Source: an optimization exercise on an open RTL-to-GDS flow (aim: small area). Production flows keep margins and buffers that such runs may drop.
RTL that was checked went through simulation tests only; none was proved equivalent to the original.
The series may have gaps, and a smaller design here may also do less where the tests do not look.
The RTL of runs 3 and 6 was laid out without a check of its function.
No driver is modelled on the clock port, so clocking that relies on it looks cheaper here than on a real chip.

**Run 1: hierarchy map of the flops**

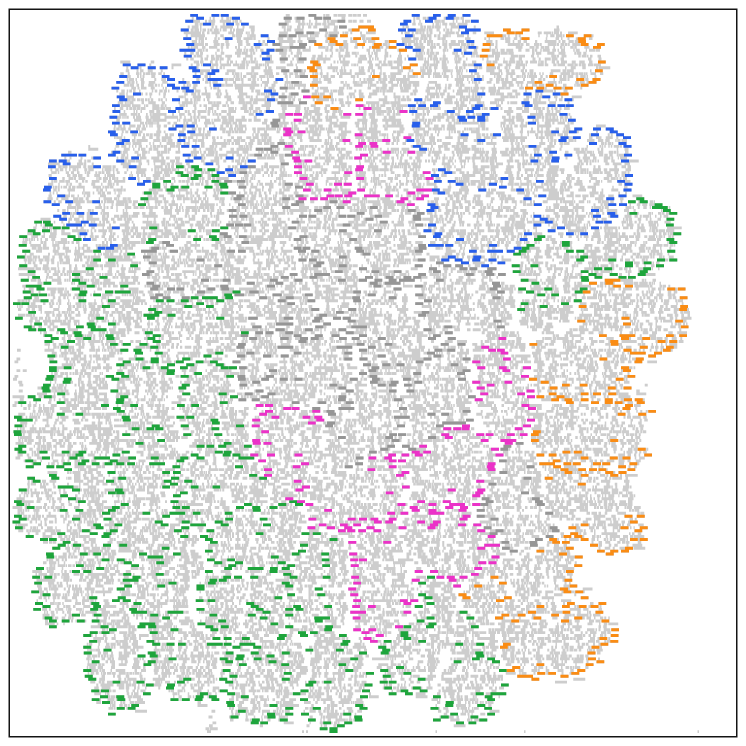
**Run 1: clock wiring as the flow saved it**

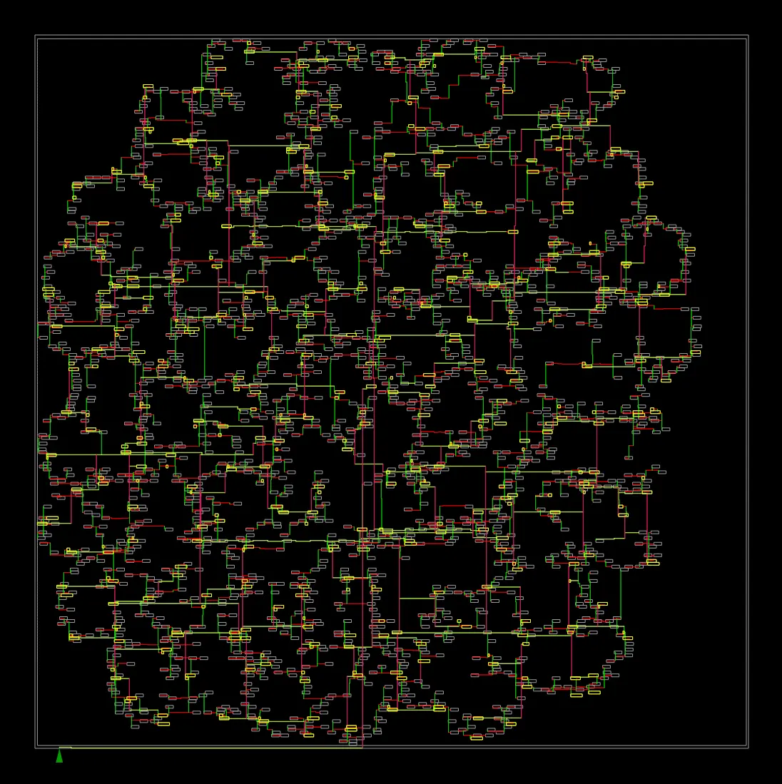
**Run 1: clock wires, drivers and flops**

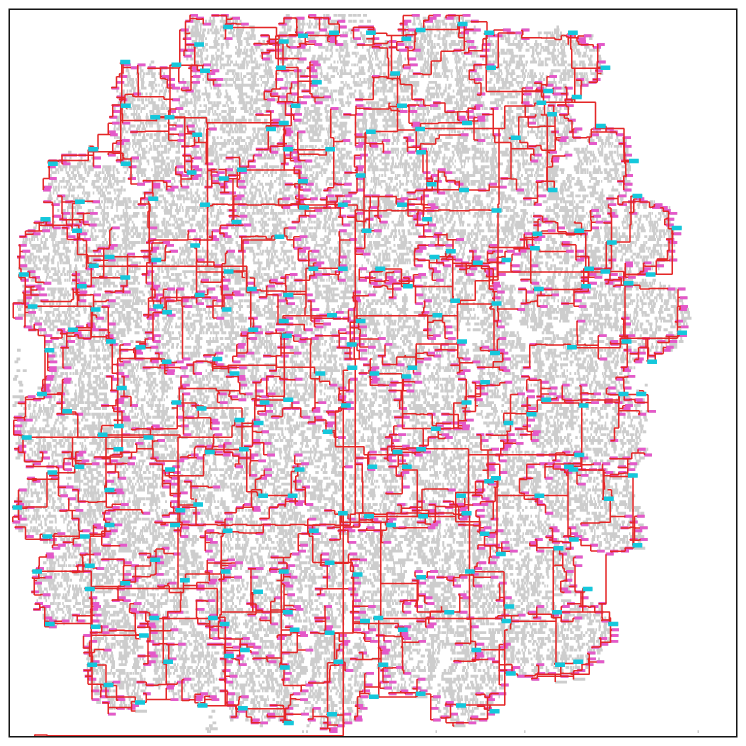
## flow/design.v

```verilog
module  blog ( input clk, Reset, frame_clk,
               output int  blog1x, blog1y,
									blog2x, blog2y,
									blog3x, blog3y,
									blog4x, blog4y,
									blog5x, blog5y,
									blog6x, blog6y,
									blog7x, blog7y,
									blog8x, blog8y,
									blog9x, blog9y,
					output blog1dir,
							 blog2dir,
							 blog3dir,
							 blog4dir,
							 blog5dir,
							 blog6dir,
							 blog7dir,
							 blog8dir,
							 blog9dir);
    int Ball_X_Pos, Ball_X_Motion, Ball_Y_Pos, Ball_Y_Motion;
	logic[7:0] lastkey;
    parameter [9:0] blog1startx=0; 
    parameter [9:0] blog1starty=72; 
	 parameter [9:0] blog2startx=96; 
    parameter [9:0] blog2starty=72; 
	 parameter [9:0] blog3startx=288; 
    parameter [9:0] blog3starty=72; 
	 parameter [9:0] blog4startx=96; 
    parameter [9:0] blog4starty=120; 
	 parameter [9:0] blog5startx=384; 
    parameter [9:0] blog5starty=120; 
	 parameter [9:0] blog6startx=480; 
    parameter [9:0] blog6starty=120; 
	 parameter [9:0] blog7startx=48; 
    parameter [9:0] blog7starty=144; 
	 parameter [9:0] blog8startx=144; 
    parameter [9:0] blog8starty=144; 
	 parameter [9:0] blog9startx=432; 
    parameter [9:0] blog9starty=144; 
    parameter [9:0] Ball_X_Min=0;        
    parameter [9:0] Ball_X_Max=639;      
    parameter [9:0] Ball_Y_Min=0;        
    parameter [9:0] Ball_Y_Max=479;      
    parameter [9:0] blogxstep=1;       
    always_ff @ (posedge clk )
    begin: Move_Ball
        if (Reset)   
        begin 
				blog1x <= blog1startx;
				blog1y <= blog1starty;
				blog2x <= blog2startx;
				blog2y <= blog2starty;
				blog3x <= blog3startx;
				blog3y <= blog3starty;
				blog4x <= blog4startx;
				blog4y <= blog4starty;
				blog5x <= blog5startx;
				blog5y <= blog5starty;
				blog6x <= blog6startx;
				blog6y <= blog6starty;
				blog7x <= blog7startx;
				blog7y <= blog7starty;
				blog8x <= blog8startx;
				blog8y <= blog8starty;
				blog9x <= blog9startx;
				blog9y <= blog9starty;
				blog1dir <= 8'd0;
				blog2dir <= 8'd0;
				blog3dir <= 8'd0;
				blog4dir <= 8'd0;
				blog5dir <= 8'd0;
				blog6dir <= 8'd0;
				blog7dir <= 8'd0;
				blog8dir <= 8'd0;
				blog9dir <= 8'd0;
        end
        else if (frame_clk) 
        begin 
				 if (blog1x -23 > 640)                       
				 begin
					blog1x <= -16;               
				 end 
				 else
				 begin
					blog1x <= (blog1x + (blogxstep));   
					end
				if (blog2x -23 > 640)                       
				 begin
					blog2x <= -16;               
				 end 
				 else
				 begin
					blog2x <= (blog2x + (blogxstep));   
					end
				if (blog3x -23 > 640)                       
				 begin
					blog3x <= -16;               
				 end 
				 else
				 begin
					blog3x <= (blog3x + (blogxstep));   
					end
				if (blog4x -23 > 640)                       
				 begin
					blog4x <= -16;               
				 end 
				 else
				 begin
					blog4x <= (blog4x + (blogxstep));   
					end
				if (blog5x -23 > 640)                       
				 begin
					blog5x <= -16;               
				 end 
				 else
				 begin
					blog5x <= (blog5x + (blogxstep));   
					end
				if (blog6x -23 > 640)                       
				 begin
					blog6x <= -16;               
				 end 
				 else
				 begin
					blog6x <= (blog6x + (blogxstep));   
					end
				if (blog7x -23 > 640)                       
				 begin
					blog7x <= -16;               
				 end 
				 else
				 begin
					blog7x <= (blog7x + (blogxstep));   
					end
				if (blog8x -23 > 640)                       
				 begin
					blog8x <= -16;               
				 end 
				 else
				 begin
					blog8x <= (blog8x + (blogxstep));   
					end
				if (blog9x -23 > 640)                       
				 begin
					blog9x <= -16;               
				 end 
				 else
				 begin
					blog9x <= (blog9x + (blogxstep));   
					end
		end  
    end
endmodule
module  slog ( input clk, Reset, frame_clk,
               output int  slog1x, slog1y,
					slog2x, slog2y,
					slog3x, slog3y,
					slog4x, slog4y,
					slog5x, slog5y,
					slog6x, slog6y,
					slog7x, slog7y,
					slog8x, slog8y,
					slog9x, slog9y,
					slog10x, slog10y,
					slog11x, slog11y,
					slog12x, slog12y,
					slog13x, slog13y,
					slog14x, slog14y,
					slog15x, slog15y,
					slog16x, slog16y,
					slog17x, slog17y,
					slog18x, slog18y,
					slog19x, slog19y,
					slog20x, slog20y,
					slog21x, slog21y,
					slog22x, slog22y,
					slog23x, slog23y,
					slog24x, slog24y,
					output slog1dir,
					slog2dir,
					slog3dir,
					slog4dir,
					slog5dir,
					slog6dir,
					slog7dir,
					slog9dir,
					slog10dir,
					slog11dir,
					slog12dir,
					slog13dir,
					slog14dir,
					slog15dir,
					slog16dir,
					slog17dir,
					slog18dir,
					slog19dir,
					slog20dir,
					slog21dir,
					slog22dir,
					slog23dir,
					slog24dir,
					slog8dir);
    int Ball_X_Pos, Ball_X_Motion, Ball_Y_Pos, Ball_Y_Motion;
	logic[7:0] lastkey;
    parameter [9:0] slog1startx=0; 
    parameter [9:0] slog1starty=48; 
	 parameter [9:0] slog2startx=48; 
    parameter [9:0] slog2starty=48; 
	 parameter [9:0] slog3startx=96; 
    parameter [9:0] slog3starty=48; 
	 parameter [9:0] slog4startx=192; 
    parameter [9:0] slog4starty=48; 
	 parameter [9:0] slog5startx=288; 
    parameter [9:0] slog5starty=48; 
	 parameter [9:0] slog6startx=336; 
    parameter [9:0] slog6starty=48; 
	 parameter [9:0] slog7startx=384; 
    parameter [9:0] slog7starty=48; 
	 parameter [9:0] slog8startx=528; 
    parameter [9:0] slog8starty=48; 
	 parameter [9:0] slog9startx=0; 
    parameter [9:0] slog9starty=96; 
	 parameter [9:0] slog10startx=96; 
    parameter [9:0] slog10starty=96; 
	 parameter [9:0] slog11startx=144; 
    parameter [9:0] slog11starty=96; 
	 parameter [9:0] slog12startx=192; 
    parameter [9:0] slog12starty=96; 
	 parameter [9:0] slog13startx=240; 
    parameter [9:0] slog13starty=96; 
	 parameter [9:0] slog14startx=336; 
    parameter [9:0] slog14starty=96; 
	 parameter [9:0] slog15startx=384; 
    parameter [9:0] slog15starty=96; 
	 parameter [9:0] slog16startx=528; 
    parameter [9:0] slog16starty=96; 
	 parameter [9:0] slog17startx=144; 
    parameter [9:0] slog17starty=168; 
	 parameter [9:0] slog18startx=192; 
    parameter [9:0] slog18starty=168; 
	 parameter [9:0] slog19startx=288; 
    parameter [9:0] slog19starty=168; 
	 parameter [9:0] slog20startx=336; 
    parameter [9:0] slog20starty=168; 
	 parameter [9:0] slog21startx=432; 
    parameter [9:0] slog21starty=168; 
	 parameter [9:0] slog22startx=480; 
    parameter [9:0] slog22starty=168; 
	 parameter [9:0] slog23startx=528; 
    parameter [9:0] slog23starty=168; 
	 parameter [9:0] slog24startx=576; 
    parameter [9:0] slog24starty=168; 
    parameter [9:0] Ball_X_Min=0;        
    parameter [9:0] Ball_X_Max=639;      
    parameter [9:0] Ball_Y_Min=0;        
    parameter [9:0] Ball_Y_Max=479;      
    parameter [9:0] slogxstep=1;       
    always_ff @ (posedge clk )
    begin: Move_Ball
        if (Reset)   
        begin 
				slog1x <= slog1startx;
				slog1y <= slog1starty;
				slog1dir <= 8'd0;
				slog2x <= slog2startx;
				slog2y <= slog2starty;
				slog2dir <= 8'd0;
				slog3x <= slog3startx;
				slog3y <= slog3starty;
				slog3dir <= 8'd0;
				slog4x <= slog4startx;
				slog4y <= slog4starty;
				slog4dir <= 8'd0;
				slog5x <= slog5startx;
				slog5y <= slog5starty;
				slog5dir <= 8'd0;
				slog6x <= slog6startx;
				slog6y <= slog6starty;
				slog6dir <= 8'd0;
				slog7x <= slog7startx;
				slog7y <= slog7starty;
				slog7dir <= 8'd0;
				slog8x <= slog8startx;
				slog8y <= slog8starty;
				slog8dir <= 8'd0;
				slog9x <= slog9startx;
				slog9y <= slog9starty;
				slog9dir <= 8'd0;
				slog10x <= slog10startx;
				slog10y <= slog10starty;
				slog10dir <= 8'd0;
				slog11x <= slog11startx;
				slog11y <= slog11starty;
				slog11dir <= 8'd0;
				slog12x <= slog12startx;
				slog12y <= slog12starty;
				slog12dir <= 8'd0;
				slog13x <= slog13startx;
				slog13y <= slog13starty;
				slog13dir <= 8'd0;
				slog14x <= slog14startx;
				slog14y <= slog14starty;
				slog14dir <= 8'd0;
				slog15x <= slog15startx;
				slog15y <= slog15starty;
				slog15dir <= 8'd0;
				slog16x <= slog16startx;
				slog16y <= slog16starty;
				slog16dir <= 8'd0;
				slog17x <= slog17startx;
				slog17y <= slog17starty;
				slog17dir <= 8'd0;
				slog18x <= slog18startx;
				slog18y <= slog18starty;
				slog18dir <= 8'd0;
				slog19x <= slog19startx;
				slog19y <= slog19starty;
				slog19dir <= 8'd0;
				slog20x <= slog20startx;
				slog20y <= slog20starty;
				slog20dir <= 8'd0;
				slog21x <= slog21startx;
				slog21y <= slog21starty;
				slog21dir <= 8'd0;
				slog22x <= slog22startx;
				slog22y <= slog22starty;
				slog22dir <= 8'd0;
				slog23x <= slog23startx;
				slog23y <= slog23starty;
				slog23dir <= 8'd0;
				slog24x <= slog24startx;
				slog24y <= slog24starty;
				slog24dir <= 8'd0;
        end
        else if (frame_clk) 
        begin 			 
				 if (slog1x < -47)                       
				 begin
					slog1x <= 646;               
				 end 
				 else
				 begin
					slog1x <= (slog1x + ~ (slogxstep) + 1'b1);   
					end
				 if (slog2x < -47)                       
				 begin
					slog2x <= 646;               
				 end 
				 else
				 begin
					slog2x <= (slog2x + ~ (slogxstep) + 1'b1);   
					end
				 if (slog3x < -47)                       
				 begin
					slog3x <= 646;               
				 end 
				 else
				 begin
					slog3x <= (slog3x + ~ (slogxstep) + 1'b1);   
					end
				 if (slog4x < -47)                       
				 begin
					slog4x <= 646;               
				 end 
				 else
				 begin
					slog4x <= (slog4x + ~ (slogxstep) + 1'b1);   
					end
				 if (slog5x < -47)                       
				 begin
					slog5x <= 646;               
				 end 
				 else
				 begin
					slog5x <= (slog5x + ~ (slogxstep) + 1'b1);   
					end
				 if (slog6x < -47)                       
				 begin
					slog6x <= 646;               
				 end 
				 else
				 begin
					slog6x <= (slog6x + ~ (slogxstep) + 1'b1);   
					end
				 if (slog7x < -47)                       
				 begin
					slog7x <= 646;               
				 end 
				 else
				 begin
					slog7x <= (slog7x + ~ (slogxstep) + 1'b1);   
					end
				 if (slog8x < -47)                       
				 begin
					slog8x <= 646;               
				 end 
				 else
				 begin
					slog8x <= (slog8x + ~ (slogxstep) + 1'b1);   
					end
				 if (slog9x < -47)                       
				 begin
					slog9x <= 646;               
				 end 
				 else
				 begin
					slog9x <= (slog9x + ~ (slogxstep) + 1'b1);   
					end
				 if (slog10x < -47)                       
				 begin
					slog10x <= 646;               
				 end 
				 else
				 begin
					slog10x <= (slog10x + ~ (slogxstep) + 1'b1);   
					end
				 if (slog11x < -47)                       
				 begin
					slog11x <= 646;               
				 end 
				 else
				 begin
					slog11x <= (slog11x + ~ (slogxstep) + 1'b1);   
					end
				 if (slog12x < -47)                       
				 begin
					slog12x <= 646;               
				 end 
				 else
				 begin
					slog12x <= (slog12x + ~ (slogxstep) + 1'b1);   
					end
				 if (slog13x < -47)                       
				 begin
					slog13x <= 646;               
				 end 
				 else
				 begin
					slog13x <= (slog13x + ~ (slogxstep) + 1'b1);   
					end
				 if (slog14x < -47)                       
				 begin
					slog14x <= 646;               
				 end 
				 else
				 begin
					slog14x <= (slog14x + ~ (slogxstep) + 1'b1);   
					end
				 if (slog15x < -47)                       
				 begin
					slog15x <= 646;               
				 end 
				 else
				 begin
					slog15x <= (slog15x + ~ (slogxstep) + 1'b1);   
					end
				 if (slog16x < -47)                       
				 begin
					slog16x <= 646;               
				 end 
				 else
				 begin
					slog16x <= (slog16x + ~ (slogxstep) + 1'b1);   
					end
				 if (slog17x < -47)                       
				 begin
					slog17x <= 646;               
				 end 
				 else
				 begin
					slog17x <= (slog17x + ~ (slogxstep) + 1'b1);   
					end
				 if (slog18x < -47)                       
				 begin
					slog18x <= 646;               
				 end 
				 else
				 begin
					slog18x <= (slog18x + ~ (slogxstep) + 1'b1);   
					end
				 if (slog19x < -47)                       
				 begin
					slog19x <= 646;               
				 end 
				 else
				 begin
					slog19x <= (slog19x + ~ (slogxstep) + 1'b1);   
					end
				 if (slog20x < -47)                       
				 begin
					slog20x <= 646;               
				 end 
				 else
				 begin
					slog20x <= (slog20x + ~ (slogxstep) + 1'b1);   
					end
				 if (slog21x < -47)                       
				 begin
					slog21x <= 646;               
				 end 
				 else
				 begin
					slog21x <= (slog21x + ~ (slogxstep) + 1'b1);   
					end
				 if (slog22x < -47)                       
				 begin
					slog22x <= 646;               
				 end 
				 else
				 begin
					slog22x <= (slog22x + ~ (slogxstep) + 1'b1);   
					end
				 if (slog23x < -47)                       
				 begin
					slog23x <= 646;               
				 end 
				 else
				 begin
					slog23x <= (slog23x + ~ (slogxstep) + 1'b1);   
					end
				 if (slog24x < -47)                       
				 begin
					slog24x <= 646;               
				 end 
				 else
				 begin
					slog24x <= (slog24x + ~ (slogxstep) + 1'b1);   
					end
		end  
    end
endmodule
module  trucks ( input clk, Reset, frame_clk,
               output int  truck1x, truck1y, 
									truck2x, truck2y,
									truck3x, truck3y,
									truck4x, truck4y,
									truck5x, truck5y,
									truck6x, truck6y,
									truck7x, truck7y,
									truck8x, truck8y,
					output truck1dir,
							 truck2dir,
							 truck3dir,
							 truck4dir,
							 truck5dir,
							 truck6dir,
							 truck7dir,
							 truck8dir);
    int Ball_X_Pos, Ball_X_Motion, Ball_Y_Pos, Ball_Y_Motion;
	logic[7:0] lastkey;
    parameter [9:0] truck1startx=0; 
    parameter [9:0] truck1starty=336; 
	 parameter [9:0] truck2startx=120; 
    parameter [9:0] truck2starty=336; 
	 parameter [9:0] truck3startx=240; 
    parameter [9:0] truck3starty=336; 
	 parameter [9:0] truck4startx=360; 
    parameter [9:0] truck4starty=336; 
	 parameter [9:0] truck5startx=20; 
    parameter [9:0] truck5starty=384; 
	 parameter [9:0] truck6startx=140; 
    parameter [9:0] truck6starty=384; 
	 parameter [9:0] truck7startx=260; 
    parameter [9:0] truck7starty=384; 
	 parameter [9:0] truck8startx=380; 
    parameter [9:0] truck8starty=384; 
    parameter [9:0] Ball_X_Min=-48;        
    parameter [9:0] Ball_X_Max=639;      
    parameter [9:0] Ball_Y_Min=0;        
    parameter [9:0] Ball_Y_Max=479;      
    parameter [9:0] truckxstep=1;       
    always_ff @ (posedge clk )
    begin: Move_Ball
        if (Reset)   
        begin 
				truck1y <= truck1starty;
				truck1x <= truck1startx;
				truck2y <= truck2starty;
				truck2x <= truck2startx;
				truck3y <= truck3starty;
				truck3x <= truck3startx;
				truck4y <= truck4starty;
				truck4x <= truck4startx;
				truck5y <= truck5starty;
				truck5x <= truck5startx;
				truck6y <= truck6starty;
				truck6x <= truck6startx;
				truck7y <= truck7starty;
				truck7x <= truck7startx;
				truck8y <= truck8starty;
				truck8x <= truck8startx;
				truck1dir <= 8'd0;
				truck2dir <= 8'd0;
				truck3dir <= 8'd0;
				truck4dir <= 8'd0;
				truck5dir <= 8'd1;
				truck6dir <= 8'd1;
				truck7dir <= 8'd1;
				truck8dir <= 8'd1;
        end
        else if (frame_clk) 
        begin 
				 if (truck1x < -48 )                       
				 begin
					truck1x <= 646;               
				 end 
				 else
				 begin
					truck1x <= (truck1x + ~(truckxstep)+1);   
					end
				 if (truck2x < -48 )                       
				 begin
					truck2x <= 646;               
				 end 
				 else
				 begin
					truck2x <= (truck2x + ~(truckxstep)+1);   
					end
				 if (truck3x < -48 )                       
				 begin
					truck3x <= 646;               
				 end 
				 else
				 begin
					truck3x <= (truck3x + ~(truckxstep)+1);   
					end
				 if (truck4x < -48 )                       
				 begin
					truck4x <= 646;               
				 end 
				 else
				 begin
					truck4x <= (truck4x + ~(truckxstep)+1);   
					end
				 if (truck5x -48>640 )                       
				 begin
					truck5x <= -16;               
				 end 
				 else
				 begin
					truck5x <= (truck5x + (truckxstep)+1);   
					end
				 if (truck6x -48>640 )                       
				 begin
					truck6x <= -16;               
				 end 
				 else
				 begin
					truck6x <= (truck6x + (truckxstep)+1);   
					end
				 if (truck7x -48>640 )                       
				 begin
					truck7x <= -16;               
				 end 
				 else
				 begin
					truck7x <= (truck7x + (truckxstep)+1);   
					end
				 if (truck8x -48 > 640 )                       
				 begin
					truck8x <= -16;               
				 end 
				 else
				 begin
					truck8x <= (truck8x + (truckxstep)+1);   
					end
		end  
    end
endmodule
module  carleft ( input clk, Reset, frame_clk,
               output int  carleft1x, carleft1y,
					carleft2x, carleft2y,
					carleft3x, carleft3y,
					carleft4x, carleft4y,
					carleft5x, carleft5y,
					carleft6x, carleft6y,
					output carleft1dir,
					carleft2dir,
					carleft3dir,
					carleft4dir,
					carleft5dir,
					carleft6dir);
    int Ball_X_Pos, Ball_X_Motion, Ball_Y_Pos, Ball_Y_Motion;
	logic[7:0] lastkey;
    parameter [9:0] carleft1startx=412; 
    parameter [9:0] carleft1starty=408; 
	 parameter [9:0] carleft2startx=64; 
    parameter [9:0] carleft2starty=408; 
	 parameter [9:0] carleft3startx=244; 
    parameter [9:0] carleft3starty=408; 
	 parameter [9:0] carleft4startx=100; 
    parameter [9:0] carleft4starty=264; 
	 parameter [9:0] carleft5startx=440; 
    parameter [9:0] carleft5starty=264; 
	 parameter [9:0] carleft6startx=192; 
    parameter [9:0] carleft6starty=264; 
    parameter [9:0] Ball_X_Min=0;        
    parameter [9:0] Ball_X_Max=639;      
    parameter [9:0] Ball_Y_Min=0;        
    parameter [9:0] Ball_Y_Max=479;      
    parameter [9:0] carleftxstep=1;       
    always_ff @ (posedge clk )
    begin: Move_Ball
        if (Reset)   
        begin 
				carleft1x <= carleft1startx;
				carleft1y <= carleft1starty;
				carleft1dir <= 8'd0;
				carleft2x <= carleft2startx;
				carleft2y <= carleft2starty;
				carleft2dir <= 8'd0;
				carleft3x <= carleft3startx;
				carleft3y <= carleft3starty;
				carleft3dir <= 8'd0;
				carleft4x <= carleft4startx;
				carleft4y <= carleft4starty;
				carleft4dir <= 8'd0;
				carleft5x <= carleft5startx;
				carleft5y <= carleft5starty;
				carleft5dir <= 8'd0;
				carleft6x <= carleft6startx;
				carleft6y <= carleft6starty;
				carleft6dir <= 8'd0;
        end
        else if (frame_clk) 
        begin 
				 if (carleft1x < - 23)                       
				 begin
					carleft1x <= 646;               
				 end 
				 else
				 begin
					carleft1x <= (carleft1x + ~(carleftxstep)+1);   
					end
				 if (carleft2x < - 23)                       
				 begin
					carleft2x <= 646;               
				 end 
				 else
				 begin
					carleft2x <= (carleft2x + ~(carleftxstep)+1);   
					end
				 if (carleft3x < - 23)                       
				 begin
					carleft3x <= 646;               
				 end 
				 else
				 begin
					carleft3x <= (carleft3x + ~(carleftxstep)+1);   
					end
				 if (carleft4x < - 23)                       
				 begin
					carleft4x <= 646;               
				 end 
				 else
				 begin
					carleft4x <= (carleft4x + ~(carleftxstep));   
					end
				 if (carleft5x < - 23)                       
				 begin
					carleft5x <= 646;               
				 end 
				 else
				 begin
					carleft5x <= (carleft5x + ~(carleftxstep));   
					end
				 if (carleft6x < - 23)                       
				 begin
					carleft6x <= 646;               
				 end 
				 else
				 begin
					carleft6x <= (carleft6x + ~(carleftxstep));   
					end
		end  
    end
endmodule
module  carright ( input clk, Reset, frame_clk,
               output int  carright1x, carright1y,
									carright2x, carright2y,
									carright3x, carright3y,
									carright4x, carright4y,
									carright5x, carright5y,
									carright6x, carright6y,
									carright7x, carright7y,
									carright8x, carright8y,
					output carright1dir,
							 carright2dir,
							 carright3dir,
							 carright4dir,
							 carright5dir,
							 carright6dir,
							 carright7dir,
							 carright8dir);
    int Ball_X_Pos, Ball_X_Motion, Ball_Y_Pos, Ball_Y_Motion;
	logic[7:0] lastkey;
    parameter [9:0] carright1startx=0; 
    parameter [9:0] carright1starty=288; 
	 parameter [9:0] carright2startx=240; 
    parameter [9:0] carright2starty=288; 
	 parameter [9:0] carright3startx=350; 
    parameter [9:0] carright3starty=288; 
	 parameter [9:0] carright4startx=470; 
    parameter [9:0] carright4starty=288; 
	 parameter [9:0] carright5startx=30; 
    parameter [9:0] carright5starty=360; 
	 parameter [9:0] carright6startx=270; 
    parameter [9:0] carright6starty=360; 
	 parameter [9:0] carright7startx=380; 
    parameter [9:0] carright7starty=360; 
	 parameter [9:0] carright8startx=478; 
    parameter [9:0] carright8starty=360; 
    parameter [9:0] Ball_X_Min=0;        
    parameter [9:0] Ball_X_Max=639;      
    parameter [9:0] Ball_Y_Min=0;        
    parameter [9:0] Ball_Y_Max=479;      
    parameter [9:0] carrightxstep=1;       
    always_ff @ (posedge clk )
    begin: Move_Ball
        if (Reset)   
        begin 
				carright1x <= carright1startx;
				carright1y <= carright1starty;
				carright2x <= carright2startx;
				carright2y <= carright2starty;
				carright3x <= carright3startx;
				carright3y <= carright3starty;
				carright4x <= carright4startx;
				carright4y <= carright4starty;
				carright5x <= carright5startx;
				carright5y <= carright5starty;
				carright6x <= carright6startx;
				carright6y <= carright6starty;
				carright7x <= carright7startx;
				carright7y <= carright7starty;
				carright8x <= carright8startx;
				carright8y <= carright8starty;
				carright1dir <= 8'd0;
				carright2dir <= 8'd0;
				carright3dir <= 8'd0;
				carright4dir <= 8'd0;
				carright5dir <= 8'd0;
				carright6dir <= 8'd0;
				carright7dir <= 8'd0;
				carright8dir <= 8'd0;
        end
        else if (frame_clk) 
        begin 
				 if (carright1x -23 > 640)                       
				 begin
					carright1x <= -16;               
				 end 
				 else
				 begin
					carright1x <= (carright1x + (carrightxstep));   
					end
				if (carright2x -23 > 640)                       
				 begin
					carright2x <= -16;               
				 end 
				 else
				 begin
					carright2x <= (carright2x + (carrightxstep));   
					end
				if (carright3x -23 > 640)                       
				 begin
					carright3x <= -16;               
				 end 
				 else
				 begin
					carright3x <= (carright3x + (carrightxstep));   
					end
				if (carright4x -23 > 640)                       
				 begin
					carright4x <= -16;               
				 end 
				 else
				 begin
					carright4x <= (carright4x + (carrightxstep));   
					end
				if (carright5x -23 > 640)                       
				 begin
					carright5x <= -16;               
				 end 
				 else
				 begin
					carright5x <= (carright5x + (carrightxstep));   
					end
				if (carright6x -23 > 640)                       
				 begin
					carright6x <= -16;               
				 end 
				 else
				 begin
					carright6x <= (carright6x + (carrightxstep));   
					end
				if (carright7x -23 > 640)                       
				 begin
					carright7x <= -16;               
				 end 
				 else
				 begin
					carright7x <= (carright7x + (carrightxstep));   
					end
				if (carright8x -23 > 640)                       
				 begin
					carright8x <= -16;               
				 end 
				 else
				 begin
					carright8x <= (carright8x + (carrightxstep));   
					end
		end  
    end
endmodule
module  othercarright ( input clk, Reset, frame_clk,
               output int  othercarright1x, othercarright1y,
					othercarright2x, othercarright2y,
					othercarright3x, othercarright3y,
					othercarright4x, othercarright4y,
					output othercarright1dir,
					othercarright2dir,
					othercarright3dir,
					othercarright4dir);
    int Ball_X_Pos, Ball_X_Motion, Ball_Y_Pos, Ball_Y_Motion;
	logic[7:0] lastkey;
    parameter [9:0] othercarright1startx=144; 
    parameter [9:0] othercarright1starty=312; 
	 parameter [9:0] othercarright2startx=0; 
    parameter [9:0] othercarright2starty=312; 
	 parameter [9:0] othercarright3startx=432; 
    parameter [9:0] othercarright3starty=312; 
	 parameter [9:0] othercarright4startx=288; 
    parameter [9:0] othercarright4starty=312; 
    parameter [9:0] Ball_X_Min=0;        
    parameter [9:0] Ball_X_Max=639;      
    parameter [9:0] Ball_Y_Min=0;        
    parameter [9:0] Ball_Y_Max=479;      
    parameter [9:0] othercarrightxstep=2;       
    always_ff @ (posedge clk )
    begin: Move_Ball
        if (Reset)   
        begin 
				othercarright1x <= othercarright1startx;
				othercarright1y <= othercarright1starty;
				othercarright2x <= othercarright2startx;
				othercarright2y <= othercarright2starty;
				othercarright3x <= othercarright3startx;
				othercarright3y <= othercarright3starty;
				othercarright4x <= othercarright4startx;
				othercarright4y <= othercarright4starty;
				othercarright1dir <= 8'd0;
				othercarright2dir <= 8'd0;
				othercarright3dir <= 8'd0;
				othercarright4dir <= 8'd0;
        end
        else if (frame_clk) 
        begin 
				 if (othercarright1x > 640)                       
				 begin
					othercarright1x <= -32;               
				 end 
				 else
				 begin
					othercarright1x <= (othercarright1x + (othercarrightxstep) );   
					end
				if (othercarright2x > 640)                       
				 begin
					othercarright2x <= -32;               
				 end 
				 else
				 begin
					othercarright2x <= (othercarright2x + (othercarrightxstep) );   
					end
				if (othercarright3x > 640)                       
				 begin
					othercarright3x <= -32;               
				 end 
				 else
				 begin
					othercarright3x <= (othercarright3x + (othercarrightxstep) );   
					end
				if (othercarright4x > 640)                       
				 begin
					othercarright4x <= -32;               
				 end 
				 else
				 begin
					othercarright4x <= (othercarright4x + (othercarrightxstep) );   
					end
		end  
    end
endmodule
module  ball ( input clk, Reset, frame_clk, dead, win, wall,
					input int rightlog, leftlog,
					input [7:0] KEYCODE,
					output [9:0]  BallX, BallY, BallS,
					output [2:0] direction,
					output unpaused, manualreset,
					output [7:0] counter);
    logic [9:0] Ball_X_Pos, Ball_X_Motion, Ball_Y_Pos, Ball_Y_Motion, Ball_Size;
	logic[7:0] lastkey;
    parameter [9:0] Ball_X_Center=320; 
    parameter [9:0] Ball_Y_Center=432; 
    parameter [9:0] Ball_X_Min=0;        
    parameter [9:0] Ball_X_Max=639;      
    parameter [9:0] Ball_Y_Min=0;        
    parameter [9:0] Ball_Y_Max=479;      
    parameter [9:0] Ball_X_Step=1;       
    parameter [9:0] Ball_Y_Step=1;       
    assign Ball_Size = 4;   
    always_ff @ (posedge clk )
    begin: Move_Ball
        if (Reset)   
        begin 
            Ball_Y_Motion <= 10'd0;  
				Ball_X_Motion <= 10'd0;  
				Ball_Y_Pos <= Ball_Y_Center;
				Ball_X_Pos <= Ball_X_Center;
				counter <= 8'hff;
				direction <= 8'd0;
				unpaused <= 1'b0;
				manualreset <= 0;
				lastkey <= 8'd0;
        end
			 else if (!frame_clk)
			 begin
			 end
			 else if (dead || win > 0 || manualreset)
			 begin
			 Ball_Y_Motion <= 10'd0;  
				Ball_X_Motion <= 10'd0;  
				Ball_Y_Pos <= Ball_Y_Center;
				Ball_X_Pos <= Ball_X_Center;
				counter <= 8'hff;
				direction <= 8'd0;
				manualreset <= 0;
			 end
        else 
        begin 
				lastkey	<= KEYCODE;
				 if (counter > 0 && counter <= 30)
				 begin
					counter <= counter - 1;
				end
				 if (counter == 0)
				begin
					direction <= direction - 4;
					counter <= ~(8'd1)+1;
				end
				 if (lastkey == 8'd0 && KEYCODE == 8'h29)	 
				 begin
					unpaused <= ~unpaused;
				 end
				 else if (lastkey == 8'd0 && KEYCODE == 8'h15)	 
				 begin
					manualreset <= 1'b1;
				 end
				 else if (lastkey == 8'd0 && KEYCODE == 8'b00000111 && unpaused == 1'b1)	 
				 begin
					Ball_X_Motion <= 10'd24+ rightlog + leftlog;
					counter <= 8'd15;                       
					direction <= 5;
					 if ( (Ball_X_Pos + 24) >= Ball_X_Max )   
						Ball_X_Motion <= 0 ;   
					Ball_Y_Motion <= 10'd0;
				 end
				 else if (lastkey == 8'd0 &&KEYCODE == 8'b00000100&& unpaused == 1'b1)	 
				 begin
					Ball_X_Motion <= ~(10'd24)+1+ rightlog + leftlog;
					counter <= 8'd15;                       
					direction <= 7;
					 if (((Ball_X_Pos - 24) < Ball_X_Min) ||  ((Ball_X_Pos - 24) >= Ball_X_Max))   
						Ball_X_Motion <= 0;
					Ball_Y_Motion <= 10'd0;
				 end
				 else if (lastkey == 8'd0 &&KEYCODE == 8'b00010110&& unpaused == 1'b1)	 
				 begin
					Ball_Y_Motion <= 10'd24;
					counter <= 8'd15;                       
					direction <= 6;
					if ( (Ball_Y_Pos + 24) >= Ball_Y_Max )   
					  Ball_Y_Motion <= 0;   
					Ball_X_Motion <= 10'd0;
				 end
				 else if (lastkey == 8'd0 && KEYCODE == 8'b00011010&& unpaused == 1'b1)	 
				 begin
					Ball_Y_Motion <= ~(10'd24)+1;
					counter <= 8'd15;                       
					direction <= 4;                      
					if ( ((Ball_Y_Pos - 24) < Ball_Y_Min)  || ((Ball_Y_Pos - 24) >= Ball_Y_Max))
						begin
							Ball_Y_Motion <= 0;
					   end
					else if (((BallY == 48) && ( (0 <= BallX && BallX <= 62) || (91 <= BallX && BallX <= 177) || (206 <= BallX && BallX <= 294) || (324 <= BallX && BallX <= 410) || (440 <= BallX && BallX <= 526) )))   
						begin
							Ball_Y_Motion <= 0;
						end
					Ball_X_Motion <= 10'd0;
					end
					else if (unpaused == 1'b0)     
					begin
						Ball_X_Motion <= 0;
						Ball_Y_Motion <= 0;
					end
					else
						begin
						Ball_X_Motion <= 0+ rightlog + leftlog;
						Ball_Y_Motion <= 0;
					end
				Ball_Y_Pos <= (Ball_Y_Pos + Ball_Y_Motion);   
				Ball_X_Pos <= (Ball_X_Pos + Ball_X_Motion);
		end  
    end
    assign BallX = Ball_X_Pos;
    assign BallY = Ball_Y_Pos;
    assign BallS = Ball_Size;
endmodule
module  collision ( 		input clk, rst, Reset, Clk,
								input        [9:0] BallX, BallY, Ball_size, 
								input int slog1x, slog1y,
									slog2x, slog2y,
									slog3x, slog3y,
									slog4x, slog4y,
									slog5x, slog5y,
									slog6x, slog6y,
									slog7x, slog7y,
									slog8x, slog8y,
									slog9x, slog16y,
									slog10x, slog9y,
									slog11x, slog10y,
									slog12x, slog11y,
									slog13x, slog12y,
									slog14x, slog13y,
									slog15x, slog14y,
									slog16x, slog15y,
									slog17x, slog17y,
									slog18x, slog18y,
									slog19x, slog19y,
									slog20x, slog20y,
									slog21x, slog21y,
									slog22x, slog22y,
									slog23x, slog23y,
									slog24x, slog24y,
									blog1x, blog1y,
									blog2x, blog2y,
									blog3x, blog3y,
									blog4x, blog4y,
									blog5x, blog5y,
									blog6x, blog6y,
									blog7x, blog7y,
									blog8x, blog8y,
									blog9x, blog9y,
								 truck1x, truck1y, 
								 truck2x, truck2y,
								 truck3x, truck3y,
								 truck4x, truck4y,
								 truck5x, truck5y,
								 truck6x, truck6y,
								 truck7x, truck7y, 
								 truck8x, truck8y,
								carright1x, carright1y,
								carright2x, carright2y,
								carright3x, carright3y,
								carright4x, carright4y,
								carright5x, carright5y,
								carright6x, carright6y,
								carright7x, carright7y,
								carright8x, carright8y,
								othercarright1x, othercarright1y,
								othercarright2x, othercarright2y,
								othercarright3x, othercarright3y,
								othercarright4x, othercarright4y,
								carleft1x, carleft1y,
								carleft2x, carleft2y,
								carleft3x, carleft3y,
								carleft4x, carleft4y,
								carleft5x, carleft5y,
								carleft6x, carleft6y,
                       output logic dead, pad1, pad2, pad3, pad4, pad5, wall, win,
							  output int leftlog, rightlog, deathcount);
    assign wall = 1'b0;
    logic slog1hit, slog2hit, slog3hit, slog4hit, slog5hit, slog6hit, slog7hit, slog8hit,
	 slog9hit, slog10hit, slog11hit, slog12hit, slog13hit, slog14hit, slog15hit, slog16hit,
	 slog17hit, slog18hit, slog19hit, slog20hit, slog21hit, slog22hit, slog23hit, slog24hit,
	 blog1hit, blog2hit, blog3hit, blog4hit, blog5hit, blog6hit, blog7hit, blog8hit, blog9hit,
	 truck1hit, truck2hit, truck3hit, truck4hit, truck5hit, truck6hit, truck7hit, truck8hit, 
	 carleft1hit, carleft2hit, carleft3hit, carleft4hit, carleft5hit, carleft6hit, 
	 carright1hit, carright2hit, carright3hit, carright4hit, carright5hit, carright6hit, carright7hit, carright8hit, 
	 othercarright1hit, othercarright2hit, othercarright3hit, othercarright4hit;           
	 always_comb
    begin:pacmanJr_on_proc
			if (BallY == truck1y &&(BallX <= truck1x + 10'd38) && (BallX >= truck1x + ~(10'd15)+1))
            truck1hit = 1'b1 ;
        else 
				truck1hit = 1'b0;
		 if (BallY == truck2y &&(BallX <= truck2x + 10'd38) && (BallX >= truck2x + ~(10'd15)+1))
            truck2hit = 1'b1 ;
        else 
				truck2hit = 1'b0;
		if (BallY == truck3y &&(BallX <= truck3x + 10'd38) && (BallX >= truck3x + ~(10'd15)+1))
            truck3hit = 1'b1 ;
        else 
				truck3hit = 1'b0;
		if (BallY == truck4y &&(BallX <= truck4x + 10'd38) && (BallX >= truck4x + ~(10'd15)+1))
            truck4hit = 1'b1 ;
        else 
				truck4hit = 1'b0;
		  if (BallY == truck5y &&(BallX <= truck5x + 10'd39) && (BallX >= truck5x + ~(10'd14)+1))
            truck5hit = 1'b1 ;
        else 
				truck5hit = 1'b0;
		  if (BallY == truck6y &&(BallX <= truck6x + 10'd39) && (BallX >= truck6x + ~(10'd14)+1))
            truck6hit = 1'b1 ;
        else 
				truck6hit = 1'b0;
		if (BallY == truck7y &&(BallX <= truck7x + 10'd39) && (BallX >= truck7x + ~(10'd14)+1))
            truck7hit = 1'b1 ;
        else 
				truck7hit = 1'b0;
		if (BallY == truck8y &&(BallX <= truck8x + 10'd39) && (BallX >= truck8x + ~(10'd14)+1))
            truck8hit = 1'b1 ;
        else 
				truck8hit = 1'b0;
		if (BallY == carleft1y &&(BallX <= carleft1x + 10'd17) && (BallX >= carleft1x + ~(10'd14)+1))
            carleft1hit = 1'b1 ;
        else 
				carleft1hit = 1'b0;
		if (BallY == carleft2y &&(BallX <= carleft2x + 10'd17) && (BallX >= carleft2x + ~(10'd14)+1))
            carleft2hit = 1'b1 ;
        else 
				carleft2hit = 1'b0;
		if (BallY == carleft3y &&(BallX <= carleft3x + 10'd17) && (BallX >= carleft3x + ~(10'd14)+1))
            carleft3hit = 1'b1 ;
        else 
				carleft3hit = 1'b0;
		if (BallY == carleft4y &&(BallX <= carleft4x + 10'd17) && (BallX >= carleft4x + ~(10'd14)+1))
            carleft4hit = 1'b1 ;
        else 
				carleft4hit = 1'b0;
		if (BallY == carleft5y &&(BallX <= carleft5x + 10'd17) && (BallX >= carleft5x + ~(10'd14)+1))
            carleft5hit = 1'b1 ;
        else 
				carleft5hit = 1'b0;
		if (BallY == carleft6y &&(BallX <= carleft6x + 10'd17) && (BallX >= carleft6x + ~(10'd14)+1))
            carleft6hit = 1'b1 ;
        else 
				carleft6hit = 1'b0;
		if (BallY == carright1y &&(BallX <= carright1x + 10'd14) && (BallX >= carright1x + ~(10'd17)+1))
            carright1hit = 1'b1 ;
        else 
				carright1hit = 1'b0;
		if (BallY == carright2y &&(BallX <= carright2x + 10'd14) && (BallX >= carright2x + ~(10'd17)+1))
            carright2hit = 1'b1 ;
        else 
				carright2hit = 1'b0;
		if (BallY == carright3y &&(BallX <= carright3x + 10'd14) && (BallX >= carright3x + ~(10'd17)+1))
            carright3hit = 1'b1 ;
        else 
				carright3hit = 1'b0;
		if (BallY == carright4y &&(BallX <= carright4x + 10'd14) && (BallX >= carright4x + ~(10'd17)+1))
            carright4hit = 1'b1 ;
        else 
				carright4hit = 1'b0;
		if (BallY == carright5y &&(BallX <= carright5x + 10'd14) && (BallX >= carright5x + ~(10'd17)+1))
            carright5hit = 1'b1 ;
        else 
				carright5hit = 1'b0;
		if (BallY == carright6y &&(BallX <= carright6x + 10'd14) && (BallX >= carright6x + ~(10'd17)+1))
            carright6hit = 1'b1 ;
        else 
				carright6hit = 1'b0;
		if (BallY == carright7y &&(BallX <= carright7x + 10'd14) && (BallX >= carright7x + ~(10'd17)+1))
            carright7hit = 1'b1 ;
        else 
				carright7hit = 1'b0;
		if (BallY == carright8y &&(BallX <= carright8x + 10'd14) && (BallX >= carright8x + ~(10'd17)+1))
            carright8hit = 1'b1 ;
        else 
				carright8hit = 1'b0;
		if (BallY == othercarright1y &&(BallX <= othercarright1x + 10'd17) && (BallX >= othercarright1x + ~(10'd18)+1))
            othercarright1hit = 1'b1 ;
        else 
				othercarright1hit = 1'b0;
		if (BallY == othercarright2y &&(BallX <= othercarright2x + 10'd17) && (BallX >= othercarright2x + ~(10'd18)+1))
            othercarright2hit = 1'b1 ;
        else 
				othercarright2hit = 1'b0;
		if (BallY == othercarright3y &&(BallX <= othercarright3x + 10'd17) && (BallX >= othercarright3x + ~(10'd18)+1))
            othercarright3hit = 1'b1 ;
        else 
				othercarright3hit = 1'b0;
		if (BallY == othercarright4y &&(BallX <= othercarright4x + 10'd17) && (BallX >= othercarright4x + ~(10'd18)+1))
            othercarright4hit = 1'b1 ;
        else 
				othercarright4hit = 1'b0;
		if (BallY == slog1y &&(BallX <= slog1x + 10'd37) && (BallX >= slog1x + ~(10'd10)+1))
            slog1hit = 1'b1 ;
        else 
				slog1hit = 1'b0;
		if (BallY == slog2y &&(BallX <= slog2x + 10'd37) && (BallX >= slog2x + ~(10'd10)+1))
            slog2hit = 1'b1 ;
        else 
				slog2hit = 1'b0;
		if (BallY == slog3y &&(BallX <= slog3x + 10'd37) && (BallX >= slog3x + ~(10'd10)+1))
            slog3hit = 1'b1 ;
        else 
				slog3hit = 1'b0;
		if (BallY == slog4y &&(BallX <= slog4x + 10'd37) && (BallX >= slog4x + ~(10'd10)+1))
            slog4hit = 1'b1 ;
        else 
				slog4hit = 1'b0;
		if (BallY == slog5y &&(BallX <= slog5x + 10'd37) && (BallX >= slog5x + ~(10'd10)+1))
            slog5hit = 1'b1 ;
        else 
				slog5hit = 1'b0;
		if (BallY == slog6y &&(BallX <= slog6x + 10'd37) && (BallX >= slog6x + ~(10'd10)+1))
            slog6hit = 1'b1 ;
        else 
				slog6hit = 1'b0;
		if (BallY == slog7y &&(BallX <= slog7x + 10'd37) && (BallX >= slog7x + ~(10'd10)+1))
            slog7hit = 1'b1 ;
        else 
				slog7hit = 1'b0;
		if (BallY == slog8y &&(BallX <= slog8x + 10'd37) && (BallX >= slog8x + ~(10'd10)+1))
            slog8hit = 1'b1 ;
        else 
				slog8hit = 1'b0;
		if (BallY == slog9y &&(BallX <= slog9x + 10'd37) && (BallX >= slog9x + ~(10'd10)+1))
            slog9hit = 1'b1 ;
        else 
				slog9hit = 1'b0;
		if (BallY == slog10y &&(BallX <= slog10x + 10'd37) && (BallX >= slog10x + ~(10'd10)+1))
            slog10hit = 1'b1 ;
        else 
				slog10hit = 1'b0;
		if (BallY == slog11y &&(BallX <= slog11x + 10'd37) && (BallX >= slog11x + ~(10'd10)+1))
            slog11hit = 1'b1 ;
        else 
				slog11hit = 1'b0;
		if (BallY == slog12y &&(BallX <= slog12x + 10'd37) && (BallX >= slog12x + ~(10'd10)+1))
            slog12hit = 1'b1 ;
        else 
				slog12hit = 1'b0;
		if (BallY == slog13y &&(BallX <= slog13x + 10'd37) && (BallX >= slog13x + ~(10'd10)+1))
            slog13hit = 1'b1 ;
        else 
				slog13hit = 1'b0;
		if (BallY == slog14y &&(BallX <= slog14x + 10'd37) && (BallX >= slog14x + ~(10'd10)+1))
            slog14hit = 1'b1 ;
        else 
				slog14hit = 1'b0;
		if (BallY == slog15y &&(BallX <= slog15x + 10'd37) && (BallX >= slog15x + ~(10'd10)+1))
            slog15hit = 1'b1 ;
        else 
				slog15hit = 1'b0;
		if (BallY == slog16y &&(BallX <= slog16x + 10'd37) && (BallX >= slog16x + ~(10'd10)+1))
            slog16hit = 1'b1 ;
        else 
				slog16hit = 1'b0;
		if (BallY == slog17y &&(BallX <= slog17x + 10'd37) && (BallX >= slog17x + ~(10'd10)+1))
            slog17hit = 1'b1 ;
        else 
				slog17hit = 1'b0;
		if (BallY == slog18y &&(BallX <= slog18x + 10'd37) && (BallX >= slog18x + ~(10'd10)+1))
            slog18hit = 1'b1 ;
        else 
				slog18hit = 1'b0;
		if (BallY == slog19y &&(BallX <= slog19x + 10'd37) && (BallX >= slog19x + ~(10'd10)+1))
            slog19hit = 1'b1 ;
        else 
				slog19hit = 1'b0;
		if (BallY == slog20y &&(BallX <= slog20x + 10'd37) && (BallX >= slog20x + ~(10'd10)+1))
            slog20hit = 1'b1 ;
        else 
				slog20hit = 1'b0;
		if (BallY == slog21y &&(BallX <= slog21x + 10'd37) && (BallX >= slog21x + ~(10'd10)+1))
            slog21hit = 1'b1 ;
        else 
				slog21hit = 1'b0;
		if (BallY == slog22y &&(BallX <= slog22x + 10'd37) && (BallX >= slog22x + ~(10'd10)+1))
            slog22hit = 1'b1 ;
        else 
				slog22hit = 1'b0;
		if (BallY == slog23y &&(BallX <= slog23x + 10'd37) && (BallX >= slog23x + ~(10'd10)+1))
            slog23hit = 1'b1 ;
        else 
				slog23hit = 1'b0;
		if (BallY == slog24y &&(BallX <= slog24x + 10'd37) && (BallX >= slog24x + ~(10'd10)+1))
            slog24hit = 1'b1 ;
        else 
				slog24hit = 1'b0;
		if (BallY == blog1y &&(BallX <= blog1x + 10'd84) && (BallX >= blog1x + ~(10'd10)+1))
            blog1hit = 1'b1 ;
        else 
				blog1hit = 1'b0;
		if (BallY == blog2y &&(BallX <= blog2x + 10'd84) && (BallX >= blog2x + ~(10'd10)+1))
            blog2hit = 1'b1 ;
        else 
				blog2hit = 1'b0;
		if (BallY == blog3y &&(BallX <= blog3x + 10'd84) && (BallX >= blog3x + ~(10'd10)+1))
            blog3hit = 1'b1 ;
        else 
				blog3hit = 1'b0;
		if (BallY == blog4y &&(BallX <= blog4x + 10'd84) && (BallX >= blog4x + ~(10'd10)+1))
            blog4hit = 1'b1 ;
        else 
				blog4hit = 1'b0;
		if (BallY == blog5y &&(BallX <= blog5x + 10'd84) && (BallX >= blog5x + ~(10'd10)+1))
            blog5hit = 1'b1 ;
        else 
				blog5hit = 1'b0;
		if (BallY == blog6y &&(BallX <= blog6x + 10'd84) && (BallX >= blog6x + ~(10'd10)+1))
            blog6hit = 1'b1 ;
        else 
				blog6hit = 1'b0;
		if (BallY == blog7y &&(BallX <= blog7x + 10'd84) && (BallX >= blog7x + ~(10'd10)+1))
            blog7hit = 1'b1 ;
        else 
				blog7hit = 1'b0;
		if (BallY == blog8y &&(BallX <= blog8x + 10'd84) && (BallX >= blog8x + ~(10'd10)+1))
            blog8hit = 1'b1 ;
        else 
				blog8hit = 1'b0;
		if (BallY == blog9y &&(BallX <= blog9x + 10'd84) && (BallX >= blog9x + ~(10'd10)+1))
            blog9hit = 1'b1 ;
        else 
				blog9hit = 1'b0;	
     end 
    always_ff @ (posedge clk )
			begin:RGB_Display
        if (rst)
        begin
            dead <= 0;
            win <= 0;
            leftlog <= 0;
            rightlog <= 0;
            pad1 <= 0;
            pad2 <= 0;
            pad3 <= 0;
            pad4 <= 0;
            pad5 <= 0;
            deathcount <= 5;
        end
        else if (Reset)
        begin 
            pad1 <= 0;
				pad2 <= 0;
				pad3 <= 0;
				pad4 <= 0;
				pad5 <= 0;
				deathcount <= 5;
			end
			else if (!Clk)
			begin
			end
			else if (deathcount == 0)
			begin
				 pad1 <= 0;
				pad2 <= 0;
				pad3 <= 0;
				pad4 <= 0;
				pad5 <= 0;
				deathcount <= 5;
			end
       else if (truck1hit == 1'b1)            
			begin
			dead <= 1;
			rightlog <= 0;
			leftlog <= 0;
			win <= 0;
			deathcount <= deathcount - 1;
			end
        else if (truck2hit == 1'b1)            
			begin
			dead <= 1;
			rightlog <= 0;
			leftlog <= 0;
			win <= 0;
			deathcount <= deathcount - 1;
			end
			else if (truck3hit == 1'b1)            
			begin
			dead <= 1;
			rightlog <= 0;
			leftlog <= 0;
			win <= 0;
			deathcount <= deathcount - 1;
			end
			else if (truck4hit == 1'b1)            
			begin
			dead <= 1;
			rightlog <= 0;
			leftlog <= 0;
			win <= 0;
			deathcount <= deathcount - 1;
			end    
			else if (truck5hit == 1'b1)            
			begin
			dead <= 1;
			rightlog <= 0;
			leftlog <= 0;
			win <= 0;
			deathcount <= deathcount - 1;
			end   
			else if (truck6hit == 1'b1)            
			begin
			dead <= 1;
			rightlog <= 0;
			leftlog <= 0;
			win <= 0;
			deathcount <= deathcount - 1;
			end   
			else if (truck7hit == 1'b1)            
			begin
			dead <= 1;
			rightlog <= 0;
			leftlog <= 0;
			win <= 0;
			deathcount <= deathcount - 1;
			end   
			else if (truck8hit == 1'b1)            
			begin
			dead <= 1;
			rightlog <= 0;
			leftlog <= 0;
			win <= 0;
			deathcount <= deathcount - 1;
			end   
			else if (carleft1hit == 1'b1)            
			begin
			dead <= 1;
			rightlog <= 0;
			leftlog <= 0;
			win <= 0;
			deathcount <= deathcount - 1;
			end   
		else if (carleft2hit == 1'b1)            
			begin
			dead <= 1;
			rightlog <= 0;
			leftlog <= 0;
			win <= 0;
			deathcount <= deathcount - 1;
			end 
			else if (carleft3hit == 1'b1)            
			begin
			dead <= 1;
			rightlog <= 0;
			leftlog <= 0;
			win <= 0;
			deathcount <= deathcount - 1;
			end 
			else if (carleft4hit == 1'b1)            
			begin
			dead <= 1;
			rightlog <= 0;
			leftlog <= 0;
			win <= 0;
			deathcount <= deathcount - 1;
			end 
			else if (carleft5hit == 1'b1)            
			begin
			dead <= 1;
			rightlog <= 0;
			leftlog <= 0;
			win <= 0;
			deathcount <= deathcount - 1;
			end 
			else if (carleft6hit == 1'b1)            
			begin
			dead <= 1;
			rightlog <= 0;
			leftlog <= 0;
			win <= 0;
			deathcount <= deathcount - 1;
			end 
			else if (carright1hit == 1'b1)            
			begin
			dead <= 1;
			rightlog <= 0;
			leftlog <= 0;
			win <= 0;
			deathcount <= deathcount - 1;
			end 
			else if (carright2hit == 1'b1)            
			begin
			dead <= 1;
			rightlog <= 0;
			leftlog <= 0;
			win <= 0;
			deathcount <= deathcount - 1;
			end 
			else if (carright3hit == 1'b1)            
			begin
			dead <= 1;
			rightlog <= 0;
			leftlog <= 0;
			win <= 0;
			deathcount <= deathcount - 1;
			end 
			else if (carright4hit == 1'b1)            
			begin
			dead <= 1;
			rightlog <= 0;
			leftlog <= 0;
			win <= 0;
			deathcount <= deathcount - 1;
			end 
			else if (carright5hit == 1'b1)            
			begin
			dead <= 1;
			rightlog <= 0;
			leftlog <= 0;
			win <= 0;
			deathcount <= deathcount - 1;
			end 
			else if (carright6hit == 1'b1)            
			begin
			dead <= 1;
			rightlog <= 0;
			leftlog <= 0;
			win <= 0;
			deathcount <= deathcount - 1;
			end 
			else if (carright7hit == 1'b1)            
			begin
			dead <= 1;
			rightlog <= 0;
			leftlog <= 0;
			win <= 0;
			deathcount <= deathcount - 1;
			end 
			else if (carright8hit == 1'b1)            
			begin
			dead <= 1;
			rightlog <= 0;
			leftlog <= 0;
			win <= 0;
			deathcount <= deathcount - 1;
			end 
			else if (othercarright1hit == 1'b1)            
			begin
			dead <= 1;
			rightlog <= 0;
			leftlog <= 0;
			win <= 0;
			deathcount <= deathcount - 1;
			end 
			else if (othercarright2hit == 1'b1)            
			begin
			dead <= 1;
			rightlog <= 0;
			leftlog <= 0;
			win <= 0;
			deathcount <= deathcount - 1;
			end 
			else if (othercarright3hit == 1'b1)            
			begin
			dead <= 1;
			rightlog <= 0;
			leftlog <= 0;
			win <= 0;
			deathcount <= deathcount - 1;
			end 
			else if (othercarright4hit == 1'b1)            
			begin
			dead <= 1;
			rightlog <= 0;
			leftlog <= 0;
			win <= 0;
			deathcount <= deathcount - 1;
			end 
			else if (slog1hit == 1'b1)            
			begin
			dead <= 0;
			rightlog <= 0;
			leftlog <= -1;
			win <= 0;
			end 
			else if (slog2hit == 1'b1)            
			begin
			dead <= 0;
			rightlog <= 0;
			leftlog <= -1;
			win <= 0;
			end 
			else if (slog3hit == 1'b1)            
			begin
			dead <= 0;
			rightlog <= 0;
			leftlog <= -1;
			win <= 0;
			end 
			else if (slog4hit == 1'b1)            
			begin
			dead <= 0;
			rightlog <= 0;
			leftlog <= -1;
			win <= 0;
			end 
			else if (slog5hit == 1'b1)            
			begin
			dead <= 0;
			rightlog <= 0;
			leftlog <= -1;
			win <= 0;
			end 
			else if (slog6hit == 1'b1)            
			begin
			dead <= 0;
			rightlog <= 0;
			leftlog <= -1;
			win <= 0;
			end 
			else if (slog7hit == 1'b1)            
			begin
			dead <= 0;
			rightlog <= 0;
			leftlog <= -1;
			win <= 0;
			end 
			else if (slog8hit == 1'b1)            
			begin
			dead <= 0;
			rightlog <= 0;
			leftlog <= -1;
			win <= 0;
			end 
			else if (slog9hit == 1'b1)            
			begin
			dead <= 0;
			rightlog <= 0;
			leftlog <= -1;
			win <= 0;
			end 
			else if (slog10hit == 1'b1)            
			begin
			dead <= 0;
			rightlog <= 0;
			leftlog <= -1;
			win <= 0;
			end 
			else if (slog11hit == 1'b1)            
			begin
			dead <= 0;
			rightlog <= 0;
			leftlog <= -1;
			win <= 0;
			end 
			else if (slog12hit == 1'b1)            
			begin
			dead <= 0;
			rightlog <= 0;
			leftlog <= -1;
			win <= 0;
			end
			else if (slog13hit == 1'b1)            
			begin
			dead <= 0;
			rightlog <= 0;
			leftlog <= -1;
			win <= 0;
			end 
			else if (slog14hit == 1'b1)            
			begin
			dead <= 0;
			rightlog <= 0;
			leftlog <= -1;
			win <= 0;
			end 
			else if (slog15hit == 1'b1)            
			begin
			dead <= 0;
			rightlog <= 0;
			leftlog <= -1;
			win <= 0;
			end 
			else if (slog16hit == 1'b1)            
			begin
			dead <= 0;
			rightlog <= 0;
			leftlog <= -1;
			win <= 0;
			end 
			else if (slog17hit == 1'b1)            
			begin
			dead <= 0;
			rightlog <= 0;
			leftlog <= -1;
			win <= 0;
			end 
			else if (slog18hit == 1'b1)            
			begin
			dead <= 0;
			rightlog <= 0;
			leftlog <= -1;
			win <= 0;
			end
			else if (slog19hit == 1'b1)            
			begin
			dead <= 0;
			rightlog <= 0;
			leftlog <= -1;
			win <= 0;
			end 
			else if (slog20hit == 1'b1)            
			begin
			dead <= 0;
			rightlog <= 0;
			leftlog <= -1;
			win <= 0;
			end 
			else if (slog21hit == 1'b1)            
			begin
			dead <= 0;
			rightlog <= 0;
			leftlog <= -1;
			win <= 0;
			end 
			else if (slog22hit == 1'b1)            
			begin
			dead <= 0;
			rightlog <= 0;
			leftlog <= -1;
			win <= 0;
			end 
			else if (slog23hit == 1'b1)            
			begin
			dead <= 0;
			rightlog <= 0;
			leftlog <= -1;
			win <= 0;
			end 
			else if (slog24hit == 1'b1)            
			begin
			dead <= 0;
			rightlog <= 0;
			leftlog <= -1;
			win <= 0;
			end
			else if (blog1hit == 1'b1)            
			begin
			dead <= 0;
			rightlog <= 1;
			leftlog <= 0;
			win <= 0;
			end
			else if (blog2hit == 1'b1)            
			begin
			dead <= 0;
			rightlog <= 1;
			leftlog <= 0;
			win <= 0;
			end
			else if (blog3hit == 1'b1)            
			begin
			dead <= 0;
			rightlog <= 1;
			leftlog <= 0;
			win <= 0;
			end
			else if (blog4hit == 1'b1)            
			begin
			dead <= 0;
			rightlog <= 1;
			leftlog <= 0;
			win <= 0;
			end
			else if (blog5hit == 1'b1)            
			begin
			dead <= 0;
			rightlog <= 1;
			leftlog <= 0;
			win <= 0;
			end
			else if (blog6hit == 1'b1)            
			begin
			dead <= 0;
			rightlog <= 1;
			leftlog <= 0;
			win <= 0;
			end
			else if (blog7hit == 1'b1)            
			begin
			dead <= 0;
			rightlog <= 1;
			leftlog <= 0;
			win <= 0;
			end
			else if (blog8hit == 1'b1)            
			begin
			dead <= 0;
			rightlog <= 1;
			leftlog <= 0;
			win <= 0;
			end
			else if (blog9hit == 1'b1)            
			begin
			dead <= 0;
			rightlog <= 1;
			leftlog <= 0;
			win <= 0;
			end
			else                              
			begin
			if (BallY >= 192)          
				begin
					dead <= 0;
					leftlog <= 0;
					rightlog <= 0;
					win <= 0;
				end
			else if (BallY < 48 )
				begin
					if((63 <= BallX && BallX<= 90))
					begin
						dead <= 0;
						leftlog <= 0;
						rightlog <= 0;
						win <= 1;
						pad1 <=1'b1;
					end
					else if(178 <= BallX && BallX <= 205)
					begin
						dead <= 0;
						leftlog <= 0;
						rightlog <= 0;
						win <= 1;
						pad2 <= 1'b1;
					end
					else if(295 <= BallX && BallX<= 323)
					begin
						dead <= 0;
						leftlog <= 0;
						rightlog <= 0;
						win <= 1;
						pad3 <= 1'b1;
					end
					else if (411 <= BallX && BallX<= 439)
					begin
						dead <= 0;
						leftlog <= 0;
						rightlog <= 0;
						win <= 1;
						pad4 <= 1'b1;
					end
					else if(527 <= BallX && BallX<= 555)
					begin
						dead <= 0;
						leftlog <= 0;
						rightlog <= 0;
						win <= 1;
						pad5 <= 1'b1;
					end
				end
			else                         
			begin
				dead <= 1;
				leftlog <= 0;
				rightlog <= 0;
				win <= 0;
				deathcount <= deathcount - 1;
			end
		end
    end 
endmodule
module froge_core (
    input  logic       clk,
    input  logic       rst,           
    input  logic       frame,         
    input  logic [7:0] keycode,
    output logic [9:0] frog_x,
    output logic [9:0] frog_y,
    output logic [2:0] frog_dir,
    output logic       unpaused,
    output logic [7:0] lives,
    output logic [4:0] pads,
    output logic       dead,
    output logic       win,
    output logic [7:0] log_x
);
    logic [9:0] ballsizesig;
    logic [7:0] dircounter;
    logic manualwire, wallwire, pad1wire, pad2wire, pad3wire, pad4wire, pad5wire;
    int rightlogwire, leftlogwire, deathcountwire;
    logic objreset, objframe;
    assign objreset = rst || manualwire;
    assign objframe = frame && unpaused;
    int blog1x, blog1y;
    logic blog1dir;
    int blog2x, blog2y;
    logic blog2dir;
    int blog3x, blog3y;
    logic blog3dir;
    int blog4x, blog4y;
    logic blog4dir;
    int blog5x, blog5y;
    logic blog5dir;
    int blog6x, blog6y;
    logic blog6dir;
    int blog7x, blog7y;
    logic blog7dir;
    int blog8x, blog8y;
    logic blog8dir;
    int blog9x, blog9y;
    logic blog9dir;
    int slog1x, slog1y;
    logic slog1dir;
    int slog2x, slog2y;
    logic slog2dir;
    int slog3x, slog3y;
    logic slog3dir;
    int slog4x, slog4y;
    logic slog4dir;
    int slog5x, slog5y;
    logic slog5dir;
    int slog6x, slog6y;
    logic slog6dir;
    int slog7x, slog7y;
    logic slog7dir;
    int slog8x, slog8y;
    logic slog8dir;
    int slog9x, slog9y;
    logic slog9dir;
    int slog10x, slog10y;
    logic slog10dir;
    int slog11x, slog11y;
    logic slog11dir;
    int slog12x, slog12y;
    logic slog12dir;
    int slog13x, slog13y;
    logic slog13dir;
    int slog14x, slog14y;
    logic slog14dir;
    int slog15x, slog15y;
    logic slog15dir;
    int slog16x, slog16y;
    logic slog16dir;
    int slog17x, slog17y;
    logic slog17dir;
    int slog18x, slog18y;
    logic slog18dir;
    int slog19x, slog19y;
    logic slog19dir;
    int slog20x, slog20y;
    logic slog20dir;
    int slog21x, slog21y;
    logic slog21dir;
    int slog22x, slog22y;
    logic slog22dir;
    int slog23x, slog23y;
    logic slog23dir;
    int slog24x, slog24y;
    logic slog24dir;
    int truck1x, truck1y;
    logic truck1dir;
    int truck2x, truck2y;
    logic truck2dir;
    int truck3x, truck3y;
    logic truck3dir;
    int truck4x, truck4y;
    logic truck4dir;
    int truck5x, truck5y;
    logic truck5dir;
    int truck6x, truck6y;
    logic truck6dir;
    int truck7x, truck7y;
    logic truck7dir;
    int truck8x, truck8y;
    logic truck8dir;
    int carleft1x, carleft1y;
    logic carleft1dir;
    int carleft2x, carleft2y;
    logic carleft2dir;
    int carleft3x, carleft3y;
    logic carleft3dir;
    int carleft4x, carleft4y;
    logic carleft4dir;
    int carleft5x, carleft5y;
    logic carleft5dir;
    int carleft6x, carleft6y;
    logic carleft6dir;
    int carright1x, carright1y;
    logic carright1dir;
    int carright2x, carright2y;
    logic carright2dir;
    int carright3x, carright3y;
    logic carright3dir;
    int carright4x, carright4y;
    logic carright4dir;
    int carright5x, carright5y;
    logic carright5dir;
    int carright6x, carright6y;
    logic carright6dir;
    int carright7x, carright7y;
    logic carright7dir;
    int carright8x, carright8y;
    logic carright8dir;
    int othercarright1x, othercarright1y;
    logic othercarright1dir;
    int othercarright2x, othercarright2y;
    logic othercarright2dir;
    int othercarright3x, othercarright3y;
    logic othercarright3dir;
    int othercarright4x, othercarright4y;
    logic othercarright4dir;
    blog blog_instance (.clk(clk), .Reset(objreset), .frame_clk(objframe),
        .blog1x(blog1x), .blog1y(blog1y), .blog1dir(blog1dir),
        .blog2x(blog2x), .blog2y(blog2y), .blog2dir(blog2dir),
        .blog3x(blog3x), .blog3y(blog3y), .blog3dir(blog3dir),
        .blog4x(blog4x), .blog4y(blog4y), .blog4dir(blog4dir),
        .blog5x(blog5x), .blog5y(blog5y), .blog5dir(blog5dir),
        .blog6x(blog6x), .blog6y(blog6y), .blog6dir(blog6dir),
        .blog7x(blog7x), .blog7y(blog7y), .blog7dir(blog7dir),
        .blog8x(blog8x), .blog8y(blog8y), .blog8dir(blog8dir),
        .blog9x(blog9x), .blog9y(blog9y), .blog9dir(blog9dir));
    slog slog_instance (.clk(clk), .Reset(objreset), .frame_clk(objframe),
        .slog1x(slog1x), .slog1y(slog1y), .slog1dir(slog1dir),
        .slog2x(slog2x), .slog2y(slog2y), .slog2dir(slog2dir),
        .slog3x(slog3x), .slog3y(slog3y), .slog3dir(slog3dir),
        .slog4x(slog4x), .slog4y(slog4y), .slog4dir(slog4dir),
        .slog5x(slog5x), .slog5y(slog5y), .slog5dir(slog5dir),
        .slog6x(slog6x), .slog6y(slog6y), .slog6dir(slog6dir),
        .slog7x(slog7x), .slog7y(slog7y), .slog7dir(slog7dir),
        .slog8x(slog8x), .slog8y(slog8y), .slog8dir(slog8dir),
        .slog9x(slog9x), .slog9y(slog9y), .slog9dir(slog9dir),
        .slog10x(slog10x), .slog10y(slog10y), .slog10dir(slog10dir),
        .slog11x(slog11x), .slog11y(slog11y), .slog11dir(slog11dir),
        .slog12x(slog12x), .slog12y(slog12y), .slog12dir(slog12dir),
        .slog13x(slog13x), .slog13y(slog13y), .slog13dir(slog13dir),
        .slog14x(slog14x), .slog14y(slog14y), .slog14dir(slog14dir),
        .slog15x(slog15x), .slog15y(slog15y), .slog15dir(slog15dir),
        .slog16x(slog16x), .slog16y(slog16y), .slog16dir(slog16dir),
        .slog17x(slog17x), .slog17y(slog17y), .slog17dir(slog17dir),
        .slog18x(slog18x), .slog18y(slog18y), .slog18dir(slog18dir),
        .slog19x(slog19x), .slog19y(slog19y), .slog19dir(slog19dir),
        .slog20x(slog20x), .slog20y(slog20y), .slog20dir(slog20dir),
        .slog21x(slog21x), .slog21y(slog21y), .slog21dir(slog21dir),
        .slog22x(slog22x), .slog22y(slog22y), .slog22dir(slog22dir),
        .slog23x(slog23x), .slog23y(slog23y), .slog23dir(slog23dir),
        .slog24x(slog24x), .slog24y(slog24y), .slog24dir(slog24dir));
    trucks trucks_instance (.clk(clk), .Reset(objreset), .frame_clk(objframe),
        .truck1x(truck1x), .truck1y(truck1y), .truck1dir(truck1dir),
        .truck2x(truck2x), .truck2y(truck2y), .truck2dir(truck2dir),
        .truck3x(truck3x), .truck3y(truck3y), .truck3dir(truck3dir),
        .truck4x(truck4x), .truck4y(truck4y), .truck4dir(truck4dir),
        .truck5x(truck5x), .truck5y(truck5y), .truck5dir(truck5dir),
        .truck6x(truck6x), .truck6y(truck6y), .truck6dir(truck6dir),
        .truck7x(truck7x), .truck7y(truck7y), .truck7dir(truck7dir),
        .truck8x(truck8x), .truck8y(truck8y), .truck8dir(truck8dir));
    carleft carleft_instance (.clk(clk), .Reset(objreset), .frame_clk(objframe),
        .carleft1x(carleft1x), .carleft1y(carleft1y), .carleft1dir(carleft1dir),
        .carleft2x(carleft2x), .carleft2y(carleft2y), .carleft2dir(carleft2dir),
        .carleft3x(carleft3x), .carleft3y(carleft3y), .carleft3dir(carleft3dir),
        .carleft4x(carleft4x), .carleft4y(carleft4y), .carleft4dir(carleft4dir),
        .carleft5x(carleft5x), .carleft5y(carleft5y), .carleft5dir(carleft5dir),
        .carleft6x(carleft6x), .carleft6y(carleft6y), .carleft6dir(carleft6dir));
    carright carright_instance (.clk(clk), .Reset(objreset), .frame_clk(objframe),
        .carright1x(carright1x), .carright1y(carright1y), .carright1dir(carright1dir),
        .carright2x(carright2x), .carright2y(carright2y), .carright2dir(carright2dir),
        .carright3x(carright3x), .carright3y(carright3y), .carright3dir(carright3dir),
        .carright4x(carright4x), .carright4y(carright4y), .carright4dir(carright4dir),
        .carright5x(carright5x), .carright5y(carright5y), .carright5dir(carright5dir),
        .carright6x(carright6x), .carright6y(carright6y), .carright6dir(carright6dir),
        .carright7x(carright7x), .carright7y(carright7y), .carright7dir(carright7dir),
        .carright8x(carright8x), .carright8y(carright8y), .carright8dir(carright8dir));
    othercarright othercarright_instance (.clk(clk), .Reset(objreset), .frame_clk(objframe),
        .othercarright1x(othercarright1x), .othercarright1y(othercarright1y), .othercarright1dir(othercarright1dir),
        .othercarright2x(othercarright2x), .othercarright2y(othercarright2y), .othercarright2dir(othercarright2dir),
        .othercarright3x(othercarright3x), .othercarright3y(othercarright3y), .othercarright3dir(othercarright3dir),
        .othercarright4x(othercarright4x), .othercarright4y(othercarright4y), .othercarright4dir(othercarright4dir));
    ball ball_instance (.clk(clk), .Reset(rst), .frame_clk(frame), .dead(dead), .win(win),
        .rightlog(rightlogwire), .wall(wallwire), .leftlog(leftlogwire), .KEYCODE(keycode),
        .BallX(frog_x), .BallY(frog_y), .BallS(ballsizesig),
        .direction(frog_dir), .counter(dircounter), .unpaused(unpaused),
        .manualreset(manualwire));
    collision collision_instance (.clk(clk), .rst(rst), .Reset(objreset), .Clk(objframe),
        .BallX(frog_x), .BallY(frog_y), .Ball_size(ballsizesig),
        .blog1x(blog1x), .blog1y(blog1y),
        .blog2x(blog2x), .blog2y(blog2y),
        .blog3x(blog3x), .blog3y(blog3y),
        .blog4x(blog4x), .blog4y(blog4y),
        .blog5x(blog5x), .blog5y(blog5y),
        .blog6x(blog6x), .blog6y(blog6y),
        .blog7x(blog7x), .blog7y(blog7y),
        .blog8x(blog8x), .blog8y(blog8y),
        .blog9x(blog9x), .blog9y(blog9y),
        .slog1x(slog1x), .slog1y(slog1y),
        .slog2x(slog2x), .slog2y(slog2y),
        .slog3x(slog3x), .slog3y(slog3y),
        .slog4x(slog4x), .slog4y(slog4y),
        .slog5x(slog5x), .slog5y(slog5y),
        .slog6x(slog6x), .slog6y(slog6y),
        .slog7x(slog7x), .slog7y(slog7y),
        .slog8x(slog8x), .slog8y(slog8y),
        .slog9x(slog9x), .slog9y(slog9y),
        .slog10x(slog10x), .slog10y(slog10y),
        .slog11x(slog11x), .slog11y(slog11y),
        .slog12x(slog12x), .slog12y(slog12y),
        .slog13x(slog13x), .slog13y(slog13y),
        .slog14x(slog14x), .slog14y(slog14y),
        .slog15x(slog15x), .slog15y(slog15y),
        .slog16x(slog16x), .slog16y(slog16y),
        .slog17x(slog17x), .slog17y(slog17y),
        .slog18x(slog18x), .slog18y(slog18y),
        .slog19x(slog19x), .slog19y(slog19y),
        .slog20x(slog20x), .slog20y(slog20y),
        .slog21x(slog21x), .slog21y(slog21y),
        .slog22x(slog22x), .slog22y(slog22y),
        .slog23x(slog23x), .slog23y(slog23y),
        .slog24x(slog24x), .slog24y(slog24y),
        .truck1x(truck1x), .truck1y(truck1y),
        .truck2x(truck2x), .truck2y(truck2y),
        .truck3x(truck3x), .truck3y(truck3y),
        .truck4x(truck4x), .truck4y(truck4y),
        .truck5x(truck5x), .truck5y(truck5y),
        .truck6x(truck6x), .truck6y(truck6y),
        .truck7x(truck7x), .truck7y(truck7y),
        .truck8x(truck8x), .truck8y(truck8y),
        .carleft1x(carleft1x), .carleft1y(carleft1y),
        .carleft2x(carleft2x), .carleft2y(carleft2y),
        .carleft3x(carleft3x), .carleft3y(carleft3y),
        .carleft4x(carleft4x), .carleft4y(carleft4y),
        .carleft5x(carleft5x), .carleft5y(carleft5y),
        .carleft6x(carleft6x), .carleft6y(carleft6y),
        .carright1x(carright1x), .carright1y(carright1y),
        .carright2x(carright2x), .carright2y(carright2y),
        .carright3x(carright3x), .carright3y(carright3y),
        .carright4x(carright4x), .carright4y(carright4y),
        .carright5x(carright5x), .carright5y(carright5y),
        .carright6x(carright6x), .carright6y(carright6y),
        .carright7x(carright7x), .carright7y(carright7y),
        .carright8x(carright8x), .carright8y(carright8y),
        .othercarright1x(othercarright1x), .othercarright1y(othercarright1y),
        .othercarright2x(othercarright2x), .othercarright2y(othercarright2y),
        .othercarright3x(othercarright3x), .othercarright3y(othercarright3y),
        .othercarright4x(othercarright4x), .othercarright4y(othercarright4y),
        .deathcount(deathcountwire),
        .pad1(pad1wire), .pad2(pad2wire), .pad3(pad3wire), .pad4(pad4wire), .pad5(pad5wire),
        .wall(wallwire), .dead(dead), .win(win), .rightlog(rightlogwire), .leftlog(leftlogwire));
    assign lives = deathcountwire[7:0];
    assign pads  = {pad5wire, pad4wire, pad3wire, pad2wire, pad1wire};
    assign log_x = slog10x[7:0];
endmodule
```

## flow/run.sh

```bash
#!/bin/bash
# synth_recipe.tcl (not shown) runs the flow's synth.tcl, then flattens the netlist and writes it again
# the make line also repeats each setting of config.mk as NAME=value (left out here)
make -C /OpenROAD-flow-scripts/flow DESIGN_CONFIG=/design/flow/config.mk WORK_HOME=/design/flow/orfs CLKGATE_MAP_FILE= SYNTH_SCRIPT=/design/flow/synth_recipe.tcl finish
```

## flow/config.mk

```make
export PLATFORM = sky130hd
export DESIGN_NAME = froge_core
export DESIGN_NICKNAME = froge_core
export VERILOG_FILES = /design/flow/design.v
export SDC_FILE = /design/flow/constraint.sdc
export NUM_CORES = 4
export LEC_CHECK = 0
export CAP_MARGIN = 20
export CORE_MARGIN = 2
export CORE_UTILIZATION = 40
export SLEW_MARGIN = 20
```

## flow/constraint.sdc

```tcl
create_clock -name core_clock -period 20.0 [get_ports {clk}]
set_input_delay 4.0000 -clock core_clock [delete_from_list [all_inputs] [get_ports {clk}]]
set_output_delay 4.0000 -clock core_clock [all_outputs]
set_load 0.01 [all_outputs]
```

==> results.cfg, run 1 <==
[run_status]
outcome = finished clean

[logic_synthesis]
synth.avg_cell_area_sq_um = 7.26
async_reset_ff_share_pct = 0
syn_area_sq_um = 182000
ys_types = 108
ys_seq_area_share_pct = 21.6
synth_seq_cells = 1964
yosysWarnings = 87
synthCells = 25000
synth_edf_count = 0
synthFlopType = dfxtp_1

[timing]
fin_crit_ns = 7.97
whs_ns = 0.457
rsz0062_at_grt = no
setup_viol_count_final = 0
finalHoldViolCount = 0
period_share_pct = 39.8
clock.fmax_mhz = 125
worst_pin_slew_ns = 1.31
fin_ws_ns = 12.03
slew_headroom_pct = 11.4
maxSlewViolCount = 0
finalSetupTns_ns = 0

[critical_path]
slowest_delay_ns = 0.78
cpMaxStageDelayCell = or4b_2
worstSetupEndpointType = flop
cp_max_fo = 84
crit_chain = buf_2, buf_4, and2_4, buf_4, buf_12, nand3_1, or3_1, or4b_2, or3_1, inv_1, nand2_1, nor4b_1, xnor2_1, nor2_1
worstPathRequired_ns = 20.83
worstPathArrival_ns = 8.80
critPathLaunchType = primary input
critPathKind = in2reg

[clock_network]
post_cts_buffers = 0
cts_tree = done
clockRootBuffer = clkbuf_16
clockBufferDepth = 4
cts_resized = 0
holdBufCountCts = 0
cts.clk_slew.worst_paths_ns = 0.06
htree_levels = 4

[floorplan]
rows = 247
die_x_um = 678
coreArea_sq_um = 453000
die_h_um = 678
tap_cells = 5976
initial_utilization_pct = 40.2
ios = 58

[final_layout]
mostFrequentLayoutCells = nor2_1, nand2_1, dfxtp_1
layout.nets = 24900
n_antenna_cell = 4
n_all_inverters = 549
syn2layout_area_growth_pct = 5.53
multi_input_area_sq_um = 133000
clock_cell_area_share_pct = 4.59
multi_input_area_share_pct = 69.1
fillers = 46500
drive_above_1_share_pct = 3.54
num-clock-buffers = 308
buffers_excl_clock = 162
multi_input_cells = 20500
final_common_cell = nor2_1
buf_share_pct = 0.803
seq_share_pct = 20.5
regArea_sq_um = 39400
dominant_cells = multi-input gates

[drt]
initialDrtViolationCount = 13600
drtAntennaViolNets = 0
route.vias.total = 174000
wire_per_inst_um = 18.3
drc_errors = 0
routed_wl_mm = 541
viasPerCell = 5.86
drtPass1Iterations = 9

[placed_design]
place_congestion = 0.916
portBuffers = 54
dp_hpwl_mm = 378
place_ws_ns = 11.02

[grt]
grt_max_degree = 178
gr-total-overflow = 0
grt_usage_pct = 22.4
grt_pass1_vias = 161000
antenna_found_initial = 8
grt_pass1_wl_mm = 879

[min_path]
hp-class = reg2reg

[job]
drv_cap = 0
-- 'hierarchy map of the flops' (at the start) --
Blue is blog_instance, placed flops 288. Magenta is trucks_instance, placed flops 252. Green is slog_instance, placed flops 768. Orange is carright_instance, placed flops 256.
Die ar.: 460000 sq um
post-layout util: 42.4%
fin cells: 29600

-- 'clock wiring as the flow saved it' (at the start) --
Seq Cell Count: 1964
Setup Skew: 0.0592 ns
CTS buffer count: 245
Clock Sinks: 1964

-- 'clock wires, drivers and flops' (at the start) --
Magenta is flip-flops, count 1964. Cyan is clock drivers, count 245. Red is clock wires, length 33.8 mm.
There are 246 routed clock nets. Position of the flops: spread over the die.
worst skew pair latency: 0.99 ns

[run 1: layer usage]
layer | track usage [%] | vias to the layer above | routed length (um)
li1 | - | 86100 | -
met1 | 31.3 | 82300 | 255000
met2 | 36.4 | 4370 | 243000
met3 | 2.19 | 756 | 27200
met4 | 6.51 | 2 | 15800
met5 | 0 | - | 14
[run 1: path summary, 6_finish.rpt]
kind	startpoint	endpoint	slack, ns	depth (start not counted)
setup / recovery	frame	slog_instance.slog24x[21]$_SDFFE_PP0P_	12.03	14
hold / removal	ball_instance.lastkey[4]$_SDFFE_PP0P_	ball_instance.lastkey[4]$_SDFFE_PP0P_	0.46	2
setup reg to reg	slog_instance.slog9x[0]$_SDFFE_PP0P_	collision_instance.deathcount[6]$_SDFFE_PP0P_	12.74	19
hold reg to reg	ball_instance.lastkey[4]$_SDFFE_PP0P_	ball_instance.lastkey[4]$_SDFFE_PP0P_	0.46	2
[run 1: per-stage QoR]
step,cell area [sq um],std cells
2_1_floorplan,182000,25000
3_3_place_gp,183000,29100
3_5_place_dp,183000,29100
4_1_cts,192000,29600
5_1_grt,192000,29600
6_report,192000,29600
[run 1: critical path: cells and delay by family]
kind / cells / cell delay (ns)
and+or+nand+nor: 8 / 2.83
buffers and inverters: 5 / 1.66
xor gates and xnor gates: 1 / 0.17
[run 1: cells in the mapped netlist, types with 165 or more instances]
cell type  instances  area, sq um
a21oi_1         1650         8260
nor3_1          1235         6180
inv_1            541         2030
or4_1            255         1910
xor2_1          1442        12600
dfxtp_1         1964        39300
clkbuf_1        1754         6580
nand2b_1         189         1180
or3_1            431         2700
ha_1            1480        18500
nor4_1           733         4590
and3_1           289         1810
a211oi_1         165         1240
nand4_1          736         4600
o21ai_0          931         4660
nor2_1          2791        10500
nand2_1         2170         8150
a31oi_1          256         1600
nor2b_1          198         1240
nand3_1         1122         5620
xnor2_1         1842        16100
[run 1: cell families (layout without fill, tap and decap cells)]
logic type | count (synthesis) | in the layout | synth area share, %
and+or+nand+nor | 11000 | 11000 | 30.5
AOI/OAI and AO/OA | 4519 | 4519 | 15.5
xor gates and xnor gates | 3284 | 3284 | 15.8
buffers and inverters | 2588 | 1165 | 5.48
DFF | 1964 | 1964 | 21.6
adders and majority gates | 1484 | 1484 | 10.2
muxes | 144 | 144 | 0.809
other | 1 | 7 | 0.00206
## Run 2: files that changed since run 1, shown whole
==> flow/design.v <==
module froge_core (
    input  logic       clk,
    input  logic       rst,           
    input  logic       frame,         
    input  logic [7:0] keycode,
    output logic [9:0] frog_x,
    output logic [9:0] frog_y,
    output logic [2:0] frog_dir,
    output logic       unpaused,
    output logic [7:0] lives,
    output logic [4:0] pads,
    output logic       dead,
    output logic       win,
    output logic [7:0] log_x
);
    logic [9:0] fx;           
    logic [5:0] fy;           
    logic       mxp, mxn;     
    logic       mlp, mln;     
    logic       myu, myd;     
    logic       cidle;        
    logic [3:0] cnt;          
    logic [2:0] dir;
    logic       unp, mres, lk0;
    logic       rl, ll;       
    logic [4:0] padr;
    logic [2:0] dc;           
    logic       hit;          
    logic       srow, brow, vrow;    
    logic [2:0] grow;                
    logic [6:0] vrw;                 
    logic [6:0] wrw;                 
    always_comb begin
        srow = 1'b0; brow = 1'b0; vrow = 1'b0; grow = 3'd0; vrw = 7'd0; wrw = 7'd0;
        case (fy)
            6'd6, 6'd12, 6'd21:        begin srow = 1'b1; vrw = 7'd58; wrw = 7'd47; end
            6'd9, 6'd15, 6'd18:        begin brow = 1'b1; grow = 3'd0; vrw = 7'd26; wrw = 7'd94; end
            6'd36, 6'd45:              begin vrow = 1'b1; grow = 3'd0; vrw = 7'd33; wrw = 7'd31; end
            6'd48:                     begin vrow = 1'b1; grow = 3'd1; vrw = 7'd30; wrw = 7'd53; end
            6'd39:                     begin vrow = 1'b1; grow = 3'd2; vrw = 7'd50; wrw = 7'd35; end
            6'd51:                     begin vrow = 1'b1; grow = 3'd3; vrw = 7'd38; wrw = 7'd31; end
            6'd33:                     begin vrow = 1'b1; grow = 3'd4; vrw = 7'd38; wrw = 7'd31; end
            6'd42:                     begin vrow = 1'b1; grow = 3'd5; vrw = 7'd64; wrw = 7'd53; end
            default: ;
        endcase
    end
    logic [2:0] jj;
    logic [9:0] roff;
    always_comb begin
        roff = 10'd0;
        case ({fy, jj})
            {6'd6, 3'd0}:  roff = 10'd599;  {6'd6, 3'd1}:  roff = 10'd647;
            {6'd6, 3'd2}:  roff = 10'd0;    {6'd6, 3'd3}:  roff = 10'd96;
            {6'd6, 3'd4}:  roff = 10'd192;  {6'd6, 3'd5}:  roff = 10'd240;
            {6'd6, 3'd6}:  roff = 10'd288;  {6'd6, 3'd7}:  roff = 10'd432;
            {6'd12, 3'd0}: roff = 10'd599;  {6'd12, 3'd1}: roff = 10'd0;
            {6'd12, 3'd2}: roff = 10'd48;   {6'd12, 3'd3}: roff = 10'd96;
            {6'd12, 3'd4}: roff = 10'd144;  {6'd12, 3'd5}: roff = 10'd240;
            {6'd12, 3'd6}: roff = 10'd288;  {6'd12, 3'd7}: roff = 10'd432;
            {6'd21, 3'd0}: roff = 10'd48;   {6'd21, 3'd1}: roff = 10'd96;
            {6'd21, 3'd2}: roff = 10'd192;  {6'd21, 3'd3}: roff = 10'd240;
            {6'd21, 3'd4}: roff = 10'd336;  {6'd21, 3'd5}: roff = 10'd384;
            {6'd21, 3'd6}: roff = 10'd432;  {6'd21, 3'd7}: roff = 10'd480;
            {6'd9, 3'd0}:  roff = 10'd16;   {6'd9, 3'd1}:  roff = 10'd112;
            {6'd9, 3'd2}:  roff = 10'd304;  {6'd9, 3'd3}:  roff = 10'd304;
            {6'd15, 3'd0}: roff = 10'd112;  {6'd15, 3'd1}: roff = 10'd400;
            {6'd15, 3'd2}: roff = 10'd496;  {6'd15, 3'd3}: roff = 10'd496;
            {6'd18, 3'd0}: roff = 10'd64;   {6'd18, 3'd1}: roff = 10'd160;
            {6'd18, 3'd2}: roff = 10'd448;  {6'd18, 3'd3}: roff = 10'd448;
            {6'd36, 3'd0}: roff = 10'd16;   {6'd36, 3'd1}: roff = 10'd256;
            {6'd36, 3'd2}: roff = 10'd366;  {6'd36, 3'd3}: roff = 10'd486;
            {6'd45, 3'd0}: roff = 10'd46;   {6'd45, 3'd1}: roff = 10'd286;
            {6'd45, 3'd2}: roff = 10'd396;  {6'd45, 3'd3}: roff = 10'd494;
            {6'd48, 3'd0}: roff = 10'd36;   {6'd48, 3'd1}: roff = 10'd156;
            {6'd48, 3'd2}: roff = 10'd276;  {6'd48, 3'd3}: roff = 10'd396;
            {6'd39, 3'd0}: roff = 10'd176;  {6'd39, 3'd1}: roff = 10'd32;
            {6'd39, 3'd2}: roff = 10'd464;  {6'd39, 3'd3}: roff = 10'd320;
            {6'd51, 3'd0}: roff = 10'd436;  {6'd51, 3'd1}: roff = 10'd88;
            {6'd51, 3'd2}: roff = 10'd268;  {6'd51, 3'd3}: roff = 10'd268;
            {6'd33, 3'd0}: roff = 10'd124;  {6'd33, 3'd1}: roff = 10'd464;
            {6'd33, 3'd2}: roff = 10'd216;  {6'd33, 3'd3}: roff = 10'd216;
            {6'd42, 3'd0}: roff = 10'd49;   {6'd42, 3'd1}: roff = 10'd169;
            {6'd42, 3'd2}: roff = 10'd289;  {6'd42, 3'd3}: roff = 10'd409;
            default: ;
        endcase
    end
    logic [9:0] s;                   
    logic [5:0][9:0] ring;
    logic [2:0] ph;
    logic [5:0] n;                   
    logic       adv, resf;
    wire  [9:0] tail = ring[5];
    wire        zero = rst | resf | mres;
    logic [9:0]  aa, ca, ma;
    logic [10:0] t;
    logic [11:0] t2;
    logic [9:0]  uk;
    always_comb begin
        if (n < 6'd6) begin
            aa = tail;
            case (ph)
                3'd0: begin ca = 10'd1;   ma = 10'd681; end
                3'd1: begin ca = 10'd2;   ma = 10'd708; end
                3'd2: begin ca = 10'd2;   ma = 10'd676; end
                3'd3: begin ca = 10'd670; ma = 10'd671; end
                3'd4: begin ca = 10'd670; ma = 10'd672; end
                default: begin ca = 10'd695; ma = 10'd696; end
            endcase
        end else if (n == 6'd6) begin
            aa = s; ca = 10'd694; ma = 10'd695;
        end else begin
            aa = srow ? s : tail;
            ca = roff;
            if (srow) ma = 10'd695;
            else case (grow)
                3'd0: ma = 10'd681;
                3'd1: ma = 10'd708;
                3'd2: ma = 10'd676;
                3'd3: ma = 10'd671;
                3'd4: ma = 10'd672;
                default: ma = 10'd696;
            endcase
        end
        t  = {1'b0, aa} + {1'b0, ca};
        t2 = {1'b0, t} - {2'b0, ma};
        uk = t2[11] ? t[9:0] : t2[9:0];
    end
    assign jj = srow ? n[2:0] : {1'b0, n[4:3]};
    logic [11:0] e;
    logic        hitk, scan;
    always_comb begin
        e    = {2'b0, fx} + {5'b0, vrw} - {2'b0, uk};
        hitk = !e[11] && (e[10:0] <= {4'b0, wrw}) && (uk >= {3'b0, vrw});
        scan = srow ? (n[5:3] == 3'd1)
                    : ((brow | vrow) && n >= 6'd8 && n < 6'd40 && ph == grow);
    end
    always_ff @(posedge clk) begin
        ph <= (ph >= 3'd5) ? 3'd0 : ph + 3'd1;
        for (int i = 5; i > 0; i--) ring[i] <= ring[i-1];
        if (zero)                   ring[0] <= 10'd0;
        else if (adv && n < 6'd6)   ring[0] <= uk;
        else                        ring[0] <= tail;
        if (rst | mres)             s <= 10'd144;
        else if (adv && n == 6'd6)  s <= uk;
        if (rst | frame)            n <= 6'd0;
        else if (n != 6'd63)        n <= n + 6'd1;
        if (rst)                    begin resf <= 1'b1; adv <= 1'b0; end
        else if (frame)             begin resf <= 1'b0; adv <= unp & ~mres; end
        if (n < 6'd8)               hit <= 1'b0;
        else if (scan && hitk)      hit <= 1'b1;
    end
    logic [9:0] xm;
    always_comb begin
        case ({mxp, mxn, mlp, mln})
            4'b0010: xm = 10'd1;
            4'b0001: xm = 10'h3FF;
            4'b1000: xm = 10'd24;
            4'b1010: xm = 10'd25;
            4'b1001: xm = 10'd23;
            4'b0100: xm = 10'h3E8;      
            4'b0110: xm = 10'h3E9;      
            4'b0101: xm = 10'h3E7;      
            default: xm = 10'd0;
        endcase
    end
    wire k0   = lk0;
    wire kp   = k0 && keycode == 8'h29;
    wire kr   = k0 && keycode == 8'h15;
    wire kR   = k0 && keycode == 8'h07 && unp;
    wire kL   = k0 && keycode == 8'h04 && unp;
    wire kD   = k0 && keycode == 8'h16 && unp;
    wire kU   = k0 && keycode == 8'h1A && unp;
    wire padblk = (fx <= 10'd62) || (fx >= 10'd91 && fx <= 10'd177) ||
                  (fx >= 10'd206 && fx <= 10'd294) || (fx >= 10'd324 && fx <= 10'd410) ||
                  (fx >= 10'd440 && fx <= 10'd526);
    always_ff @(posedge clk) begin
        if (rst) begin
            mxp <= 1'b0; mxn <= 1'b0; mlp <= 1'b0; mln <= 1'b0; myu <= 1'b0; myd <= 1'b0;
            fy <= 6'd54; fx <= 10'd320; cidle <= 1'b1; cnt <= 4'd0; dir <= 3'd0;
            unp <= 1'b0; mres <= 1'b0; lk0 <= 1'b1;
        end else if (frame) begin
            if (dead || win || mres) begin
                mxp <= 1'b0; mxn <= 1'b0; mlp <= 1'b0; mln <= 1'b0; myu <= 1'b0; myd <= 1'b0;
                fy <= 6'd54; fx <= 10'd320; cidle <= 1'b1; dir <= 3'd0; mres <= 1'b0;
            end else begin
                lk0 <= (keycode == 8'h00);
                if (!cidle && cnt != 4'd0) cnt <= cnt - 4'd1;
                if (!cidle && cnt == 4'd0) begin dir <= dir ^ 3'b100; cidle <= 1'b1; end
                if (kp) unp <= ~unp;
                else if (kr) mres <= 1'b1;
                else if (kR) begin
                    cidle <= 1'b0; cnt <= 4'd15; dir <= 3'd5;
                    if (fx >= 10'd615) begin mxp <= 1'b0; mlp <= 1'b0; mln <= 1'b0; end
                    else begin mxp <= 1'b1; mlp <= rl; mln <= ll; end
                    mxn <= 1'b0; myu <= 1'b0; myd <= 1'b0;
                end else if (kL) begin
                    cidle <= 1'b0; cnt <= 4'd15; dir <= 3'd7;
                    if (fx < 10'd24 || fx >= 10'd663) begin mxn <= 1'b0; mlp <= 1'b0; mln <= 1'b0; end
                    else begin mxn <= 1'b1; mlp <= rl; mln <= ll; end
                    mxp <= 1'b0; myu <= 1'b0; myd <= 1'b0;
                end else if (kD) begin
                    cidle <= 1'b0; cnt <= 4'd15; dir <= 3'd6;
                    myd <= (fy != 6'd57); myu <= 1'b0;
                    mxp <= 1'b0; mxn <= 1'b0; mlp <= 1'b0; mln <= 1'b0;
                end else if (kU) begin
                    cidle <= 1'b0; cnt <= 4'd15; dir <= 3'd4;
                    myu <= !(fy == 6'd0 || (fy == 6'd6 && padblk)); myd <= 1'b0;
                    mxp <= 1'b0; mxn <= 1'b0; mlp <= 1'b0; mln <= 1'b0;
                end else if (!unp) begin
                    mxp <= 1'b0; mxn <= 1'b0; mlp <= 1'b0; mln <= 1'b0; myu <= 1'b0; myd <= 1'b0;
                end else begin
                    mxp <= 1'b0; mxn <= 1'b0; mlp <= rl; mln <= ll; myu <= 1'b0; myd <= 1'b0;
                end
                fx <= fx + xm;
                fy <= myd ? fy + 6'd3 : myu ? fy - 6'd3 : fy;
            end
        end
    end
    always_ff @(posedge clk) begin
        if (rst) begin
            dead <= 1'b0; win <= 1'b0; ll <= 1'b0; rl <= 1'b0; padr <= 5'd0; dc <= 3'd5;
        end else if (mres) begin
            padr <= 5'd0; dc <= 3'd5;
        end else if (frame && unp) begin
            if (dc == 3'd0) begin
                padr <= 5'd0; dc <= 3'd5;
            end else if (hit && vrow) begin
                dead <= 1'b1; rl <= 1'b0; ll <= 1'b0; win <= 1'b0; dc <= dc - 3'd1;
            end else if (hit && srow) begin
                dead <= 1'b0; rl <= 1'b0; ll <= 1'b1; win <= 1'b0;
            end else if (hit && brow) begin
                dead <= 1'b0; rl <= 1'b1; ll <= 1'b0; win <= 1'b0;
            end else if (fy >= 6'd24) begin
                dead <= 1'b0; rl <= 1'b0; ll <= 1'b0; win <= 1'b0;
            end else if (fy < 6'd6) begin
                if (fx >= 10'd63 && fx <= 10'd90) begin
                    dead <= 1'b0; rl <= 1'b0; ll <= 1'b0; win <= 1'b1; padr[0] <= 1'b1;
                end else if (fx >= 10'd178 && fx <= 10'd205) begin
                    dead <= 1'b0; rl <= 1'b0; ll <= 1'b0; win <= 1'b1; padr[1] <= 1'b1;
                end else if (fx >= 10'd295 && fx <= 10'd323) begin
                    dead <= 1'b0; rl <= 1'b0; ll <= 1'b0; win <= 1'b1; padr[2] <= 1'b1;
                end else if (fx >= 10'd411 && fx <= 10'd439) begin
                    dead <= 1'b0; rl <= 1'b0; ll <= 1'b0; win <= 1'b1; padr[3] <= 1'b1;
                end else if (fx >= 10'd527 && fx <= 10'd555) begin
                    dead <= 1'b0; rl <= 1'b0; ll <= 1'b0; win <= 1'b1; padr[4] <= 1'b1;
                end
            end else begin
                dead <= 1'b1; rl <= 1'b0; ll <= 1'b0; win <= 1'b0; dc <= dc - 3'd1;
            end
        end
    end
    assign frog_x   = fx;
    assign frog_y   = {1'b0, fy, 3'b000};
    assign frog_dir = dir;
    assign unpaused = unp;
    assign lives    = {5'b0, dc};
    assign pads     = padr;
    assign log_x    = s[7:0] - 8'd48;
endmodule
**Run 2: clock wires, drivers and flops**

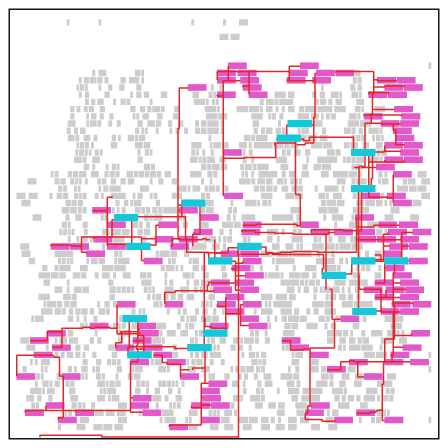
Red is clock wires, length 2200 um. Cyan is clock drivers, count 17. Magenta is flip-flops, count 151.
Position of the flops: spread over the die. There are 18 routed clock nets.
worst skew pair latency: 0.44 ns
Setup Skew: 0.0182 ns

**Run 2: placed cells, one colour a class**

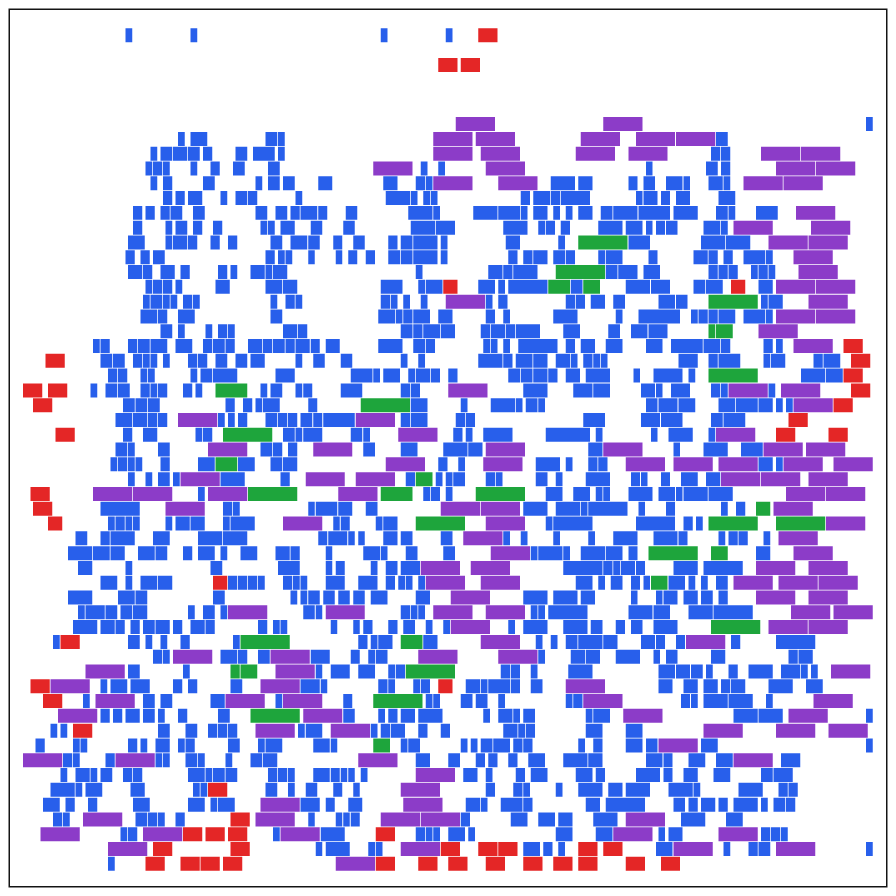
Purple is sequential cells, cells 151, share of their area 28%. Blue is combinational and other logic, cells 1011, share of their area 62%. Green is clock drivers and dummy loads, cells 32, share of their area 5.3%. Red is remaining buffers and delay cells, cells 53, share of their area 4.9%.

**Run 2: routed metal per tile**

Scale bar: 50 um. The die is cut into 32 by 32 equal tiles; white is low, dark blue is high, scaled to the fullest tile. Values are wire area over tile area, all layers added.
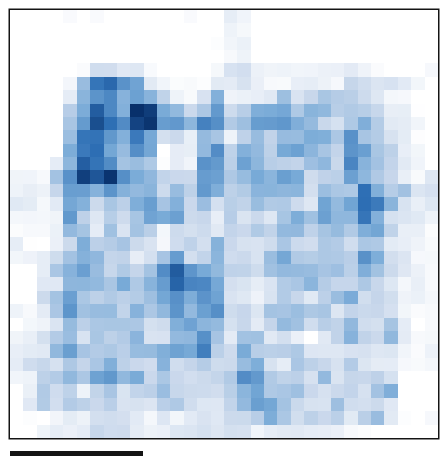
The mean over all tiles is 0.17. The fullest tile reaches 0.72. 20% of the tiles are nearly empty. The emptiest ninth of the die: upper right. 11% of the tiles are over half the peak.
total number of vias: 9022
WL final: 28.4 mm

==> run 2 against run 1 <==
Against the previous run: fmax decreased by 6.1%; non-clock buffer count decreased by 109; global-route usage decreased by 0.58 points; worst setup slack got worse by 0.52 ns; die area decreased by 94%; register-to-register slack got worse by 1.2 ns; sequential share of layout area increased by 6.8 points; critical path depth increased by 18; core utilization increased by 3.3 points; via count decreased by 95%; critical path type is now reg2reg; highest routed layer is now met4.
==> results.cfg, run 2 <==
[timing]
fin_crit_ns = 8.49
maxSlewViolCount = 0
setup_viol_count_final = 0
slew_headroom_pct = 26.2
finalSetupTns_ns = 0
finalHoldViolCount = 0
clock.fmax_mhz = 118
period_share_pct = 42.4
rsz0062_at_grt = no
worst_pin_slew_ns = 1.10

[placed_design]
placed_cells = 1539
place_congestion = 0.937
portBuffers = 48
dp_hpwl_mm = 21.3

[clock_network]
htree_levels = 4
cts_buffers = 17
cts_resized = 0
post_cts_buffers = 0
cts_tree = done
cts_sinks = 151
clockBufferDepth = 2
cts.clk_slew.worst_paths_ns = 0.07
holdBufCountCts = 0
clockRootBuffer = clkbuf_16

[grt]
antenna_found_initial = 0
grt_max_degree = 32
grt_pass1_vias = 8316
gr-total-overflow = 0
grt_usage_pct = 21.8
grt_pass1_wl_mm = 45.3

[job]
drv_cap = 0

[critical_path]
startpoint = srow$_SDFF_PN0_
regToRegEndpoint = hit$_SDFFE_PP0P_
cpMaxStageDelayCell = dfxtp_1
critPathLaunchType = flop
path_common_cell = a21oi_1
critPathKind = reg2reg
reg2reg_slack_ns = 11.51
cp_max_fo = 24
worstPathRequired_ns = 20.36
worstSetupEndpointType = flop
reg2reg_depth = 32
slowest_delay_ns = 0.85
worstPathArrival_ns = 8.85
r2r-start = srow$_SDFF_PN0_

[min_path]
hp-start = ring[12]$_DFF_P_
holdPathEnd = ring[22]$_DFF_P_
whs_path_depth = 0
hp-class = reg2reg

[logic_synthesis]
ys_seq_area_share_pct = 30.6
synth_common_cells = dfxtp_1, nand2_1, nor2_1
synth_edf_count = 0
syn_area_sq_um = 9870
synthFlopType = dfxtp_1
synth.avg_cell_area_sq_um = 8.11
synth.most_common_cell = dfxtp_1
synth_top_area_share_pct = 30.6
synth.area.top_cells = dfxtp_1, ha_1, a21oi_1, nand2_1, nor2_1
yosysWarnings = 1
ys_types = 85
synthCells = 1217
synth_seq_cells = 151
async_reset_ff_share_pct = 0
yosysTopAreaCell = dfxtp_1

[final_layout]
syn2layout_area_growth_pct = 12.3
final_common_cell = dfxtp_1
largest_reg_flops = 60
stdcell_count = 1571
layout.nets = 1329
n_antenna_cell = 0
biggestRegsByFlops = ring x60, fx x10, s x10
drive_above_1_share_pct = 6.26
top_register = ring
mostFrequentLayoutCells = dfxtp_1, nand2_1, nor2_1

[drt]
viasPerCell = 5.74
wire_per_inst_um = 18.1
drtPass1Iterations = 8
drtAntennaViolNets = 0
drc_errors = 0
initialDrtViolationCount = 950

[floorplan]
dieArea_sq_um = 25900
ios = 58
coreArea_sq_um = 24200
initial_utilization_pct = 40.7
die_h_um = 161
die_x_um = 161
rows = 57

[run_status]
outcome = finished clean
==> run 2: worst max path at each step <==
stage | end | cells past startpoint
finish | hit$_SDFFE_PP0P_ | 32
global route | hit$_SDFFE_PP0P_ | 35
CTS | hit$_SDFFE_PP0P_ | 32
detailed placement | hit$_SDFFE_PP0P_ | 32
global placement | hit$_SDFFE_PP0P_ | 32
floorplan | hit$_SDFFE_PP0P_ | 35
==> run 2: worst max-delay path, delay by kind of cell, from the launching register on <==
family          cells  cell delay, ns
fa+ha+maj           4            1.50
simple gates        9            1.42
compound gates     18            4.39
flops               1            0.85
xor+xnor            1            0.23
==> run 2: through the flow <==
stage / worst slack, ns / hold WS, ns / util (%) / instance area, sq um
2_1_floorplan: 12.85 / 0.310 / - / 9900
3_3_place_gp: 11.61 / 0.310 / 43.3 / 10500
3_5_place_dp: 11.59 / 0.312 / 43.4 / 10500
4_1_cts: 11.63 / 0.321 / 45.7 / 11100
5_1_grt: 10.83 / 0.332 / 45.7 / 11100
6_report: 11.51 / 0.318 / 45.7 / 11100
==> run 2: cell type report <==
class,instances,area [sq um]
fill,2471,13200
multi-input combinational,947,6330
sequential,151,3020
timing repair buffer,53,518
clock buffer,18,429
tap,324,405
inverter,64,240
clock inverter,14,140
==> run 2: cells by family (layout without fill, tap and decap cells) <==
group / after synthesis / count (layout) / share of synthesized area [%]
AO/OA/AOI/OAI: 338 / 338 / 23.1
XOR/XNOR: 40 / 40 / 3.55
adder cells (fa/ha/maj): 84 / 84 / 11.6
buffers and inverters: 127 / 149 / 5.57
flip-flops: 151 / 151 / 30.6
multiplexers: 29 / 29 / 3.28
other: 1 / 9 / 0.0380
AND/OR/NAND/NOR: 447 / 447 / 22.3
==> run 2: layer usage <==
layer,part of all wire (%),global-route usage [%]
met4,1.4,5.84
met2,44,34.0
met3,5.3,3.49
met5,0,0
met1,49,31.4
==> run 3: a larger rewrite; changed files in full <==
removed: flow/run.sh
==> flow/design.v <==
module froge_core (
    input  logic       clk,
    input  logic       rst,           
    input  logic       frame,         
    input  logic [7:0] keycode,
    output logic [9:0] frog_x,
    output logic [9:0] frog_y,
    output logic [2:0] frog_dir,
    output logic       unpaused,
    output logic [7:0] lives,
    output logic [4:0] pads,
    output logic       dead,
    output logic       win,
    output logic [7:0] log_x
);
    logic [9:0] fx;           
    logic [5:0] fy;           
    logic       mxp, mxn;     
    logic       mlp, mln;     
    logic       myu, myd;     
    logic       cidle;        
    logic [3:0] cnt;          
    logic [2:0] dir;
    logic       unp, mres, lk0;
    logic       rl, ll;       
    logic [4:0] padr;
    logic [2:0] dc;           
    logic       hit;          
    logic       srow, brow, vrow;    
    logic [2:0] grow;                
    logic [6:0] vrw;                 
    logic [6:0] wrw;                 
    wire r6  = fy == 6'd6,  r9  = fy == 6'd9,  r12 = fy == 6'd12, r15 = fy == 6'd15;
    wire r18 = fy == 6'd18, r21 = fy == 6'd21, r33 = fy == 6'd33, r36 = fy == 6'd36;
    wire r39 = fy == 6'd39, r42 = fy == 6'd42, r45 = fy == 6'd45, r48 = fy == 6'd48;
    wire r51 = fy == 6'd51;
    assign srow = r6 | r12 | r21;
    assign brow = r9 | r15 | r18;
    assign vrow = r33 | r36 | r39 | r42 | r45 | r48 | r51;
    assign grow = r48 ? 3'd1 : r39 ? 3'd2 : r51 ? 3'd3 : r33 ? 3'd4 : r42 ? 3'd5 : 3'd0;
    assign vrw  = srow ? 7'd58 : brow ? 7'd26 : (r36 | r45) ? 7'd33 : r48 ? 7'd30 :
                  r39 ? 7'd50 : (r51 | r33) ? 7'd38 : r42 ? 7'd64 : 7'd0;
    assign wrw  = srow ? 7'd47 : brow ? 7'd94 : (r36 | r45) ? 7'd31 : r48 ? 7'd53 :
                  r39 ? 7'd35 : (r51 | r33) ? 7'd31 : r42 ? 7'd53 : 7'd0;
    logic [2:0] jj;
    logic [9:0] roff;
    always_comb begin
        roff = 10'd0;
        case ({fy, jj})
            {6'd6, 3'd0}:  roff = 10'd599;  {6'd6, 3'd1}:  roff = 10'd647;
            {6'd6, 3'd2}:  roff = 10'd0;    {6'd6, 3'd3}:  roff = 10'd96;
            {6'd6, 3'd4}:  roff = 10'd192;  {6'd6, 3'd5}:  roff = 10'd240;
            {6'd6, 3'd6}:  roff = 10'd288;  {6'd6, 3'd7}:  roff = 10'd432;
            {6'd12, 3'd0}: roff = 10'd599;  {6'd12, 3'd1}: roff = 10'd0;
            {6'd12, 3'd2}: roff = 10'd48;   {6'd12, 3'd3}: roff = 10'd96;
            {6'd12, 3'd4}: roff = 10'd144;  {6'd12, 3'd5}: roff = 10'd240;
            {6'd12, 3'd6}: roff = 10'd288;  {6'd12, 3'd7}: roff = 10'd432;
            {6'd21, 3'd0}: roff = 10'd48;   {6'd21, 3'd1}: roff = 10'd96;
            {6'd21, 3'd2}: roff = 10'd192;  {6'd21, 3'd3}: roff = 10'd240;
            {6'd21, 3'd4}: roff = 10'd336;  {6'd21, 3'd5}: roff = 10'd384;
            {6'd21, 3'd6}: roff = 10'd432;  {6'd21, 3'd7}: roff = 10'd480;
            {6'd9, 3'd0}:  roff = 10'd16;   {6'd9, 3'd1}:  roff = 10'd112;
            {6'd9, 3'd2}:  roff = 10'd304;  {6'd9, 3'd3}:  roff = 10'd304;
            {6'd15, 3'd0}: roff = 10'd112;  {6'd15, 3'd1}: roff = 10'd400;
            {6'd15, 3'd2}: roff = 10'd496;  {6'd15, 3'd3}: roff = 10'd496;
            {6'd18, 3'd0}: roff = 10'd64;   {6'd18, 3'd1}: roff = 10'd160;
            {6'd18, 3'd2}: roff = 10'd448;  {6'd18, 3'd3}: roff = 10'd448;
            {6'd36, 3'd0}: roff = 10'd16;   {6'd36, 3'd1}: roff = 10'd256;
            {6'd36, 3'd2}: roff = 10'd366;  {6'd36, 3'd3}: roff = 10'd486;
            {6'd45, 3'd0}: roff = 10'd46;   {6'd45, 3'd1}: roff = 10'd286;
            {6'd45, 3'd2}: roff = 10'd396;  {6'd45, 3'd3}: roff = 10'd494;
            {6'd48, 3'd0}: roff = 10'd36;   {6'd48, 3'd1}: roff = 10'd156;
            {6'd48, 3'd2}: roff = 10'd276;  {6'd48, 3'd3}: roff = 10'd396;
            {6'd39, 3'd0}: roff = 10'd176;  {6'd39, 3'd1}: roff = 10'd32;
            {6'd39, 3'd2}: roff = 10'd464;  {6'd39, 3'd3}: roff = 10'd320;
            {6'd51, 3'd0}: roff = 10'd436;  {6'd51, 3'd1}: roff = 10'd88;
            {6'd51, 3'd2}: roff = 10'd268;  {6'd51, 3'd3}: roff = 10'd268;
            {6'd33, 3'd0}: roff = 10'd124;  {6'd33, 3'd1}: roff = 10'd464;
            {6'd33, 3'd2}: roff = 10'd216;  {6'd33, 3'd3}: roff = 10'd216;
            {6'd42, 3'd0}: roff = 10'd49;   {6'd42, 3'd1}: roff = 10'd169;
            {6'd42, 3'd2}: roff = 10'd289;  {6'd42, 3'd3}: roff = 10'd409;
            default: ;
        endcase
    end
    logic [9:0] s;                   
    logic [5:0][9:0] ring;
    logic [2:0] ph;
    logic [2:0] rv;                  
    logic       adv, resf;
    wire  [9:0] tail = ring[5];
    wire        zero = rst | resf | mres;
    logic [9:0]  aa, ca, ma;
    logic [10:0] t;
    logic [11:0] t2;
    logic [9:0]  uk;
    always_comb begin
        if (rv == 3'd1) begin
            aa = tail;
            case (ph)
                3'd0: begin ca = 10'd1;   ma = 10'd681; end
                3'd1: begin ca = 10'd2;   ma = 10'd708; end
                3'd2: begin ca = 10'd2;   ma = 10'd676; end
                3'd3: begin ca = 10'd670; ma = 10'd671; end
                3'd4: begin ca = 10'd670; ma = 10'd672; end
                default: begin ca = 10'd695; ma = 10'd696; end
            endcase
        end else if (rv == 3'd0) begin
            aa = s; ca = 10'd694; ma = 10'd695;
        end else begin
            aa = srow ? s : tail;
            ca = roff;
            if (srow) ma = 10'd695;
            else case (grow)
                3'd0: ma = 10'd681;
                3'd1: ma = 10'd708;
                3'd2: ma = 10'd676;
                3'd3: ma = 10'd671;
                3'd4: ma = 10'd672;
                default: ma = 10'd696;
            endcase
        end
        t  = {1'b0, aa} + {1'b0, ca};
        t2 = {1'b0, t} - {2'b0, ma};
        uk = t2[11] ? t[9:0] : t2[9:0];
    end
    assign jj = srow ? {rv[0], ph[1:0]} : {1'b0, rv[1:0]};
    logic [11:0] e;
    logic        hitk, scan;
    always_comb begin
        e    = {2'b0, fx} + {5'b0, vrw} - {2'b0, uk};
        hitk = !e[11] && (e[10:0] <= {4'b0, wrw}) && (uk >= {3'b0, vrw});
        scan = srow ? (rv[2:1] == 2'b01 && !ph[2])
                    : ((brow | vrow) && (rv[2:1] == 2'b01 || rv[2:1] == 2'b10) && ph == grow);
    end
    always_ff @(posedge clk) begin
        ph <= (ph >= 3'd5) ? 3'd0 : ph + 3'd1;
        for (int i = 5; i > 0; i--) ring[i] <= ring[i-1];
        if (zero)                   ring[0] <= 10'd0;
        else if (adv && rv == 3'd1) ring[0] <= uk;
        else                        ring[0] <= tail;
        if (rst | mres)             s <= 10'd144;
        else if (adv && rv == 3'd0 && ph == 3'd5) s <= uk;
        if (rst | frame)            rv <= 3'd0;
        else if (ph == 3'd5 && rv != 3'd7) rv <= rv + 3'd1;
        if (rst)                    begin resf <= 1'b1; adv <= 1'b0; end
        else if (frame)             begin resf <= 1'b0; adv <= unp & ~mres; end
        if (rv[2:1] == 2'b00)       hit <= 1'b0;
        else if (scan && hitk)      hit <= 1'b1;
    end
    logic [9:0] xm;
    assign xm = (mxp ? 10'd24 : mxn ? 10'h3E8 : 10'd0) + (mlp ? 10'd1 : mln ? 10'h3FF : 10'd0);
    wire k0   = lk0;
    wire kp   = k0 && keycode == 8'h29;
    wire kr   = k0 && keycode == 8'h15;
    wire kR   = k0 && keycode == 8'h07 && unp;
    wire kL   = k0 && keycode == 8'h04 && unp;
    wire kD   = k0 && keycode == 8'h16 && unp;
    wire kU   = k0 && keycode == 8'h1A && unp;
    wire p1 = fx >= 10'd63  && fx <= 10'd90;
    wire p2 = fx >= 10'd178 && fx <= 10'd205;
    wire p3 = fx >= 10'd295 && fx <= 10'd323;
    wire p4 = fx >= 10'd411 && fx <= 10'd439;
    wire p5 = fx >= 10'd527 && fx <= 10'd555;
    wire padblk = (fx <= 10'd526) && !(p1 | p2 | p3 | p4);
    always_ff @(posedge clk) begin
        if (rst) begin
            mxp <= 1'b0; mxn <= 1'b0; mlp <= 1'b0; mln <= 1'b0; myu <= 1'b0; myd <= 1'b0;
            fy <= 6'd54; fx <= 10'd320; cidle <= 1'b1; cnt <= 4'd0; dir <= 3'd0;
            unp <= 1'b0; mres <= 1'b0; lk0 <= 1'b1;
        end else if (frame) begin
            if (dead || win || mres) begin
                mxp <= 1'b0; mxn <= 1'b0; mlp <= 1'b0; mln <= 1'b0; myu <= 1'b0; myd <= 1'b0;
                fy <= 6'd54; fx <= 10'd320; cidle <= 1'b1; dir <= 3'd0; mres <= 1'b0;
            end else begin
                lk0 <= (keycode == 8'h00);
                if (!cidle && cnt != 4'd0) cnt <= cnt - 4'd1;
                if (!cidle && cnt == 4'd0) begin dir <= dir ^ 3'b100; cidle <= 1'b1; end
                if (kp) unp <= ~unp;
                else if (kr) mres <= 1'b1;
                else if (kR) begin
                    cidle <= 1'b0; cnt <= 4'd15; dir <= 3'd5;
                    if (fx >= 10'd615) begin mxp <= 1'b0; mlp <= 1'b0; mln <= 1'b0; end
                    else begin mxp <= 1'b1; mlp <= rl; mln <= ll; end
                    mxn <= 1'b0; myu <= 1'b0; myd <= 1'b0;
                end else if (kL) begin
                    cidle <= 1'b0; cnt <= 4'd15; dir <= 3'd7;
                    if (fx < 10'd24 || fx >= 10'd663) begin mxn <= 1'b0; mlp <= 1'b0; mln <= 1'b0; end
                    else begin mxn <= 1'b1; mlp <= rl; mln <= ll; end
                    mxp <= 1'b0; myu <= 1'b0; myd <= 1'b0;
                end else if (kD) begin
                    cidle <= 1'b0; cnt <= 4'd15; dir <= 3'd6;
                    myd <= (fy != 6'd57); myu <= 1'b0;
                    mxp <= 1'b0; mxn <= 1'b0; mlp <= 1'b0; mln <= 1'b0;
                end else if (kU) begin
                    cidle <= 1'b0; cnt <= 4'd15; dir <= 3'd4;
                    myu <= !(fy == 6'd0 || (fy == 6'd6 && padblk)); myd <= 1'b0;
                    mxp <= 1'b0; mxn <= 1'b0; mlp <= 1'b0; mln <= 1'b0;
                end else if (!unp) begin
                    mxp <= 1'b0; mxn <= 1'b0; mlp <= 1'b0; mln <= 1'b0; myu <= 1'b0; myd <= 1'b0;
                end else begin
                    mxp <= 1'b0; mxn <= 1'b0; mlp <= rl; mln <= ll; myu <= 1'b0; myd <= 1'b0;
                end
                fx <= fx + xm;
                fy <= myd ? fy + 6'd3 : myu ? fy - 6'd3 : fy;
            end
        end
    end
    always_ff @(posedge clk) begin
        if (rst) begin
            dead <= 1'b0; win <= 1'b0; ll <= 1'b0; rl <= 1'b0; padr <= 5'd0; dc <= 3'd5;
        end else if (mres) begin
            padr <= 5'd0; dc <= 3'd5;
        end else if (frame && unp) begin
            if (dc == 3'd0) begin
                padr <= 5'd0; dc <= 3'd5;
            end else if (hit && vrow) begin
                dead <= 1'b1; rl <= 1'b0; ll <= 1'b0; win <= 1'b0; dc <= dc - 3'd1;
            end else if (hit && srow) begin
                dead <= 1'b0; rl <= 1'b0; ll <= 1'b1; win <= 1'b0;
            end else if (hit && brow) begin
                dead <= 1'b0; rl <= 1'b1; ll <= 1'b0; win <= 1'b0;
            end else if (fy >= 6'd24) begin
                dead <= 1'b0; rl <= 1'b0; ll <= 1'b0; win <= 1'b0;
            end else if (fy < 6'd6) begin
                if (p1 | p2 | p3 | p4 | p5) begin
                    dead <= 1'b0; rl <= 1'b0; ll <= 1'b0; win <= 1'b1;
                    padr <= padr | {p5, p4, p3, p2, p1};
                end
            end else begin
                dead <= 1'b1; rl <= 1'b0; ll <= 1'b0; win <= 1'b0; dc <= dc - 3'd1;
            end
        end
    end
    assign frog_x   = fx;
    assign frog_y   = {1'b0, fy, 3'b000};
    assign frog_dir = dir;
    assign unpaused = unp;
    assign lives    = {5'b0, dc};
    assign pads     = padr;
    assign log_x    = s[7:0] - 8'd48;
endmodule
==> flow/flow/run.sh <==
#!/bin/bash
# Layout flow: the standard synthesis; then the combinational logic is
# re-mapped for area by ABC (flip-flops and their names untouched) and proven
# equal to the standard netlist with yosys equiv; then the standard layout
# with single-drive port buffers and a clock tree of small buffers.
set -uo pipefail
export RESDIR=$PWD/orfs/results/sky130hd/froge_core/base
export BUFFER_PORTS_ARGS="-buffer_cell sky130_fd_sc_hd__buf_1"
export CTS_ARGS="-sink_clustering_enable -repair_clock_nets -dont_use_dummy_load -buf_list sky130_fd_sc_hd__clkbuf_8 -sink_clustering_size 16 -sink_clustering_max_diameter 50"
bash standard.sh synth > synth.log 2>&1 || exit 1
cp "$RESDIR/1_2_yosys.v" "$RESDIR/1_2_yosys_std.v"
if yosys -c flow/resyn.tcl > resyn.log 2>&1 && yosys -c flow/equiv.tcl > equiv.log 2>&1; then
  cp "$RESDIR/1_2_yosys_new.v" "$RESDIR/1_2_yosys.v"
  rm -f "$RESDIR/1_synth.odb" "$RESDIR/1_synth.sdc"
  echo "re-mapped netlist in use" >> resyn.log
else
  echo "re-mapping failed; standard netlist in use" >> resyn.log
fi
bash standard.sh > standard.log 2>&1
==> flow/flow/equiv.tcl <==
# Prove the re-mapped netlist equal to the standard synthesis, flip-flop by flip-flop.
yosys -import
set lib $::env(FLOW_HOME)/platforms/sky130hd/lib/sky130_fd_sc_hd__tt_025C_1v80.lib
set res $::env(RESDIR)
read_liberty -ignore_miss_func -ignore_miss_dir $lib
read_verilog $res/1_2_yosys_std.v
yosys rename froge_core gold
read_verilog $res/1_2_yosys_new.v
yosys rename froge_core gate
flatten gold gate
yosys rename -hide w:_*
opt_clean -purge
equiv_make gold gate equiv
hierarchy -top equiv
equiv_simple
equiv_status -assert
==> flow/flow/resyn.abc <==
strash
&get -n
&deepsyn -T 60
&put
dch -f
amap
mfs2
amap
topo
==> flow/flow/resyn.tcl <==
# Re-map the combinational logic of the standard synthesis for area; the
# flip-flops (kept as black boxes) and their names are left as they are.
yosys -import
set lib $::env(FLOW_HOME)/platforms/sky130hd/lib/sky130_fd_sc_hd__tt_025C_1v80.lib
set res $::env(RESDIR)
read_liberty -ignore_miss_func -ignore_miss_dir $lib
read_verilog $res/1_2_yosys_std.v
hierarchy -top froge_core
blackbox sky130_fd_sc_hd__dfxtp_1
flatten
hierarchy -top froge_core
opt_clean -purge
abc -liberty $lib -dont_use sky130_fd_sc_hd__lpflow_bleeder_1 -dont_use sky130_fd_sc_hd__lpflow_clkbufkapwr_1 -dont_use sky130_fd_sc_hd__lpflow_clkbufkapwr_16 -dont_use sky130_fd_sc_hd__lpflow_clkbufkapwr_2 -dont_use sky130_fd_sc_hd__lpflow_clkbufkapwr_4 -dont_use sky130_fd_sc_hd__lpflow_clkbufkapwr_8 -dont_use sky130_fd_sc_hd__lpflow_clkinvkapwr_1 -dont_use sky130_fd_sc_hd__lpflow_clkinvkapwr_16 -dont_use sky130_fd_sc_hd__lpflow_clkinvkapwr_2 -dont_use sky130_fd_sc_hd__lpflow_clkinvkapwr_4 -dont_use sky130_fd_sc_hd__lpflow_clkinvkapwr_8 -dont_use sky130_fd_sc_hd__lpflow_decapkapwr_12 -dont_use sky130_fd_sc_hd__lpflow_decapkapwr_3 -dont_use sky130_fd_sc_hd__lpflow_decapkapwr_4 -dont_use sky130_fd_sc_hd__lpflow_decapkapwr_6 -dont_use sky130_fd_sc_hd__lpflow_decapkapwr_8 -dont_use sky130_fd_sc_hd__lpflow_inputiso0n_1 -dont_use sky130_fd_sc_hd__lpflow_inputiso0p_1 -dont_use sky130_fd_sc_hd__lpflow_inputiso1n_1 -dont_use sky130_fd_sc_hd__lpflow_inputiso1p_1 -dont_use sky130_fd_sc_hd__lpflow_inputisolatch_1 -dont_use sky130_fd_sc_hd__lpflow_isobufsrc_1 -dont_use sky130_fd_sc_hd__lpflow_isobufsrc_16 -dont_use sky130_fd_sc_hd__lpflow_isobufsrc_2 -dont_use sky130_fd_sc_hd__lpflow_isobufsrc_4 -dont_use sky130_fd_sc_hd__lpflow_isobufsrc_8 -dont_use sky130_fd_sc_hd__lpflow_isobufsrckapwr_16 -dont_use sky130_fd_sc_hd__lpflow_lsbuf_lh_hl_isowell_tap_1 -dont_use sky130_fd_sc_hd__lpflow_lsbuf_lh_hl_isowell_tap_2 -dont_use sky130_fd_sc_hd__lpflow_lsbuf_lh_hl_isowell_tap_4 -dont_use sky130_fd_sc_hd__lpflow_lsbuf_lh_isowell_4 -dont_use sky130_fd_sc_hd__lpflow_lsbuf_lh_isowell_tap_1 -dont_use sky130_fd_sc_hd__lpflow_lsbuf_lh_isowell_tap_2 -dont_use sky130_fd_sc_hd__lpflow_lsbuf_lh_isowell_tap_4 -dont_use sky130_fd_sc_hd__probe_p_8 -dont_use sky130_fd_sc_hd__probec_p_8  -script flow/resyn.abc
opt_clean -purge
hilomap -singleton -hicell sky130_fd_sc_hd__conb_1 HI -locell sky130_fd_sc_hd__conb_1 LO
insbuf -buf sky130_fd_sc_hd__buf_1 A X
opt_clean -purge
tee -o resyn_stat.txt stat -liberty $lib
write_verilog -noattr -nohex -nodec $res/1_2_yosys_new.v
==> flow/standard.sh <==
#!/bin/bash
# synth_recipe.tcl (not shown) runs the flow's synth.tcl, then flattens the netlist and writes it again
# the make line also repeats each setting of config.mk as NAME=value (left out here)
make -C /OpenROAD-flow-scripts/flow DESIGN_CONFIG=/design/flow/config.mk WORK_HOME=/design/flow/orfs CLKGATE_MAP_FILE= SYNTH_SCRIPT=/design/flow/synth_recipe.tcl "${@:-finish}"
==> flow/config.mk <==
export PLATFORM = sky130hd
export DESIGN_NAME = froge_core
export DESIGN_NICKNAME = froge_core
export VERILOG_FILES = /design/flow/design.v
export SDC_FILE = /design/flow/constraint.sdc
export NUM_CORES = 4
export LEC_CHECK = 0
export ABC_AREA = 1
export CAP_MARGIN = 20
export CORE_MARGIN = 2
export CORE_UTILIZATION = 65
export SLEW_MARGIN = 20
**Run 3: placed cells, one colour a class**

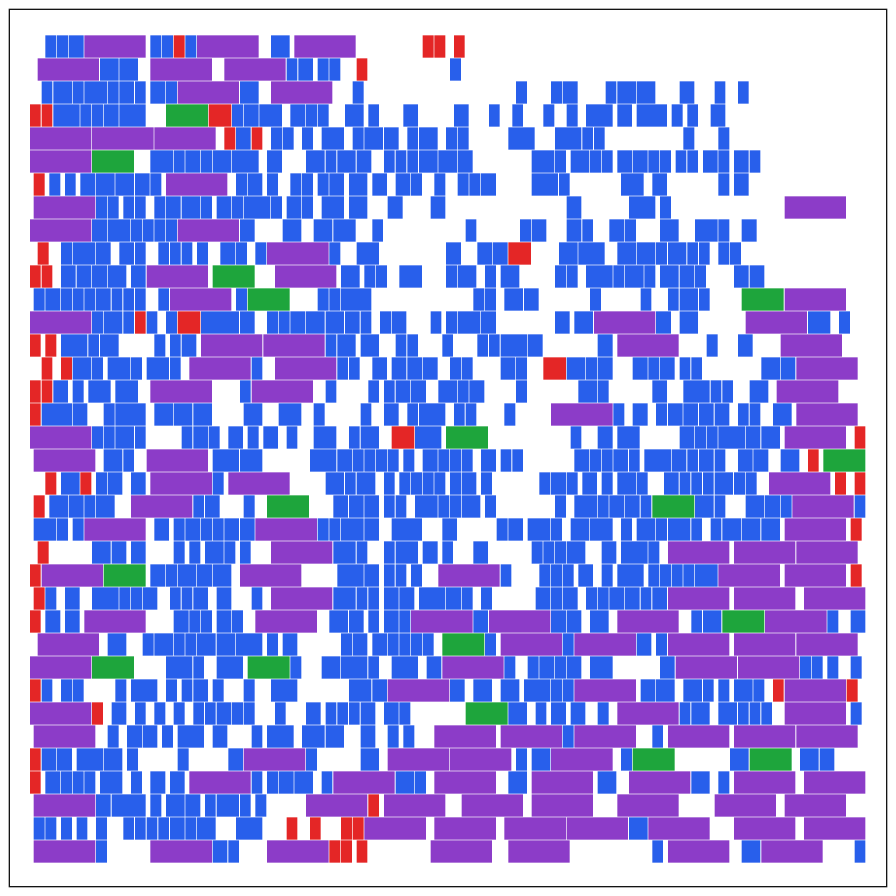
Blue is combinational and other logic, cells 786, share of their area 57%. Red is remaining buffers and delay cells, cells 53, share of their area 3.2%. Green is clock drivers, cells 17, share of their area 3.4%. Purple is sequential cells, cells 124, share of their area 37%.

**Run 3: routed metal per tile**

Scale bar: 20 um. The die is cut into 21 by 21 equal tiles; white is low, dark blue is high, scaled to the fullest tile. Values are wire area over tile area, all layers added.
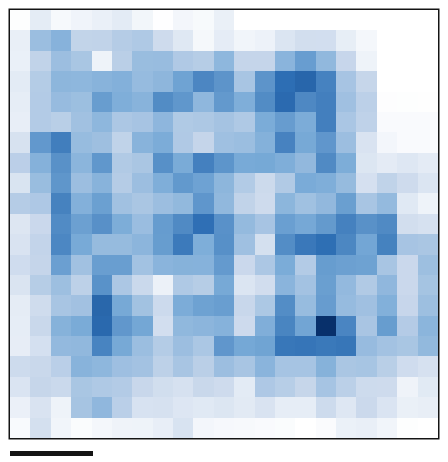
WL final: 20.3 mm
GRT Total Usage: 37.2%
total number of vias: 7028
wire per inst: 18.2 um

**Run 3: clock wiring as the flow saved it**

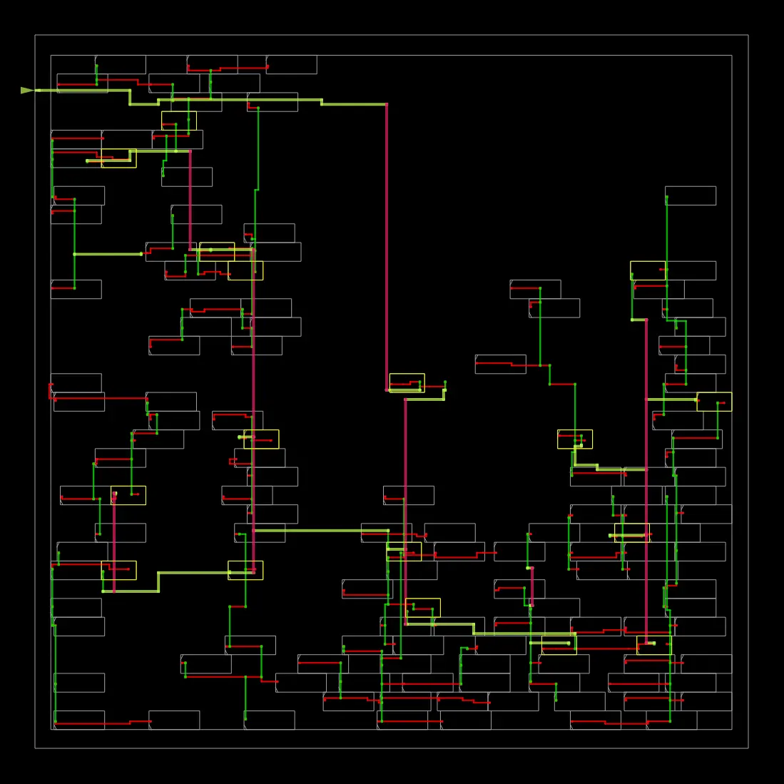
Seq Cell Count: 124
Setup Skew: 0.0346 ns
CTS buffer count: 17
Clock buffer cells: 17

==> run 3 against run 2 <==
Against the previous run: still clean on timing, DRC and antenna; via count shrank 22%; sequential share of layout area grew 8.4 points; synthesized area shrank 35%; cell area shrank 37%; first-iteration DRC count shrank 26%; register-to-register slack lost 1.2 ns; count of clock-buffer cells in the layout shrank 1; fmax shrank 13%; highest routed layer unchanged.
==> results.cfg, run 3 <==
[clock_network]
cts_resized = 0
holdBufCountCts = 0
htree_levels = 4
clockRootBuffer = clkbuf_8
cts_tree = done
clockBufferDepth = 2
cts_sinks = 124
post_cts_buffers = 0
clk_latency_ns = 0.47

[critical_path]
slowest_delay_ns = 0.60
reg2reg_depth = 49
endpoint = hit$_SDFFE_PN0P_
startpoint = fy[1]$_SDFFE_PP1P_
r2r-start = fy[1]$_SDFFE_PP1P_
worstPathRequired_ns = 20.37
path_common_cell = nor2_1
worstSetupEndpointType = flop
worstPathArrival_ns = 10.11
cpMaxStageDelayCell = dfxtp_1
cp_max_fo = 11
regToRegEndpoint = hit$_SDFFE_PN0P_

[final_layout]
n_antenna_cell = 0
mostFrequentLayoutCells = nor2_1, clkinv_1, dfxtp_1
fin_util_pct = 71.8
syn2layout_area_growth_pct = 7.82
final_common_cell = nor2_1
regArea_sq_um = 2480
fillers = 774
top_register = ring
largest_reg_flops = 60
biggestRegsByFlops = ring x60, fx x10, s x10
multi_input_area_sq_um = 3370

[timing]
fin_crit_ns = 9.74
finalSetupTns_ns = 0
period_share_pct = 48.7
finalHoldViolCount = 0
maxSlewViolCount = 0
clock.fmax_mhz = 103
rsz0062_at_grt = no
worst_pin_slew_ns = 0.850
setup_viol_count_final = 0

[run_status]
outcome = finished clean

[placed_design]
dp_hpwl_mm = 15.1
place_congestion = 0.998

[min_path]
hp-class = reg2reg
whs_path_depth = 0

[floorplan]
die_x_um = 104
die_h_um = 104
ios = 58
coreArea_sq_um = 9680
dieArea_sq_um = 10700

[grt]
grt_max_degree = 17
antenna_found_initial = 0
grt_pass1_vias = 6728

[drt]
viasPerCell = 6.31
drc_errors = 0
drtAntennaViolNets = 0

[logic_synthesis]
yosysWarnings = 1
syn_area_sq_um = 6450
synth.avg_cell_area_sq_um = 6.84
synthCells = 942

[job]
drv_cap = 0
-- run 3: area by class of cell --
type | instances | area share (%)
clock buffer | 17 | 3.37
inverter | 129 | 6.97
multi-input combinational | 657 | 48.4
sequential | 124 | 35.7
tap | 133 | 2.39
timing repair buffer | 53 | 3.13
-- run 3: worst max-delay path: cells and delay by family, from the launching register on --
| kind | cells | cell delay [ns] |
|---|---|---|
| compound gates | 19 | 3.94 |
| simple gates | 25 | 3.99 |
| flops | 1 | 0.60 |
| buf+inv | 5 | 1.12 |
-- run 3: worst min-delay path by stage --
stage	startpoint	to	slack, ns
3_5_place_dp	ring[5]$_SDFF_PP0_	ring[15]$_DFF_P_	0.31
2_1_floorplan	ring[0]$_SDFF_PP0_	ring[10]$_DFF_P_	0.31
6_report	ring[18]$_DFF_P_	ring[28]$_DFF_P_	0.29
4_1_cts	ring[18]$_DFF_P_	ring[28]$_DFF_P_	0.29
5_1_grt	ring[18]$_DFF_P_	ring[28]$_DFF_P_	0.29
3_3_place_gp	ring[24]$_DFF_P_	ring[34]$_DFF_P_	0.31
-- run 3: metrics by stage --
stage | setup WS (ns) | hold WS [ns] | cells | area [sq um]
2_1_floorplan | 12.08 | 0.310 | 950 | 6480
3_3_place_gp | 10.95 | 0.310 | 1095 | 6700
3_5_place_dp | 10.74 | 0.314 | 1095 | 6700
4_1_cts | 10.61 | 0.292 | 1112 | 6940
5_1_grt | 9.50 | 0.291 | 1113 | 6950
6_report | 10.26 | 0.292 | 1113 | 6950
-- run 3: layer usage --
layer / track usage (%) / up-vias / wire length, um
li1: - / 3328 / -
met1: 42.4 / 3131 / 7600
met2: 62.6 / 461 / 9530
met3: 8.24 / 108 / 2000
met4: 25.0 / 0 / 1140
met5: 0 / - / 0
==> run 4: changes to the inputs <==
--- a/flow/design.v
+++ b/flow/design.v
@@ -20,5 +20,6 @@
     logic       myu, myd;     
-    logic       cidle;        
+    wire        cidle;        
     logic [3:0] cnt;          
     logic [2:0] dir;
+    assign cidle = ~dir[2];
     logic       unp, mres, lk0;
@@ -61,22 +62,22 @@
             {6'd21, 3'd6}: roff = 10'd432;  {6'd21, 3'd7}: roff = 10'd480;
-            {6'd9, 3'd0}:  roff = 10'd16;   {6'd9, 3'd1}:  roff = 10'd112;
-            {6'd9, 3'd2}:  roff = 10'd304;  {6'd9, 3'd3}:  roff = 10'd304;
-            {6'd15, 3'd0}: roff = 10'd112;  {6'd15, 3'd1}: roff = 10'd400;
-            {6'd15, 3'd2}: roff = 10'd496;  {6'd15, 3'd3}: roff = 10'd496;
-            {6'd18, 3'd0}: roff = 10'd64;   {6'd18, 3'd1}: roff = 10'd160;
-            {6'd18, 3'd2}: roff = 10'd448;  {6'd18, 3'd3}: roff = 10'd448;
-            {6'd36, 3'd0}: roff = 10'd16;   {6'd36, 3'd1}: roff = 10'd256;
-            {6'd36, 3'd2}: roff = 10'd366;  {6'd36, 3'd3}: roff = 10'd486;
-            {6'd45, 3'd0}: roff = 10'd46;   {6'd45, 3'd1}: roff = 10'd286;
-            {6'd45, 3'd2}: roff = 10'd396;  {6'd45, 3'd3}: roff = 10'd494;
-            {6'd48, 3'd0}: roff = 10'd36;   {6'd48, 3'd1}: roff = 10'd156;
-            {6'd48, 3'd2}: roff = 10'd276;  {6'd48, 3'd3}: roff = 10'd396;
-            {6'd39, 3'd0}: roff = 10'd176;  {6'd39, 3'd1}: roff = 10'd32;
-            {6'd39, 3'd2}: roff = 10'd464;  {6'd39, 3'd3}: roff = 10'd320;
-            {6'd51, 3'd0}: roff = 10'd436;  {6'd51, 3'd1}: roff = 10'd88;
-            {6'd51, 3'd2}: roff = 10'd268;  {6'd51, 3'd3}: roff = 10'd268;
-            {6'd33, 3'd0}: roff = 10'd124;  {6'd33, 3'd1}: roff = 10'd464;
-            {6'd33, 3'd2}: roff = 10'd216;  {6'd33, 3'd3}: roff = 10'd216;
-            {6'd42, 3'd0}: roff = 10'd49;   {6'd42, 3'd1}: roff = 10'd169;
-            {6'd42, 3'd2}: roff = 10'd289;  {6'd42, 3'd3}: roff = 10'd409;
+            {6'd9, 3'd0}:  roff = 10'd0;   {6'd9, 3'd1}:  roff = 10'd96;
+            {6'd9, 3'd2}:  roff = 10'd288;  {6'd9, 3'd3}:  roff = 10'd288;
+            {6'd15, 3'd0}: roff = 10'd96;  {6'd15, 3'd1}: roff = 10'd384;
+            {6'd15, 3'd2}: roff = 10'd480;  {6'd15, 3'd3}: roff = 10'd480;
+            {6'd18, 3'd0}: roff = 10'd48;   {6'd18, 3'd1}: roff = 10'd144;
+            {6'd18, 3'd2}: roff = 10'd432;  {6'd18, 3'd3}: roff = 10'd432;
+            {6'd36, 3'd0}: roff = 10'd0;   {6'd36, 3'd1}: roff = 10'd240;
+            {6'd36, 3'd2}: roff = 10'd350;  {6'd36, 3'd3}: roff = 10'd470;
+            {6'd45, 3'd0}: roff = 10'd30;   {6'd45, 3'd1}: roff = 10'd270;
+            {6'd45, 3'd2}: roff = 10'd380;  {6'd45, 3'd3}: roff = 10'd478;
+            {6'd48, 3'd0}: roff = 10'd0;   {6'd48, 3'd1}: roff = 10'd120;
+            {6'd48, 3'd2}: roff = 10'd240;  {6'd48, 3'd3}: roff = 10'd360;
+            {6'd39, 3'd0}: roff = 10'd144;  {6'd39, 3'd1}: roff = 10'd0;
+            {6'd39, 3'd2}: roff = 10'd432;  {6'd39, 3'd3}: roff = 10'd288;
+            {6'd51, 3'd0}: roff = 10'd348;  {6'd51, 3'd1}: roff = 10'd0;
+            {6'd51, 3'd2}: roff = 10'd180;  {6'd51, 3'd3}: roff = 10'd180;
+            {6'd33, 3'd0}: roff = 10'd0;  {6'd33, 3'd1}: roff = 10'd340;
+            {6'd33, 3'd2}: roff = 10'd92;  {6'd33, 3'd3}: roff = 10'd92;
+            {6'd42, 3'd0}: roff = 10'd0;   {6'd42, 3'd1}: roff = 10'd120;
+            {6'd42, 3'd2}: roff = 10'd240;  {6'd42, 3'd3}: roff = 10'd360;
             default: ;
@@ -90,2 +91,12 @@
     wire  [9:0] tail = ring[5];
+    logic [9:0] rinit;
+    always_comb
+        case (ph)
+            3'd0: rinit = 10'd16;
+            3'd1: rinit = 10'd36;
+            3'd2: rinit = 10'd32;
+            3'd3: rinit = 10'd88;
+            3'd4: rinit = 10'd124;
+            default: rinit = 10'd49;
+        endcase
     wire        zero = rst | resf | mres;
@@ -137,3 +148,3 @@
         for (int i = 5; i > 0; i--) ring[i] <= ring[i-1];
-        if (zero)                   ring[0] <= 10'd0;
+        if (zero)                   ring[0] <= rinit;
         else if (adv && rv == 3'd1) ring[0] <= uk;
@@ -167,3 +178,3 @@
             mxp <= 1'b0; mxn <= 1'b0; mlp <= 1'b0; mln <= 1'b0; myu <= 1'b0; myd <= 1'b0;
-            fy <= 6'd54; fx <= 10'd320; cidle <= 1'b1; cnt <= 4'd0; dir <= 3'd0;
+            fy <= 6'd54; fx <= 10'd320; cnt <= 4'd0; dir <= 3'd0;
             unp <= 1'b0; mres <= 1'b0; lk0 <= 1'b1;
@@ -172,3 +183,3 @@
                 mxp <= 1'b0; mxn <= 1'b0; mlp <= 1'b0; mln <= 1'b0; myu <= 1'b0; myd <= 1'b0;
-                fy <= 6'd54; fx <= 10'd320; cidle <= 1'b1; dir <= 3'd0; mres <= 1'b0;
+                fy <= 6'd54; fx <= 10'd320; dir <= 3'd0; mres <= 1'b0;
             end else begin
@@ -176,3 +187,3 @@
                 if (!cidle && cnt != 4'd0) cnt <= cnt - 4'd1;
-                if (!cidle && cnt == 4'd0) begin dir <= dir ^ 3'b100; cidle <= 1'b1; end
+                if (!cidle && cnt == 4'd0) dir <= dir ^ 3'b100;
                 if (kp) unp <= ~unp;
@@ -180,3 +191,3 @@
                 else if (kR) begin
-                    cidle <= 1'b0; cnt <= 4'd15; dir <= 3'd5;
+                    cnt <= 4'd15; dir <= 3'd5;
                     if (fx >= 10'd615) begin mxp <= 1'b0; mlp <= 1'b0; mln <= 1'b0; end
@@ -185,3 +196,3 @@
                 end else if (kL) begin
-                    cidle <= 1'b0; cnt <= 4'd15; dir <= 3'd7;
+                    cnt <= 4'd15; dir <= 3'd7;
                     if (fx < 10'd24 || fx >= 10'd663) begin mxn <= 1'b0; mlp <= 1'b0; mln <= 1'b0; end
@@ -190,3 +201,3 @@
                 end else if (kD) begin
-                    cidle <= 1'b0; cnt <= 4'd15; dir <= 3'd6;
+                    cnt <= 4'd15; dir <= 3'd6;
                     myd <= (fy != 6'd57); myu <= 1'b0;
@@ -194,3 +205,3 @@
                 end else if (kU) begin
-                    cidle <= 1'b0; cnt <= 4'd15; dir <= 3'd4;
+                    cnt <= 4'd15; dir <= 3'd4;
                     myu <= !(fy == 6'd0 || (fy == 6'd6 && padblk)); myd <= 1'b0;
--- a/flow/flow/run.sh
+++ b/flow/flow/run.sh
@@ -8,3 +8,3 @@
 export BUFFER_PORTS_ARGS="-buffer_cell sky130_fd_sc_hd__buf_1"
-export CTS_ARGS="-sink_clustering_enable -repair_clock_nets -dont_use_dummy_load -buf_list sky130_fd_sc_hd__clkbuf_8 -sink_clustering_size 16 -sink_clustering_max_diameter 50"
+export CTS_ARGS="-sink_clustering_enable -repair_clock_nets -dont_use_dummy_load -root_buf sky130_fd_sc_hd__clkbuf_8 -buf_list sky130_fd_sc_hd__clkbuf_4 -sink_clustering_size 12 -sink_clustering_max_diameter 40"
 bash standard.sh synth > synth.log 2>&1 || exit 1
**Run 4: routed metal per tile**

Scale bar: 20 um. The die is cut into 21 by 21 equal tiles; white is low, dark blue is high, scaled to the fullest tile. Values are wire area over tile area, all layers added.
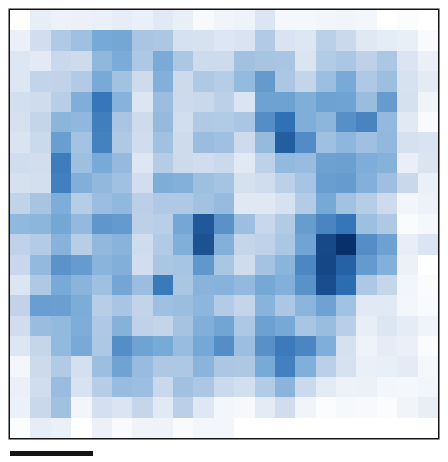
4.1% of the tiles are nearly empty. The mean over all tiles is 0.31. 16% of the tiles are over half the peak. The fullest tile reaches 1.0.

**Run 4: placed cells, one colour a class**

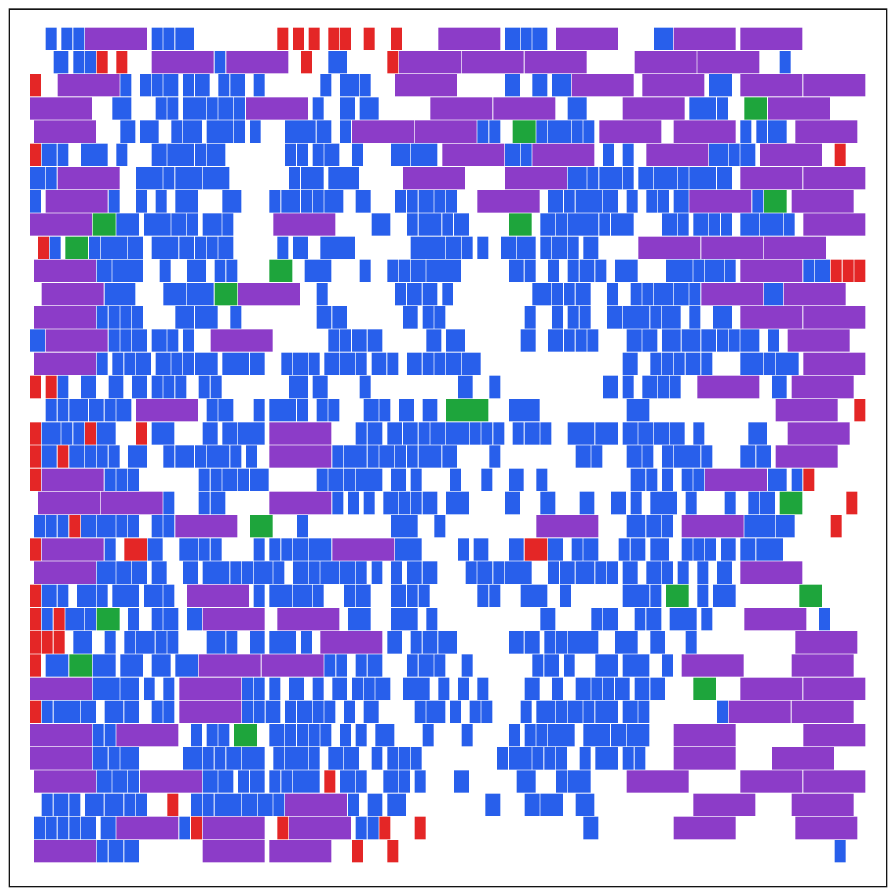
Blue is combinational and other logic, cells 762, share of their area 57%. Green is clock drivers, cells 17, share of their area 2.0%. Red is remaining buffers and delay cells, cells 50, share of their area 3.0%. Purple is sequential cells, cells 123, share of their area 38%.

**Run 4: clock wires, drivers and flops**

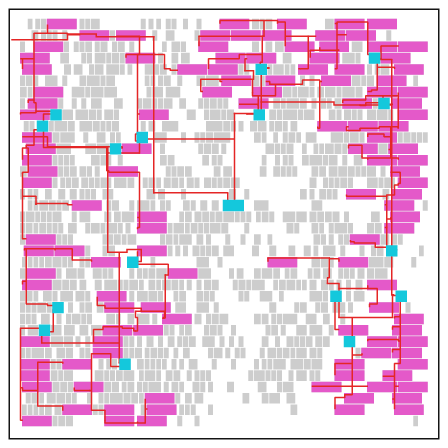
Magenta is flip-flops, count 123. Cyan is clock drivers, count 17. Red is clock wires, length 1360 um.
There are 18 routed clock nets. Position of the flops: spread over the die.
Setup Skew: 0.0418 ns

==> run 4 against run 3 <==
Against the previous run: still clean; hold slack improved by 0.0089 ns; register-to-register slack got worse by 0.99 ns; count of clock-buffer cells in the layout did not move; via count fell by 3.1%; worst setup slack got worse by 0.99 ns; global-route usage rose by 0.13 points; fmax fell by 9.2%; sequential share of layout area rose by 1.0 points; routed wire length fell by 5.4%; critical path depth rose by 8; critical endpoint unchanged; largest cell class unchanged.
==> results.cfg, run 4 <==
[timing]
slew_headroom_pct = 29.6
finalSetupTns_ns = 0
maxSlewViolCount = 0
clock.fmax_mhz = 93.2
setup_viol_count_final = 0
period_share_pct = 53.6
finalHoldViolCount = 0
worst_pin_slew_ns = 1.05
rsz0062_at_grt = no
fin_crit_ns = 10.73

[clock_network]
holdBufCountCts = 0
cts_tree = done
cts_sinks = 123
clk_latency_ns = 0.44
post_cts_buffers = 0
clockBufferDepth = 2
htree_levels = 4
cts_resized = 0
cts_buffers = 17
clockRootBuffer = clkbuf_8
cts.clk_slew.worst_paths_ns = 0.10

[final_layout]
stdcell_count = 1085
fillers = 800
syn2layout_area_growth_pct = 5.93
n_antenna_cell = 0
final_common_cell = nor2_1
top_register = ring
biggestRegsByFlops = ring x60, fx x10, s x10
largest_reg_flops = 60
drive_above_1_share_pct = 2.00
layout.nets = 965
fin_area_sq_um = 6700
mostFrequentLayoutCells = nor2_1, clkinv_1, dfxtp_1

[critical_path]
cp_max_fo = 8
critPathKind = reg2reg
path_common_cell = nor2_1
worstSetupEndpointType = flop
cpMaxStageDelayCell = o22ai_1
reg2reg_slack_ns = 9.27
slowest_delay_ns = 0.46
worstPathRequired_ns = 20.26
worstPathArrival_ns = 10.98
critPathLaunchType = flop

[job]
drv_cap = 0

[placed_design]
dp_hpwl_mm = 14.5
portBuffers = 48
place_congestion = 1.04
place_area_sq_um = 6570
placed_cells = 1068

[min_path]
hp-class = reg2reg

[run_status]
outcome = finished clean

[floorplan]
dieArea_sq_um = 10500
die_h_um = 103
rows = 36
ios = 58
coreArea_sq_um = 9590
die_x_um = 103
initial_utilization_pct = 65.9

[grt]
grt_usage_pct = 37.4
grt_max_degree = 17
grt_pass1_vias = 6458
antenna_found_initial = 0
gr-total-overflow = 0
grt_pass1_wl_mm = 30.3

[drt]
initialDrtViolationCount = 671
wire_per_inst_um = 17.7
drc_errors = 0
route.vias.total = 6810
drtAntennaViolNets = 0
routed_wl_mm = 19.2
drtPass1Iterations = 9
viasPerCell = 6.28

[logic_synthesis]
synthCells = 917
yosysWarnings = 1
syn_area_sq_um = 6330
synth.avg_cell_area_sq_um = 6.90
## run 4: cell count changes in the layout (fill, tap and decap cells not counted), moves of 7 or more
cell,before,now
clkbuf_8,17,1
clkbuf_4,1,16
o22ai_1,43,34
a22oi_1,3,11
nor4_1,13,6
## run 4: metal layers
layer	wire length, um	up-vias	track usage [%]
li1	-	3235	-
met1	7410	3023	43.6
met2	9120	442	63.2
met3	1590	110	7.25
met4	1040	0	23.0
met5	0	-	0
## run 4: area by class of cell
| cell class | instances | area [sq um] | area share (%) |
|---|---|---|---|
| clock buffers | 17 | 134 | 2.00 |
| inverters | 132 | 495 | 7.39 |
| multi-input cells | 630 | 3250 | 48.5 |
| flip-flops and latches | 123 | 2460 | 36.7 |
| well taps | 133 | 166 | 2.48 |
| repair buffers | 50 | 195 | 2.91 |
## run 4: worst paths after layout
| path | start | end | cells past startpoint |
|---|---|---|---|
| setup / recovery | fy[0]$_SDFFE_PP0P_ | hit$_SDFFE_PN0P_ | 57 |
| hold / removal | ring[28]$_DFF_P_ | ring[38]$_DFF_P_ | 0 |
| setup reg to reg | fy[0]$_SDFFE_PP0P_ | hit$_SDFFE_PN0P_ | 57 |
| hold reg to reg | ring[28]$_DFF_P_ | ring[38]$_DFF_P_ | 0 |
## run 4: through the flow
step	util (%)	worst slack (ns)	hold WS [ns]
floorplan	-	11.24	0.310
global placement	68.5	10.35	0.310
detailed placement	68.5	9.81	0.312
CTS	69.9	9.74	0.304
global route	69.9	8.17	0.305
finish	69.9	9.27	0.301
## run 4: worst max-delay path, delay by kind of cell, from the launching register on
family          cells  cell delay [ns]
flops               1             0.44
compound gates     22             4.72
buf+inv             8             1.55
simple gates       27             3.84
==> run 5: changes to the inputs <==
--- a/flow/flow/run.sh
+++ b/flow/flow/run.sh
@@ -8,3 +8,3 @@
 export BUFFER_PORTS_ARGS="-buffer_cell sky130_fd_sc_hd__buf_1"
-export CTS_ARGS="-sink_clustering_enable -repair_clock_nets -dont_use_dummy_load -root_buf sky130_fd_sc_hd__clkbuf_8 -buf_list sky130_fd_sc_hd__clkbuf_4 -sink_clustering_size 12 -sink_clustering_max_diameter 40"
+export CTS_ARGS="-sink_clustering_enable -repair_clock_nets -dont_use_dummy_load -buf_list sky130_fd_sc_hd__clkbuf_4 -sink_clustering_size 8 -sink_clustering_max_diameter 30"
 bash standard.sh synth > synth.log 2>&1 || exit 1
**Run 5: clock wires, drivers and flops**

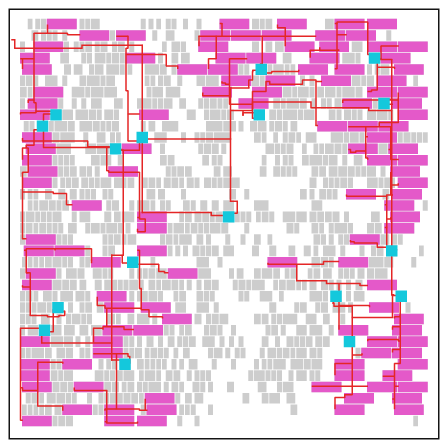
Magenta is flip-flops, count 123. Cyan is clock drivers, count 17. Red is clock wires, length 1340 um.
Position of the flops: spread over the die.

**Run 5: placed cells, one colour a class**

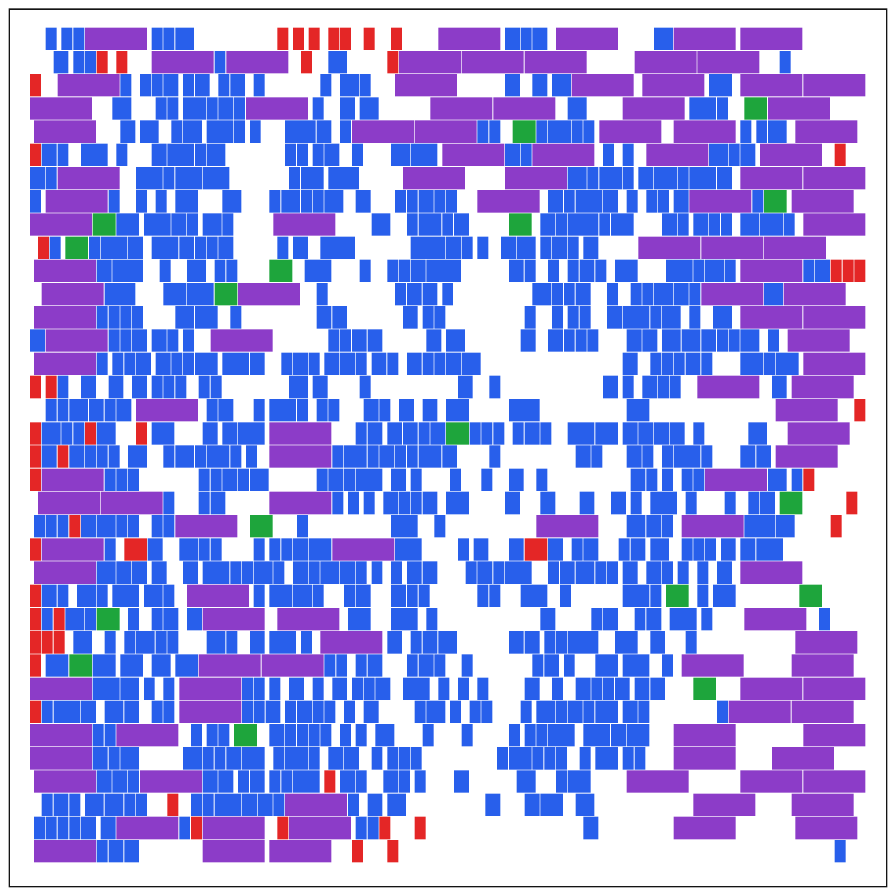
Blue is combinational and other logic, cells 762, share of their area 57%. Green is clock drivers, cells 17, share of their area 2.0%. Purple is sequential cells, cells 123, share of their area 38%. Red is remaining buffers and delay cells, cells 50, share of their area 3.0%.
sequential cell area share: 36.8%
post-layout util: 69.8%

**Run 5: gate-type map**

Scale bar: 20 um.
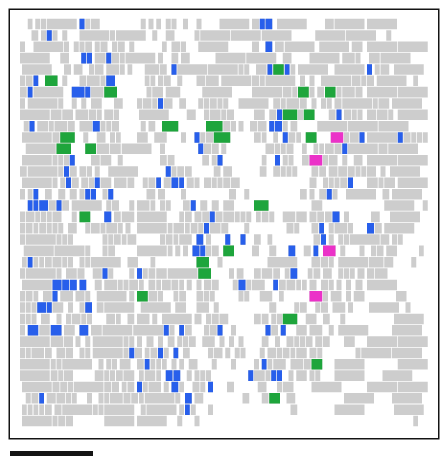
Blue is nand cells, cells 103, where spread over the die. Magenta is xor and xnor cells, cells 4, where middle right. Green is non-inverting ao/oa cells, cells 23.
multi-input gate share of the layout cell area: 48.5%
fin cells: 1085

==> run 5 against run 4 <==
Against the previous run: hold slack better by 0.0036 ns; global-route usage is 0.10 points higher; worst setup slack better by 0.11 ns; synthesized cell count stayed put; largest cell class unchanged; fmax is 1.0% higher; routed wire length is 0.25% lower; synthesized area stayed put; sequential share of layout area hardly changed; critical endpoint unchanged; flip-flop and latch count stayed put.
==> results.cfg, run 5 <==
[floorplan]
rows = 36
die_x_um = 103
coreArea_sq_um = 9590
initial_utilization_pct = 65.9
die_h_um = 103
dieArea_sq_um = 10500
ios = 58

[final_layout]
syn2layout_area_growth_pct = 5.83
mostFrequentLayoutCells = nor2_1, clkinv_1, dfxtp_1
biggestRegsByFlops = ring x60, fx x10, s x10
top_register = ring
final_common_cell = nor2_1
multi_input_area_sq_um = 3250
n_antenna_cell = 0
layout.nets = 965
largest_reg_flops = 60
regArea_sq_um = 2460
drive_above_1_share_pct = 2.00
fillers = 799

[critical_path]
critPathKind = reg2reg
reg2reg_depth = 59
cpMaxStageDelayCell = o22ai_1
reg2reg_slack_ns = 9.38
worstSetupEndpointType = flop
path_common_cell = nor2_1
regToRegEndpoint = hit$_SDFFE_PN0P_
critPathLaunchType = flop
r2r-start = fy[1]$_SDFFE_PP1P_
startpoint = fy[1]$_SDFFE_PP1P_
worstPathArrival_ns = 10.99
slowest_delay_ns = 0.47
worstPathRequired_ns = 20.37
endpoint = hit$_SDFFE_PN0P_
cp_max_fo = 8

[job]
drv_cap = 0

[timing]
rsz0062_at_grt = no
worst_pin_slew_ns = 1.05
fin_crit_ns = 10.62
maxSlewViolCount = 0
fin_ws_ns = 9.38
fin_worst_skew_ns = 0.0365
clock.fmax_mhz = 94.2
finalSetupTns_ns = 0
setup_viol_count_final = 0
finalHoldViolCount = 0
period_share_pct = 53.1
slew_headroom_pct = 29.5

[placed_design]
place_congestion = 1.04
portBuffers = 48
dp_hpwl_mm = 14.5
place_ws_ns = 9.81
placed_cells = 1068

[run_status]
outcome = finished clean

[clock_network]
clockRootBuffer = clkbuf_4
clk_latency_ns = 0.54
htree_levels = 4
cts_sinks = 123
clockBufferDepth = 2
cts_resized = 0
cts_buffers = 17
cts_tree = done
holdBufCountCts = 0
cts.clk_slew.worst_paths_ns = 0.09
post_cts_buffers = 0

[grt]
grt_pass1_wl_mm = 30.4
grt_pass1_vias = 6472
grt_usage_pct = 37.5
grt_max_degree = 17
antenna_found_initial = 0
gr-total-overflow = 0

[drt]
drc_errors = 0
initialDrtViolationCount = 729
route.vias.total = 6785
wire_per_inst_um = 17.6
viasPerCell = 6.25
drtPass1Iterations = 8
routed_wl_mm = 19.1
drtAntennaViolNets = 0

[logic_synthesis]
synthCells = 917
synth.avg_cell_area_sq_um = 6.90
yosysWarnings = 1
syn_area_sq_um = 6330

[min_path]
hp-class = reg2reg
[run 5: layout make-up]
type | instances | share of cell area (%)
multi-input cells | 630 | 48.5
repair buffers | 50 | 2.91
well taps | 133 | 2.49
clock buffers | 17 | 1.91
flip-flops and latches | 123 | 36.8
inverters | 132 | 7.40
[run 5: per-stage QoR]
step           utilization (%)  cell area (sq um)  hold slack, ns
5_1_grt                   69.8               6700           0.305
3_3_place_gp              68.5               6570           0.310
6_report                  69.8               6700           0.305
2_1_floorplan                -               6360           0.310
3_5_place_dp              68.5               6570           0.312
4_1_cts                   69.8               6700           0.304
[run 5: worst max-delay path: cells and delay by family, from the launching register on]
| family | cells | cell delay (ns) |
|---|---|---|
| AOI/OAI and AO/OA | 24 | 5.08 |
| and+or+nand+nor | 27 | 3.53 |
| buffers and inverters | 8 | 1.41 |
| DFF | 1 | 0.39 |
[run 5: worst min-delay path by stage]
stage,start,end,cells after the start
finish,ring[28]$_DFF_P_,ring[38]$_DFF_P_,0
global route,ring[28]$_DFF_P_,ring[38]$_DFF_P_,0
CTS,ring[28]$_DFF_P_,ring[38]$_DFF_P_,0
detailed placement,ring[0]$_DFF_P_,ring[10]$_DFF_P_,0
global placement,ring[48]$_DFF_P_,ring[58]$_DFF_P_,0
floorplan,ring[0]$_DFF_P_,ring[10]$_DFF_P_,0
[run 5: routing by layer]
metal  vias to the layer above  GRT usage, %  wire length (um)
li1                       3226             -                 -
met1                      3002          43.3              7120
met5                         -             0                 0
met4                         0          23.6              1040
met2                       450          63.4              9130
met3                       107          7.46              1840
==> run 6: changes to the inputs <==
--- a/flow/design.v
+++ b/flow/design.v
@@ -146,3 +146,3 @@
     always_ff @(posedge clk) begin
-        ph <= (ph >= 3'd5) ? 3'd0 : ph + 3'd1;
+        ph <= (rst || ph >= 3'd5) ? 3'd0 : ph + 3'd1;
         for (int i = 5; i > 0; i--) ring[i] <= ring[i-1];
==> flow/flow/run.sh (replaced) <==
#!/bin/bash
# Layout flow: the standard synthesis; then the combinational logic is
# re-mapped for area by ABC with four random seeds in parallel (flip-flops and
# their names untouched), each result proven equal to the standard netlist with
# yosys equiv, and the smallest proven one kept; then the standard layout
# with single-drive port buffers and a clock tree of small buffers.
set -uo pipefail
export RESDIR=$PWD/orfs/results/sky130hd/froge_core/base
export BUFFER_PORTS_ARGS="-buffer_cell sky130_fd_sc_hd__buf_1"
export CTS_ARGS="-sink_clustering_enable -repair_clock_nets -dont_use_dummy_load -buf_list sky130_fd_sc_hd__clkbuf_4 -sink_clustering_size 8 -sink_clustering_max_diameter 30"
bash standard.sh synth > synth.log 2>&1 || exit 1
cp "$RESDIR/1_2_yosys.v" "$RESDIR/1_2_yosys_std.v"
for S in 1 2 3 4; do
  mkdir -p resyn$S
  sed "s/SEED/$S/" flow/resyn.abc > resyn$S/resyn.abc
  RESYN_OUT=$PWD/resyn$S yosys -c flow/resyn.tcl > resyn$S/resyn.log 2>&1 &
done
wait
best=""; bestarea=""
for S in 1 2 3 4; do
  if [ -f resyn$S/1_2_yosys_new.v ] && RESYN_OUT=$PWD/resyn$S yosys -c flow/equiv.tcl > resyn$S/equiv.log 2>&1; then
    a=$(awk '/Chip area/ {print $NF}' resyn$S/stat.txt | tail -1)
    if [ -z "$best" ] || awk -v a="$a" -v b="$bestarea" 'BEGIN{exit !(a < b)}'; then best=$S; bestarea=$a; fi
  fi
done
if [ -n "$best" ]; then
  cp resyn$best/1_2_yosys_new.v "$RESDIR/1_2_yosys.v"
  rm -f "$RESDIR/1_synth.odb" "$RESDIR/1_synth.sdc"
  echo "re-mapped netlist of seed $best in use, area $bestarea" > resyn.log
else
  echo "no re-mapped netlist proven; standard netlist in use" > resyn.log
fi
bash standard.sh > standard.log 2>&1
--- a/flow/flow/equiv.tcl
+++ b/flow/flow/equiv.tcl
@@ -3,7 +3,6 @@
 set lib $::env(FLOW_HOME)/platforms/sky130hd/lib/sky130_fd_sc_hd__tt_025C_1v80.lib
-set res $::env(RESDIR)
 read_liberty -ignore_miss_func -ignore_miss_dir $lib
-read_verilog $res/1_2_yosys_std.v
+read_verilog $::env(RESDIR)/1_2_yosys_std.v
 yosys rename froge_core gold
-read_verilog $res/1_2_yosys_new.v
+read_verilog $::env(RESYN_OUT)/1_2_yosys_new.v
 yosys rename froge_core gate
==> flow/flow/resyn.abc (replaced) <==
strash
&get -n
&deepsyn -T 60 -S SEED
&put
dch -f
amap
mfs2
amap
topo
==> flow/flow/resyn.tcl (replaced) <==
# Re-map the combinational logic of the standard synthesis for area; the
# flip-flops (kept as black boxes) and their names are left as they are.
yosys -import
set lib $::env(FLOW_HOME)/platforms/sky130hd/lib/sky130_fd_sc_hd__tt_025C_1v80.lib
set out $::env(RESYN_OUT)
read_liberty -ignore_miss_func -ignore_miss_dir $lib
read_verilog $::env(RESDIR)/1_2_yosys_std.v
hierarchy -top froge_core
blackbox sky130_fd_sc_hd__dfxtp_1
flatten
hierarchy -top froge_core
opt_clean -purge
abc -liberty $lib -dont_use sky130_fd_sc_hd__lpflow_bleeder_1 -dont_use sky130_fd_sc_hd__lpflow_clkbufkapwr_1 -dont_use sky130_fd_sc_hd__lpflow_clkbufkapwr_16 -dont_use sky130_fd_sc_hd__lpflow_clkbufkapwr_2 -dont_use sky130_fd_sc_hd__lpflow_clkbufkapwr_4 -dont_use sky130_fd_sc_hd__lpflow_clkbufkapwr_8 -dont_use sky130_fd_sc_hd__lpflow_clkinvkapwr_1 -dont_use sky130_fd_sc_hd__lpflow_clkinvkapwr_16 -dont_use sky130_fd_sc_hd__lpflow_clkinvkapwr_2 -dont_use sky130_fd_sc_hd__lpflow_clkinvkapwr_4 -dont_use sky130_fd_sc_hd__lpflow_clkinvkapwr_8 -dont_use sky130_fd_sc_hd__lpflow_decapkapwr_12 -dont_use sky130_fd_sc_hd__lpflow_decapkapwr_3 -dont_use sky130_fd_sc_hd__lpflow_decapkapwr_4 -dont_use sky130_fd_sc_hd__lpflow_decapkapwr_6 -dont_use sky130_fd_sc_hd__lpflow_decapkapwr_8 -dont_use sky130_fd_sc_hd__lpflow_inputiso0n_1 -dont_use sky130_fd_sc_hd__lpflow_inputiso0p_1 -dont_use sky130_fd_sc_hd__lpflow_inputiso1n_1 -dont_use sky130_fd_sc_hd__lpflow_inputiso1p_1 -dont_use sky130_fd_sc_hd__lpflow_inputisolatch_1 -dont_use sky130_fd_sc_hd__lpflow_isobufsrc_1 -dont_use sky130_fd_sc_hd__lpflow_isobufsrc_16 -dont_use sky130_fd_sc_hd__lpflow_isobufsrc_2 -dont_use sky130_fd_sc_hd__lpflow_isobufsrc_4 -dont_use sky130_fd_sc_hd__lpflow_isobufsrc_8 -dont_use sky130_fd_sc_hd__lpflow_isobufsrckapwr_16 -dont_use sky130_fd_sc_hd__lpflow_lsbuf_lh_hl_isowell_tap_1 -dont_use sky130_fd_sc_hd__lpflow_lsbuf_lh_hl_isowell_tap_2 -dont_use sky130_fd_sc_hd__lpflow_lsbuf_lh_hl_isowell_tap_4 -dont_use sky130_fd_sc_hd__lpflow_lsbuf_lh_isowell_4 -dont_use sky130_fd_sc_hd__lpflow_lsbuf_lh_isowell_tap_1 -dont_use sky130_fd_sc_hd__lpflow_lsbuf_lh_isowell_tap_2 -dont_use sky130_fd_sc_hd__lpflow_lsbuf_lh_isowell_tap_4 -dont_use sky130_fd_sc_hd__probe_p_8 -dont_use sky130_fd_sc_hd__probec_p_8  -script $out/resyn.abc
opt_clean -purge
hilomap -singleton -hicell sky130_fd_sc_hd__conb_1 HI -locell sky130_fd_sc_hd__conb_1 LO
insbuf -buf sky130_fd_sc_hd__buf_1 A X
opt_clean -purge
tee -o $out/stat.txt stat -liberty $lib
write_verilog -noattr -nohex -nodec $out/1_2_yosys_new.v
**Run 6: clock wiring as the flow saved it**

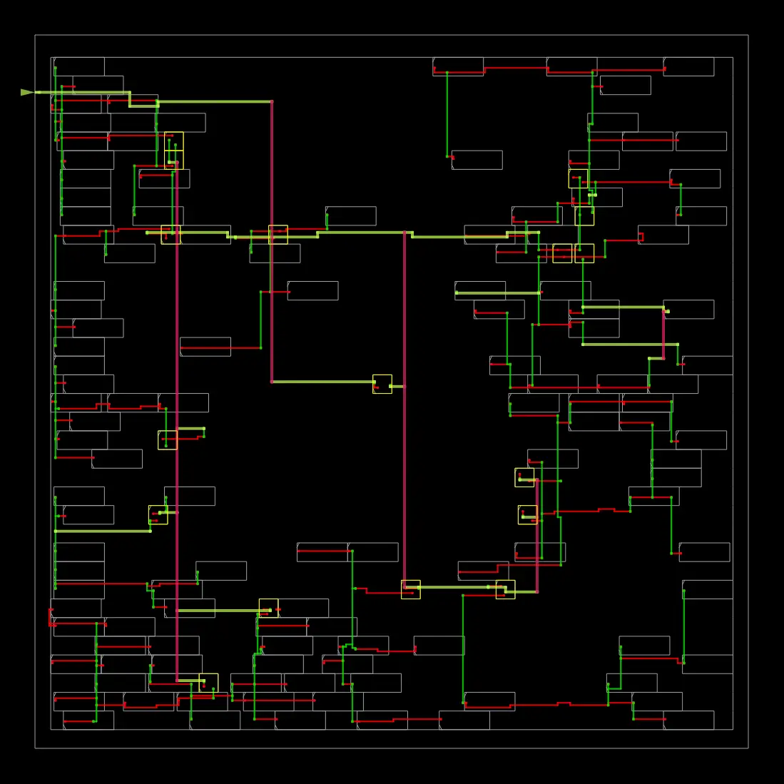
Setup Skew: 0.0407 ns
worst skew pair latency: 0.54 ns
Clock Sinks: 123
Seq Cell Count: 123

**Run 6: clock wires, drivers and flops**

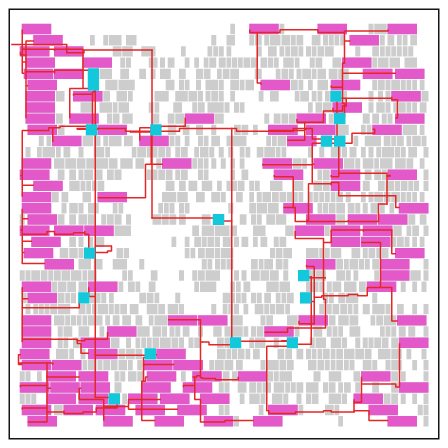
Cyan is clock drivers, count 17. Magenta is flip-flops, count 123. Red is clock wires, length 1460 um.
There are 18 routed clock nets.

**Run 6: placed cells, one colour a class**

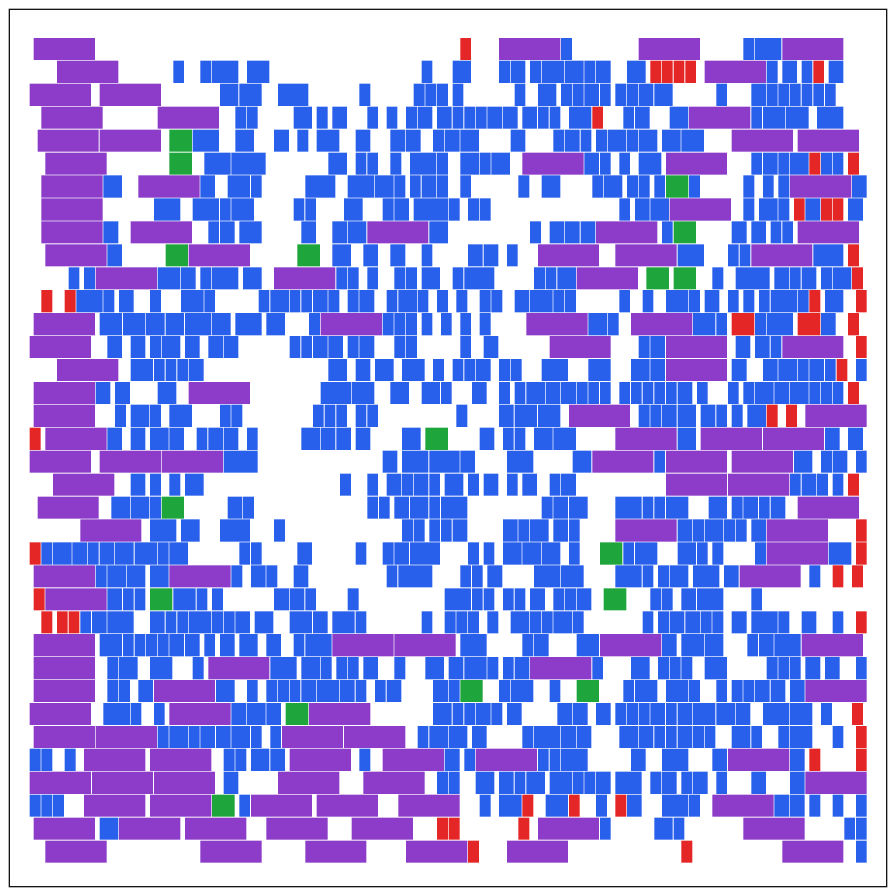
Purple is sequential cells, cells 123, share of their area 37%. Green is clock drivers, cells 17, share of their area 1.9%. Blue is combinational and other logic, cells 779, share of their area 58%. Red is remaining buffers and delay cells, cells 50, share of their area 2.9%.
Cell Rows: 36
sequential cell area share: 35.9%
post-layout util: 70.5%

==> run 6 against run 5 <==
Against the previous run: still clean; non-clock buffer count stayed put; synthesized cell count is 1.9% higher; first-iteration DRC count is 17% higher; fmax is 9.5% lower; flip-flop and latch count stayed put; core utilization is 0.66 points higher; clock skew is 0.0042 ns higher; cell count is 1.6% higher; routed wire length is 5.1% higher; cell area is 2.4% higher; sequential share of layout area is 0.85 points lower; critical endpoint unchanged.
==> results.cfg, run 6 <==
[min_path]
hp-start = ring[35]$_DFF_P_
hp-class = reg2reg
whs_path_depth = 0
holdPathEnd = ring[45]$_DFF_P_

[drt]
drc_errors = 0
drtAntennaViolNets = 0
wire_per_inst_um = 18.2
drtPass1Iterations = 6
viasPerCell = 6.44
route.vias.total = 7098
routed_wl_mm = 20.1
initialDrtViolationCount = 854

[clock_network]
post_cts_buffers = 0
cts.clk_slew.worst_paths_ns = 0.09
clockRootBuffer = clkbuf_4
cts_buffers = 17
cts_resized = 0
htree_levels = 4
clockBufferDepth = 2
cts_tree = done
holdBufCountCts = 0

[placed_design]
place_ws_ns = 8.87
place_area_sq_um = 6730
placed_cells = 1085
dp_hpwl_mm = 15.2
place_congestion = 1.01
portBuffers = 48

[timing]
setup_viol_count_final = 0
finalHoldViolCount = 0
whs_ns = 0.323
slew_headroom_pct = 27.7
maxSlewViolCount = 0
clock.fmax_mhz = 85.2
finalSetupTns_ns = 0
rsz0062_at_grt = no
period_share_pct = 58.7
worst_pin_slew_ns = 1.06
fin_crit_ns = 11.74
fin_ws_ns = 8.26

[grt]
grt_pass1_vias = 6624
grt_usage_pct = 37.1
grt_max_degree = 17
grt_pass1_wl_mm = 32.3
gr-total-overflow = 0
antenna_found_initial = 0

[final_layout]
regArea_sq_um = 2460
fillers = 853
syn2layout_area_growth_pct = 5.69
final_common_cell = nor2_1
largest_reg_flops = 60
layout.nets = 982
multi_input_area_sq_um = 3440
drive_above_1_share_pct = 1.96
top_register = ring
n_antenna_cell = 0
stdcell_count = 1102
mostFrequentLayoutCells = nor2_1, clkinv_1, dfxtp_1
biggestRegsByFlops = ring x60, fx x10, s x10
fin_area_sq_um = 6860

[floorplan]
die_x_um = 104
dieArea_sq_um = 10800
initial_utilization_pct = 66.7
die_h_um = 104
coreArea_sq_um = 9730
ios = 58

[critical_path]
reg2reg_slack_ns = 8.26
cp_max_fo = 12
r2r-start = fy[2]$_SDFFE_PP1P_
startpoint = fy[2]$_SDFFE_PP1P_
critPathKind = reg2reg
path_common_cell = nor2_1
worstPathRequired_ns = 20.39
worstSetupEndpointType = flop
critPathLaunchType = flop
regToRegEndpoint = hit$_SDFFE_PN0P_
cpMaxStageDelayCell = o22ai_1
slowest_delay_ns = 0.81
worstPathArrival_ns = 12.13
reg2reg_depth = 49

[logic_synthesis]
synthCells = 934
syn_area_sq_um = 6490
synth.avg_cell_area_sq_um = 6.94
yosysWarnings = 1

[run_status]
outcome = finished clean

[job]
drv_cap = 0
-- run 6: changes by cell type in the layout (fill, tap and decap cells not counted), sizes merged, moves of 5 or more --
cell    before  now
o21ai       88   68
nor3        29   46
o22ai       34   45
clkinv     132  123
or2          7   16
a21oi       62   55
o211ai       2    8
o21a         8   14
or3          6   11
or4          6    1
-- run 6: worst max-delay path by stage --
stage                             to  slack (ns)
floorplan           hit$_SDFFE_PN0P_       11.05
CTS                 hit$_SDFFE_PN0P_        8.77
finish              hit$_SDFFE_PN0P_        8.26
global route        hit$_SDFFE_PN0P_        7.27
global placement    hit$_SDFFE_PN0P_        9.49
detailed placement  hit$_SDFFE_PN0P_        8.87
-- run 6: final cells by class --
| class | count | area share (%) |
|---|---|---|
| clock buffers | 17 | 1.86 |
| inverters | 123 | 6.73 |
| repair buffers | 50 | 2.85 |
| multi-input cells | 656 | 50.2 |
| flip-flops and latches | 123 | 35.9 |
| well taps | 133 | 2.43 |
-- run 6: worst max-delay path: cells and delay by family (launching register included) --
family	cells	cell delay, ns
AND/OR/NAND/NOR	21	3.86
flip-flops	1	0.59
buffers and inverters	6	1.61
AO/OA/AOI/OAI	22	5.53
-- run 6: per-layer routing --
| metal | part of all wire [%] | up-vias | wire length [um] | global-route usage [%] |
|---|---|---|---|---|
| li1 | - | 3322 | - | - |
| met1 | 39 | 3156 | 7760 | 45.7 |
| met2 | 45 | 497 | 9020 | 60.1 |
| met3 | 10 | 123 | 2020 | 7.08 |
| met4 | 6.4 | 0 | 1300 | 22.6 |
| met5 | 0 | - | 0 | 0 |
==> run 7: changes to the inputs <==
--- a/flow/design.v
+++ b/flow/design.v
@@ -31,3 +31,2 @@
     logic [2:0] grow;                
-    logic [6:0] vrw;                 
     logic [6:0] wrw;                 
@@ -41,4 +40,5 @@
     assign grow = r48 ? 3'd1 : r39 ? 3'd2 : r51 ? 3'd3 : r33 ? 3'd4 : r42 ? 3'd5 : 3'd0;
-    assign vrw  = srow ? 7'd58 : brow ? 7'd26 : (r36 | r45) ? 7'd33 : r48 ? 7'd30 :
-                  r39 ? 7'd50 : (r51 | r33) ? 7'd38 : r42 ? 7'd64 : 7'd0;
+    logic [9:0] zlim;                
+    assign zlim = srow ? 10'd637 : brow ? 10'd655 : (r36 | r45) ? 10'd648 : r48 ? 10'd678 :
+                  r39 ? 10'd626 : r51 ? 10'd633 : r33 ? 10'd634 : r42 ? 10'd632 : 10'd0;
     assign wrw  = srow ? 7'd47 : brow ? 7'd94 : (r36 | r45) ? 7'd31 : r48 ? 7'd53 :
@@ -50,34 +50,34 @@
         case ({fy, jj})
-            {6'd6, 3'd0}:  roff = 10'd599;  {6'd6, 3'd1}:  roff = 10'd647;
-            {6'd6, 3'd2}:  roff = 10'd0;    {6'd6, 3'd3}:  roff = 10'd96;
-            {6'd6, 3'd4}:  roff = 10'd192;  {6'd6, 3'd5}:  roff = 10'd240;
-            {6'd6, 3'd6}:  roff = 10'd288;  {6'd6, 3'd7}:  roff = 10'd432;
-            {6'd12, 3'd0}: roff = 10'd599;  {6'd12, 3'd1}: roff = 10'd0;
-            {6'd12, 3'd2}: roff = 10'd48;   {6'd12, 3'd3}: roff = 10'd96;
-            {6'd12, 3'd4}: roff = 10'd144;  {6'd12, 3'd5}: roff = 10'd240;
-            {6'd12, 3'd6}: roff = 10'd288;  {6'd12, 3'd7}: roff = 10'd432;
-            {6'd21, 3'd0}: roff = 10'd48;   {6'd21, 3'd1}: roff = 10'd96;
-            {6'd21, 3'd2}: roff = 10'd192;  {6'd21, 3'd3}: roff = 10'd240;
-            {6'd21, 3'd4}: roff = 10'd336;  {6'd21, 3'd5}: roff = 10'd384;
-            {6'd21, 3'd6}: roff = 10'd432;  {6'd21, 3'd7}: roff = 10'd480;
-            {6'd9, 3'd0}:  roff = 10'd0;   {6'd9, 3'd1}:  roff = 10'd96;
-            {6'd9, 3'd2}:  roff = 10'd288;  {6'd9, 3'd3}:  roff = 10'd288;
-            {6'd15, 3'd0}: roff = 10'd96;  {6'd15, 3'd1}: roff = 10'd384;
-            {6'd15, 3'd2}: roff = 10'd480;  {6'd15, 3'd3}: roff = 10'd480;
-            {6'd18, 3'd0}: roff = 10'd48;   {6'd18, 3'd1}: roff = 10'd144;
-            {6'd18, 3'd2}: roff = 10'd432;  {6'd18, 3'd3}: roff = 10'd432;
-            {6'd36, 3'd0}: roff = 10'd0;   {6'd36, 3'd1}: roff = 10'd240;
-            {6'd36, 3'd2}: roff = 10'd350;  {6'd36, 3'd3}: roff = 10'd470;
-            {6'd45, 3'd0}: roff = 10'd30;   {6'd45, 3'd1}: roff = 10'd270;
-            {6'd45, 3'd2}: roff = 10'd380;  {6'd45, 3'd3}: roff = 10'd478;
-            {6'd48, 3'd0}: roff = 10'd0;   {6'd48, 3'd1}: roff = 10'd120;
-            {6'd48, 3'd2}: roff = 10'd240;  {6'd48, 3'd3}: roff = 10'd360;
-            {6'd39, 3'd0}: roff = 10'd144;  {6'd39, 3'd1}: roff = 10'd0;
-            {6'd39, 3'd2}: roff = 10'd432;  {6'd39, 3'd3}: roff = 10'd288;
-            {6'd51, 3'd0}: roff = 10'd348;  {6'd51, 3'd1}: roff = 10'd0;
-            {6'd51, 3'd2}: roff = 10'd180;  {6'd51, 3'd3}: roff = 10'd180;
-            {6'd33, 3'd0}: roff = 10'd0;  {6'd33, 3'd1}: roff = 10'd340;
-            {6'd33, 3'd2}: roff = 10'd92;  {6'd33, 3'd3}: roff = 10'd92;
-            {6'd42, 3'd0}: roff = 10'd0;   {6'd42, 3'd1}: roff = 10'd120;
-            {6'd42, 3'd2}: roff = 10'd240;  {6'd42, 3'd3}: roff = 10'd360;
+            {6'd6, 3'd0}:  roff = 10'd541;  {6'd6, 3'd1}:  roff = 10'd589;
+            {6'd6, 3'd2}:  roff = 10'd637;    {6'd6, 3'd3}:  roff = 10'd38;
+            {6'd6, 3'd4}:  roff = 10'd134;  {6'd6, 3'd5}:  roff = 10'd182;
+            {6'd6, 3'd6}:  roff = 10'd230;  {6'd6, 3'd7}:  roff = 10'd374;
+            {6'd12, 3'd0}: roff = 10'd541;  {6'd12, 3'd1}: roff = 10'd637;
+            {6'd12, 3'd2}: roff = 10'd685;   {6'd12, 3'd3}: roff = 10'd38;
+            {6'd12, 3'd4}: roff = 10'd86;  {6'd12, 3'd5}: roff = 10'd182;
+            {6'd12, 3'd6}: roff = 10'd230;  {6'd12, 3'd7}: roff = 10'd374;
+            {6'd21, 3'd0}: roff = 10'd685;   {6'd21, 3'd1}: roff = 10'd38;
+            {6'd21, 3'd2}: roff = 10'd134;  {6'd21, 3'd3}: roff = 10'd182;
+            {6'd21, 3'd4}: roff = 10'd278;  {6'd21, 3'd5}: roff = 10'd326;
+            {6'd21, 3'd6}: roff = 10'd374;  {6'd21, 3'd7}: roff = 10'd422;
+            {6'd9, 3'd0}:  roff = 10'd655;   {6'd9, 3'd1}:  roff = 10'd70;
+            {6'd9, 3'd2}:  roff = 10'd262;  {6'd9, 3'd3}:  roff = 10'd262;
+            {6'd15, 3'd0}: roff = 10'd70;  {6'd15, 3'd1}: roff = 10'd358;
+            {6'd15, 3'd2}: roff = 10'd454;  {6'd15, 3'd3}: roff = 10'd454;
+            {6'd18, 3'd0}: roff = 10'd22;   {6'd18, 3'd1}: roff = 10'd118;
+            {6'd18, 3'd2}: roff = 10'd406;  {6'd18, 3'd3}: roff = 10'd406;
+            {6'd36, 3'd0}: roff = 10'd648;   {6'd36, 3'd1}: roff = 10'd207;
+            {6'd36, 3'd2}: roff = 10'd317;  {6'd36, 3'd3}: roff = 10'd437;
+            {6'd45, 3'd0}: roff = 10'd678;   {6'd45, 3'd1}: roff = 10'd237;
+            {6'd45, 3'd2}: roff = 10'd347;  {6'd45, 3'd3}: roff = 10'd445;
+            {6'd48, 3'd0}: roff = 10'd678;   {6'd48, 3'd1}: roff = 10'd90;
+            {6'd48, 3'd2}: roff = 10'd210;  {6'd48, 3'd3}: roff = 10'd330;
+            {6'd39, 3'd0}: roff = 10'd94;  {6'd39, 3'd1}: roff = 10'd626;
+            {6'd39, 3'd2}: roff = 10'd382;  {6'd39, 3'd3}: roff = 10'd238;
+            {6'd51, 3'd0}: roff = 10'd310;  {6'd51, 3'd1}: roff = 10'd633;
+            {6'd51, 3'd2}: roff = 10'd142;  {6'd51, 3'd3}: roff = 10'd142;
+            {6'd33, 3'd0}: roff = 10'd634;  {6'd33, 3'd1}: roff = 10'd302;
+            {6'd33, 3'd2}: roff = 10'd54;  {6'd33, 3'd3}: roff = 10'd54;
+            {6'd42, 3'd0}: roff = 10'd632;   {6'd42, 3'd1}: roff = 10'd56;
+            {6'd42, 3'd2}: roff = 10'd176;  {6'd42, 3'd3}: roff = 10'd296;
             default: ;
@@ -140,4 +140,4 @@
     always_comb begin
-        e    = {2'b0, fx} + {5'b0, vrw} - {2'b0, uk};
-        hitk = !e[11] && (e[10:0] <= {4'b0, wrw}) && (uk >= {3'b0, vrw});
+        e    = {2'b0, fx} - {2'b0, uk};
+        hitk = !e[11] && (e[10:0] <= {4'b0, wrw}) && (uk < zlim);
         scan = srow ? (rv[2:1] == 2'b01 && !ph[2])
--- a/flow/flow/run.sh
+++ b/flow/flow/run.sh
@@ -9,3 +9,3 @@
 export BUFFER_PORTS_ARGS="-buffer_cell sky130_fd_sc_hd__buf_1"
-export CTS_ARGS="-sink_clustering_enable -repair_clock_nets -dont_use_dummy_load -buf_list sky130_fd_sc_hd__clkbuf_4 -sink_clustering_size 8 -sink_clustering_max_diameter 30"
+export CTS_ARGS="-repair_clock_nets -dont_use_dummy_load -buf_list sky130_fd_sc_hd__clkbuf_4"
 bash standard.sh synth > synth.log 2>&1 || exit 1
**Run 7: routed metal per tile**

Scale bar: 20 um. The die is cut into 20 by 20 equal tiles; white is low, dark blue is high, scaled to the fullest tile. Values are wire area over tile area, all layers added.
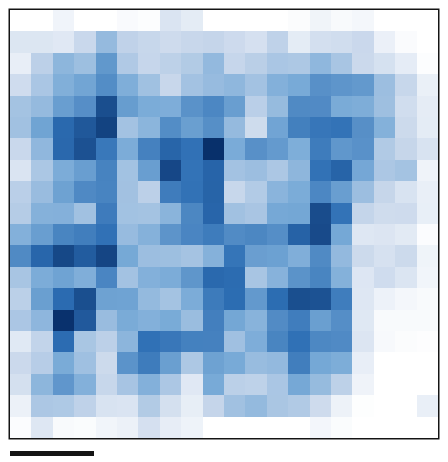
9.2% of the tiles are nearly empty. 33% of the tiles are over half the peak. The emptiest ninth of the die: lower right. The fullest tile reaches 0.85. The mean over all tiles is 0.33.

**Run 7: gate-type map**

Scale bar: 20 um.
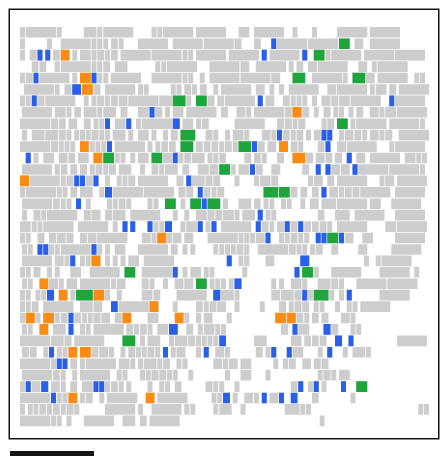
Green is non-inverting ao/oa cells, cells 26. Orange is and/or cells, cells 26. Blue is nand cells, cells 93, where spread over the die.

**Run 7: placed cells, one colour a class**

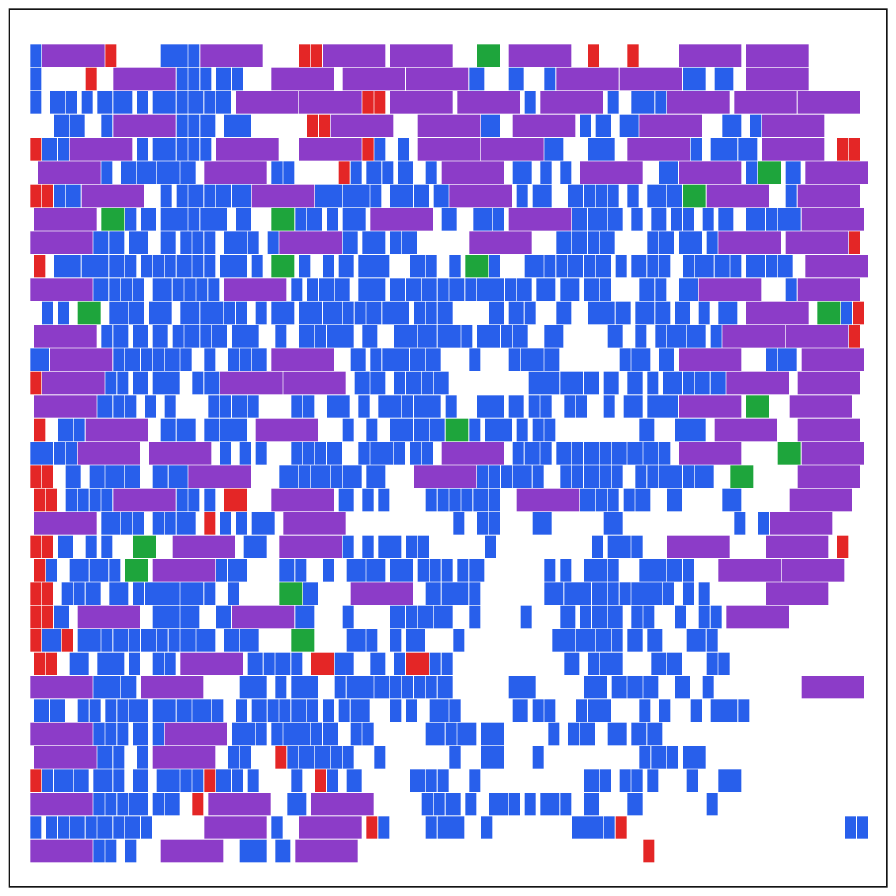
core area: 9280 sq um
Final Cell Area: 6600 sq um
sequential cell area share: 37.3%

==> run 7 against run 6 <==
Against the previous run: still clean on timing, DRC and antenna; flip-flop and latch count unchanged; register-to-register slack improved by 0.97 ns; largest cell class unchanged.
==> results.cfg, run 7 <==
[logic_synthesis]
yosysWarnings = 1
synthCells = 901
syn_area_sq_um = 6230
synth.avg_cell_area_sq_um = 6.91

[floorplan]
ios = 58
initial_utilization_pct = 67.1
rows = 35
die_x_um = 102
die_h_um = 102
dieArea_sq_um = 10400

[run_status]
outcome = finished clean

[final_layout]
syn2layout_area_growth_pct = 5.97
biggestRegsByFlops = ring x60, fx x10, s x10
mostFrequentLayoutCells = nor2_1, clkinv_1, dfxtp_1
top_register = ring
fillers = 773
drive_above_1_share_pct = 2.13
layout.nets = 950
largest_reg_flops = 60
final_common_cell = nor2_1
n_antenna_cell = 0
stdcell_count = 1066

[placed_design]
place_area_sq_um = 6470
place_congestion = 1.05
dp_hpwl_mm = 14.6
portBuffers = 48
place_ws_ns = 9.74
placed_cells = 1049

[critical_path]
crit_family = compound AO/OA/AOI/OAI gates
critPathKind = reg2reg
slowest_delay_ns = 0.74
crit_buf_inv = 3
path_common_cell = nor2_1
worstPathArrival_ns = 11.13
worstPathRequired_ns = 20.37
critPathLaunchType = flop
worstSetupEndpointType = flop
cp_max_fo = 12
cpMaxStageDelayCell = o21ai_0

[timing]
fin_worst_skew_ns = 0.0394
slew_headroom_pct = 36.6
clock.fmax_mhz = 92.9
worst_pin_slew_ns = 0.941
fin_crit_ns = 10.76
finalHoldViolCount = 0
fin_ws_ns = 9.24
period_share_pct = 53.8
setup_viol_count_final = 0
finalSetupTns_ns = 0
rsz0062_at_grt = no
maxSlewViolCount = 0

[grt]
antenna_found_initial = 0
grt_max_degree = 17
gr-total-overflow = 0
grt_usage_pct = 38.5
grt_pass1_vias = 6233
grt_pass1_wl_mm = 30.8

[clock_network]
holdBufCountCts = 0
clockBufferDepth = 2
post_cts_buffers = 0
cts_buffers = 17
cts_sinks = 123
cts.clk_slew.worst_paths_ns = 0.10
clk_latency_ns = 0.53
clockRootBuffer = clkbuf_4
htree_levels = 4
cts_resized = 0
cts_tree = done

[drt]
route.vias.total = 6919
initialDrtViolationCount = 804
wire_per_inst_um = 18.4
drtAntennaViolNets = 0
viasPerCell = 6.49
routed_wl_mm = 19.7
drtPass1Iterations = 6
drc_errors = 0

[job]
drv_cap = 0

[min_path]
hp-class = reg2reg
[run 7: changes by cell type in the layout (fill, tap and decap cells not counted), moves of 5 or more]
cell / previous run / this run
nor3_1: 46 / 28
o21ai_0: 67 / 89
or4_1: 1 / 6
or3_1: 11 / 6
nand3_1: 18 / 13
o22ai_1: 45 / 38
or2_0: 16 / 11
nor2_1: 172 / 177
[run 7: path summary, 6_finish.rpt]
check / start / endpoint / slack, ns / cells after the start
max: fy[0]$_SDFFE_PP0P_ / hit$_SDFFE_PN0P_ / 9.24 / 54
min: ring[20]$_DFF_P_ / ring[30]$_DFF_P_ / 0.31 / 0
max reg2reg: fy[0]$_SDFFE_PP0P_ / hit$_SDFFE_PN0P_ / 9.24 / 54
min reg2reg: ring[20]$_DFF_P_ / ring[30]$_DFF_P_ / 0.31 / 0
[run 7: area by class of cell]
class	instances	area, sq um	area share (%)
inverters	123	462	7.00
well taps	129	161	2.45
multi-input cells	623	3180	48.2
flip-flops and latches	123	2460	37.3
repair buffers	51	203	3.07
clock buffers	17	128	1.93
[run 7: metrics by stage]
step | utilization (%) | hold slack [ns]
global route | 71.1 | 0.314
finish | 71.1 | 0.306
CTS | 71.1 | 0.307
detailed placement | 69.7 | 0.312
global placement | 69.7 | 0.310
floorplan | - | 0.310
[run 7: routing by layer]
layer  up-vias  GRT usage, %  part of all wire [%]
met5         -             0                     0
met4         0          21.0                   4.9
met3       105          8.21                    10
met2       521          62.7                    46
met1      3115          47.7                    39
li1       3178             -                     -
==> run 8: changes to the inputs <==
--- a/flow/flow/run.sh
+++ b/flow/flow/run.sh
@@ -9,3 +9,3 @@
 export BUFFER_PORTS_ARGS="-buffer_cell sky130_fd_sc_hd__buf_1"
-export CTS_ARGS="-repair_clock_nets -dont_use_dummy_load -buf_list sky130_fd_sc_hd__clkbuf_4"
+export CTS_ARGS="-sink_clustering_enable -repair_clock_nets -dont_use_dummy_load -buf_list sky130_fd_sc_hd__clkbuf_4 -sink_clustering_size 8 -sink_clustering_max_diameter 30"
 bash standard.sh synth > synth.log 2>&1 || exit 1
**Run 8: gate-type map**

Scale bar: 20 um.
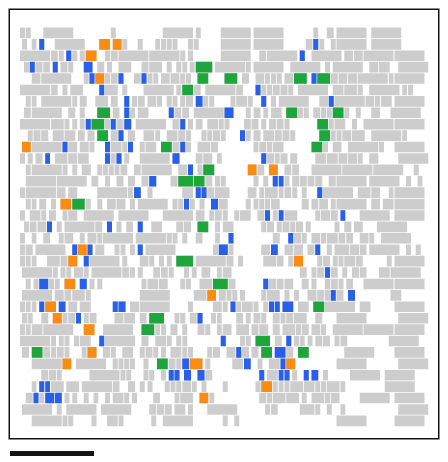
most common cell after layout, fill and taps aside: nor2_1
multi-input gate share of the layout cell area: 48.2%
fin cells: 1057

**Run 8: routed metal per tile**

Scale bar: 20 um. The die is cut into 20 by 20 equal tiles; white is low, dark blue is high, scaled to the fullest tile. Values are wire area over tile area, all layers added.
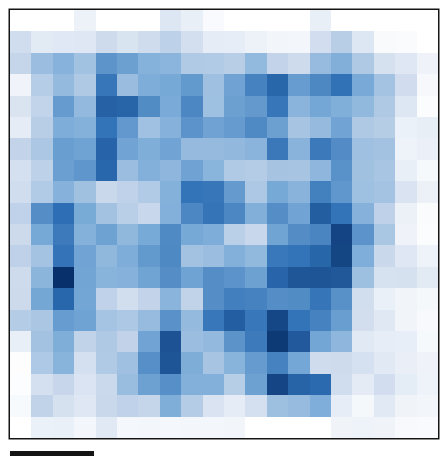
wire per inst: 17.6 um
WL final: 18.6 mm

**Run 8: clock wiring as the flow saved it**

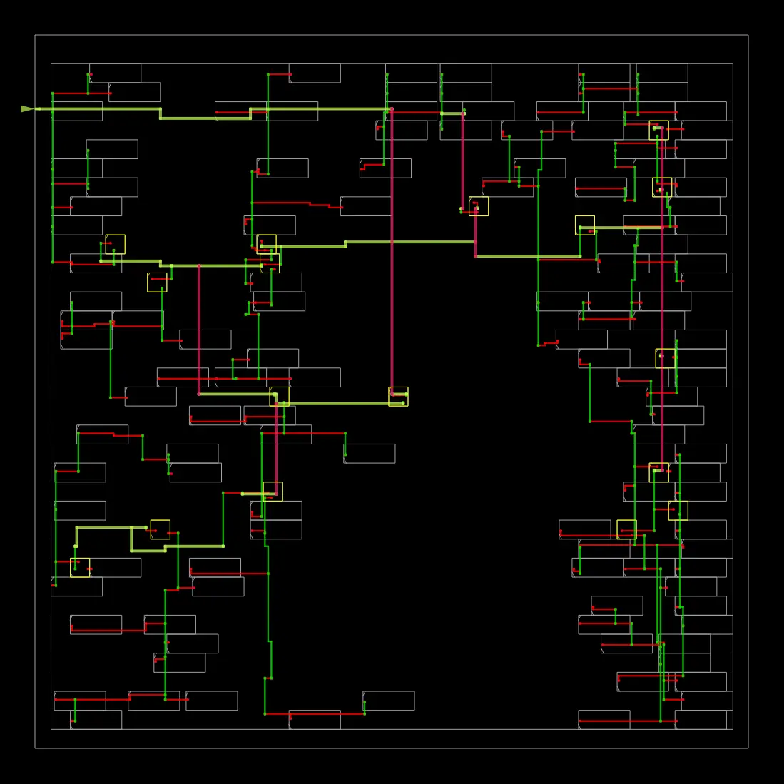
Setup Skew: 0.0496 ns

==> run 8 against run 7 <==
Against the previous run: non-clock buffer count fell by 1; worst setup slack got worse by 0.20 ns; cell area rose by 0.19%; count of clock-buffer cells in the layout did not move; cell count fell by 0.84%; flip-flop and latch count did not move; routed wire length fell by 5.3%; critical path depth rose by 3; global-route usage fell by 1.8 points; die area rose by 0.30%; largest cell class unchanged; highest routed layer unchanged.
==> results.cfg, run 8 <==
[run_status]
outcome = finished clean

[drt]
top_layer_used = met4
viasPerCell = 6.36
initialDrtViolationCount = 593
route.vias.total = 6720
wl_met3_mm = 1.88
drc_errors = 0
drtPass1Iterations = 8
wl_met1_mm = 7.01
wl_met2_mm = 8.67
drtAntennaViolNets = 0

[logic_synthesis]
synthCells = 893
syn_area_sq_um = 6250
synth.avg_cell_area_sq_um = 6.99
yosysWarnings = 1

[timing]
fin_ws_ns = 9.03
fin_crit_ns = 10.97
finalHoldViolCount = 0
setup_viol_count_final = 0
maxSlewViolCount = 0
worst_pin_slew_ns = 1.09
period_share_pct = 54.8
finalSetupTns_ns = 0
clock.fmax_mhz = 91.2
rsz0062_at_grt = no
slew_headroom_pct = 27.3

[critical_path]
worstSetupEndpointType = flop
worstPathRequired_ns = 20.43
cpMaxStageDelayCell = o21ai_0
reg2reg_depth = 57
critPathLaunchType = flop
critPathKind = reg2reg
r2r-start = fy[2]$_SDFFE_PP1P_
regToRegEndpoint = hit$_SDFFE_PN0P_
path_common_cell = o21ai_0
worstPathArrival_ns = 11.40
slowest_delay_ns = 0.58
cp_max_fo = 9
crit_family = compound AO/OA/AOI/OAI gates
crit_buf_inv = 8
crit_cells = 57
reg2reg_slack_ns = 9.03

[placed_design]
portBuffers = 48
place_congestion = 1.01
dp_hpwl_mm = 14.2
place_ws_ns = 9.60

[grt]
grt_max_degree = 18
gr-total-overflow = 0
grt_usage_pct = 36.7
grt_pass1_vias = 6224
antenna_found_initial = 0
grt_pass1_wl_mm = 29.6

[floorplan]
coreArea_sq_um = 9280
die_h_um = 102
ios = 58
die_x_um = 102
dieArea_sq_um = 10400
rows = 35
initial_utilization_pct = 67.3

[clock_network]
htree_levels = 4
clk_latency_ns = 0.54
cts_resized = 0
clockBufferDepth = 2
holdBufCountCts = 0
cts_buffers = 17
cts_sinks = 123
cts.clk_slew.worst_paths_ns = 0.11
post_cts_buffers = 0
clockRootBuffer = clkbuf_4
cts_tree = done

[final_layout]
top_register = ring
n_antenna_cell = 0
biggestRegsByFlops = ring x60, fx x10, s x10
layout.nets = 941
largest_reg_flops = 60
syn2layout_area_growth_pct = 5.83
mostFrequentLayoutCells = nor2_1, clkinv_1, dfxtp_1
drive_above_1_share_pct = 2.05

[job]
drv_cap = 0

[min_path]
holdPathEnd = ring[35]$_DFF_P_
whs_path_depth = 0
hp-class = reg2reg
hp-start = ring[25]$_DFF_P_
[run 8: worst max-delay path by stage]
stage                  startpoint  slack (ns)          endpoint
3_3_place_gp   fy[2]$_SDFFE_PP1P_       10.20  hit$_SDFFE_PN0P_
6_report       fy[2]$_SDFFE_PP1P_        9.03  hit$_SDFFE_PN0P_
5_1_grt        fy[2]$_SDFFE_PP1P_        7.67  hit$_SDFFE_PN0P_
2_1_floorplan  fy[2]$_SDFFE_PP1P_       11.62  hit$_SDFFE_PN0P_
3_5_place_dp   fy[2]$_SDFFE_PP1P_        9.60  hit$_SDFFE_PN0P_
4_1_cts        fy[2]$_SDFFE_PP1P_        9.42  hit$_SDFFE_PN0P_
[run 8: stage by stage]
stage | cells | util [%] | hold slack, ns | area (sq um)
after detailed placement | 1040 | 69.8 | 0.312 | 6480
after floorplan | 901 | - | 0.310 | 6280
after CTS | 1057 | 71.2 | 0.306 | 6610
after global routing | 1057 | 71.2 | 0.299 | 6610
after global placement | 1040 | 69.8 | 0.310 | 6480
final | 1057 | 71.2 | 0.298 | 6610
[run 8: layer usage]
layer | up-vias | global-route usage [%]
li1 | 3149 | -
met1 | 3017 | 42.7
met2 | 455 | 60.7
met3 | 99 | 9.37
met4 | 0 | 22.2
met5 | - | 0
[run 8: final cells by class]
cell class              count  area (sq um)
clock buffers              17           128
fillers                   816          2670
inverters                 128           480
multi-input cells         610          3180
flip-flops and latches    123          2460
well taps                 129           161
repair buffers             50           195
==> run 9: changes to the inputs <==
--- a/flow/design.v
+++ b/flow/design.v
@@ -50,34 +50,34 @@
         case ({fy, jj})
-            {6'd6, 3'd0}:  roff = 10'd541;  {6'd6, 3'd1}:  roff = 10'd589;
-            {6'd6, 3'd2}:  roff = 10'd637;    {6'd6, 3'd3}:  roff = 10'd38;
-            {6'd6, 3'd4}:  roff = 10'd134;  {6'd6, 3'd5}:  roff = 10'd182;
-            {6'd6, 3'd6}:  roff = 10'd230;  {6'd6, 3'd7}:  roff = 10'd374;
-            {6'd12, 3'd0}: roff = 10'd541;  {6'd12, 3'd1}: roff = 10'd637;
-            {6'd12, 3'd2}: roff = 10'd685;   {6'd12, 3'd3}: roff = 10'd38;
-            {6'd12, 3'd4}: roff = 10'd86;  {6'd12, 3'd5}: roff = 10'd182;
-            {6'd12, 3'd6}: roff = 10'd230;  {6'd12, 3'd7}: roff = 10'd374;
-            {6'd21, 3'd0}: roff = 10'd685;   {6'd21, 3'd1}: roff = 10'd38;
-            {6'd21, 3'd2}: roff = 10'd134;  {6'd21, 3'd3}: roff = 10'd182;
+            {6'd6, 3'd0}:  roff = 10'd38;  {6'd6, 3'd1}:  roff = 10'd182;
+            {6'd6, 3'd2}:  roff = 10'd374;    {6'd6, 3'd3}:  roff = 10'd134;
+            {6'd6, 3'd4}:  roff = 10'd230;  {6'd6, 3'd5}:  roff = 10'd541;
+            {6'd6, 3'd6}:  roff = 10'd637;  {6'd6, 3'd7}:  roff = 10'd589;
+            {6'd12, 3'd0}: roff = 10'd38;  {6'd12, 3'd1}: roff = 10'd182;
+            {6'd12, 3'd2}: roff = 10'd374;   {6'd12, 3'd3}: roff = 10'd86;
+            {6'd12, 3'd4}: roff = 10'd230;  {6'd12, 3'd5}: roff = 10'd541;
+            {6'd12, 3'd6}: roff = 10'd637;  {6'd12, 3'd7}: roff = 10'd685;
+            {6'd21, 3'd0}: roff = 10'd38;   {6'd21, 3'd1}: roff = 10'd182;
+            {6'd21, 3'd2}: roff = 10'd374;  {6'd21, 3'd3}: roff = 10'd134;
             {6'd21, 3'd4}: roff = 10'd278;  {6'd21, 3'd5}: roff = 10'd326;
-            {6'd21, 3'd6}: roff = 10'd374;  {6'd21, 3'd7}: roff = 10'd422;
-            {6'd9, 3'd0}:  roff = 10'd655;   {6'd9, 3'd1}:  roff = 10'd70;
-            {6'd9, 3'd2}:  roff = 10'd262;  {6'd9, 3'd3}:  roff = 10'd262;
-            {6'd15, 3'd0}: roff = 10'd70;  {6'd15, 3'd1}: roff = 10'd358;
-            {6'd15, 3'd2}: roff = 10'd454;  {6'd15, 3'd3}: roff = 10'd454;
-            {6'd18, 3'd0}: roff = 10'd22;   {6'd18, 3'd1}: roff = 10'd118;
-            {6'd18, 3'd2}: roff = 10'd406;  {6'd18, 3'd3}: roff = 10'd406;
-            {6'd36, 3'd0}: roff = 10'd648;   {6'd36, 3'd1}: roff = 10'd207;
-            {6'd36, 3'd2}: roff = 10'd317;  {6'd36, 3'd3}: roff = 10'd437;
-            {6'd45, 3'd0}: roff = 10'd678;   {6'd45, 3'd1}: roff = 10'd237;
-            {6'd45, 3'd2}: roff = 10'd347;  {6'd45, 3'd3}: roff = 10'd445;
-            {6'd48, 3'd0}: roff = 10'd678;   {6'd48, 3'd1}: roff = 10'd90;
-            {6'd48, 3'd2}: roff = 10'd210;  {6'd48, 3'd3}: roff = 10'd330;
-            {6'd39, 3'd0}: roff = 10'd94;  {6'd39, 3'd1}: roff = 10'd626;
-            {6'd39, 3'd2}: roff = 10'd382;  {6'd39, 3'd3}: roff = 10'd238;
-            {6'd51, 3'd0}: roff = 10'd310;  {6'd51, 3'd1}: roff = 10'd633;
-            {6'd51, 3'd2}: roff = 10'd142;  {6'd51, 3'd3}: roff = 10'd142;
-            {6'd33, 3'd0}: roff = 10'd634;  {6'd33, 3'd1}: roff = 10'd302;
-            {6'd33, 3'd2}: roff = 10'd54;  {6'd33, 3'd3}: roff = 10'd54;
-            {6'd42, 3'd0}: roff = 10'd632;   {6'd42, 3'd1}: roff = 10'd56;
-            {6'd42, 3'd2}: roff = 10'd176;  {6'd42, 3'd3}: roff = 10'd296;
+            {6'd21, 3'd6}: roff = 10'd422;  {6'd21, 3'd7}: roff = 10'd685;
+            {6'd9, 3'd0}:  roff = 10'd7;   {6'd9, 3'd1}:  roff = 10'd103;
+            {6'd9, 3'd2}:  roff = 10'd295;  {6'd9, 3'd3}:  roff = 10'd295;
+            {6'd15, 3'd0}: roff = 10'd103;  {6'd15, 3'd1}: roff = 10'd391;
+            {6'd15, 3'd2}: roff = 10'd487;  {6'd15, 3'd3}: roff = 10'd487;
+            {6'd18, 3'd0}: roff = 10'd55;   {6'd18, 3'd1}: roff = 10'd151;
+            {6'd18, 3'd2}: roff = 10'd439;  {6'd18, 3'd3}: roff = 10'd439;
+            {6'd36, 3'd0}: roff = 10'd0;   {6'd36, 3'd1}: roff = 10'd240;
+            {6'd36, 3'd2}: roff = 10'd350;  {6'd36, 3'd3}: roff = 10'd470;
+            {6'd45, 3'd0}: roff = 10'd30;   {6'd45, 3'd1}: roff = 10'd270;
+            {6'd45, 3'd2}: roff = 10'd380;  {6'd45, 3'd3}: roff = 10'd478;
+            {6'd48, 3'd0}: roff = 10'd0;   {6'd48, 3'd1}: roff = 10'd120;
+            {6'd48, 3'd2}: roff = 10'd240;  {6'd48, 3'd3}: roff = 10'd360;
+            {6'd39, 3'd0}: roff = 10'd0;  {6'd39, 3'd1}: roff = 10'd144;
+            {6'd39, 3'd2}: roff = 10'd288;  {6'd39, 3'd3}: roff = 10'd432;
+            {6'd51, 3'd0}: roff = 10'd0;  {6'd51, 3'd1}: roff = 10'd180;
+            {6'd51, 3'd2}: roff = 10'd348;  {6'd51, 3'd3}: roff = 10'd348;
+            {6'd33, 3'd0}: roff = 10'd0;  {6'd33, 3'd1}: roff = 10'd92;
+            {6'd33, 3'd2}: roff = 10'd340;  {6'd33, 3'd3}: roff = 10'd340;
+            {6'd42, 3'd0}: roff = 10'd0;   {6'd42, 3'd1}: roff = 10'd120;
+            {6'd42, 3'd2}: roff = 10'd240;  {6'd42, 3'd3}: roff = 10'd360;
             default: ;
@@ -94,8 +94,8 @@
         case (ph)
-            3'd0: rinit = 10'd16;
-            3'd1: rinit = 10'd36;
-            3'd2: rinit = 10'd32;
-            3'd3: rinit = 10'd88;
-            3'd4: rinit = 10'd124;
-            default: rinit = 10'd49;
+            3'd0: rinit = 10'd664;
+            3'd1: rinit = 10'd6;
+            3'd2: rinit = 10'd658;
+            3'd3: rinit = 10'd50;
+            3'd4: rinit = 10'd86;
+            default: rinit = 10'd681;
         endcase
--- a/flow/flow/run.sh
+++ b/flow/flow/run.sh
@@ -9,3 +9,3 @@
 export BUFFER_PORTS_ARGS="-buffer_cell sky130_fd_sc_hd__buf_1"
-export CTS_ARGS="-sink_clustering_enable -repair_clock_nets -dont_use_dummy_load -buf_list sky130_fd_sc_hd__clkbuf_4 -sink_clustering_size 8 -sink_clustering_max_diameter 30"
+export CTS_ARGS="-sink_clustering_enable -repair_clock_nets -dont_use_dummy_load -buf_list sky130_fd_sc_hd__clkbuf_8 -sink_clustering_size 16 -sink_clustering_max_diameter 50"
 bash standard.sh synth > synth.log 2>&1 || exit 1
**Run 9: clock wiring as the flow saved it**

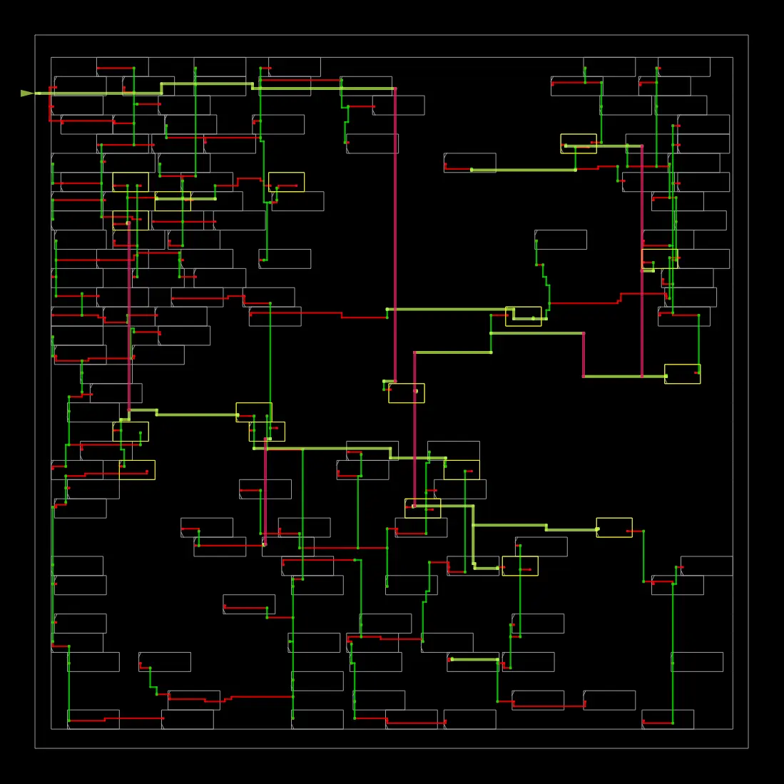
worst skew pair latency: 0.44 ns
Setup Skew: 0.0363 ns

**Run 9: routed metal per tile**

Scale bar: 20 um. The die is cut into 20 by 20 equal tiles; white is low, dark blue is high, scaled to the fullest tile. Values are wire area over tile area, all layers added.
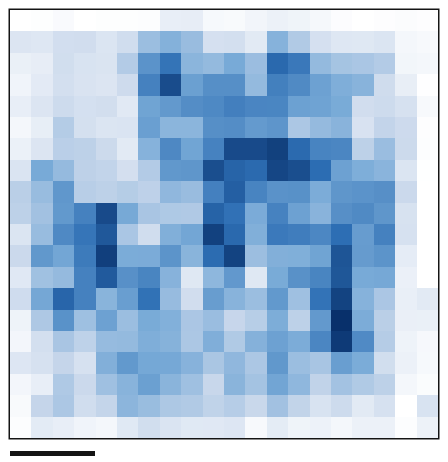
The mean over all tiles is 0.33. 31% of the tiles are over half the peak. The fullest tile reaches 0.88. The emptiest ninth of the die: upper left. The densest ninth of the die: centre. 5.8% of the tiles are nearly empty.
WL final: 19.1 mm
wire per inst: 19.0 um
GRT Total Usage: 37.7%
total number of vias: 6663

**Run 9: gate-type map**

Scale bar: 20 um.
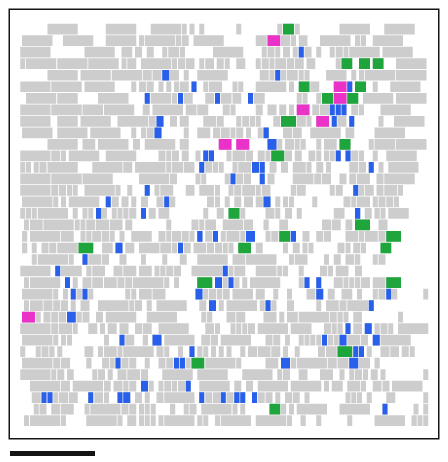
Green is non-inverting ao/oa cells, cells 23. Blue is nand cells, cells 87, where spread over the die. Magenta is xor and xnor cells, cells 8.
multi-input gate share of the layout cell area: 46.8%
fin cells: 1005

==> run 9 against run 8 <==
Against the previous run: cell area is 0.38% lower; non-clock buffer count increased by 1; first-iteration DRC count increased by 51%; sequential share of layout area is 0.14 points higher; fmax up 5.3%; synthesized area down 1.9%; core utilization grew 0.41 points; via count down 0.85%; highest routed layer unchanged; clock skew down 0.013 ns.
==> results.cfg, run 9 <==
[drt]
initialDrtViolationCount = 898
viasPerCell = 6.63
drc_errors = 0
drtAntennaViolNets = 0
drtPass1Iterations = 7

[run_status]
outcome = finished clean

[grt]
grt_pass1_vias = 5984
grt_pass1_wl_mm = 29.6
grt_max_degree = 17
gr-total-overflow = 0
antenna_found_initial = 0

[clock_network]
cts_sinks = 123
holdBufCountCts = 0
clockRootBuffer = clkbuf_8
cts_buffers = 17
cts_tree = done
clockBufferDepth = 2
htree_levels = 4
post_cts_buffers = 0
cts.clk_slew.worst_paths_ns = 0.08
cts_resized = 0

[final_layout]
top_register = ring
mostFrequentLayoutCells = nor2_1, clkinv_1, dfxtp_1
n_antenna_cell = 0
fin_util_pct = 71.6
largest_reg_flops = 60
biggestRegsByFlops = ring x60, fx x10, s x10
syn2layout_area_growth_pct = 7.47
layout.nets = 907
final_common_cell = nor2_1
drive_above_1_share_pct = 2.35

[job]
drv_cap = 0

[logic_synthesis]
syn_area_sq_um = 6130
yosysWarnings = 1
synth.avg_cell_area_sq_um = 7.14
synthCells = 858

[critical_path]
reg2reg_depth = 48
cp_max_fo = 11
r2r-start = fy[3]$_SDFFE_PP0P_
critPathLaunchType = flop
cpMaxStageDelayCell = nor2_1
slowest_delay_ns = 0.53
startpoint = fy[3]$_SDFFE_PP0P_
worstSetupEndpointType = flop
worstPathArrival_ns = 10.73
path_common_cell = nor2_1
critPathKind = reg2reg
worstPathRequired_ns = 20.32

[timing]
fin_crit_ns = 10.41
finalHoldViolCount = 0
finalSetupTns_ns = 0
fin_ws_ns = 9.59
worst_pin_slew_ns = 1.15
maxSlewViolCount = 0
slew_headroom_pct = 22.5
setup_viol_count_final = 0
clock.fmax_mhz = 96.1
period_share_pct = 52.1
rsz0062_at_grt = no

[floorplan]
die_x_um = 101
die_h_um = 101
dieArea_sq_um = 10200
initial_utilization_pct = 66.6
ios = 58
coreArea_sq_um = 9200
rows = 35

[placed_design]
placed_cells = 988
place_congestion = 1.02
place_ws_ns = 9.95
portBuffers = 48
dp_hpwl_mm = 14.3

[min_path]
whs_path_depth = 0
hp-class = reg2reg
hp-start = ring[38]$_DFF_P_
==> run 9: final cells by class <==
class | count | area [sq um]
tap | 111 | 139
sequential | 123 | 2460
fill | 761 | 2610
multi-input combinational | 579 | 3080
clock buffer | 17 | 234
inverter | 124 | 465
timing repair buffer | 51 | 203
==> run 9: stage by stage <==
stage	instance area, sq um	hold slack [ns]
2_1_floorplan	6160	0.310
3_3_place_gp	6350	0.310
3_5_place_dp	6350	0.313
4_1_cts	6580	0.322
5_1_grt	6590	0.320
6_report	6590	0.318
==> run 9: routing by layer <==
layer  global-route usage (%)  vias to the layer above  wire length, um
met2                     59.2                      501             8550
met5                        0                        -                0
li1                         -                     3037                -
met4                     16.1                        0              788
met3                     8.39                      100             2230
met1                     50.0                     3025             7510
==> run 9: path summary, 6_finish.rpt <==
| path | endpoint | slack (ns) |
|---|---|---|
| setup / recovery | hit$_SDFFE_PN0P_ | 9.59 |
| hold / removal | ring[48]$_DFF_P_ | 0.32 |
| setup reg to reg | hit$_SDFFE_PN0P_ | 9.59 |
| hold reg to reg | ring[48]$_DFF_P_ | 0.32 |
==> run 9: critical path, delay by kind of cell (launching register included) <==
kind	cells	cell delay [ns]
buffers and inverters	7	1.72
flip-flops	1	0.41
XOR/XNOR	1	0.31
AND/OR/NAND/NOR	20	3.14
AO/OA/AOI/OAI	20	4.73
==> run 10: changes to the inputs <==
--- a/flow/flow/run.sh
+++ b/flow/flow/run.sh
@@ -5,3 +5,4 @@
 # yosys equiv, and the smallest proven one kept; then the standard layout
-# with single-drive port buffers and a clock tree of small buffers.
+# with single-drive port buffers and a clock tree of small buffers, the ones
+# that drive many flip-flops made stronger after clock tree synthesis.
 set -uo pipefail
@@ -9,3 +10,4 @@
 export BUFFER_PORTS_ARGS="-buffer_cell sky130_fd_sc_hd__buf_1"
-export CTS_ARGS="-sink_clustering_enable -repair_clock_nets -dont_use_dummy_load -buf_list sky130_fd_sc_hd__clkbuf_8 -sink_clustering_size 16 -sink_clustering_max_diameter 50"
+export POST_CTS_TCL=$PWD/flow/clkfix.tcl
+export CTS_ARGS="-repair_clock_nets -dont_use_dummy_load -buf_list sky130_fd_sc_hd__clkbuf_4"
 bash standard.sh synth > synth.log 2>&1 || exit 1
==> flow/flow/clkfix.tcl (new file) <==
set block [ord::get_db_block]
set n_up 0
foreach inst [$block getInsts] {
  if {[[$inst getMaster] getName] ne "sky130_fd_sc_hd__clkbuf_4"} { continue }
  foreach it [$inst getITerms] {
    if {![$it isOutputSignal]} { continue }
    set net [$it getNet]
    if {$net eq "NULL" || [$net getSigType] ne "CLOCK"} { continue }
    set fanout [expr {[llength [$net getITerms]] - 1}]
    if {$fanout > 9} {
      replace_cell [$inst getName] sky130_fd_sc_hd__clkbuf_8
      incr n_up
      puts "clkfix: [$inst getName] drives $fanout sinks, now clkbuf_8"
    }
  }
}
puts "clkfix: $n_up clock buffers upsized"
if {$n_up > 0} {
  detailed_placement
  check_placement -verbose
}
--- a/flow/config.mk
+++ b/flow/config.mk
@@ -8,5 +8,5 @@
 export ABC_AREA = 1
-export CAP_MARGIN = 20
+export CAP_MARGIN = 0
 export CORE_MARGIN = 2
 export CORE_UTILIZATION = 65
-export SLEW_MARGIN = 20
+export SLEW_MARGIN = 0
**Run 10: routed metal per tile**

Scale bar: 20 um. The die is cut into 20 by 20 equal tiles; white is low, dark blue is high, scaled to the fullest tile. Values are wire area over tile area, all layers added.
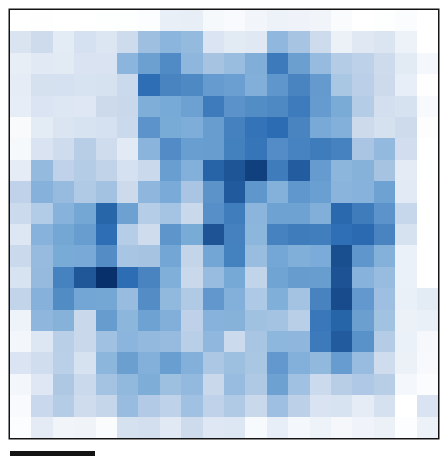
6.0% of the tiles are nearly empty. The emptiest ninth of the die: upper left. The fullest tile reaches 0.90. 27% of the tiles are over half the peak.
total number of vias: 6608
GRT Total Usage: 37.6%
WL final: 18.8 mm

**Run 10: gate-type map**

Scale bar: 20 um.
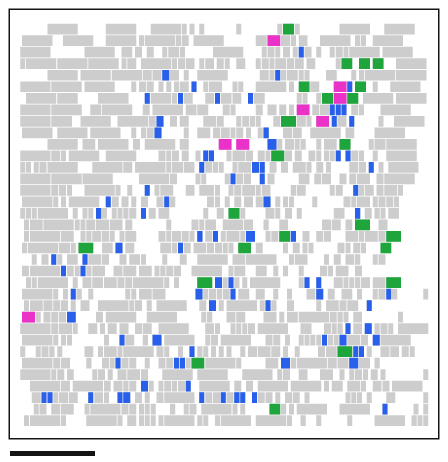
Blue is nand cells, cells 87, where spread over the die. Green is non-inverting ao/oa cells, cells 23. Magenta is xor and xnor cells, cells 8.

**Run 10: clock wires, drivers and flops**

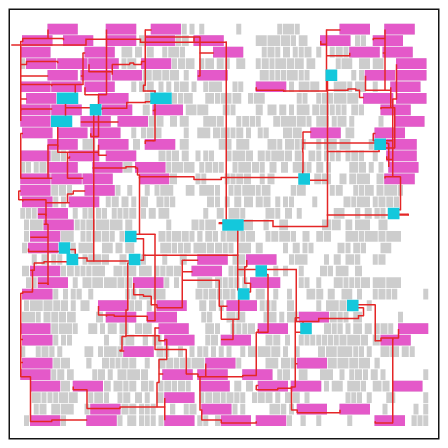
Setup Skew: 0.0376 ns
worst skew pair latency: 0.43 ns

==> run 10 against run 9 <==
Against the previous run: count of clock-buffer cells in the layout unchanged; cell count unchanged; first-iteration DRC count decreased by 2.0%; core utilization decreased by 0.91 points; global-route usage decreased by 0.067 points; routed wire length decreased by 1.3%.
==> results.cfg, run 10 <==
[run_status]
outcome = finished clean

[timing]
finalHoldViolCount = 0
worst_pin_slew_ns = 1.25
slew_headroom_pct = 16.5
finalSetupTns_ns = 0
rsz0062_at_grt = no
clock.fmax_mhz = 94.9
period_share_pct = 52.7
setup_viol_count_final = 0
fin_ws_ns = 9.46
fin_crit_ns = 10.54
maxSlewViolCount = 0

[drt]
viasPerCell = 6.58
initialDrtViolationCount = 880
drtAntennaViolNets = 0
drc_errors = 0
drtPass1Iterations = 8
wire_per_inst_um = 18.7

[clock_network]
cts_sinks = 123
cts.clk_slew.worst_paths_ns = 0.10
cts_tree = done

[placed_design]
place_ws_ns = 9.95
placed_cells = 988
dp_hpwl_mm = 14.3
portBuffers = 48
place_congestion = 1.02

[grt]
grt_pass1_wl_mm = 29.6
antenna_found_initial = 0
grt_pass1_vias = 5956
grt_max_degree = 17
gr-total-overflow = 0

[critical_path]
critPathKind = reg2reg
slowest_delay_ns = 0.62
path_common_cell = nor2_1
reg2reg_depth = 48
worstSetupEndpointType = flop
cp_max_fo = 11
worstPathArrival_ns = 10.86
cpMaxStageDelayCell = clkinv_1
worstPathRequired_ns = 20.32
critPathLaunchType = flop

[floorplan]
die_x_um = 101
coreArea_sq_um = 9200
die_h_um = 101
ios = 58
initial_utilization_pct = 66.6
rows = 35
dieArea_sq_um = 10200

[final_layout]
stdcell_count = 1005
n_antenna_cell = 0
multi_input_area_sq_um = 3080
biggestRegsByFlops = ring x60, fx x10, s x10
final_common_cell = nor2_1
top_register = ring
fin_util_pct = 70.7
syn2layout_area_growth_pct = 6.11
largest_reg_flops = 60
mostFrequentLayoutCells = nor2_1, clkinv_1, dfxtp_1
regArea_sq_um = 2460
fillers = 780
layout.nets = 907
drive_above_1_share_pct = 2.24

[min_path]
hp-class = reg2reg
whs_path_depth = 0

[job]
drv_cap = 0

[logic_synthesis]
synthCells = 858
synth.avg_cell_area_sq_um = 7.14
yosysWarnings = 1
syn_area_sq_um = 6130
run 10: path summary, 6_finish.rpt:
check                           from                to  slack (ns)
setup / recovery  fy[3]$_SDFFE_PP0P_  hit$_SDFFE_PN0P_        9.46
setup reg to reg  fy[3]$_SDFFE_PP0P_  hit$_SDFFE_PN0P_        9.46
hold / removal       ring[0]$_DFF_P_  ring[10]$_DFF_P_        0.31
hold reg to reg      ring[0]$_DFF_P_  ring[10]$_DFF_P_        0.31
run 10: layout make-up:
type / count / share of cell area, %
Timing Repair Buffer: 51 / 3.12
Inverter: 124 / 7.16
Clock buffer: 17 / 2.35
Sequential cell: 123 / 37.9
Multi-Input combinational cell: 579 / 47.4
Tap cell: 111 / 2.14
run 10: stage by stage:
stage | instance area, sq um | hold slack, ns
6_report | 6500 | 0.314
5_1_grt | 6500 | 0.318
3_5_place_dp | 6350 | 0.313
3_3_place_gp | 6350 | 0.310
2_1_floorplan | 6160 | 0.310
run 10: worst max-delay path: cells and delay by family (launching register included):
| family | cells | cell delay (ns) |
|---|---|---|
| buf+inv | 7 | 1.83 |
| simple gates | 20 | 3.12 |
| flops | 1 | 0.42 |
| xor+xnor | 1 | 0.31 |
| compound gates | 20 | 4.76 |
run 10: layer usage:
layer | vias up | part of all wire [%] | global-route usage (%)
met2 | 478 | 45 | 58.5
li1 | 3047 | - | -
met3 | 84 | 12 | 8.88
met5 | - | 0 | 0
met4 | 0 | 3.8 | 15.1
met1 | 2999 | 40 | 50.5
==> run 11: changes to the inputs <==
--- a/flow/config.mk
+++ b/flow/config.mk
@@ -8,5 +8,5 @@
 export ABC_AREA = 1
-export CAP_MARGIN = 0
+export CAP_MARGIN = 20
 export CORE_MARGIN = 2
 export CORE_UTILIZATION = 65
-export SLEW_MARGIN = 0
+export SLEW_MARGIN = 20
**Run 11: placed cells, one colour a class**

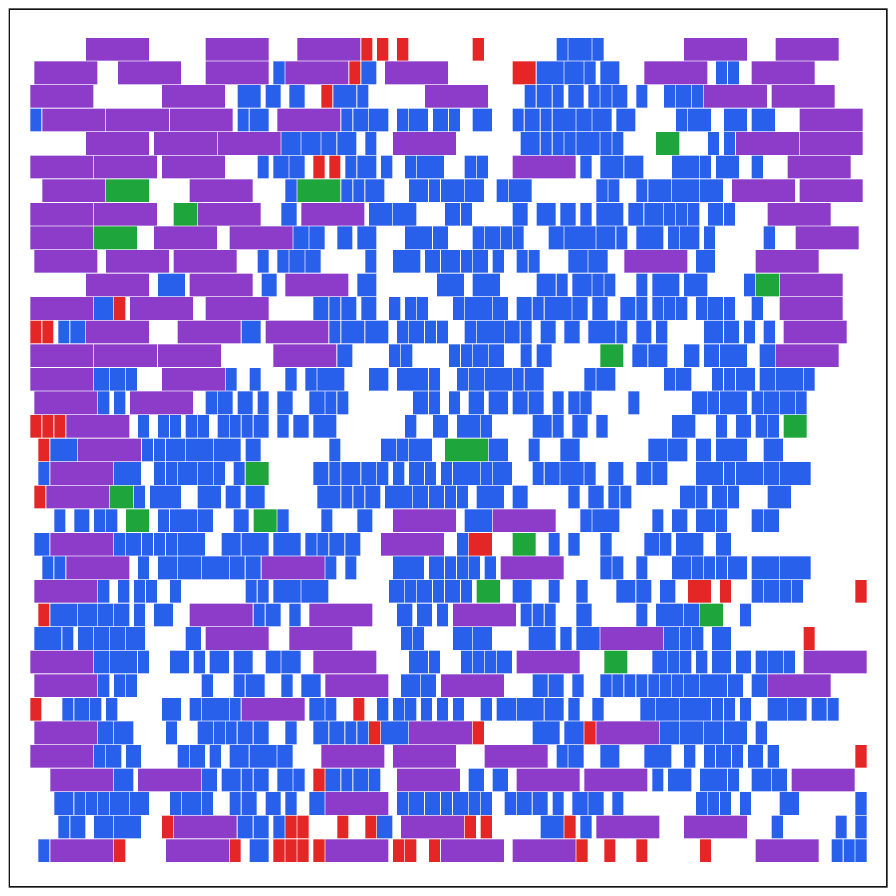
post-layout util: 70.7%
Final Cell Area: 6500 sq um
Cell Rows: 35
sequential cell area share: 37.9%
core area: 9200 sq um

**Run 11: gate-type map**

Scale bar: 20 um.
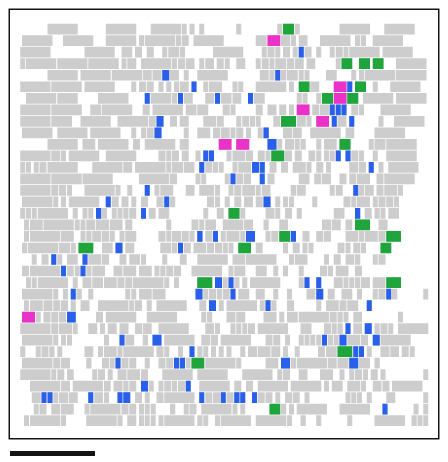
Magenta is xor and xnor cells, cells 8. Green is non-inverting ao/oa cells, cells 23. Blue is nand cells, cells 87, where spread over the die.

**Run 11: clock wiring as the flow saved it**

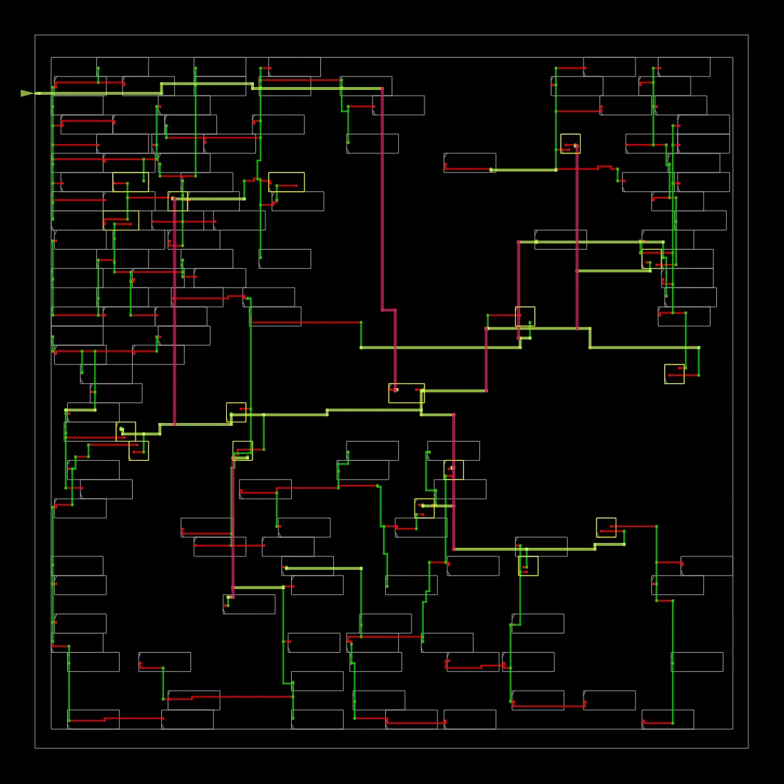
Setup Skew: 0.0380 ns

==> run 11 against run 10 <==
Against the previous run: still clean; synthesized area is the same; cell area is essentially flat; flip-flop and latch count is the same; fmax grew 1.0%; synthesized cell count is the same; routed wire length grew 0.37%; count of clock-buffer cells in the layout is the same; register-to-register slack gained 0.11 ns; sequential share of layout area is essentially flat; critical endpoint unchanged.
==> results.cfg, run 11 <==
[final_layout]
biggestRegsByFlops = ring x60, fx x10, s x10
top_register = ring
layout.nets = 907
n_antenna_cell = 0
stdcell_count = 1005
mostFrequentLayoutCells = nor2_1, clkinv_1, dfxtp_1
fillers = 780
largest_reg_flops = 60
final_common_cell = nor2_1
syn2layout_area_growth_pct = 6.15
drive_above_1_share_pct = 2.35

[critical_path]
reg2reg_depth = 48
r2r-start = fy[3]$_SDFFE_PP0P_
cp_max_fo = 11
worstPathArrival_ns = 10.74
worstSetupEndpointType = flop
path_common_cell = nor2_1
worstPathRequired_ns = 20.31
startpoint = fy[3]$_SDFFE_PP0P_
critPathKind = reg2reg
cpMaxStageDelayCell = nor2_1
critPathLaunchType = flop
slowest_delay_ns = 0.53

[placed_design]
portBuffers = 48
dp_hpwl_mm = 14.3
place_congestion = 1.02
placed_cells = 988
place_area_sq_um = 6350

[run_status]
outcome = finished clean

[clock_network]
cts_sinks = 123
cts.clk_slew.worst_paths_ns = 0.09
cts_tree = done
clk_latency_ns = 0.43

[min_path]
hp-start = ring[44]$_DFF_P_
hp-class = reg2reg
whs_path_depth = 0

[drt]
route.vias.total = 6573
viasPerCell = 6.54
wire_per_inst_um = 18.8
drc_errors = 0
drtAntennaViolNets = 0
initialDrtViolationCount = 911
drtPass1Iterations = 6
routed_wl_mm = 18.9

[logic_synthesis]
synthCells = 858
syn_area_sq_um = 6130
yosysWarnings = 1
synth.avg_cell_area_sq_um = 7.14

[timing]
finalSetupTns_ns = 0
whs_ns = 0.309
fin_crit_ns = 10.43
slew_headroom_pct = 23.4
maxSlewViolCount = 0
setup_viol_count_final = 0
worst_pin_slew_ns = 1.14
period_share_pct = 52.2
rsz0062_at_grt = no
clock.fmax_mhz = 95.9
finalHoldViolCount = 0

[grt]
antenna_found_initial = 0
grt_max_degree = 17
grt_pass1_vias = 5956
grt_usage_pct = 37.6
grt_pass1_wl_mm = 29.6
gr-total-overflow = 0

[floorplan]
die_h_um = 101
ios = 58
dieArea_sq_um = 10200
die_x_um = 101
initial_utilization_pct = 66.6

[job]
drv_cap = 0
==> run 11: layer usage <==
layer	vias to the layer above	wire, um	part of all wire (%)	GRT usage, %
met5	-	0	0	0
met1	2947	7360	39	50.5
li1	3044	-	-	-
met4	0	662	3.5	15.1
met3	89	2380	13	8.88
met2	493	8510	45	58.5
==> run 11: critical path: cells and delay by family, from the launching register on <==
kind	cells	cell delay, ns
AOI/OAI and AO/OA	20	4.48
xor gates and xnor gates	1	0.32
buffers and inverters	7	1.74
DFF	1	0.42
and+or+nand+nor	20	3.37
==> run 11: cell type report <==
type | instances | area (sq um) | share of cell area [%]
multi-input combinational | 579 | 3080 | 47.4
inverter | 124 | 465 | 7.16
timing repair buffer | 51 | 203 | 3.12
clock buffer | 17 | 153 | 2.35
sequential | 123 | 2460 | 37.9
tap | 111 | 139 | 2.14
==> run 11: final timing paths <==
check	endpoint	slack (ns)
max	hit$_SDFFE_PN0P_	9.57
min	ring[54]$_DFF_P_	0.31
max reg2reg	hit$_SDFFE_PN0P_	9.57
min reg2reg	ring[54]$_DFF_P_	0.31
==> run 11: stage by stage <==
step / utilization, % / worst slack (ns)
3_3_place_gp: 69.0 / 10.50
6_report: 70.7 / 9.57
2_1_floorplan: - / 11.92
5_1_grt: 70.7 / 8.68
3_5_place_dp: 69.0 / 9.95
==> run 12: changes to the inputs <==
==> flow/flow/resyn.abc (replaced) <==
strash
&get -n
&deepsyn -T 150 -S SEED
&put
dch -f
amap
mfs2
amap
topo
**Run 12: routed metal per tile**

Scale bar: 20 um. The die is cut into 20 by 20 equal tiles; white is low, dark blue is high, scaled to the fullest tile. Values are wire area over tile area, all layers added.
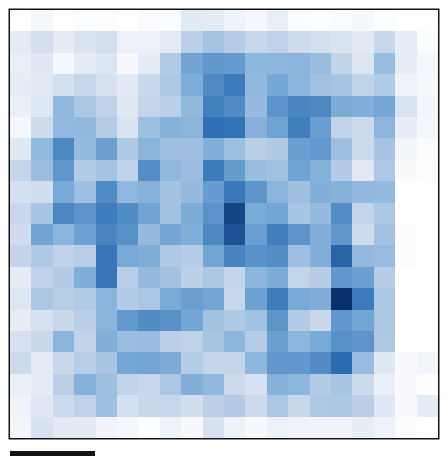
21% of the tiles are over half the peak. The densest ninth of the die: centre. The emptiest ninth of the die: upper left. 7.2% of the tiles are nearly empty.
WL final: 18.8 mm
total number of vias: 6524
GRT Total Usage: 37.9%
wire per inst: 18.9 um

**Run 12: clock wiring as the flow saved it**

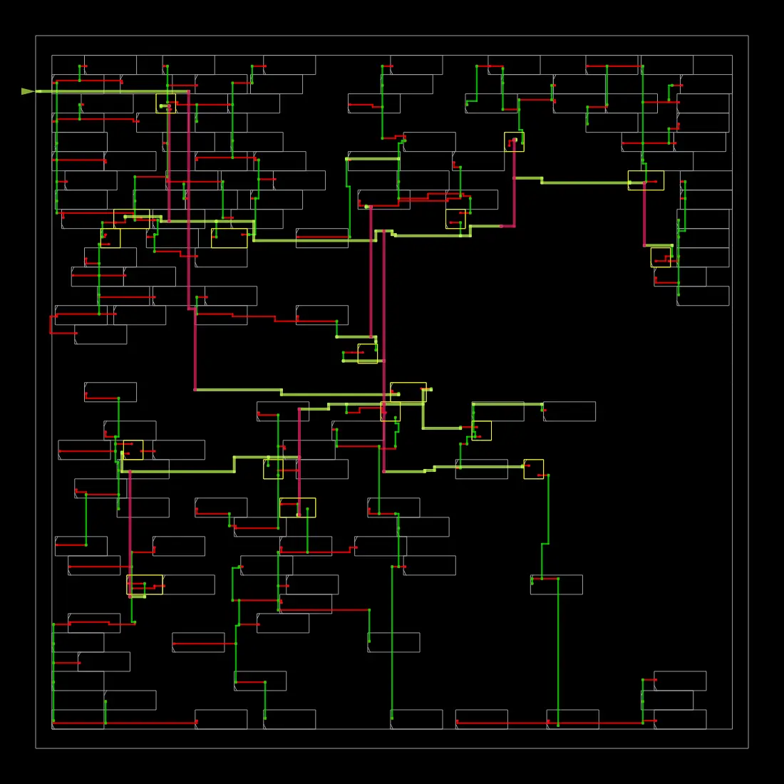
Setup Skew: 0.0361 ns

**Run 12: placed cells, one colour a class**

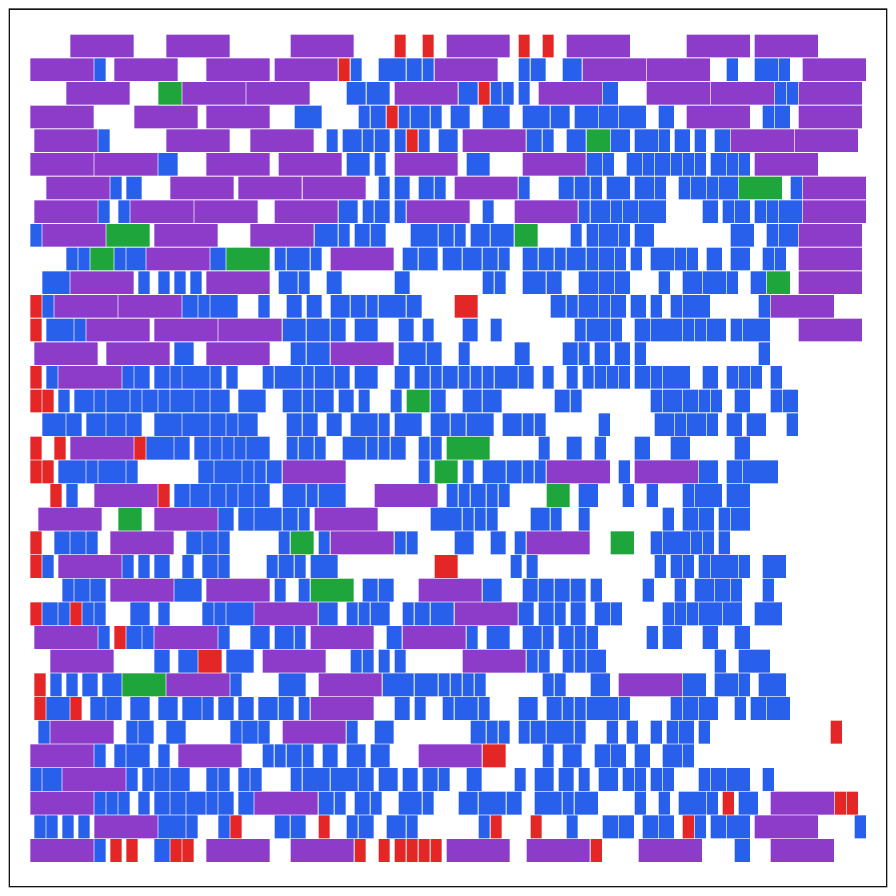
Purple is sequential cells, cells 123, share of their area 39%. Green is clock drivers, cells 17, share of their area 2.6%. Red is remaining buffers and delay cells, cells 52, share of their area 3.3%. Blue is combinational and other logic, cells 695, share of their area 55%.
core area: 9150 sq um
sequential cell area share: 38.0%
post-layout util: 70.7%

==> run 12 against run 11 <==
Against the previous run: still clean; core utilization is essentially flat; flip-flop and latch count is the same; die area shrank 0.77%; routed wire length shrank 0.47%; critical endpoint unchanged; largest cell class unchanged.
==> results.cfg, run 12 <==
[floorplan]
ios = 58
rows = 35
dieArea_sq_um = 10100
die_x_um = 101
die_h_um = 101
initial_utilization_pct = 66.4

[critical_path]
critPathLaunchType = flop
worstPathRequired_ns = 20.37
slowest_delay_ns = 0.73
worstPathArrival_ns = 11.65
critPathKind = reg2reg
path_common_cell = nor2_1
worstSetupEndpointType = flop
cp_max_fo = 12
cpMaxStageDelayCell = nor4_1

[placed_design]
place_ws_ns = 9.32
place_congestion = 0.958
dp_hpwl_mm = 14.2
portBuffers = 48

[timing]
clock.fmax_mhz = 88.7
fin_crit_ns = 11.28
maxSlewViolCount = 0
period_share_pct = 56.4
worst_pin_slew_ns = 0.971
rsz0062_at_grt = no
fin_ws_ns = 8.72
finalSetupTns_ns = 0
setup_viol_count_final = 0
slew_headroom_pct = 34.6
finalHoldViolCount = 0

[drt]
drc_errors = 0
drtPass1Iterations = 6
initialDrtViolationCount = 782
viasPerCell = 6.54
drtAntennaViolNets = 0

[grt]
grt_pass1_vias = 6045
grt_max_degree = 17
antenna_found_initial = 0
gr-total-overflow = 0
grt_pass1_wl_mm = 29.8

[final_layout]
mostFrequentLayoutCells = nor2_1, clkinv_1, dfxtp_1
final_common_cell = nor2_1
top_register = ring
n_antenna_cell = 0
layout.nets = 900
drive_above_1_share_pct = 2.37
syn2layout_area_growth_pct = 6.48
biggestRegsByFlops = ring x60, fx x10, s x10
largest_reg_flops = 60

[clock_network]
cts_sinks = 123
cts_tree = done
clk_latency_ns = 0.43
cts.clk_slew.worst_paths_ns = 0.09

[logic_synthesis]
synth.avg_cell_area_sq_um = 7.15
synthCells = 850
yosysWarnings = 1
syn_area_sq_um = 6080

[run_status]
outcome = finished clean

[min_path]
hp-class = reg2reg

[job]
drv_cap = 0
==> run 12: metrics by stage <==
| step | hold slack [ns] | instances | util, % | area (sq um) |
|---|---|---|---|---|
| 2_1_floorplan | 0.310 | 858 | - | 6110 |
| 3_3_place_gp | 0.310 | 981 | 68.9 | 6310 |
| 3_5_place_dp | 0.312 | 981 | 68.9 | 6310 |
| 5_1_grt | 0.319 | 998 | 70.7 | 6470 |
| 6_report | 0.317 | 998 | 70.7 | 6470 |
==> run 12: critical path: cells and delay by family, from the launching register on <==
family / cells / cell delay (ns)
flops: 1 / 0.54
buf+inv: 6 / 1.89
xor+xnor: 1 / 0.29
compound gates: 23 / 5.01
simple gates: 20 / 3.43
==> run 12: worst paths after layout <==
check	to	depth (start not counted)	startpoint	slack (ns)
min	ring[32]$_DFF_P_	0	ring[22]$_DFF_P_	0.32
max	hit$_SDFFE_PN0P_	50	fy[2]$_SDFFE_PP1P_	8.72
min reg2reg	ring[32]$_DFF_P_	0	ring[22]$_DFF_P_	0.32
max reg2reg	hit$_SDFFE_PN0P_	50	fy[2]$_SDFFE_PP1P_	8.72
==> run 12: per-layer routing <==
layer,vias up,part of all wire [%],track usage [%]
met3,96,10,9.15
met1,2916,40,47.2
met2,465,45,60.6
li1,3047,-,-
met4,0,4.9,20.3
met5,-,0,0
==> run 12: area by class of cell <==
| type | count | area, sq um |
|---|---|---|
| inverters | 123 | 462 |
| multi-input cells | 572 | 3030 |
| fillers | 743 | 2680 |
| flip-flops and latches | 123 | 2460 |
| well taps | 111 | 139 |
| clock buffers | 17 | 165 |
| repair buffers | 52 | 210 |

[afterwards: timing with drivers on the ports]
The results above use ideal ports. As a check the final layouts listed here were re-extracted and re-timed, cells and wires unchanged.
Step 1 assumes that a clkbuf_16 drives the clock port and a buf_2 every other input.
Step 2 adds t to the input delays and takes it off the output delays; t is the mean of the earliest and latest rising clock arrival at the registers after step 1. Input paths then give back, and output paths get back, about the clock's delay inside the block.
Three values: ideal, step 1, step 2; two values: the first two.
| run | t, ns | setup WS [ns] | hold slack, ns | clock arrival spread, ns | worst data-port slew with drivers (ns) |
|---|---|---|---|---|---|
| run 1 | 1.074 | 12.031 / 12.115 / 11.041 | 0.457 / 0.457 / 0.457 | 0.071 / 0.070 | 0.20 |
| run 2 | 0.472 | 11.510 / 11.510 / 11.510 | 0.318 / 0.318 / 0.318 | 0.019 / 0.018 | 0.03 |
| run 3 | 0.488 | 10.263 / 10.263 / 10.263 | 0.292 / 0.292 / 0.292 | 0.035 / 0.035 | 0.03 |
| run 4 | 0.452 | 9.273 / 9.273 / 9.273 | 0.301 / 0.301 / 0.301 | 0.042 / 0.042 | 0.03 |
| run 5 | 0.561 | 9.380 / 9.380 / 9.380 | 0.305 / 0.305 / 0.305 | 0.037 / 0.037 | 0.03 |
| run 6 | 0.554 | 8.262 / 8.262 / 8.262 | 0.323 / 0.323 / 0.323 | 0.041 / 0.041 | 0.04 |
| run 7 | 0.545 | 9.235 / 9.235 / 9.235 | 0.306 / 0.306 / 0.306 | 0.040 / 0.040 | 0.03 |
| run 8 | 0.551 | 9.035 / 9.035 / 9.035 | 0.298 / 0.298 / 0.298 | 0.050 / 0.050 | 0.03 |
| run 9 | 0.460 | 9.590 / 9.590 / 9.590 | 0.318 / 0.318 / 0.318 | 0.036 / 0.036 | 0.03 |
| run 10 | 0.445 | 9.461 / 9.461 / 9.461 | 0.314 / 0.314 / 0.314 | 0.037 / 0.037 | 0.03 |
| run 11 | 0.444 | 9.568 / 9.568 / 9.568 | 0.309 / 0.309 / 0.309 | 0.038 / 0.038 | 0.03 |
| run 12 | 0.452 | 8.722 / 8.722 / 8.722 | 0.317 / 0.317 / 0.317 | 0.037 / 0.036 | 0.03 |
After both steps setup and hold are still met in every run listed. The setup slack of run 1, which loses most, moves by +0.084 ns with the drivers and by -0.990 ns with both steps.
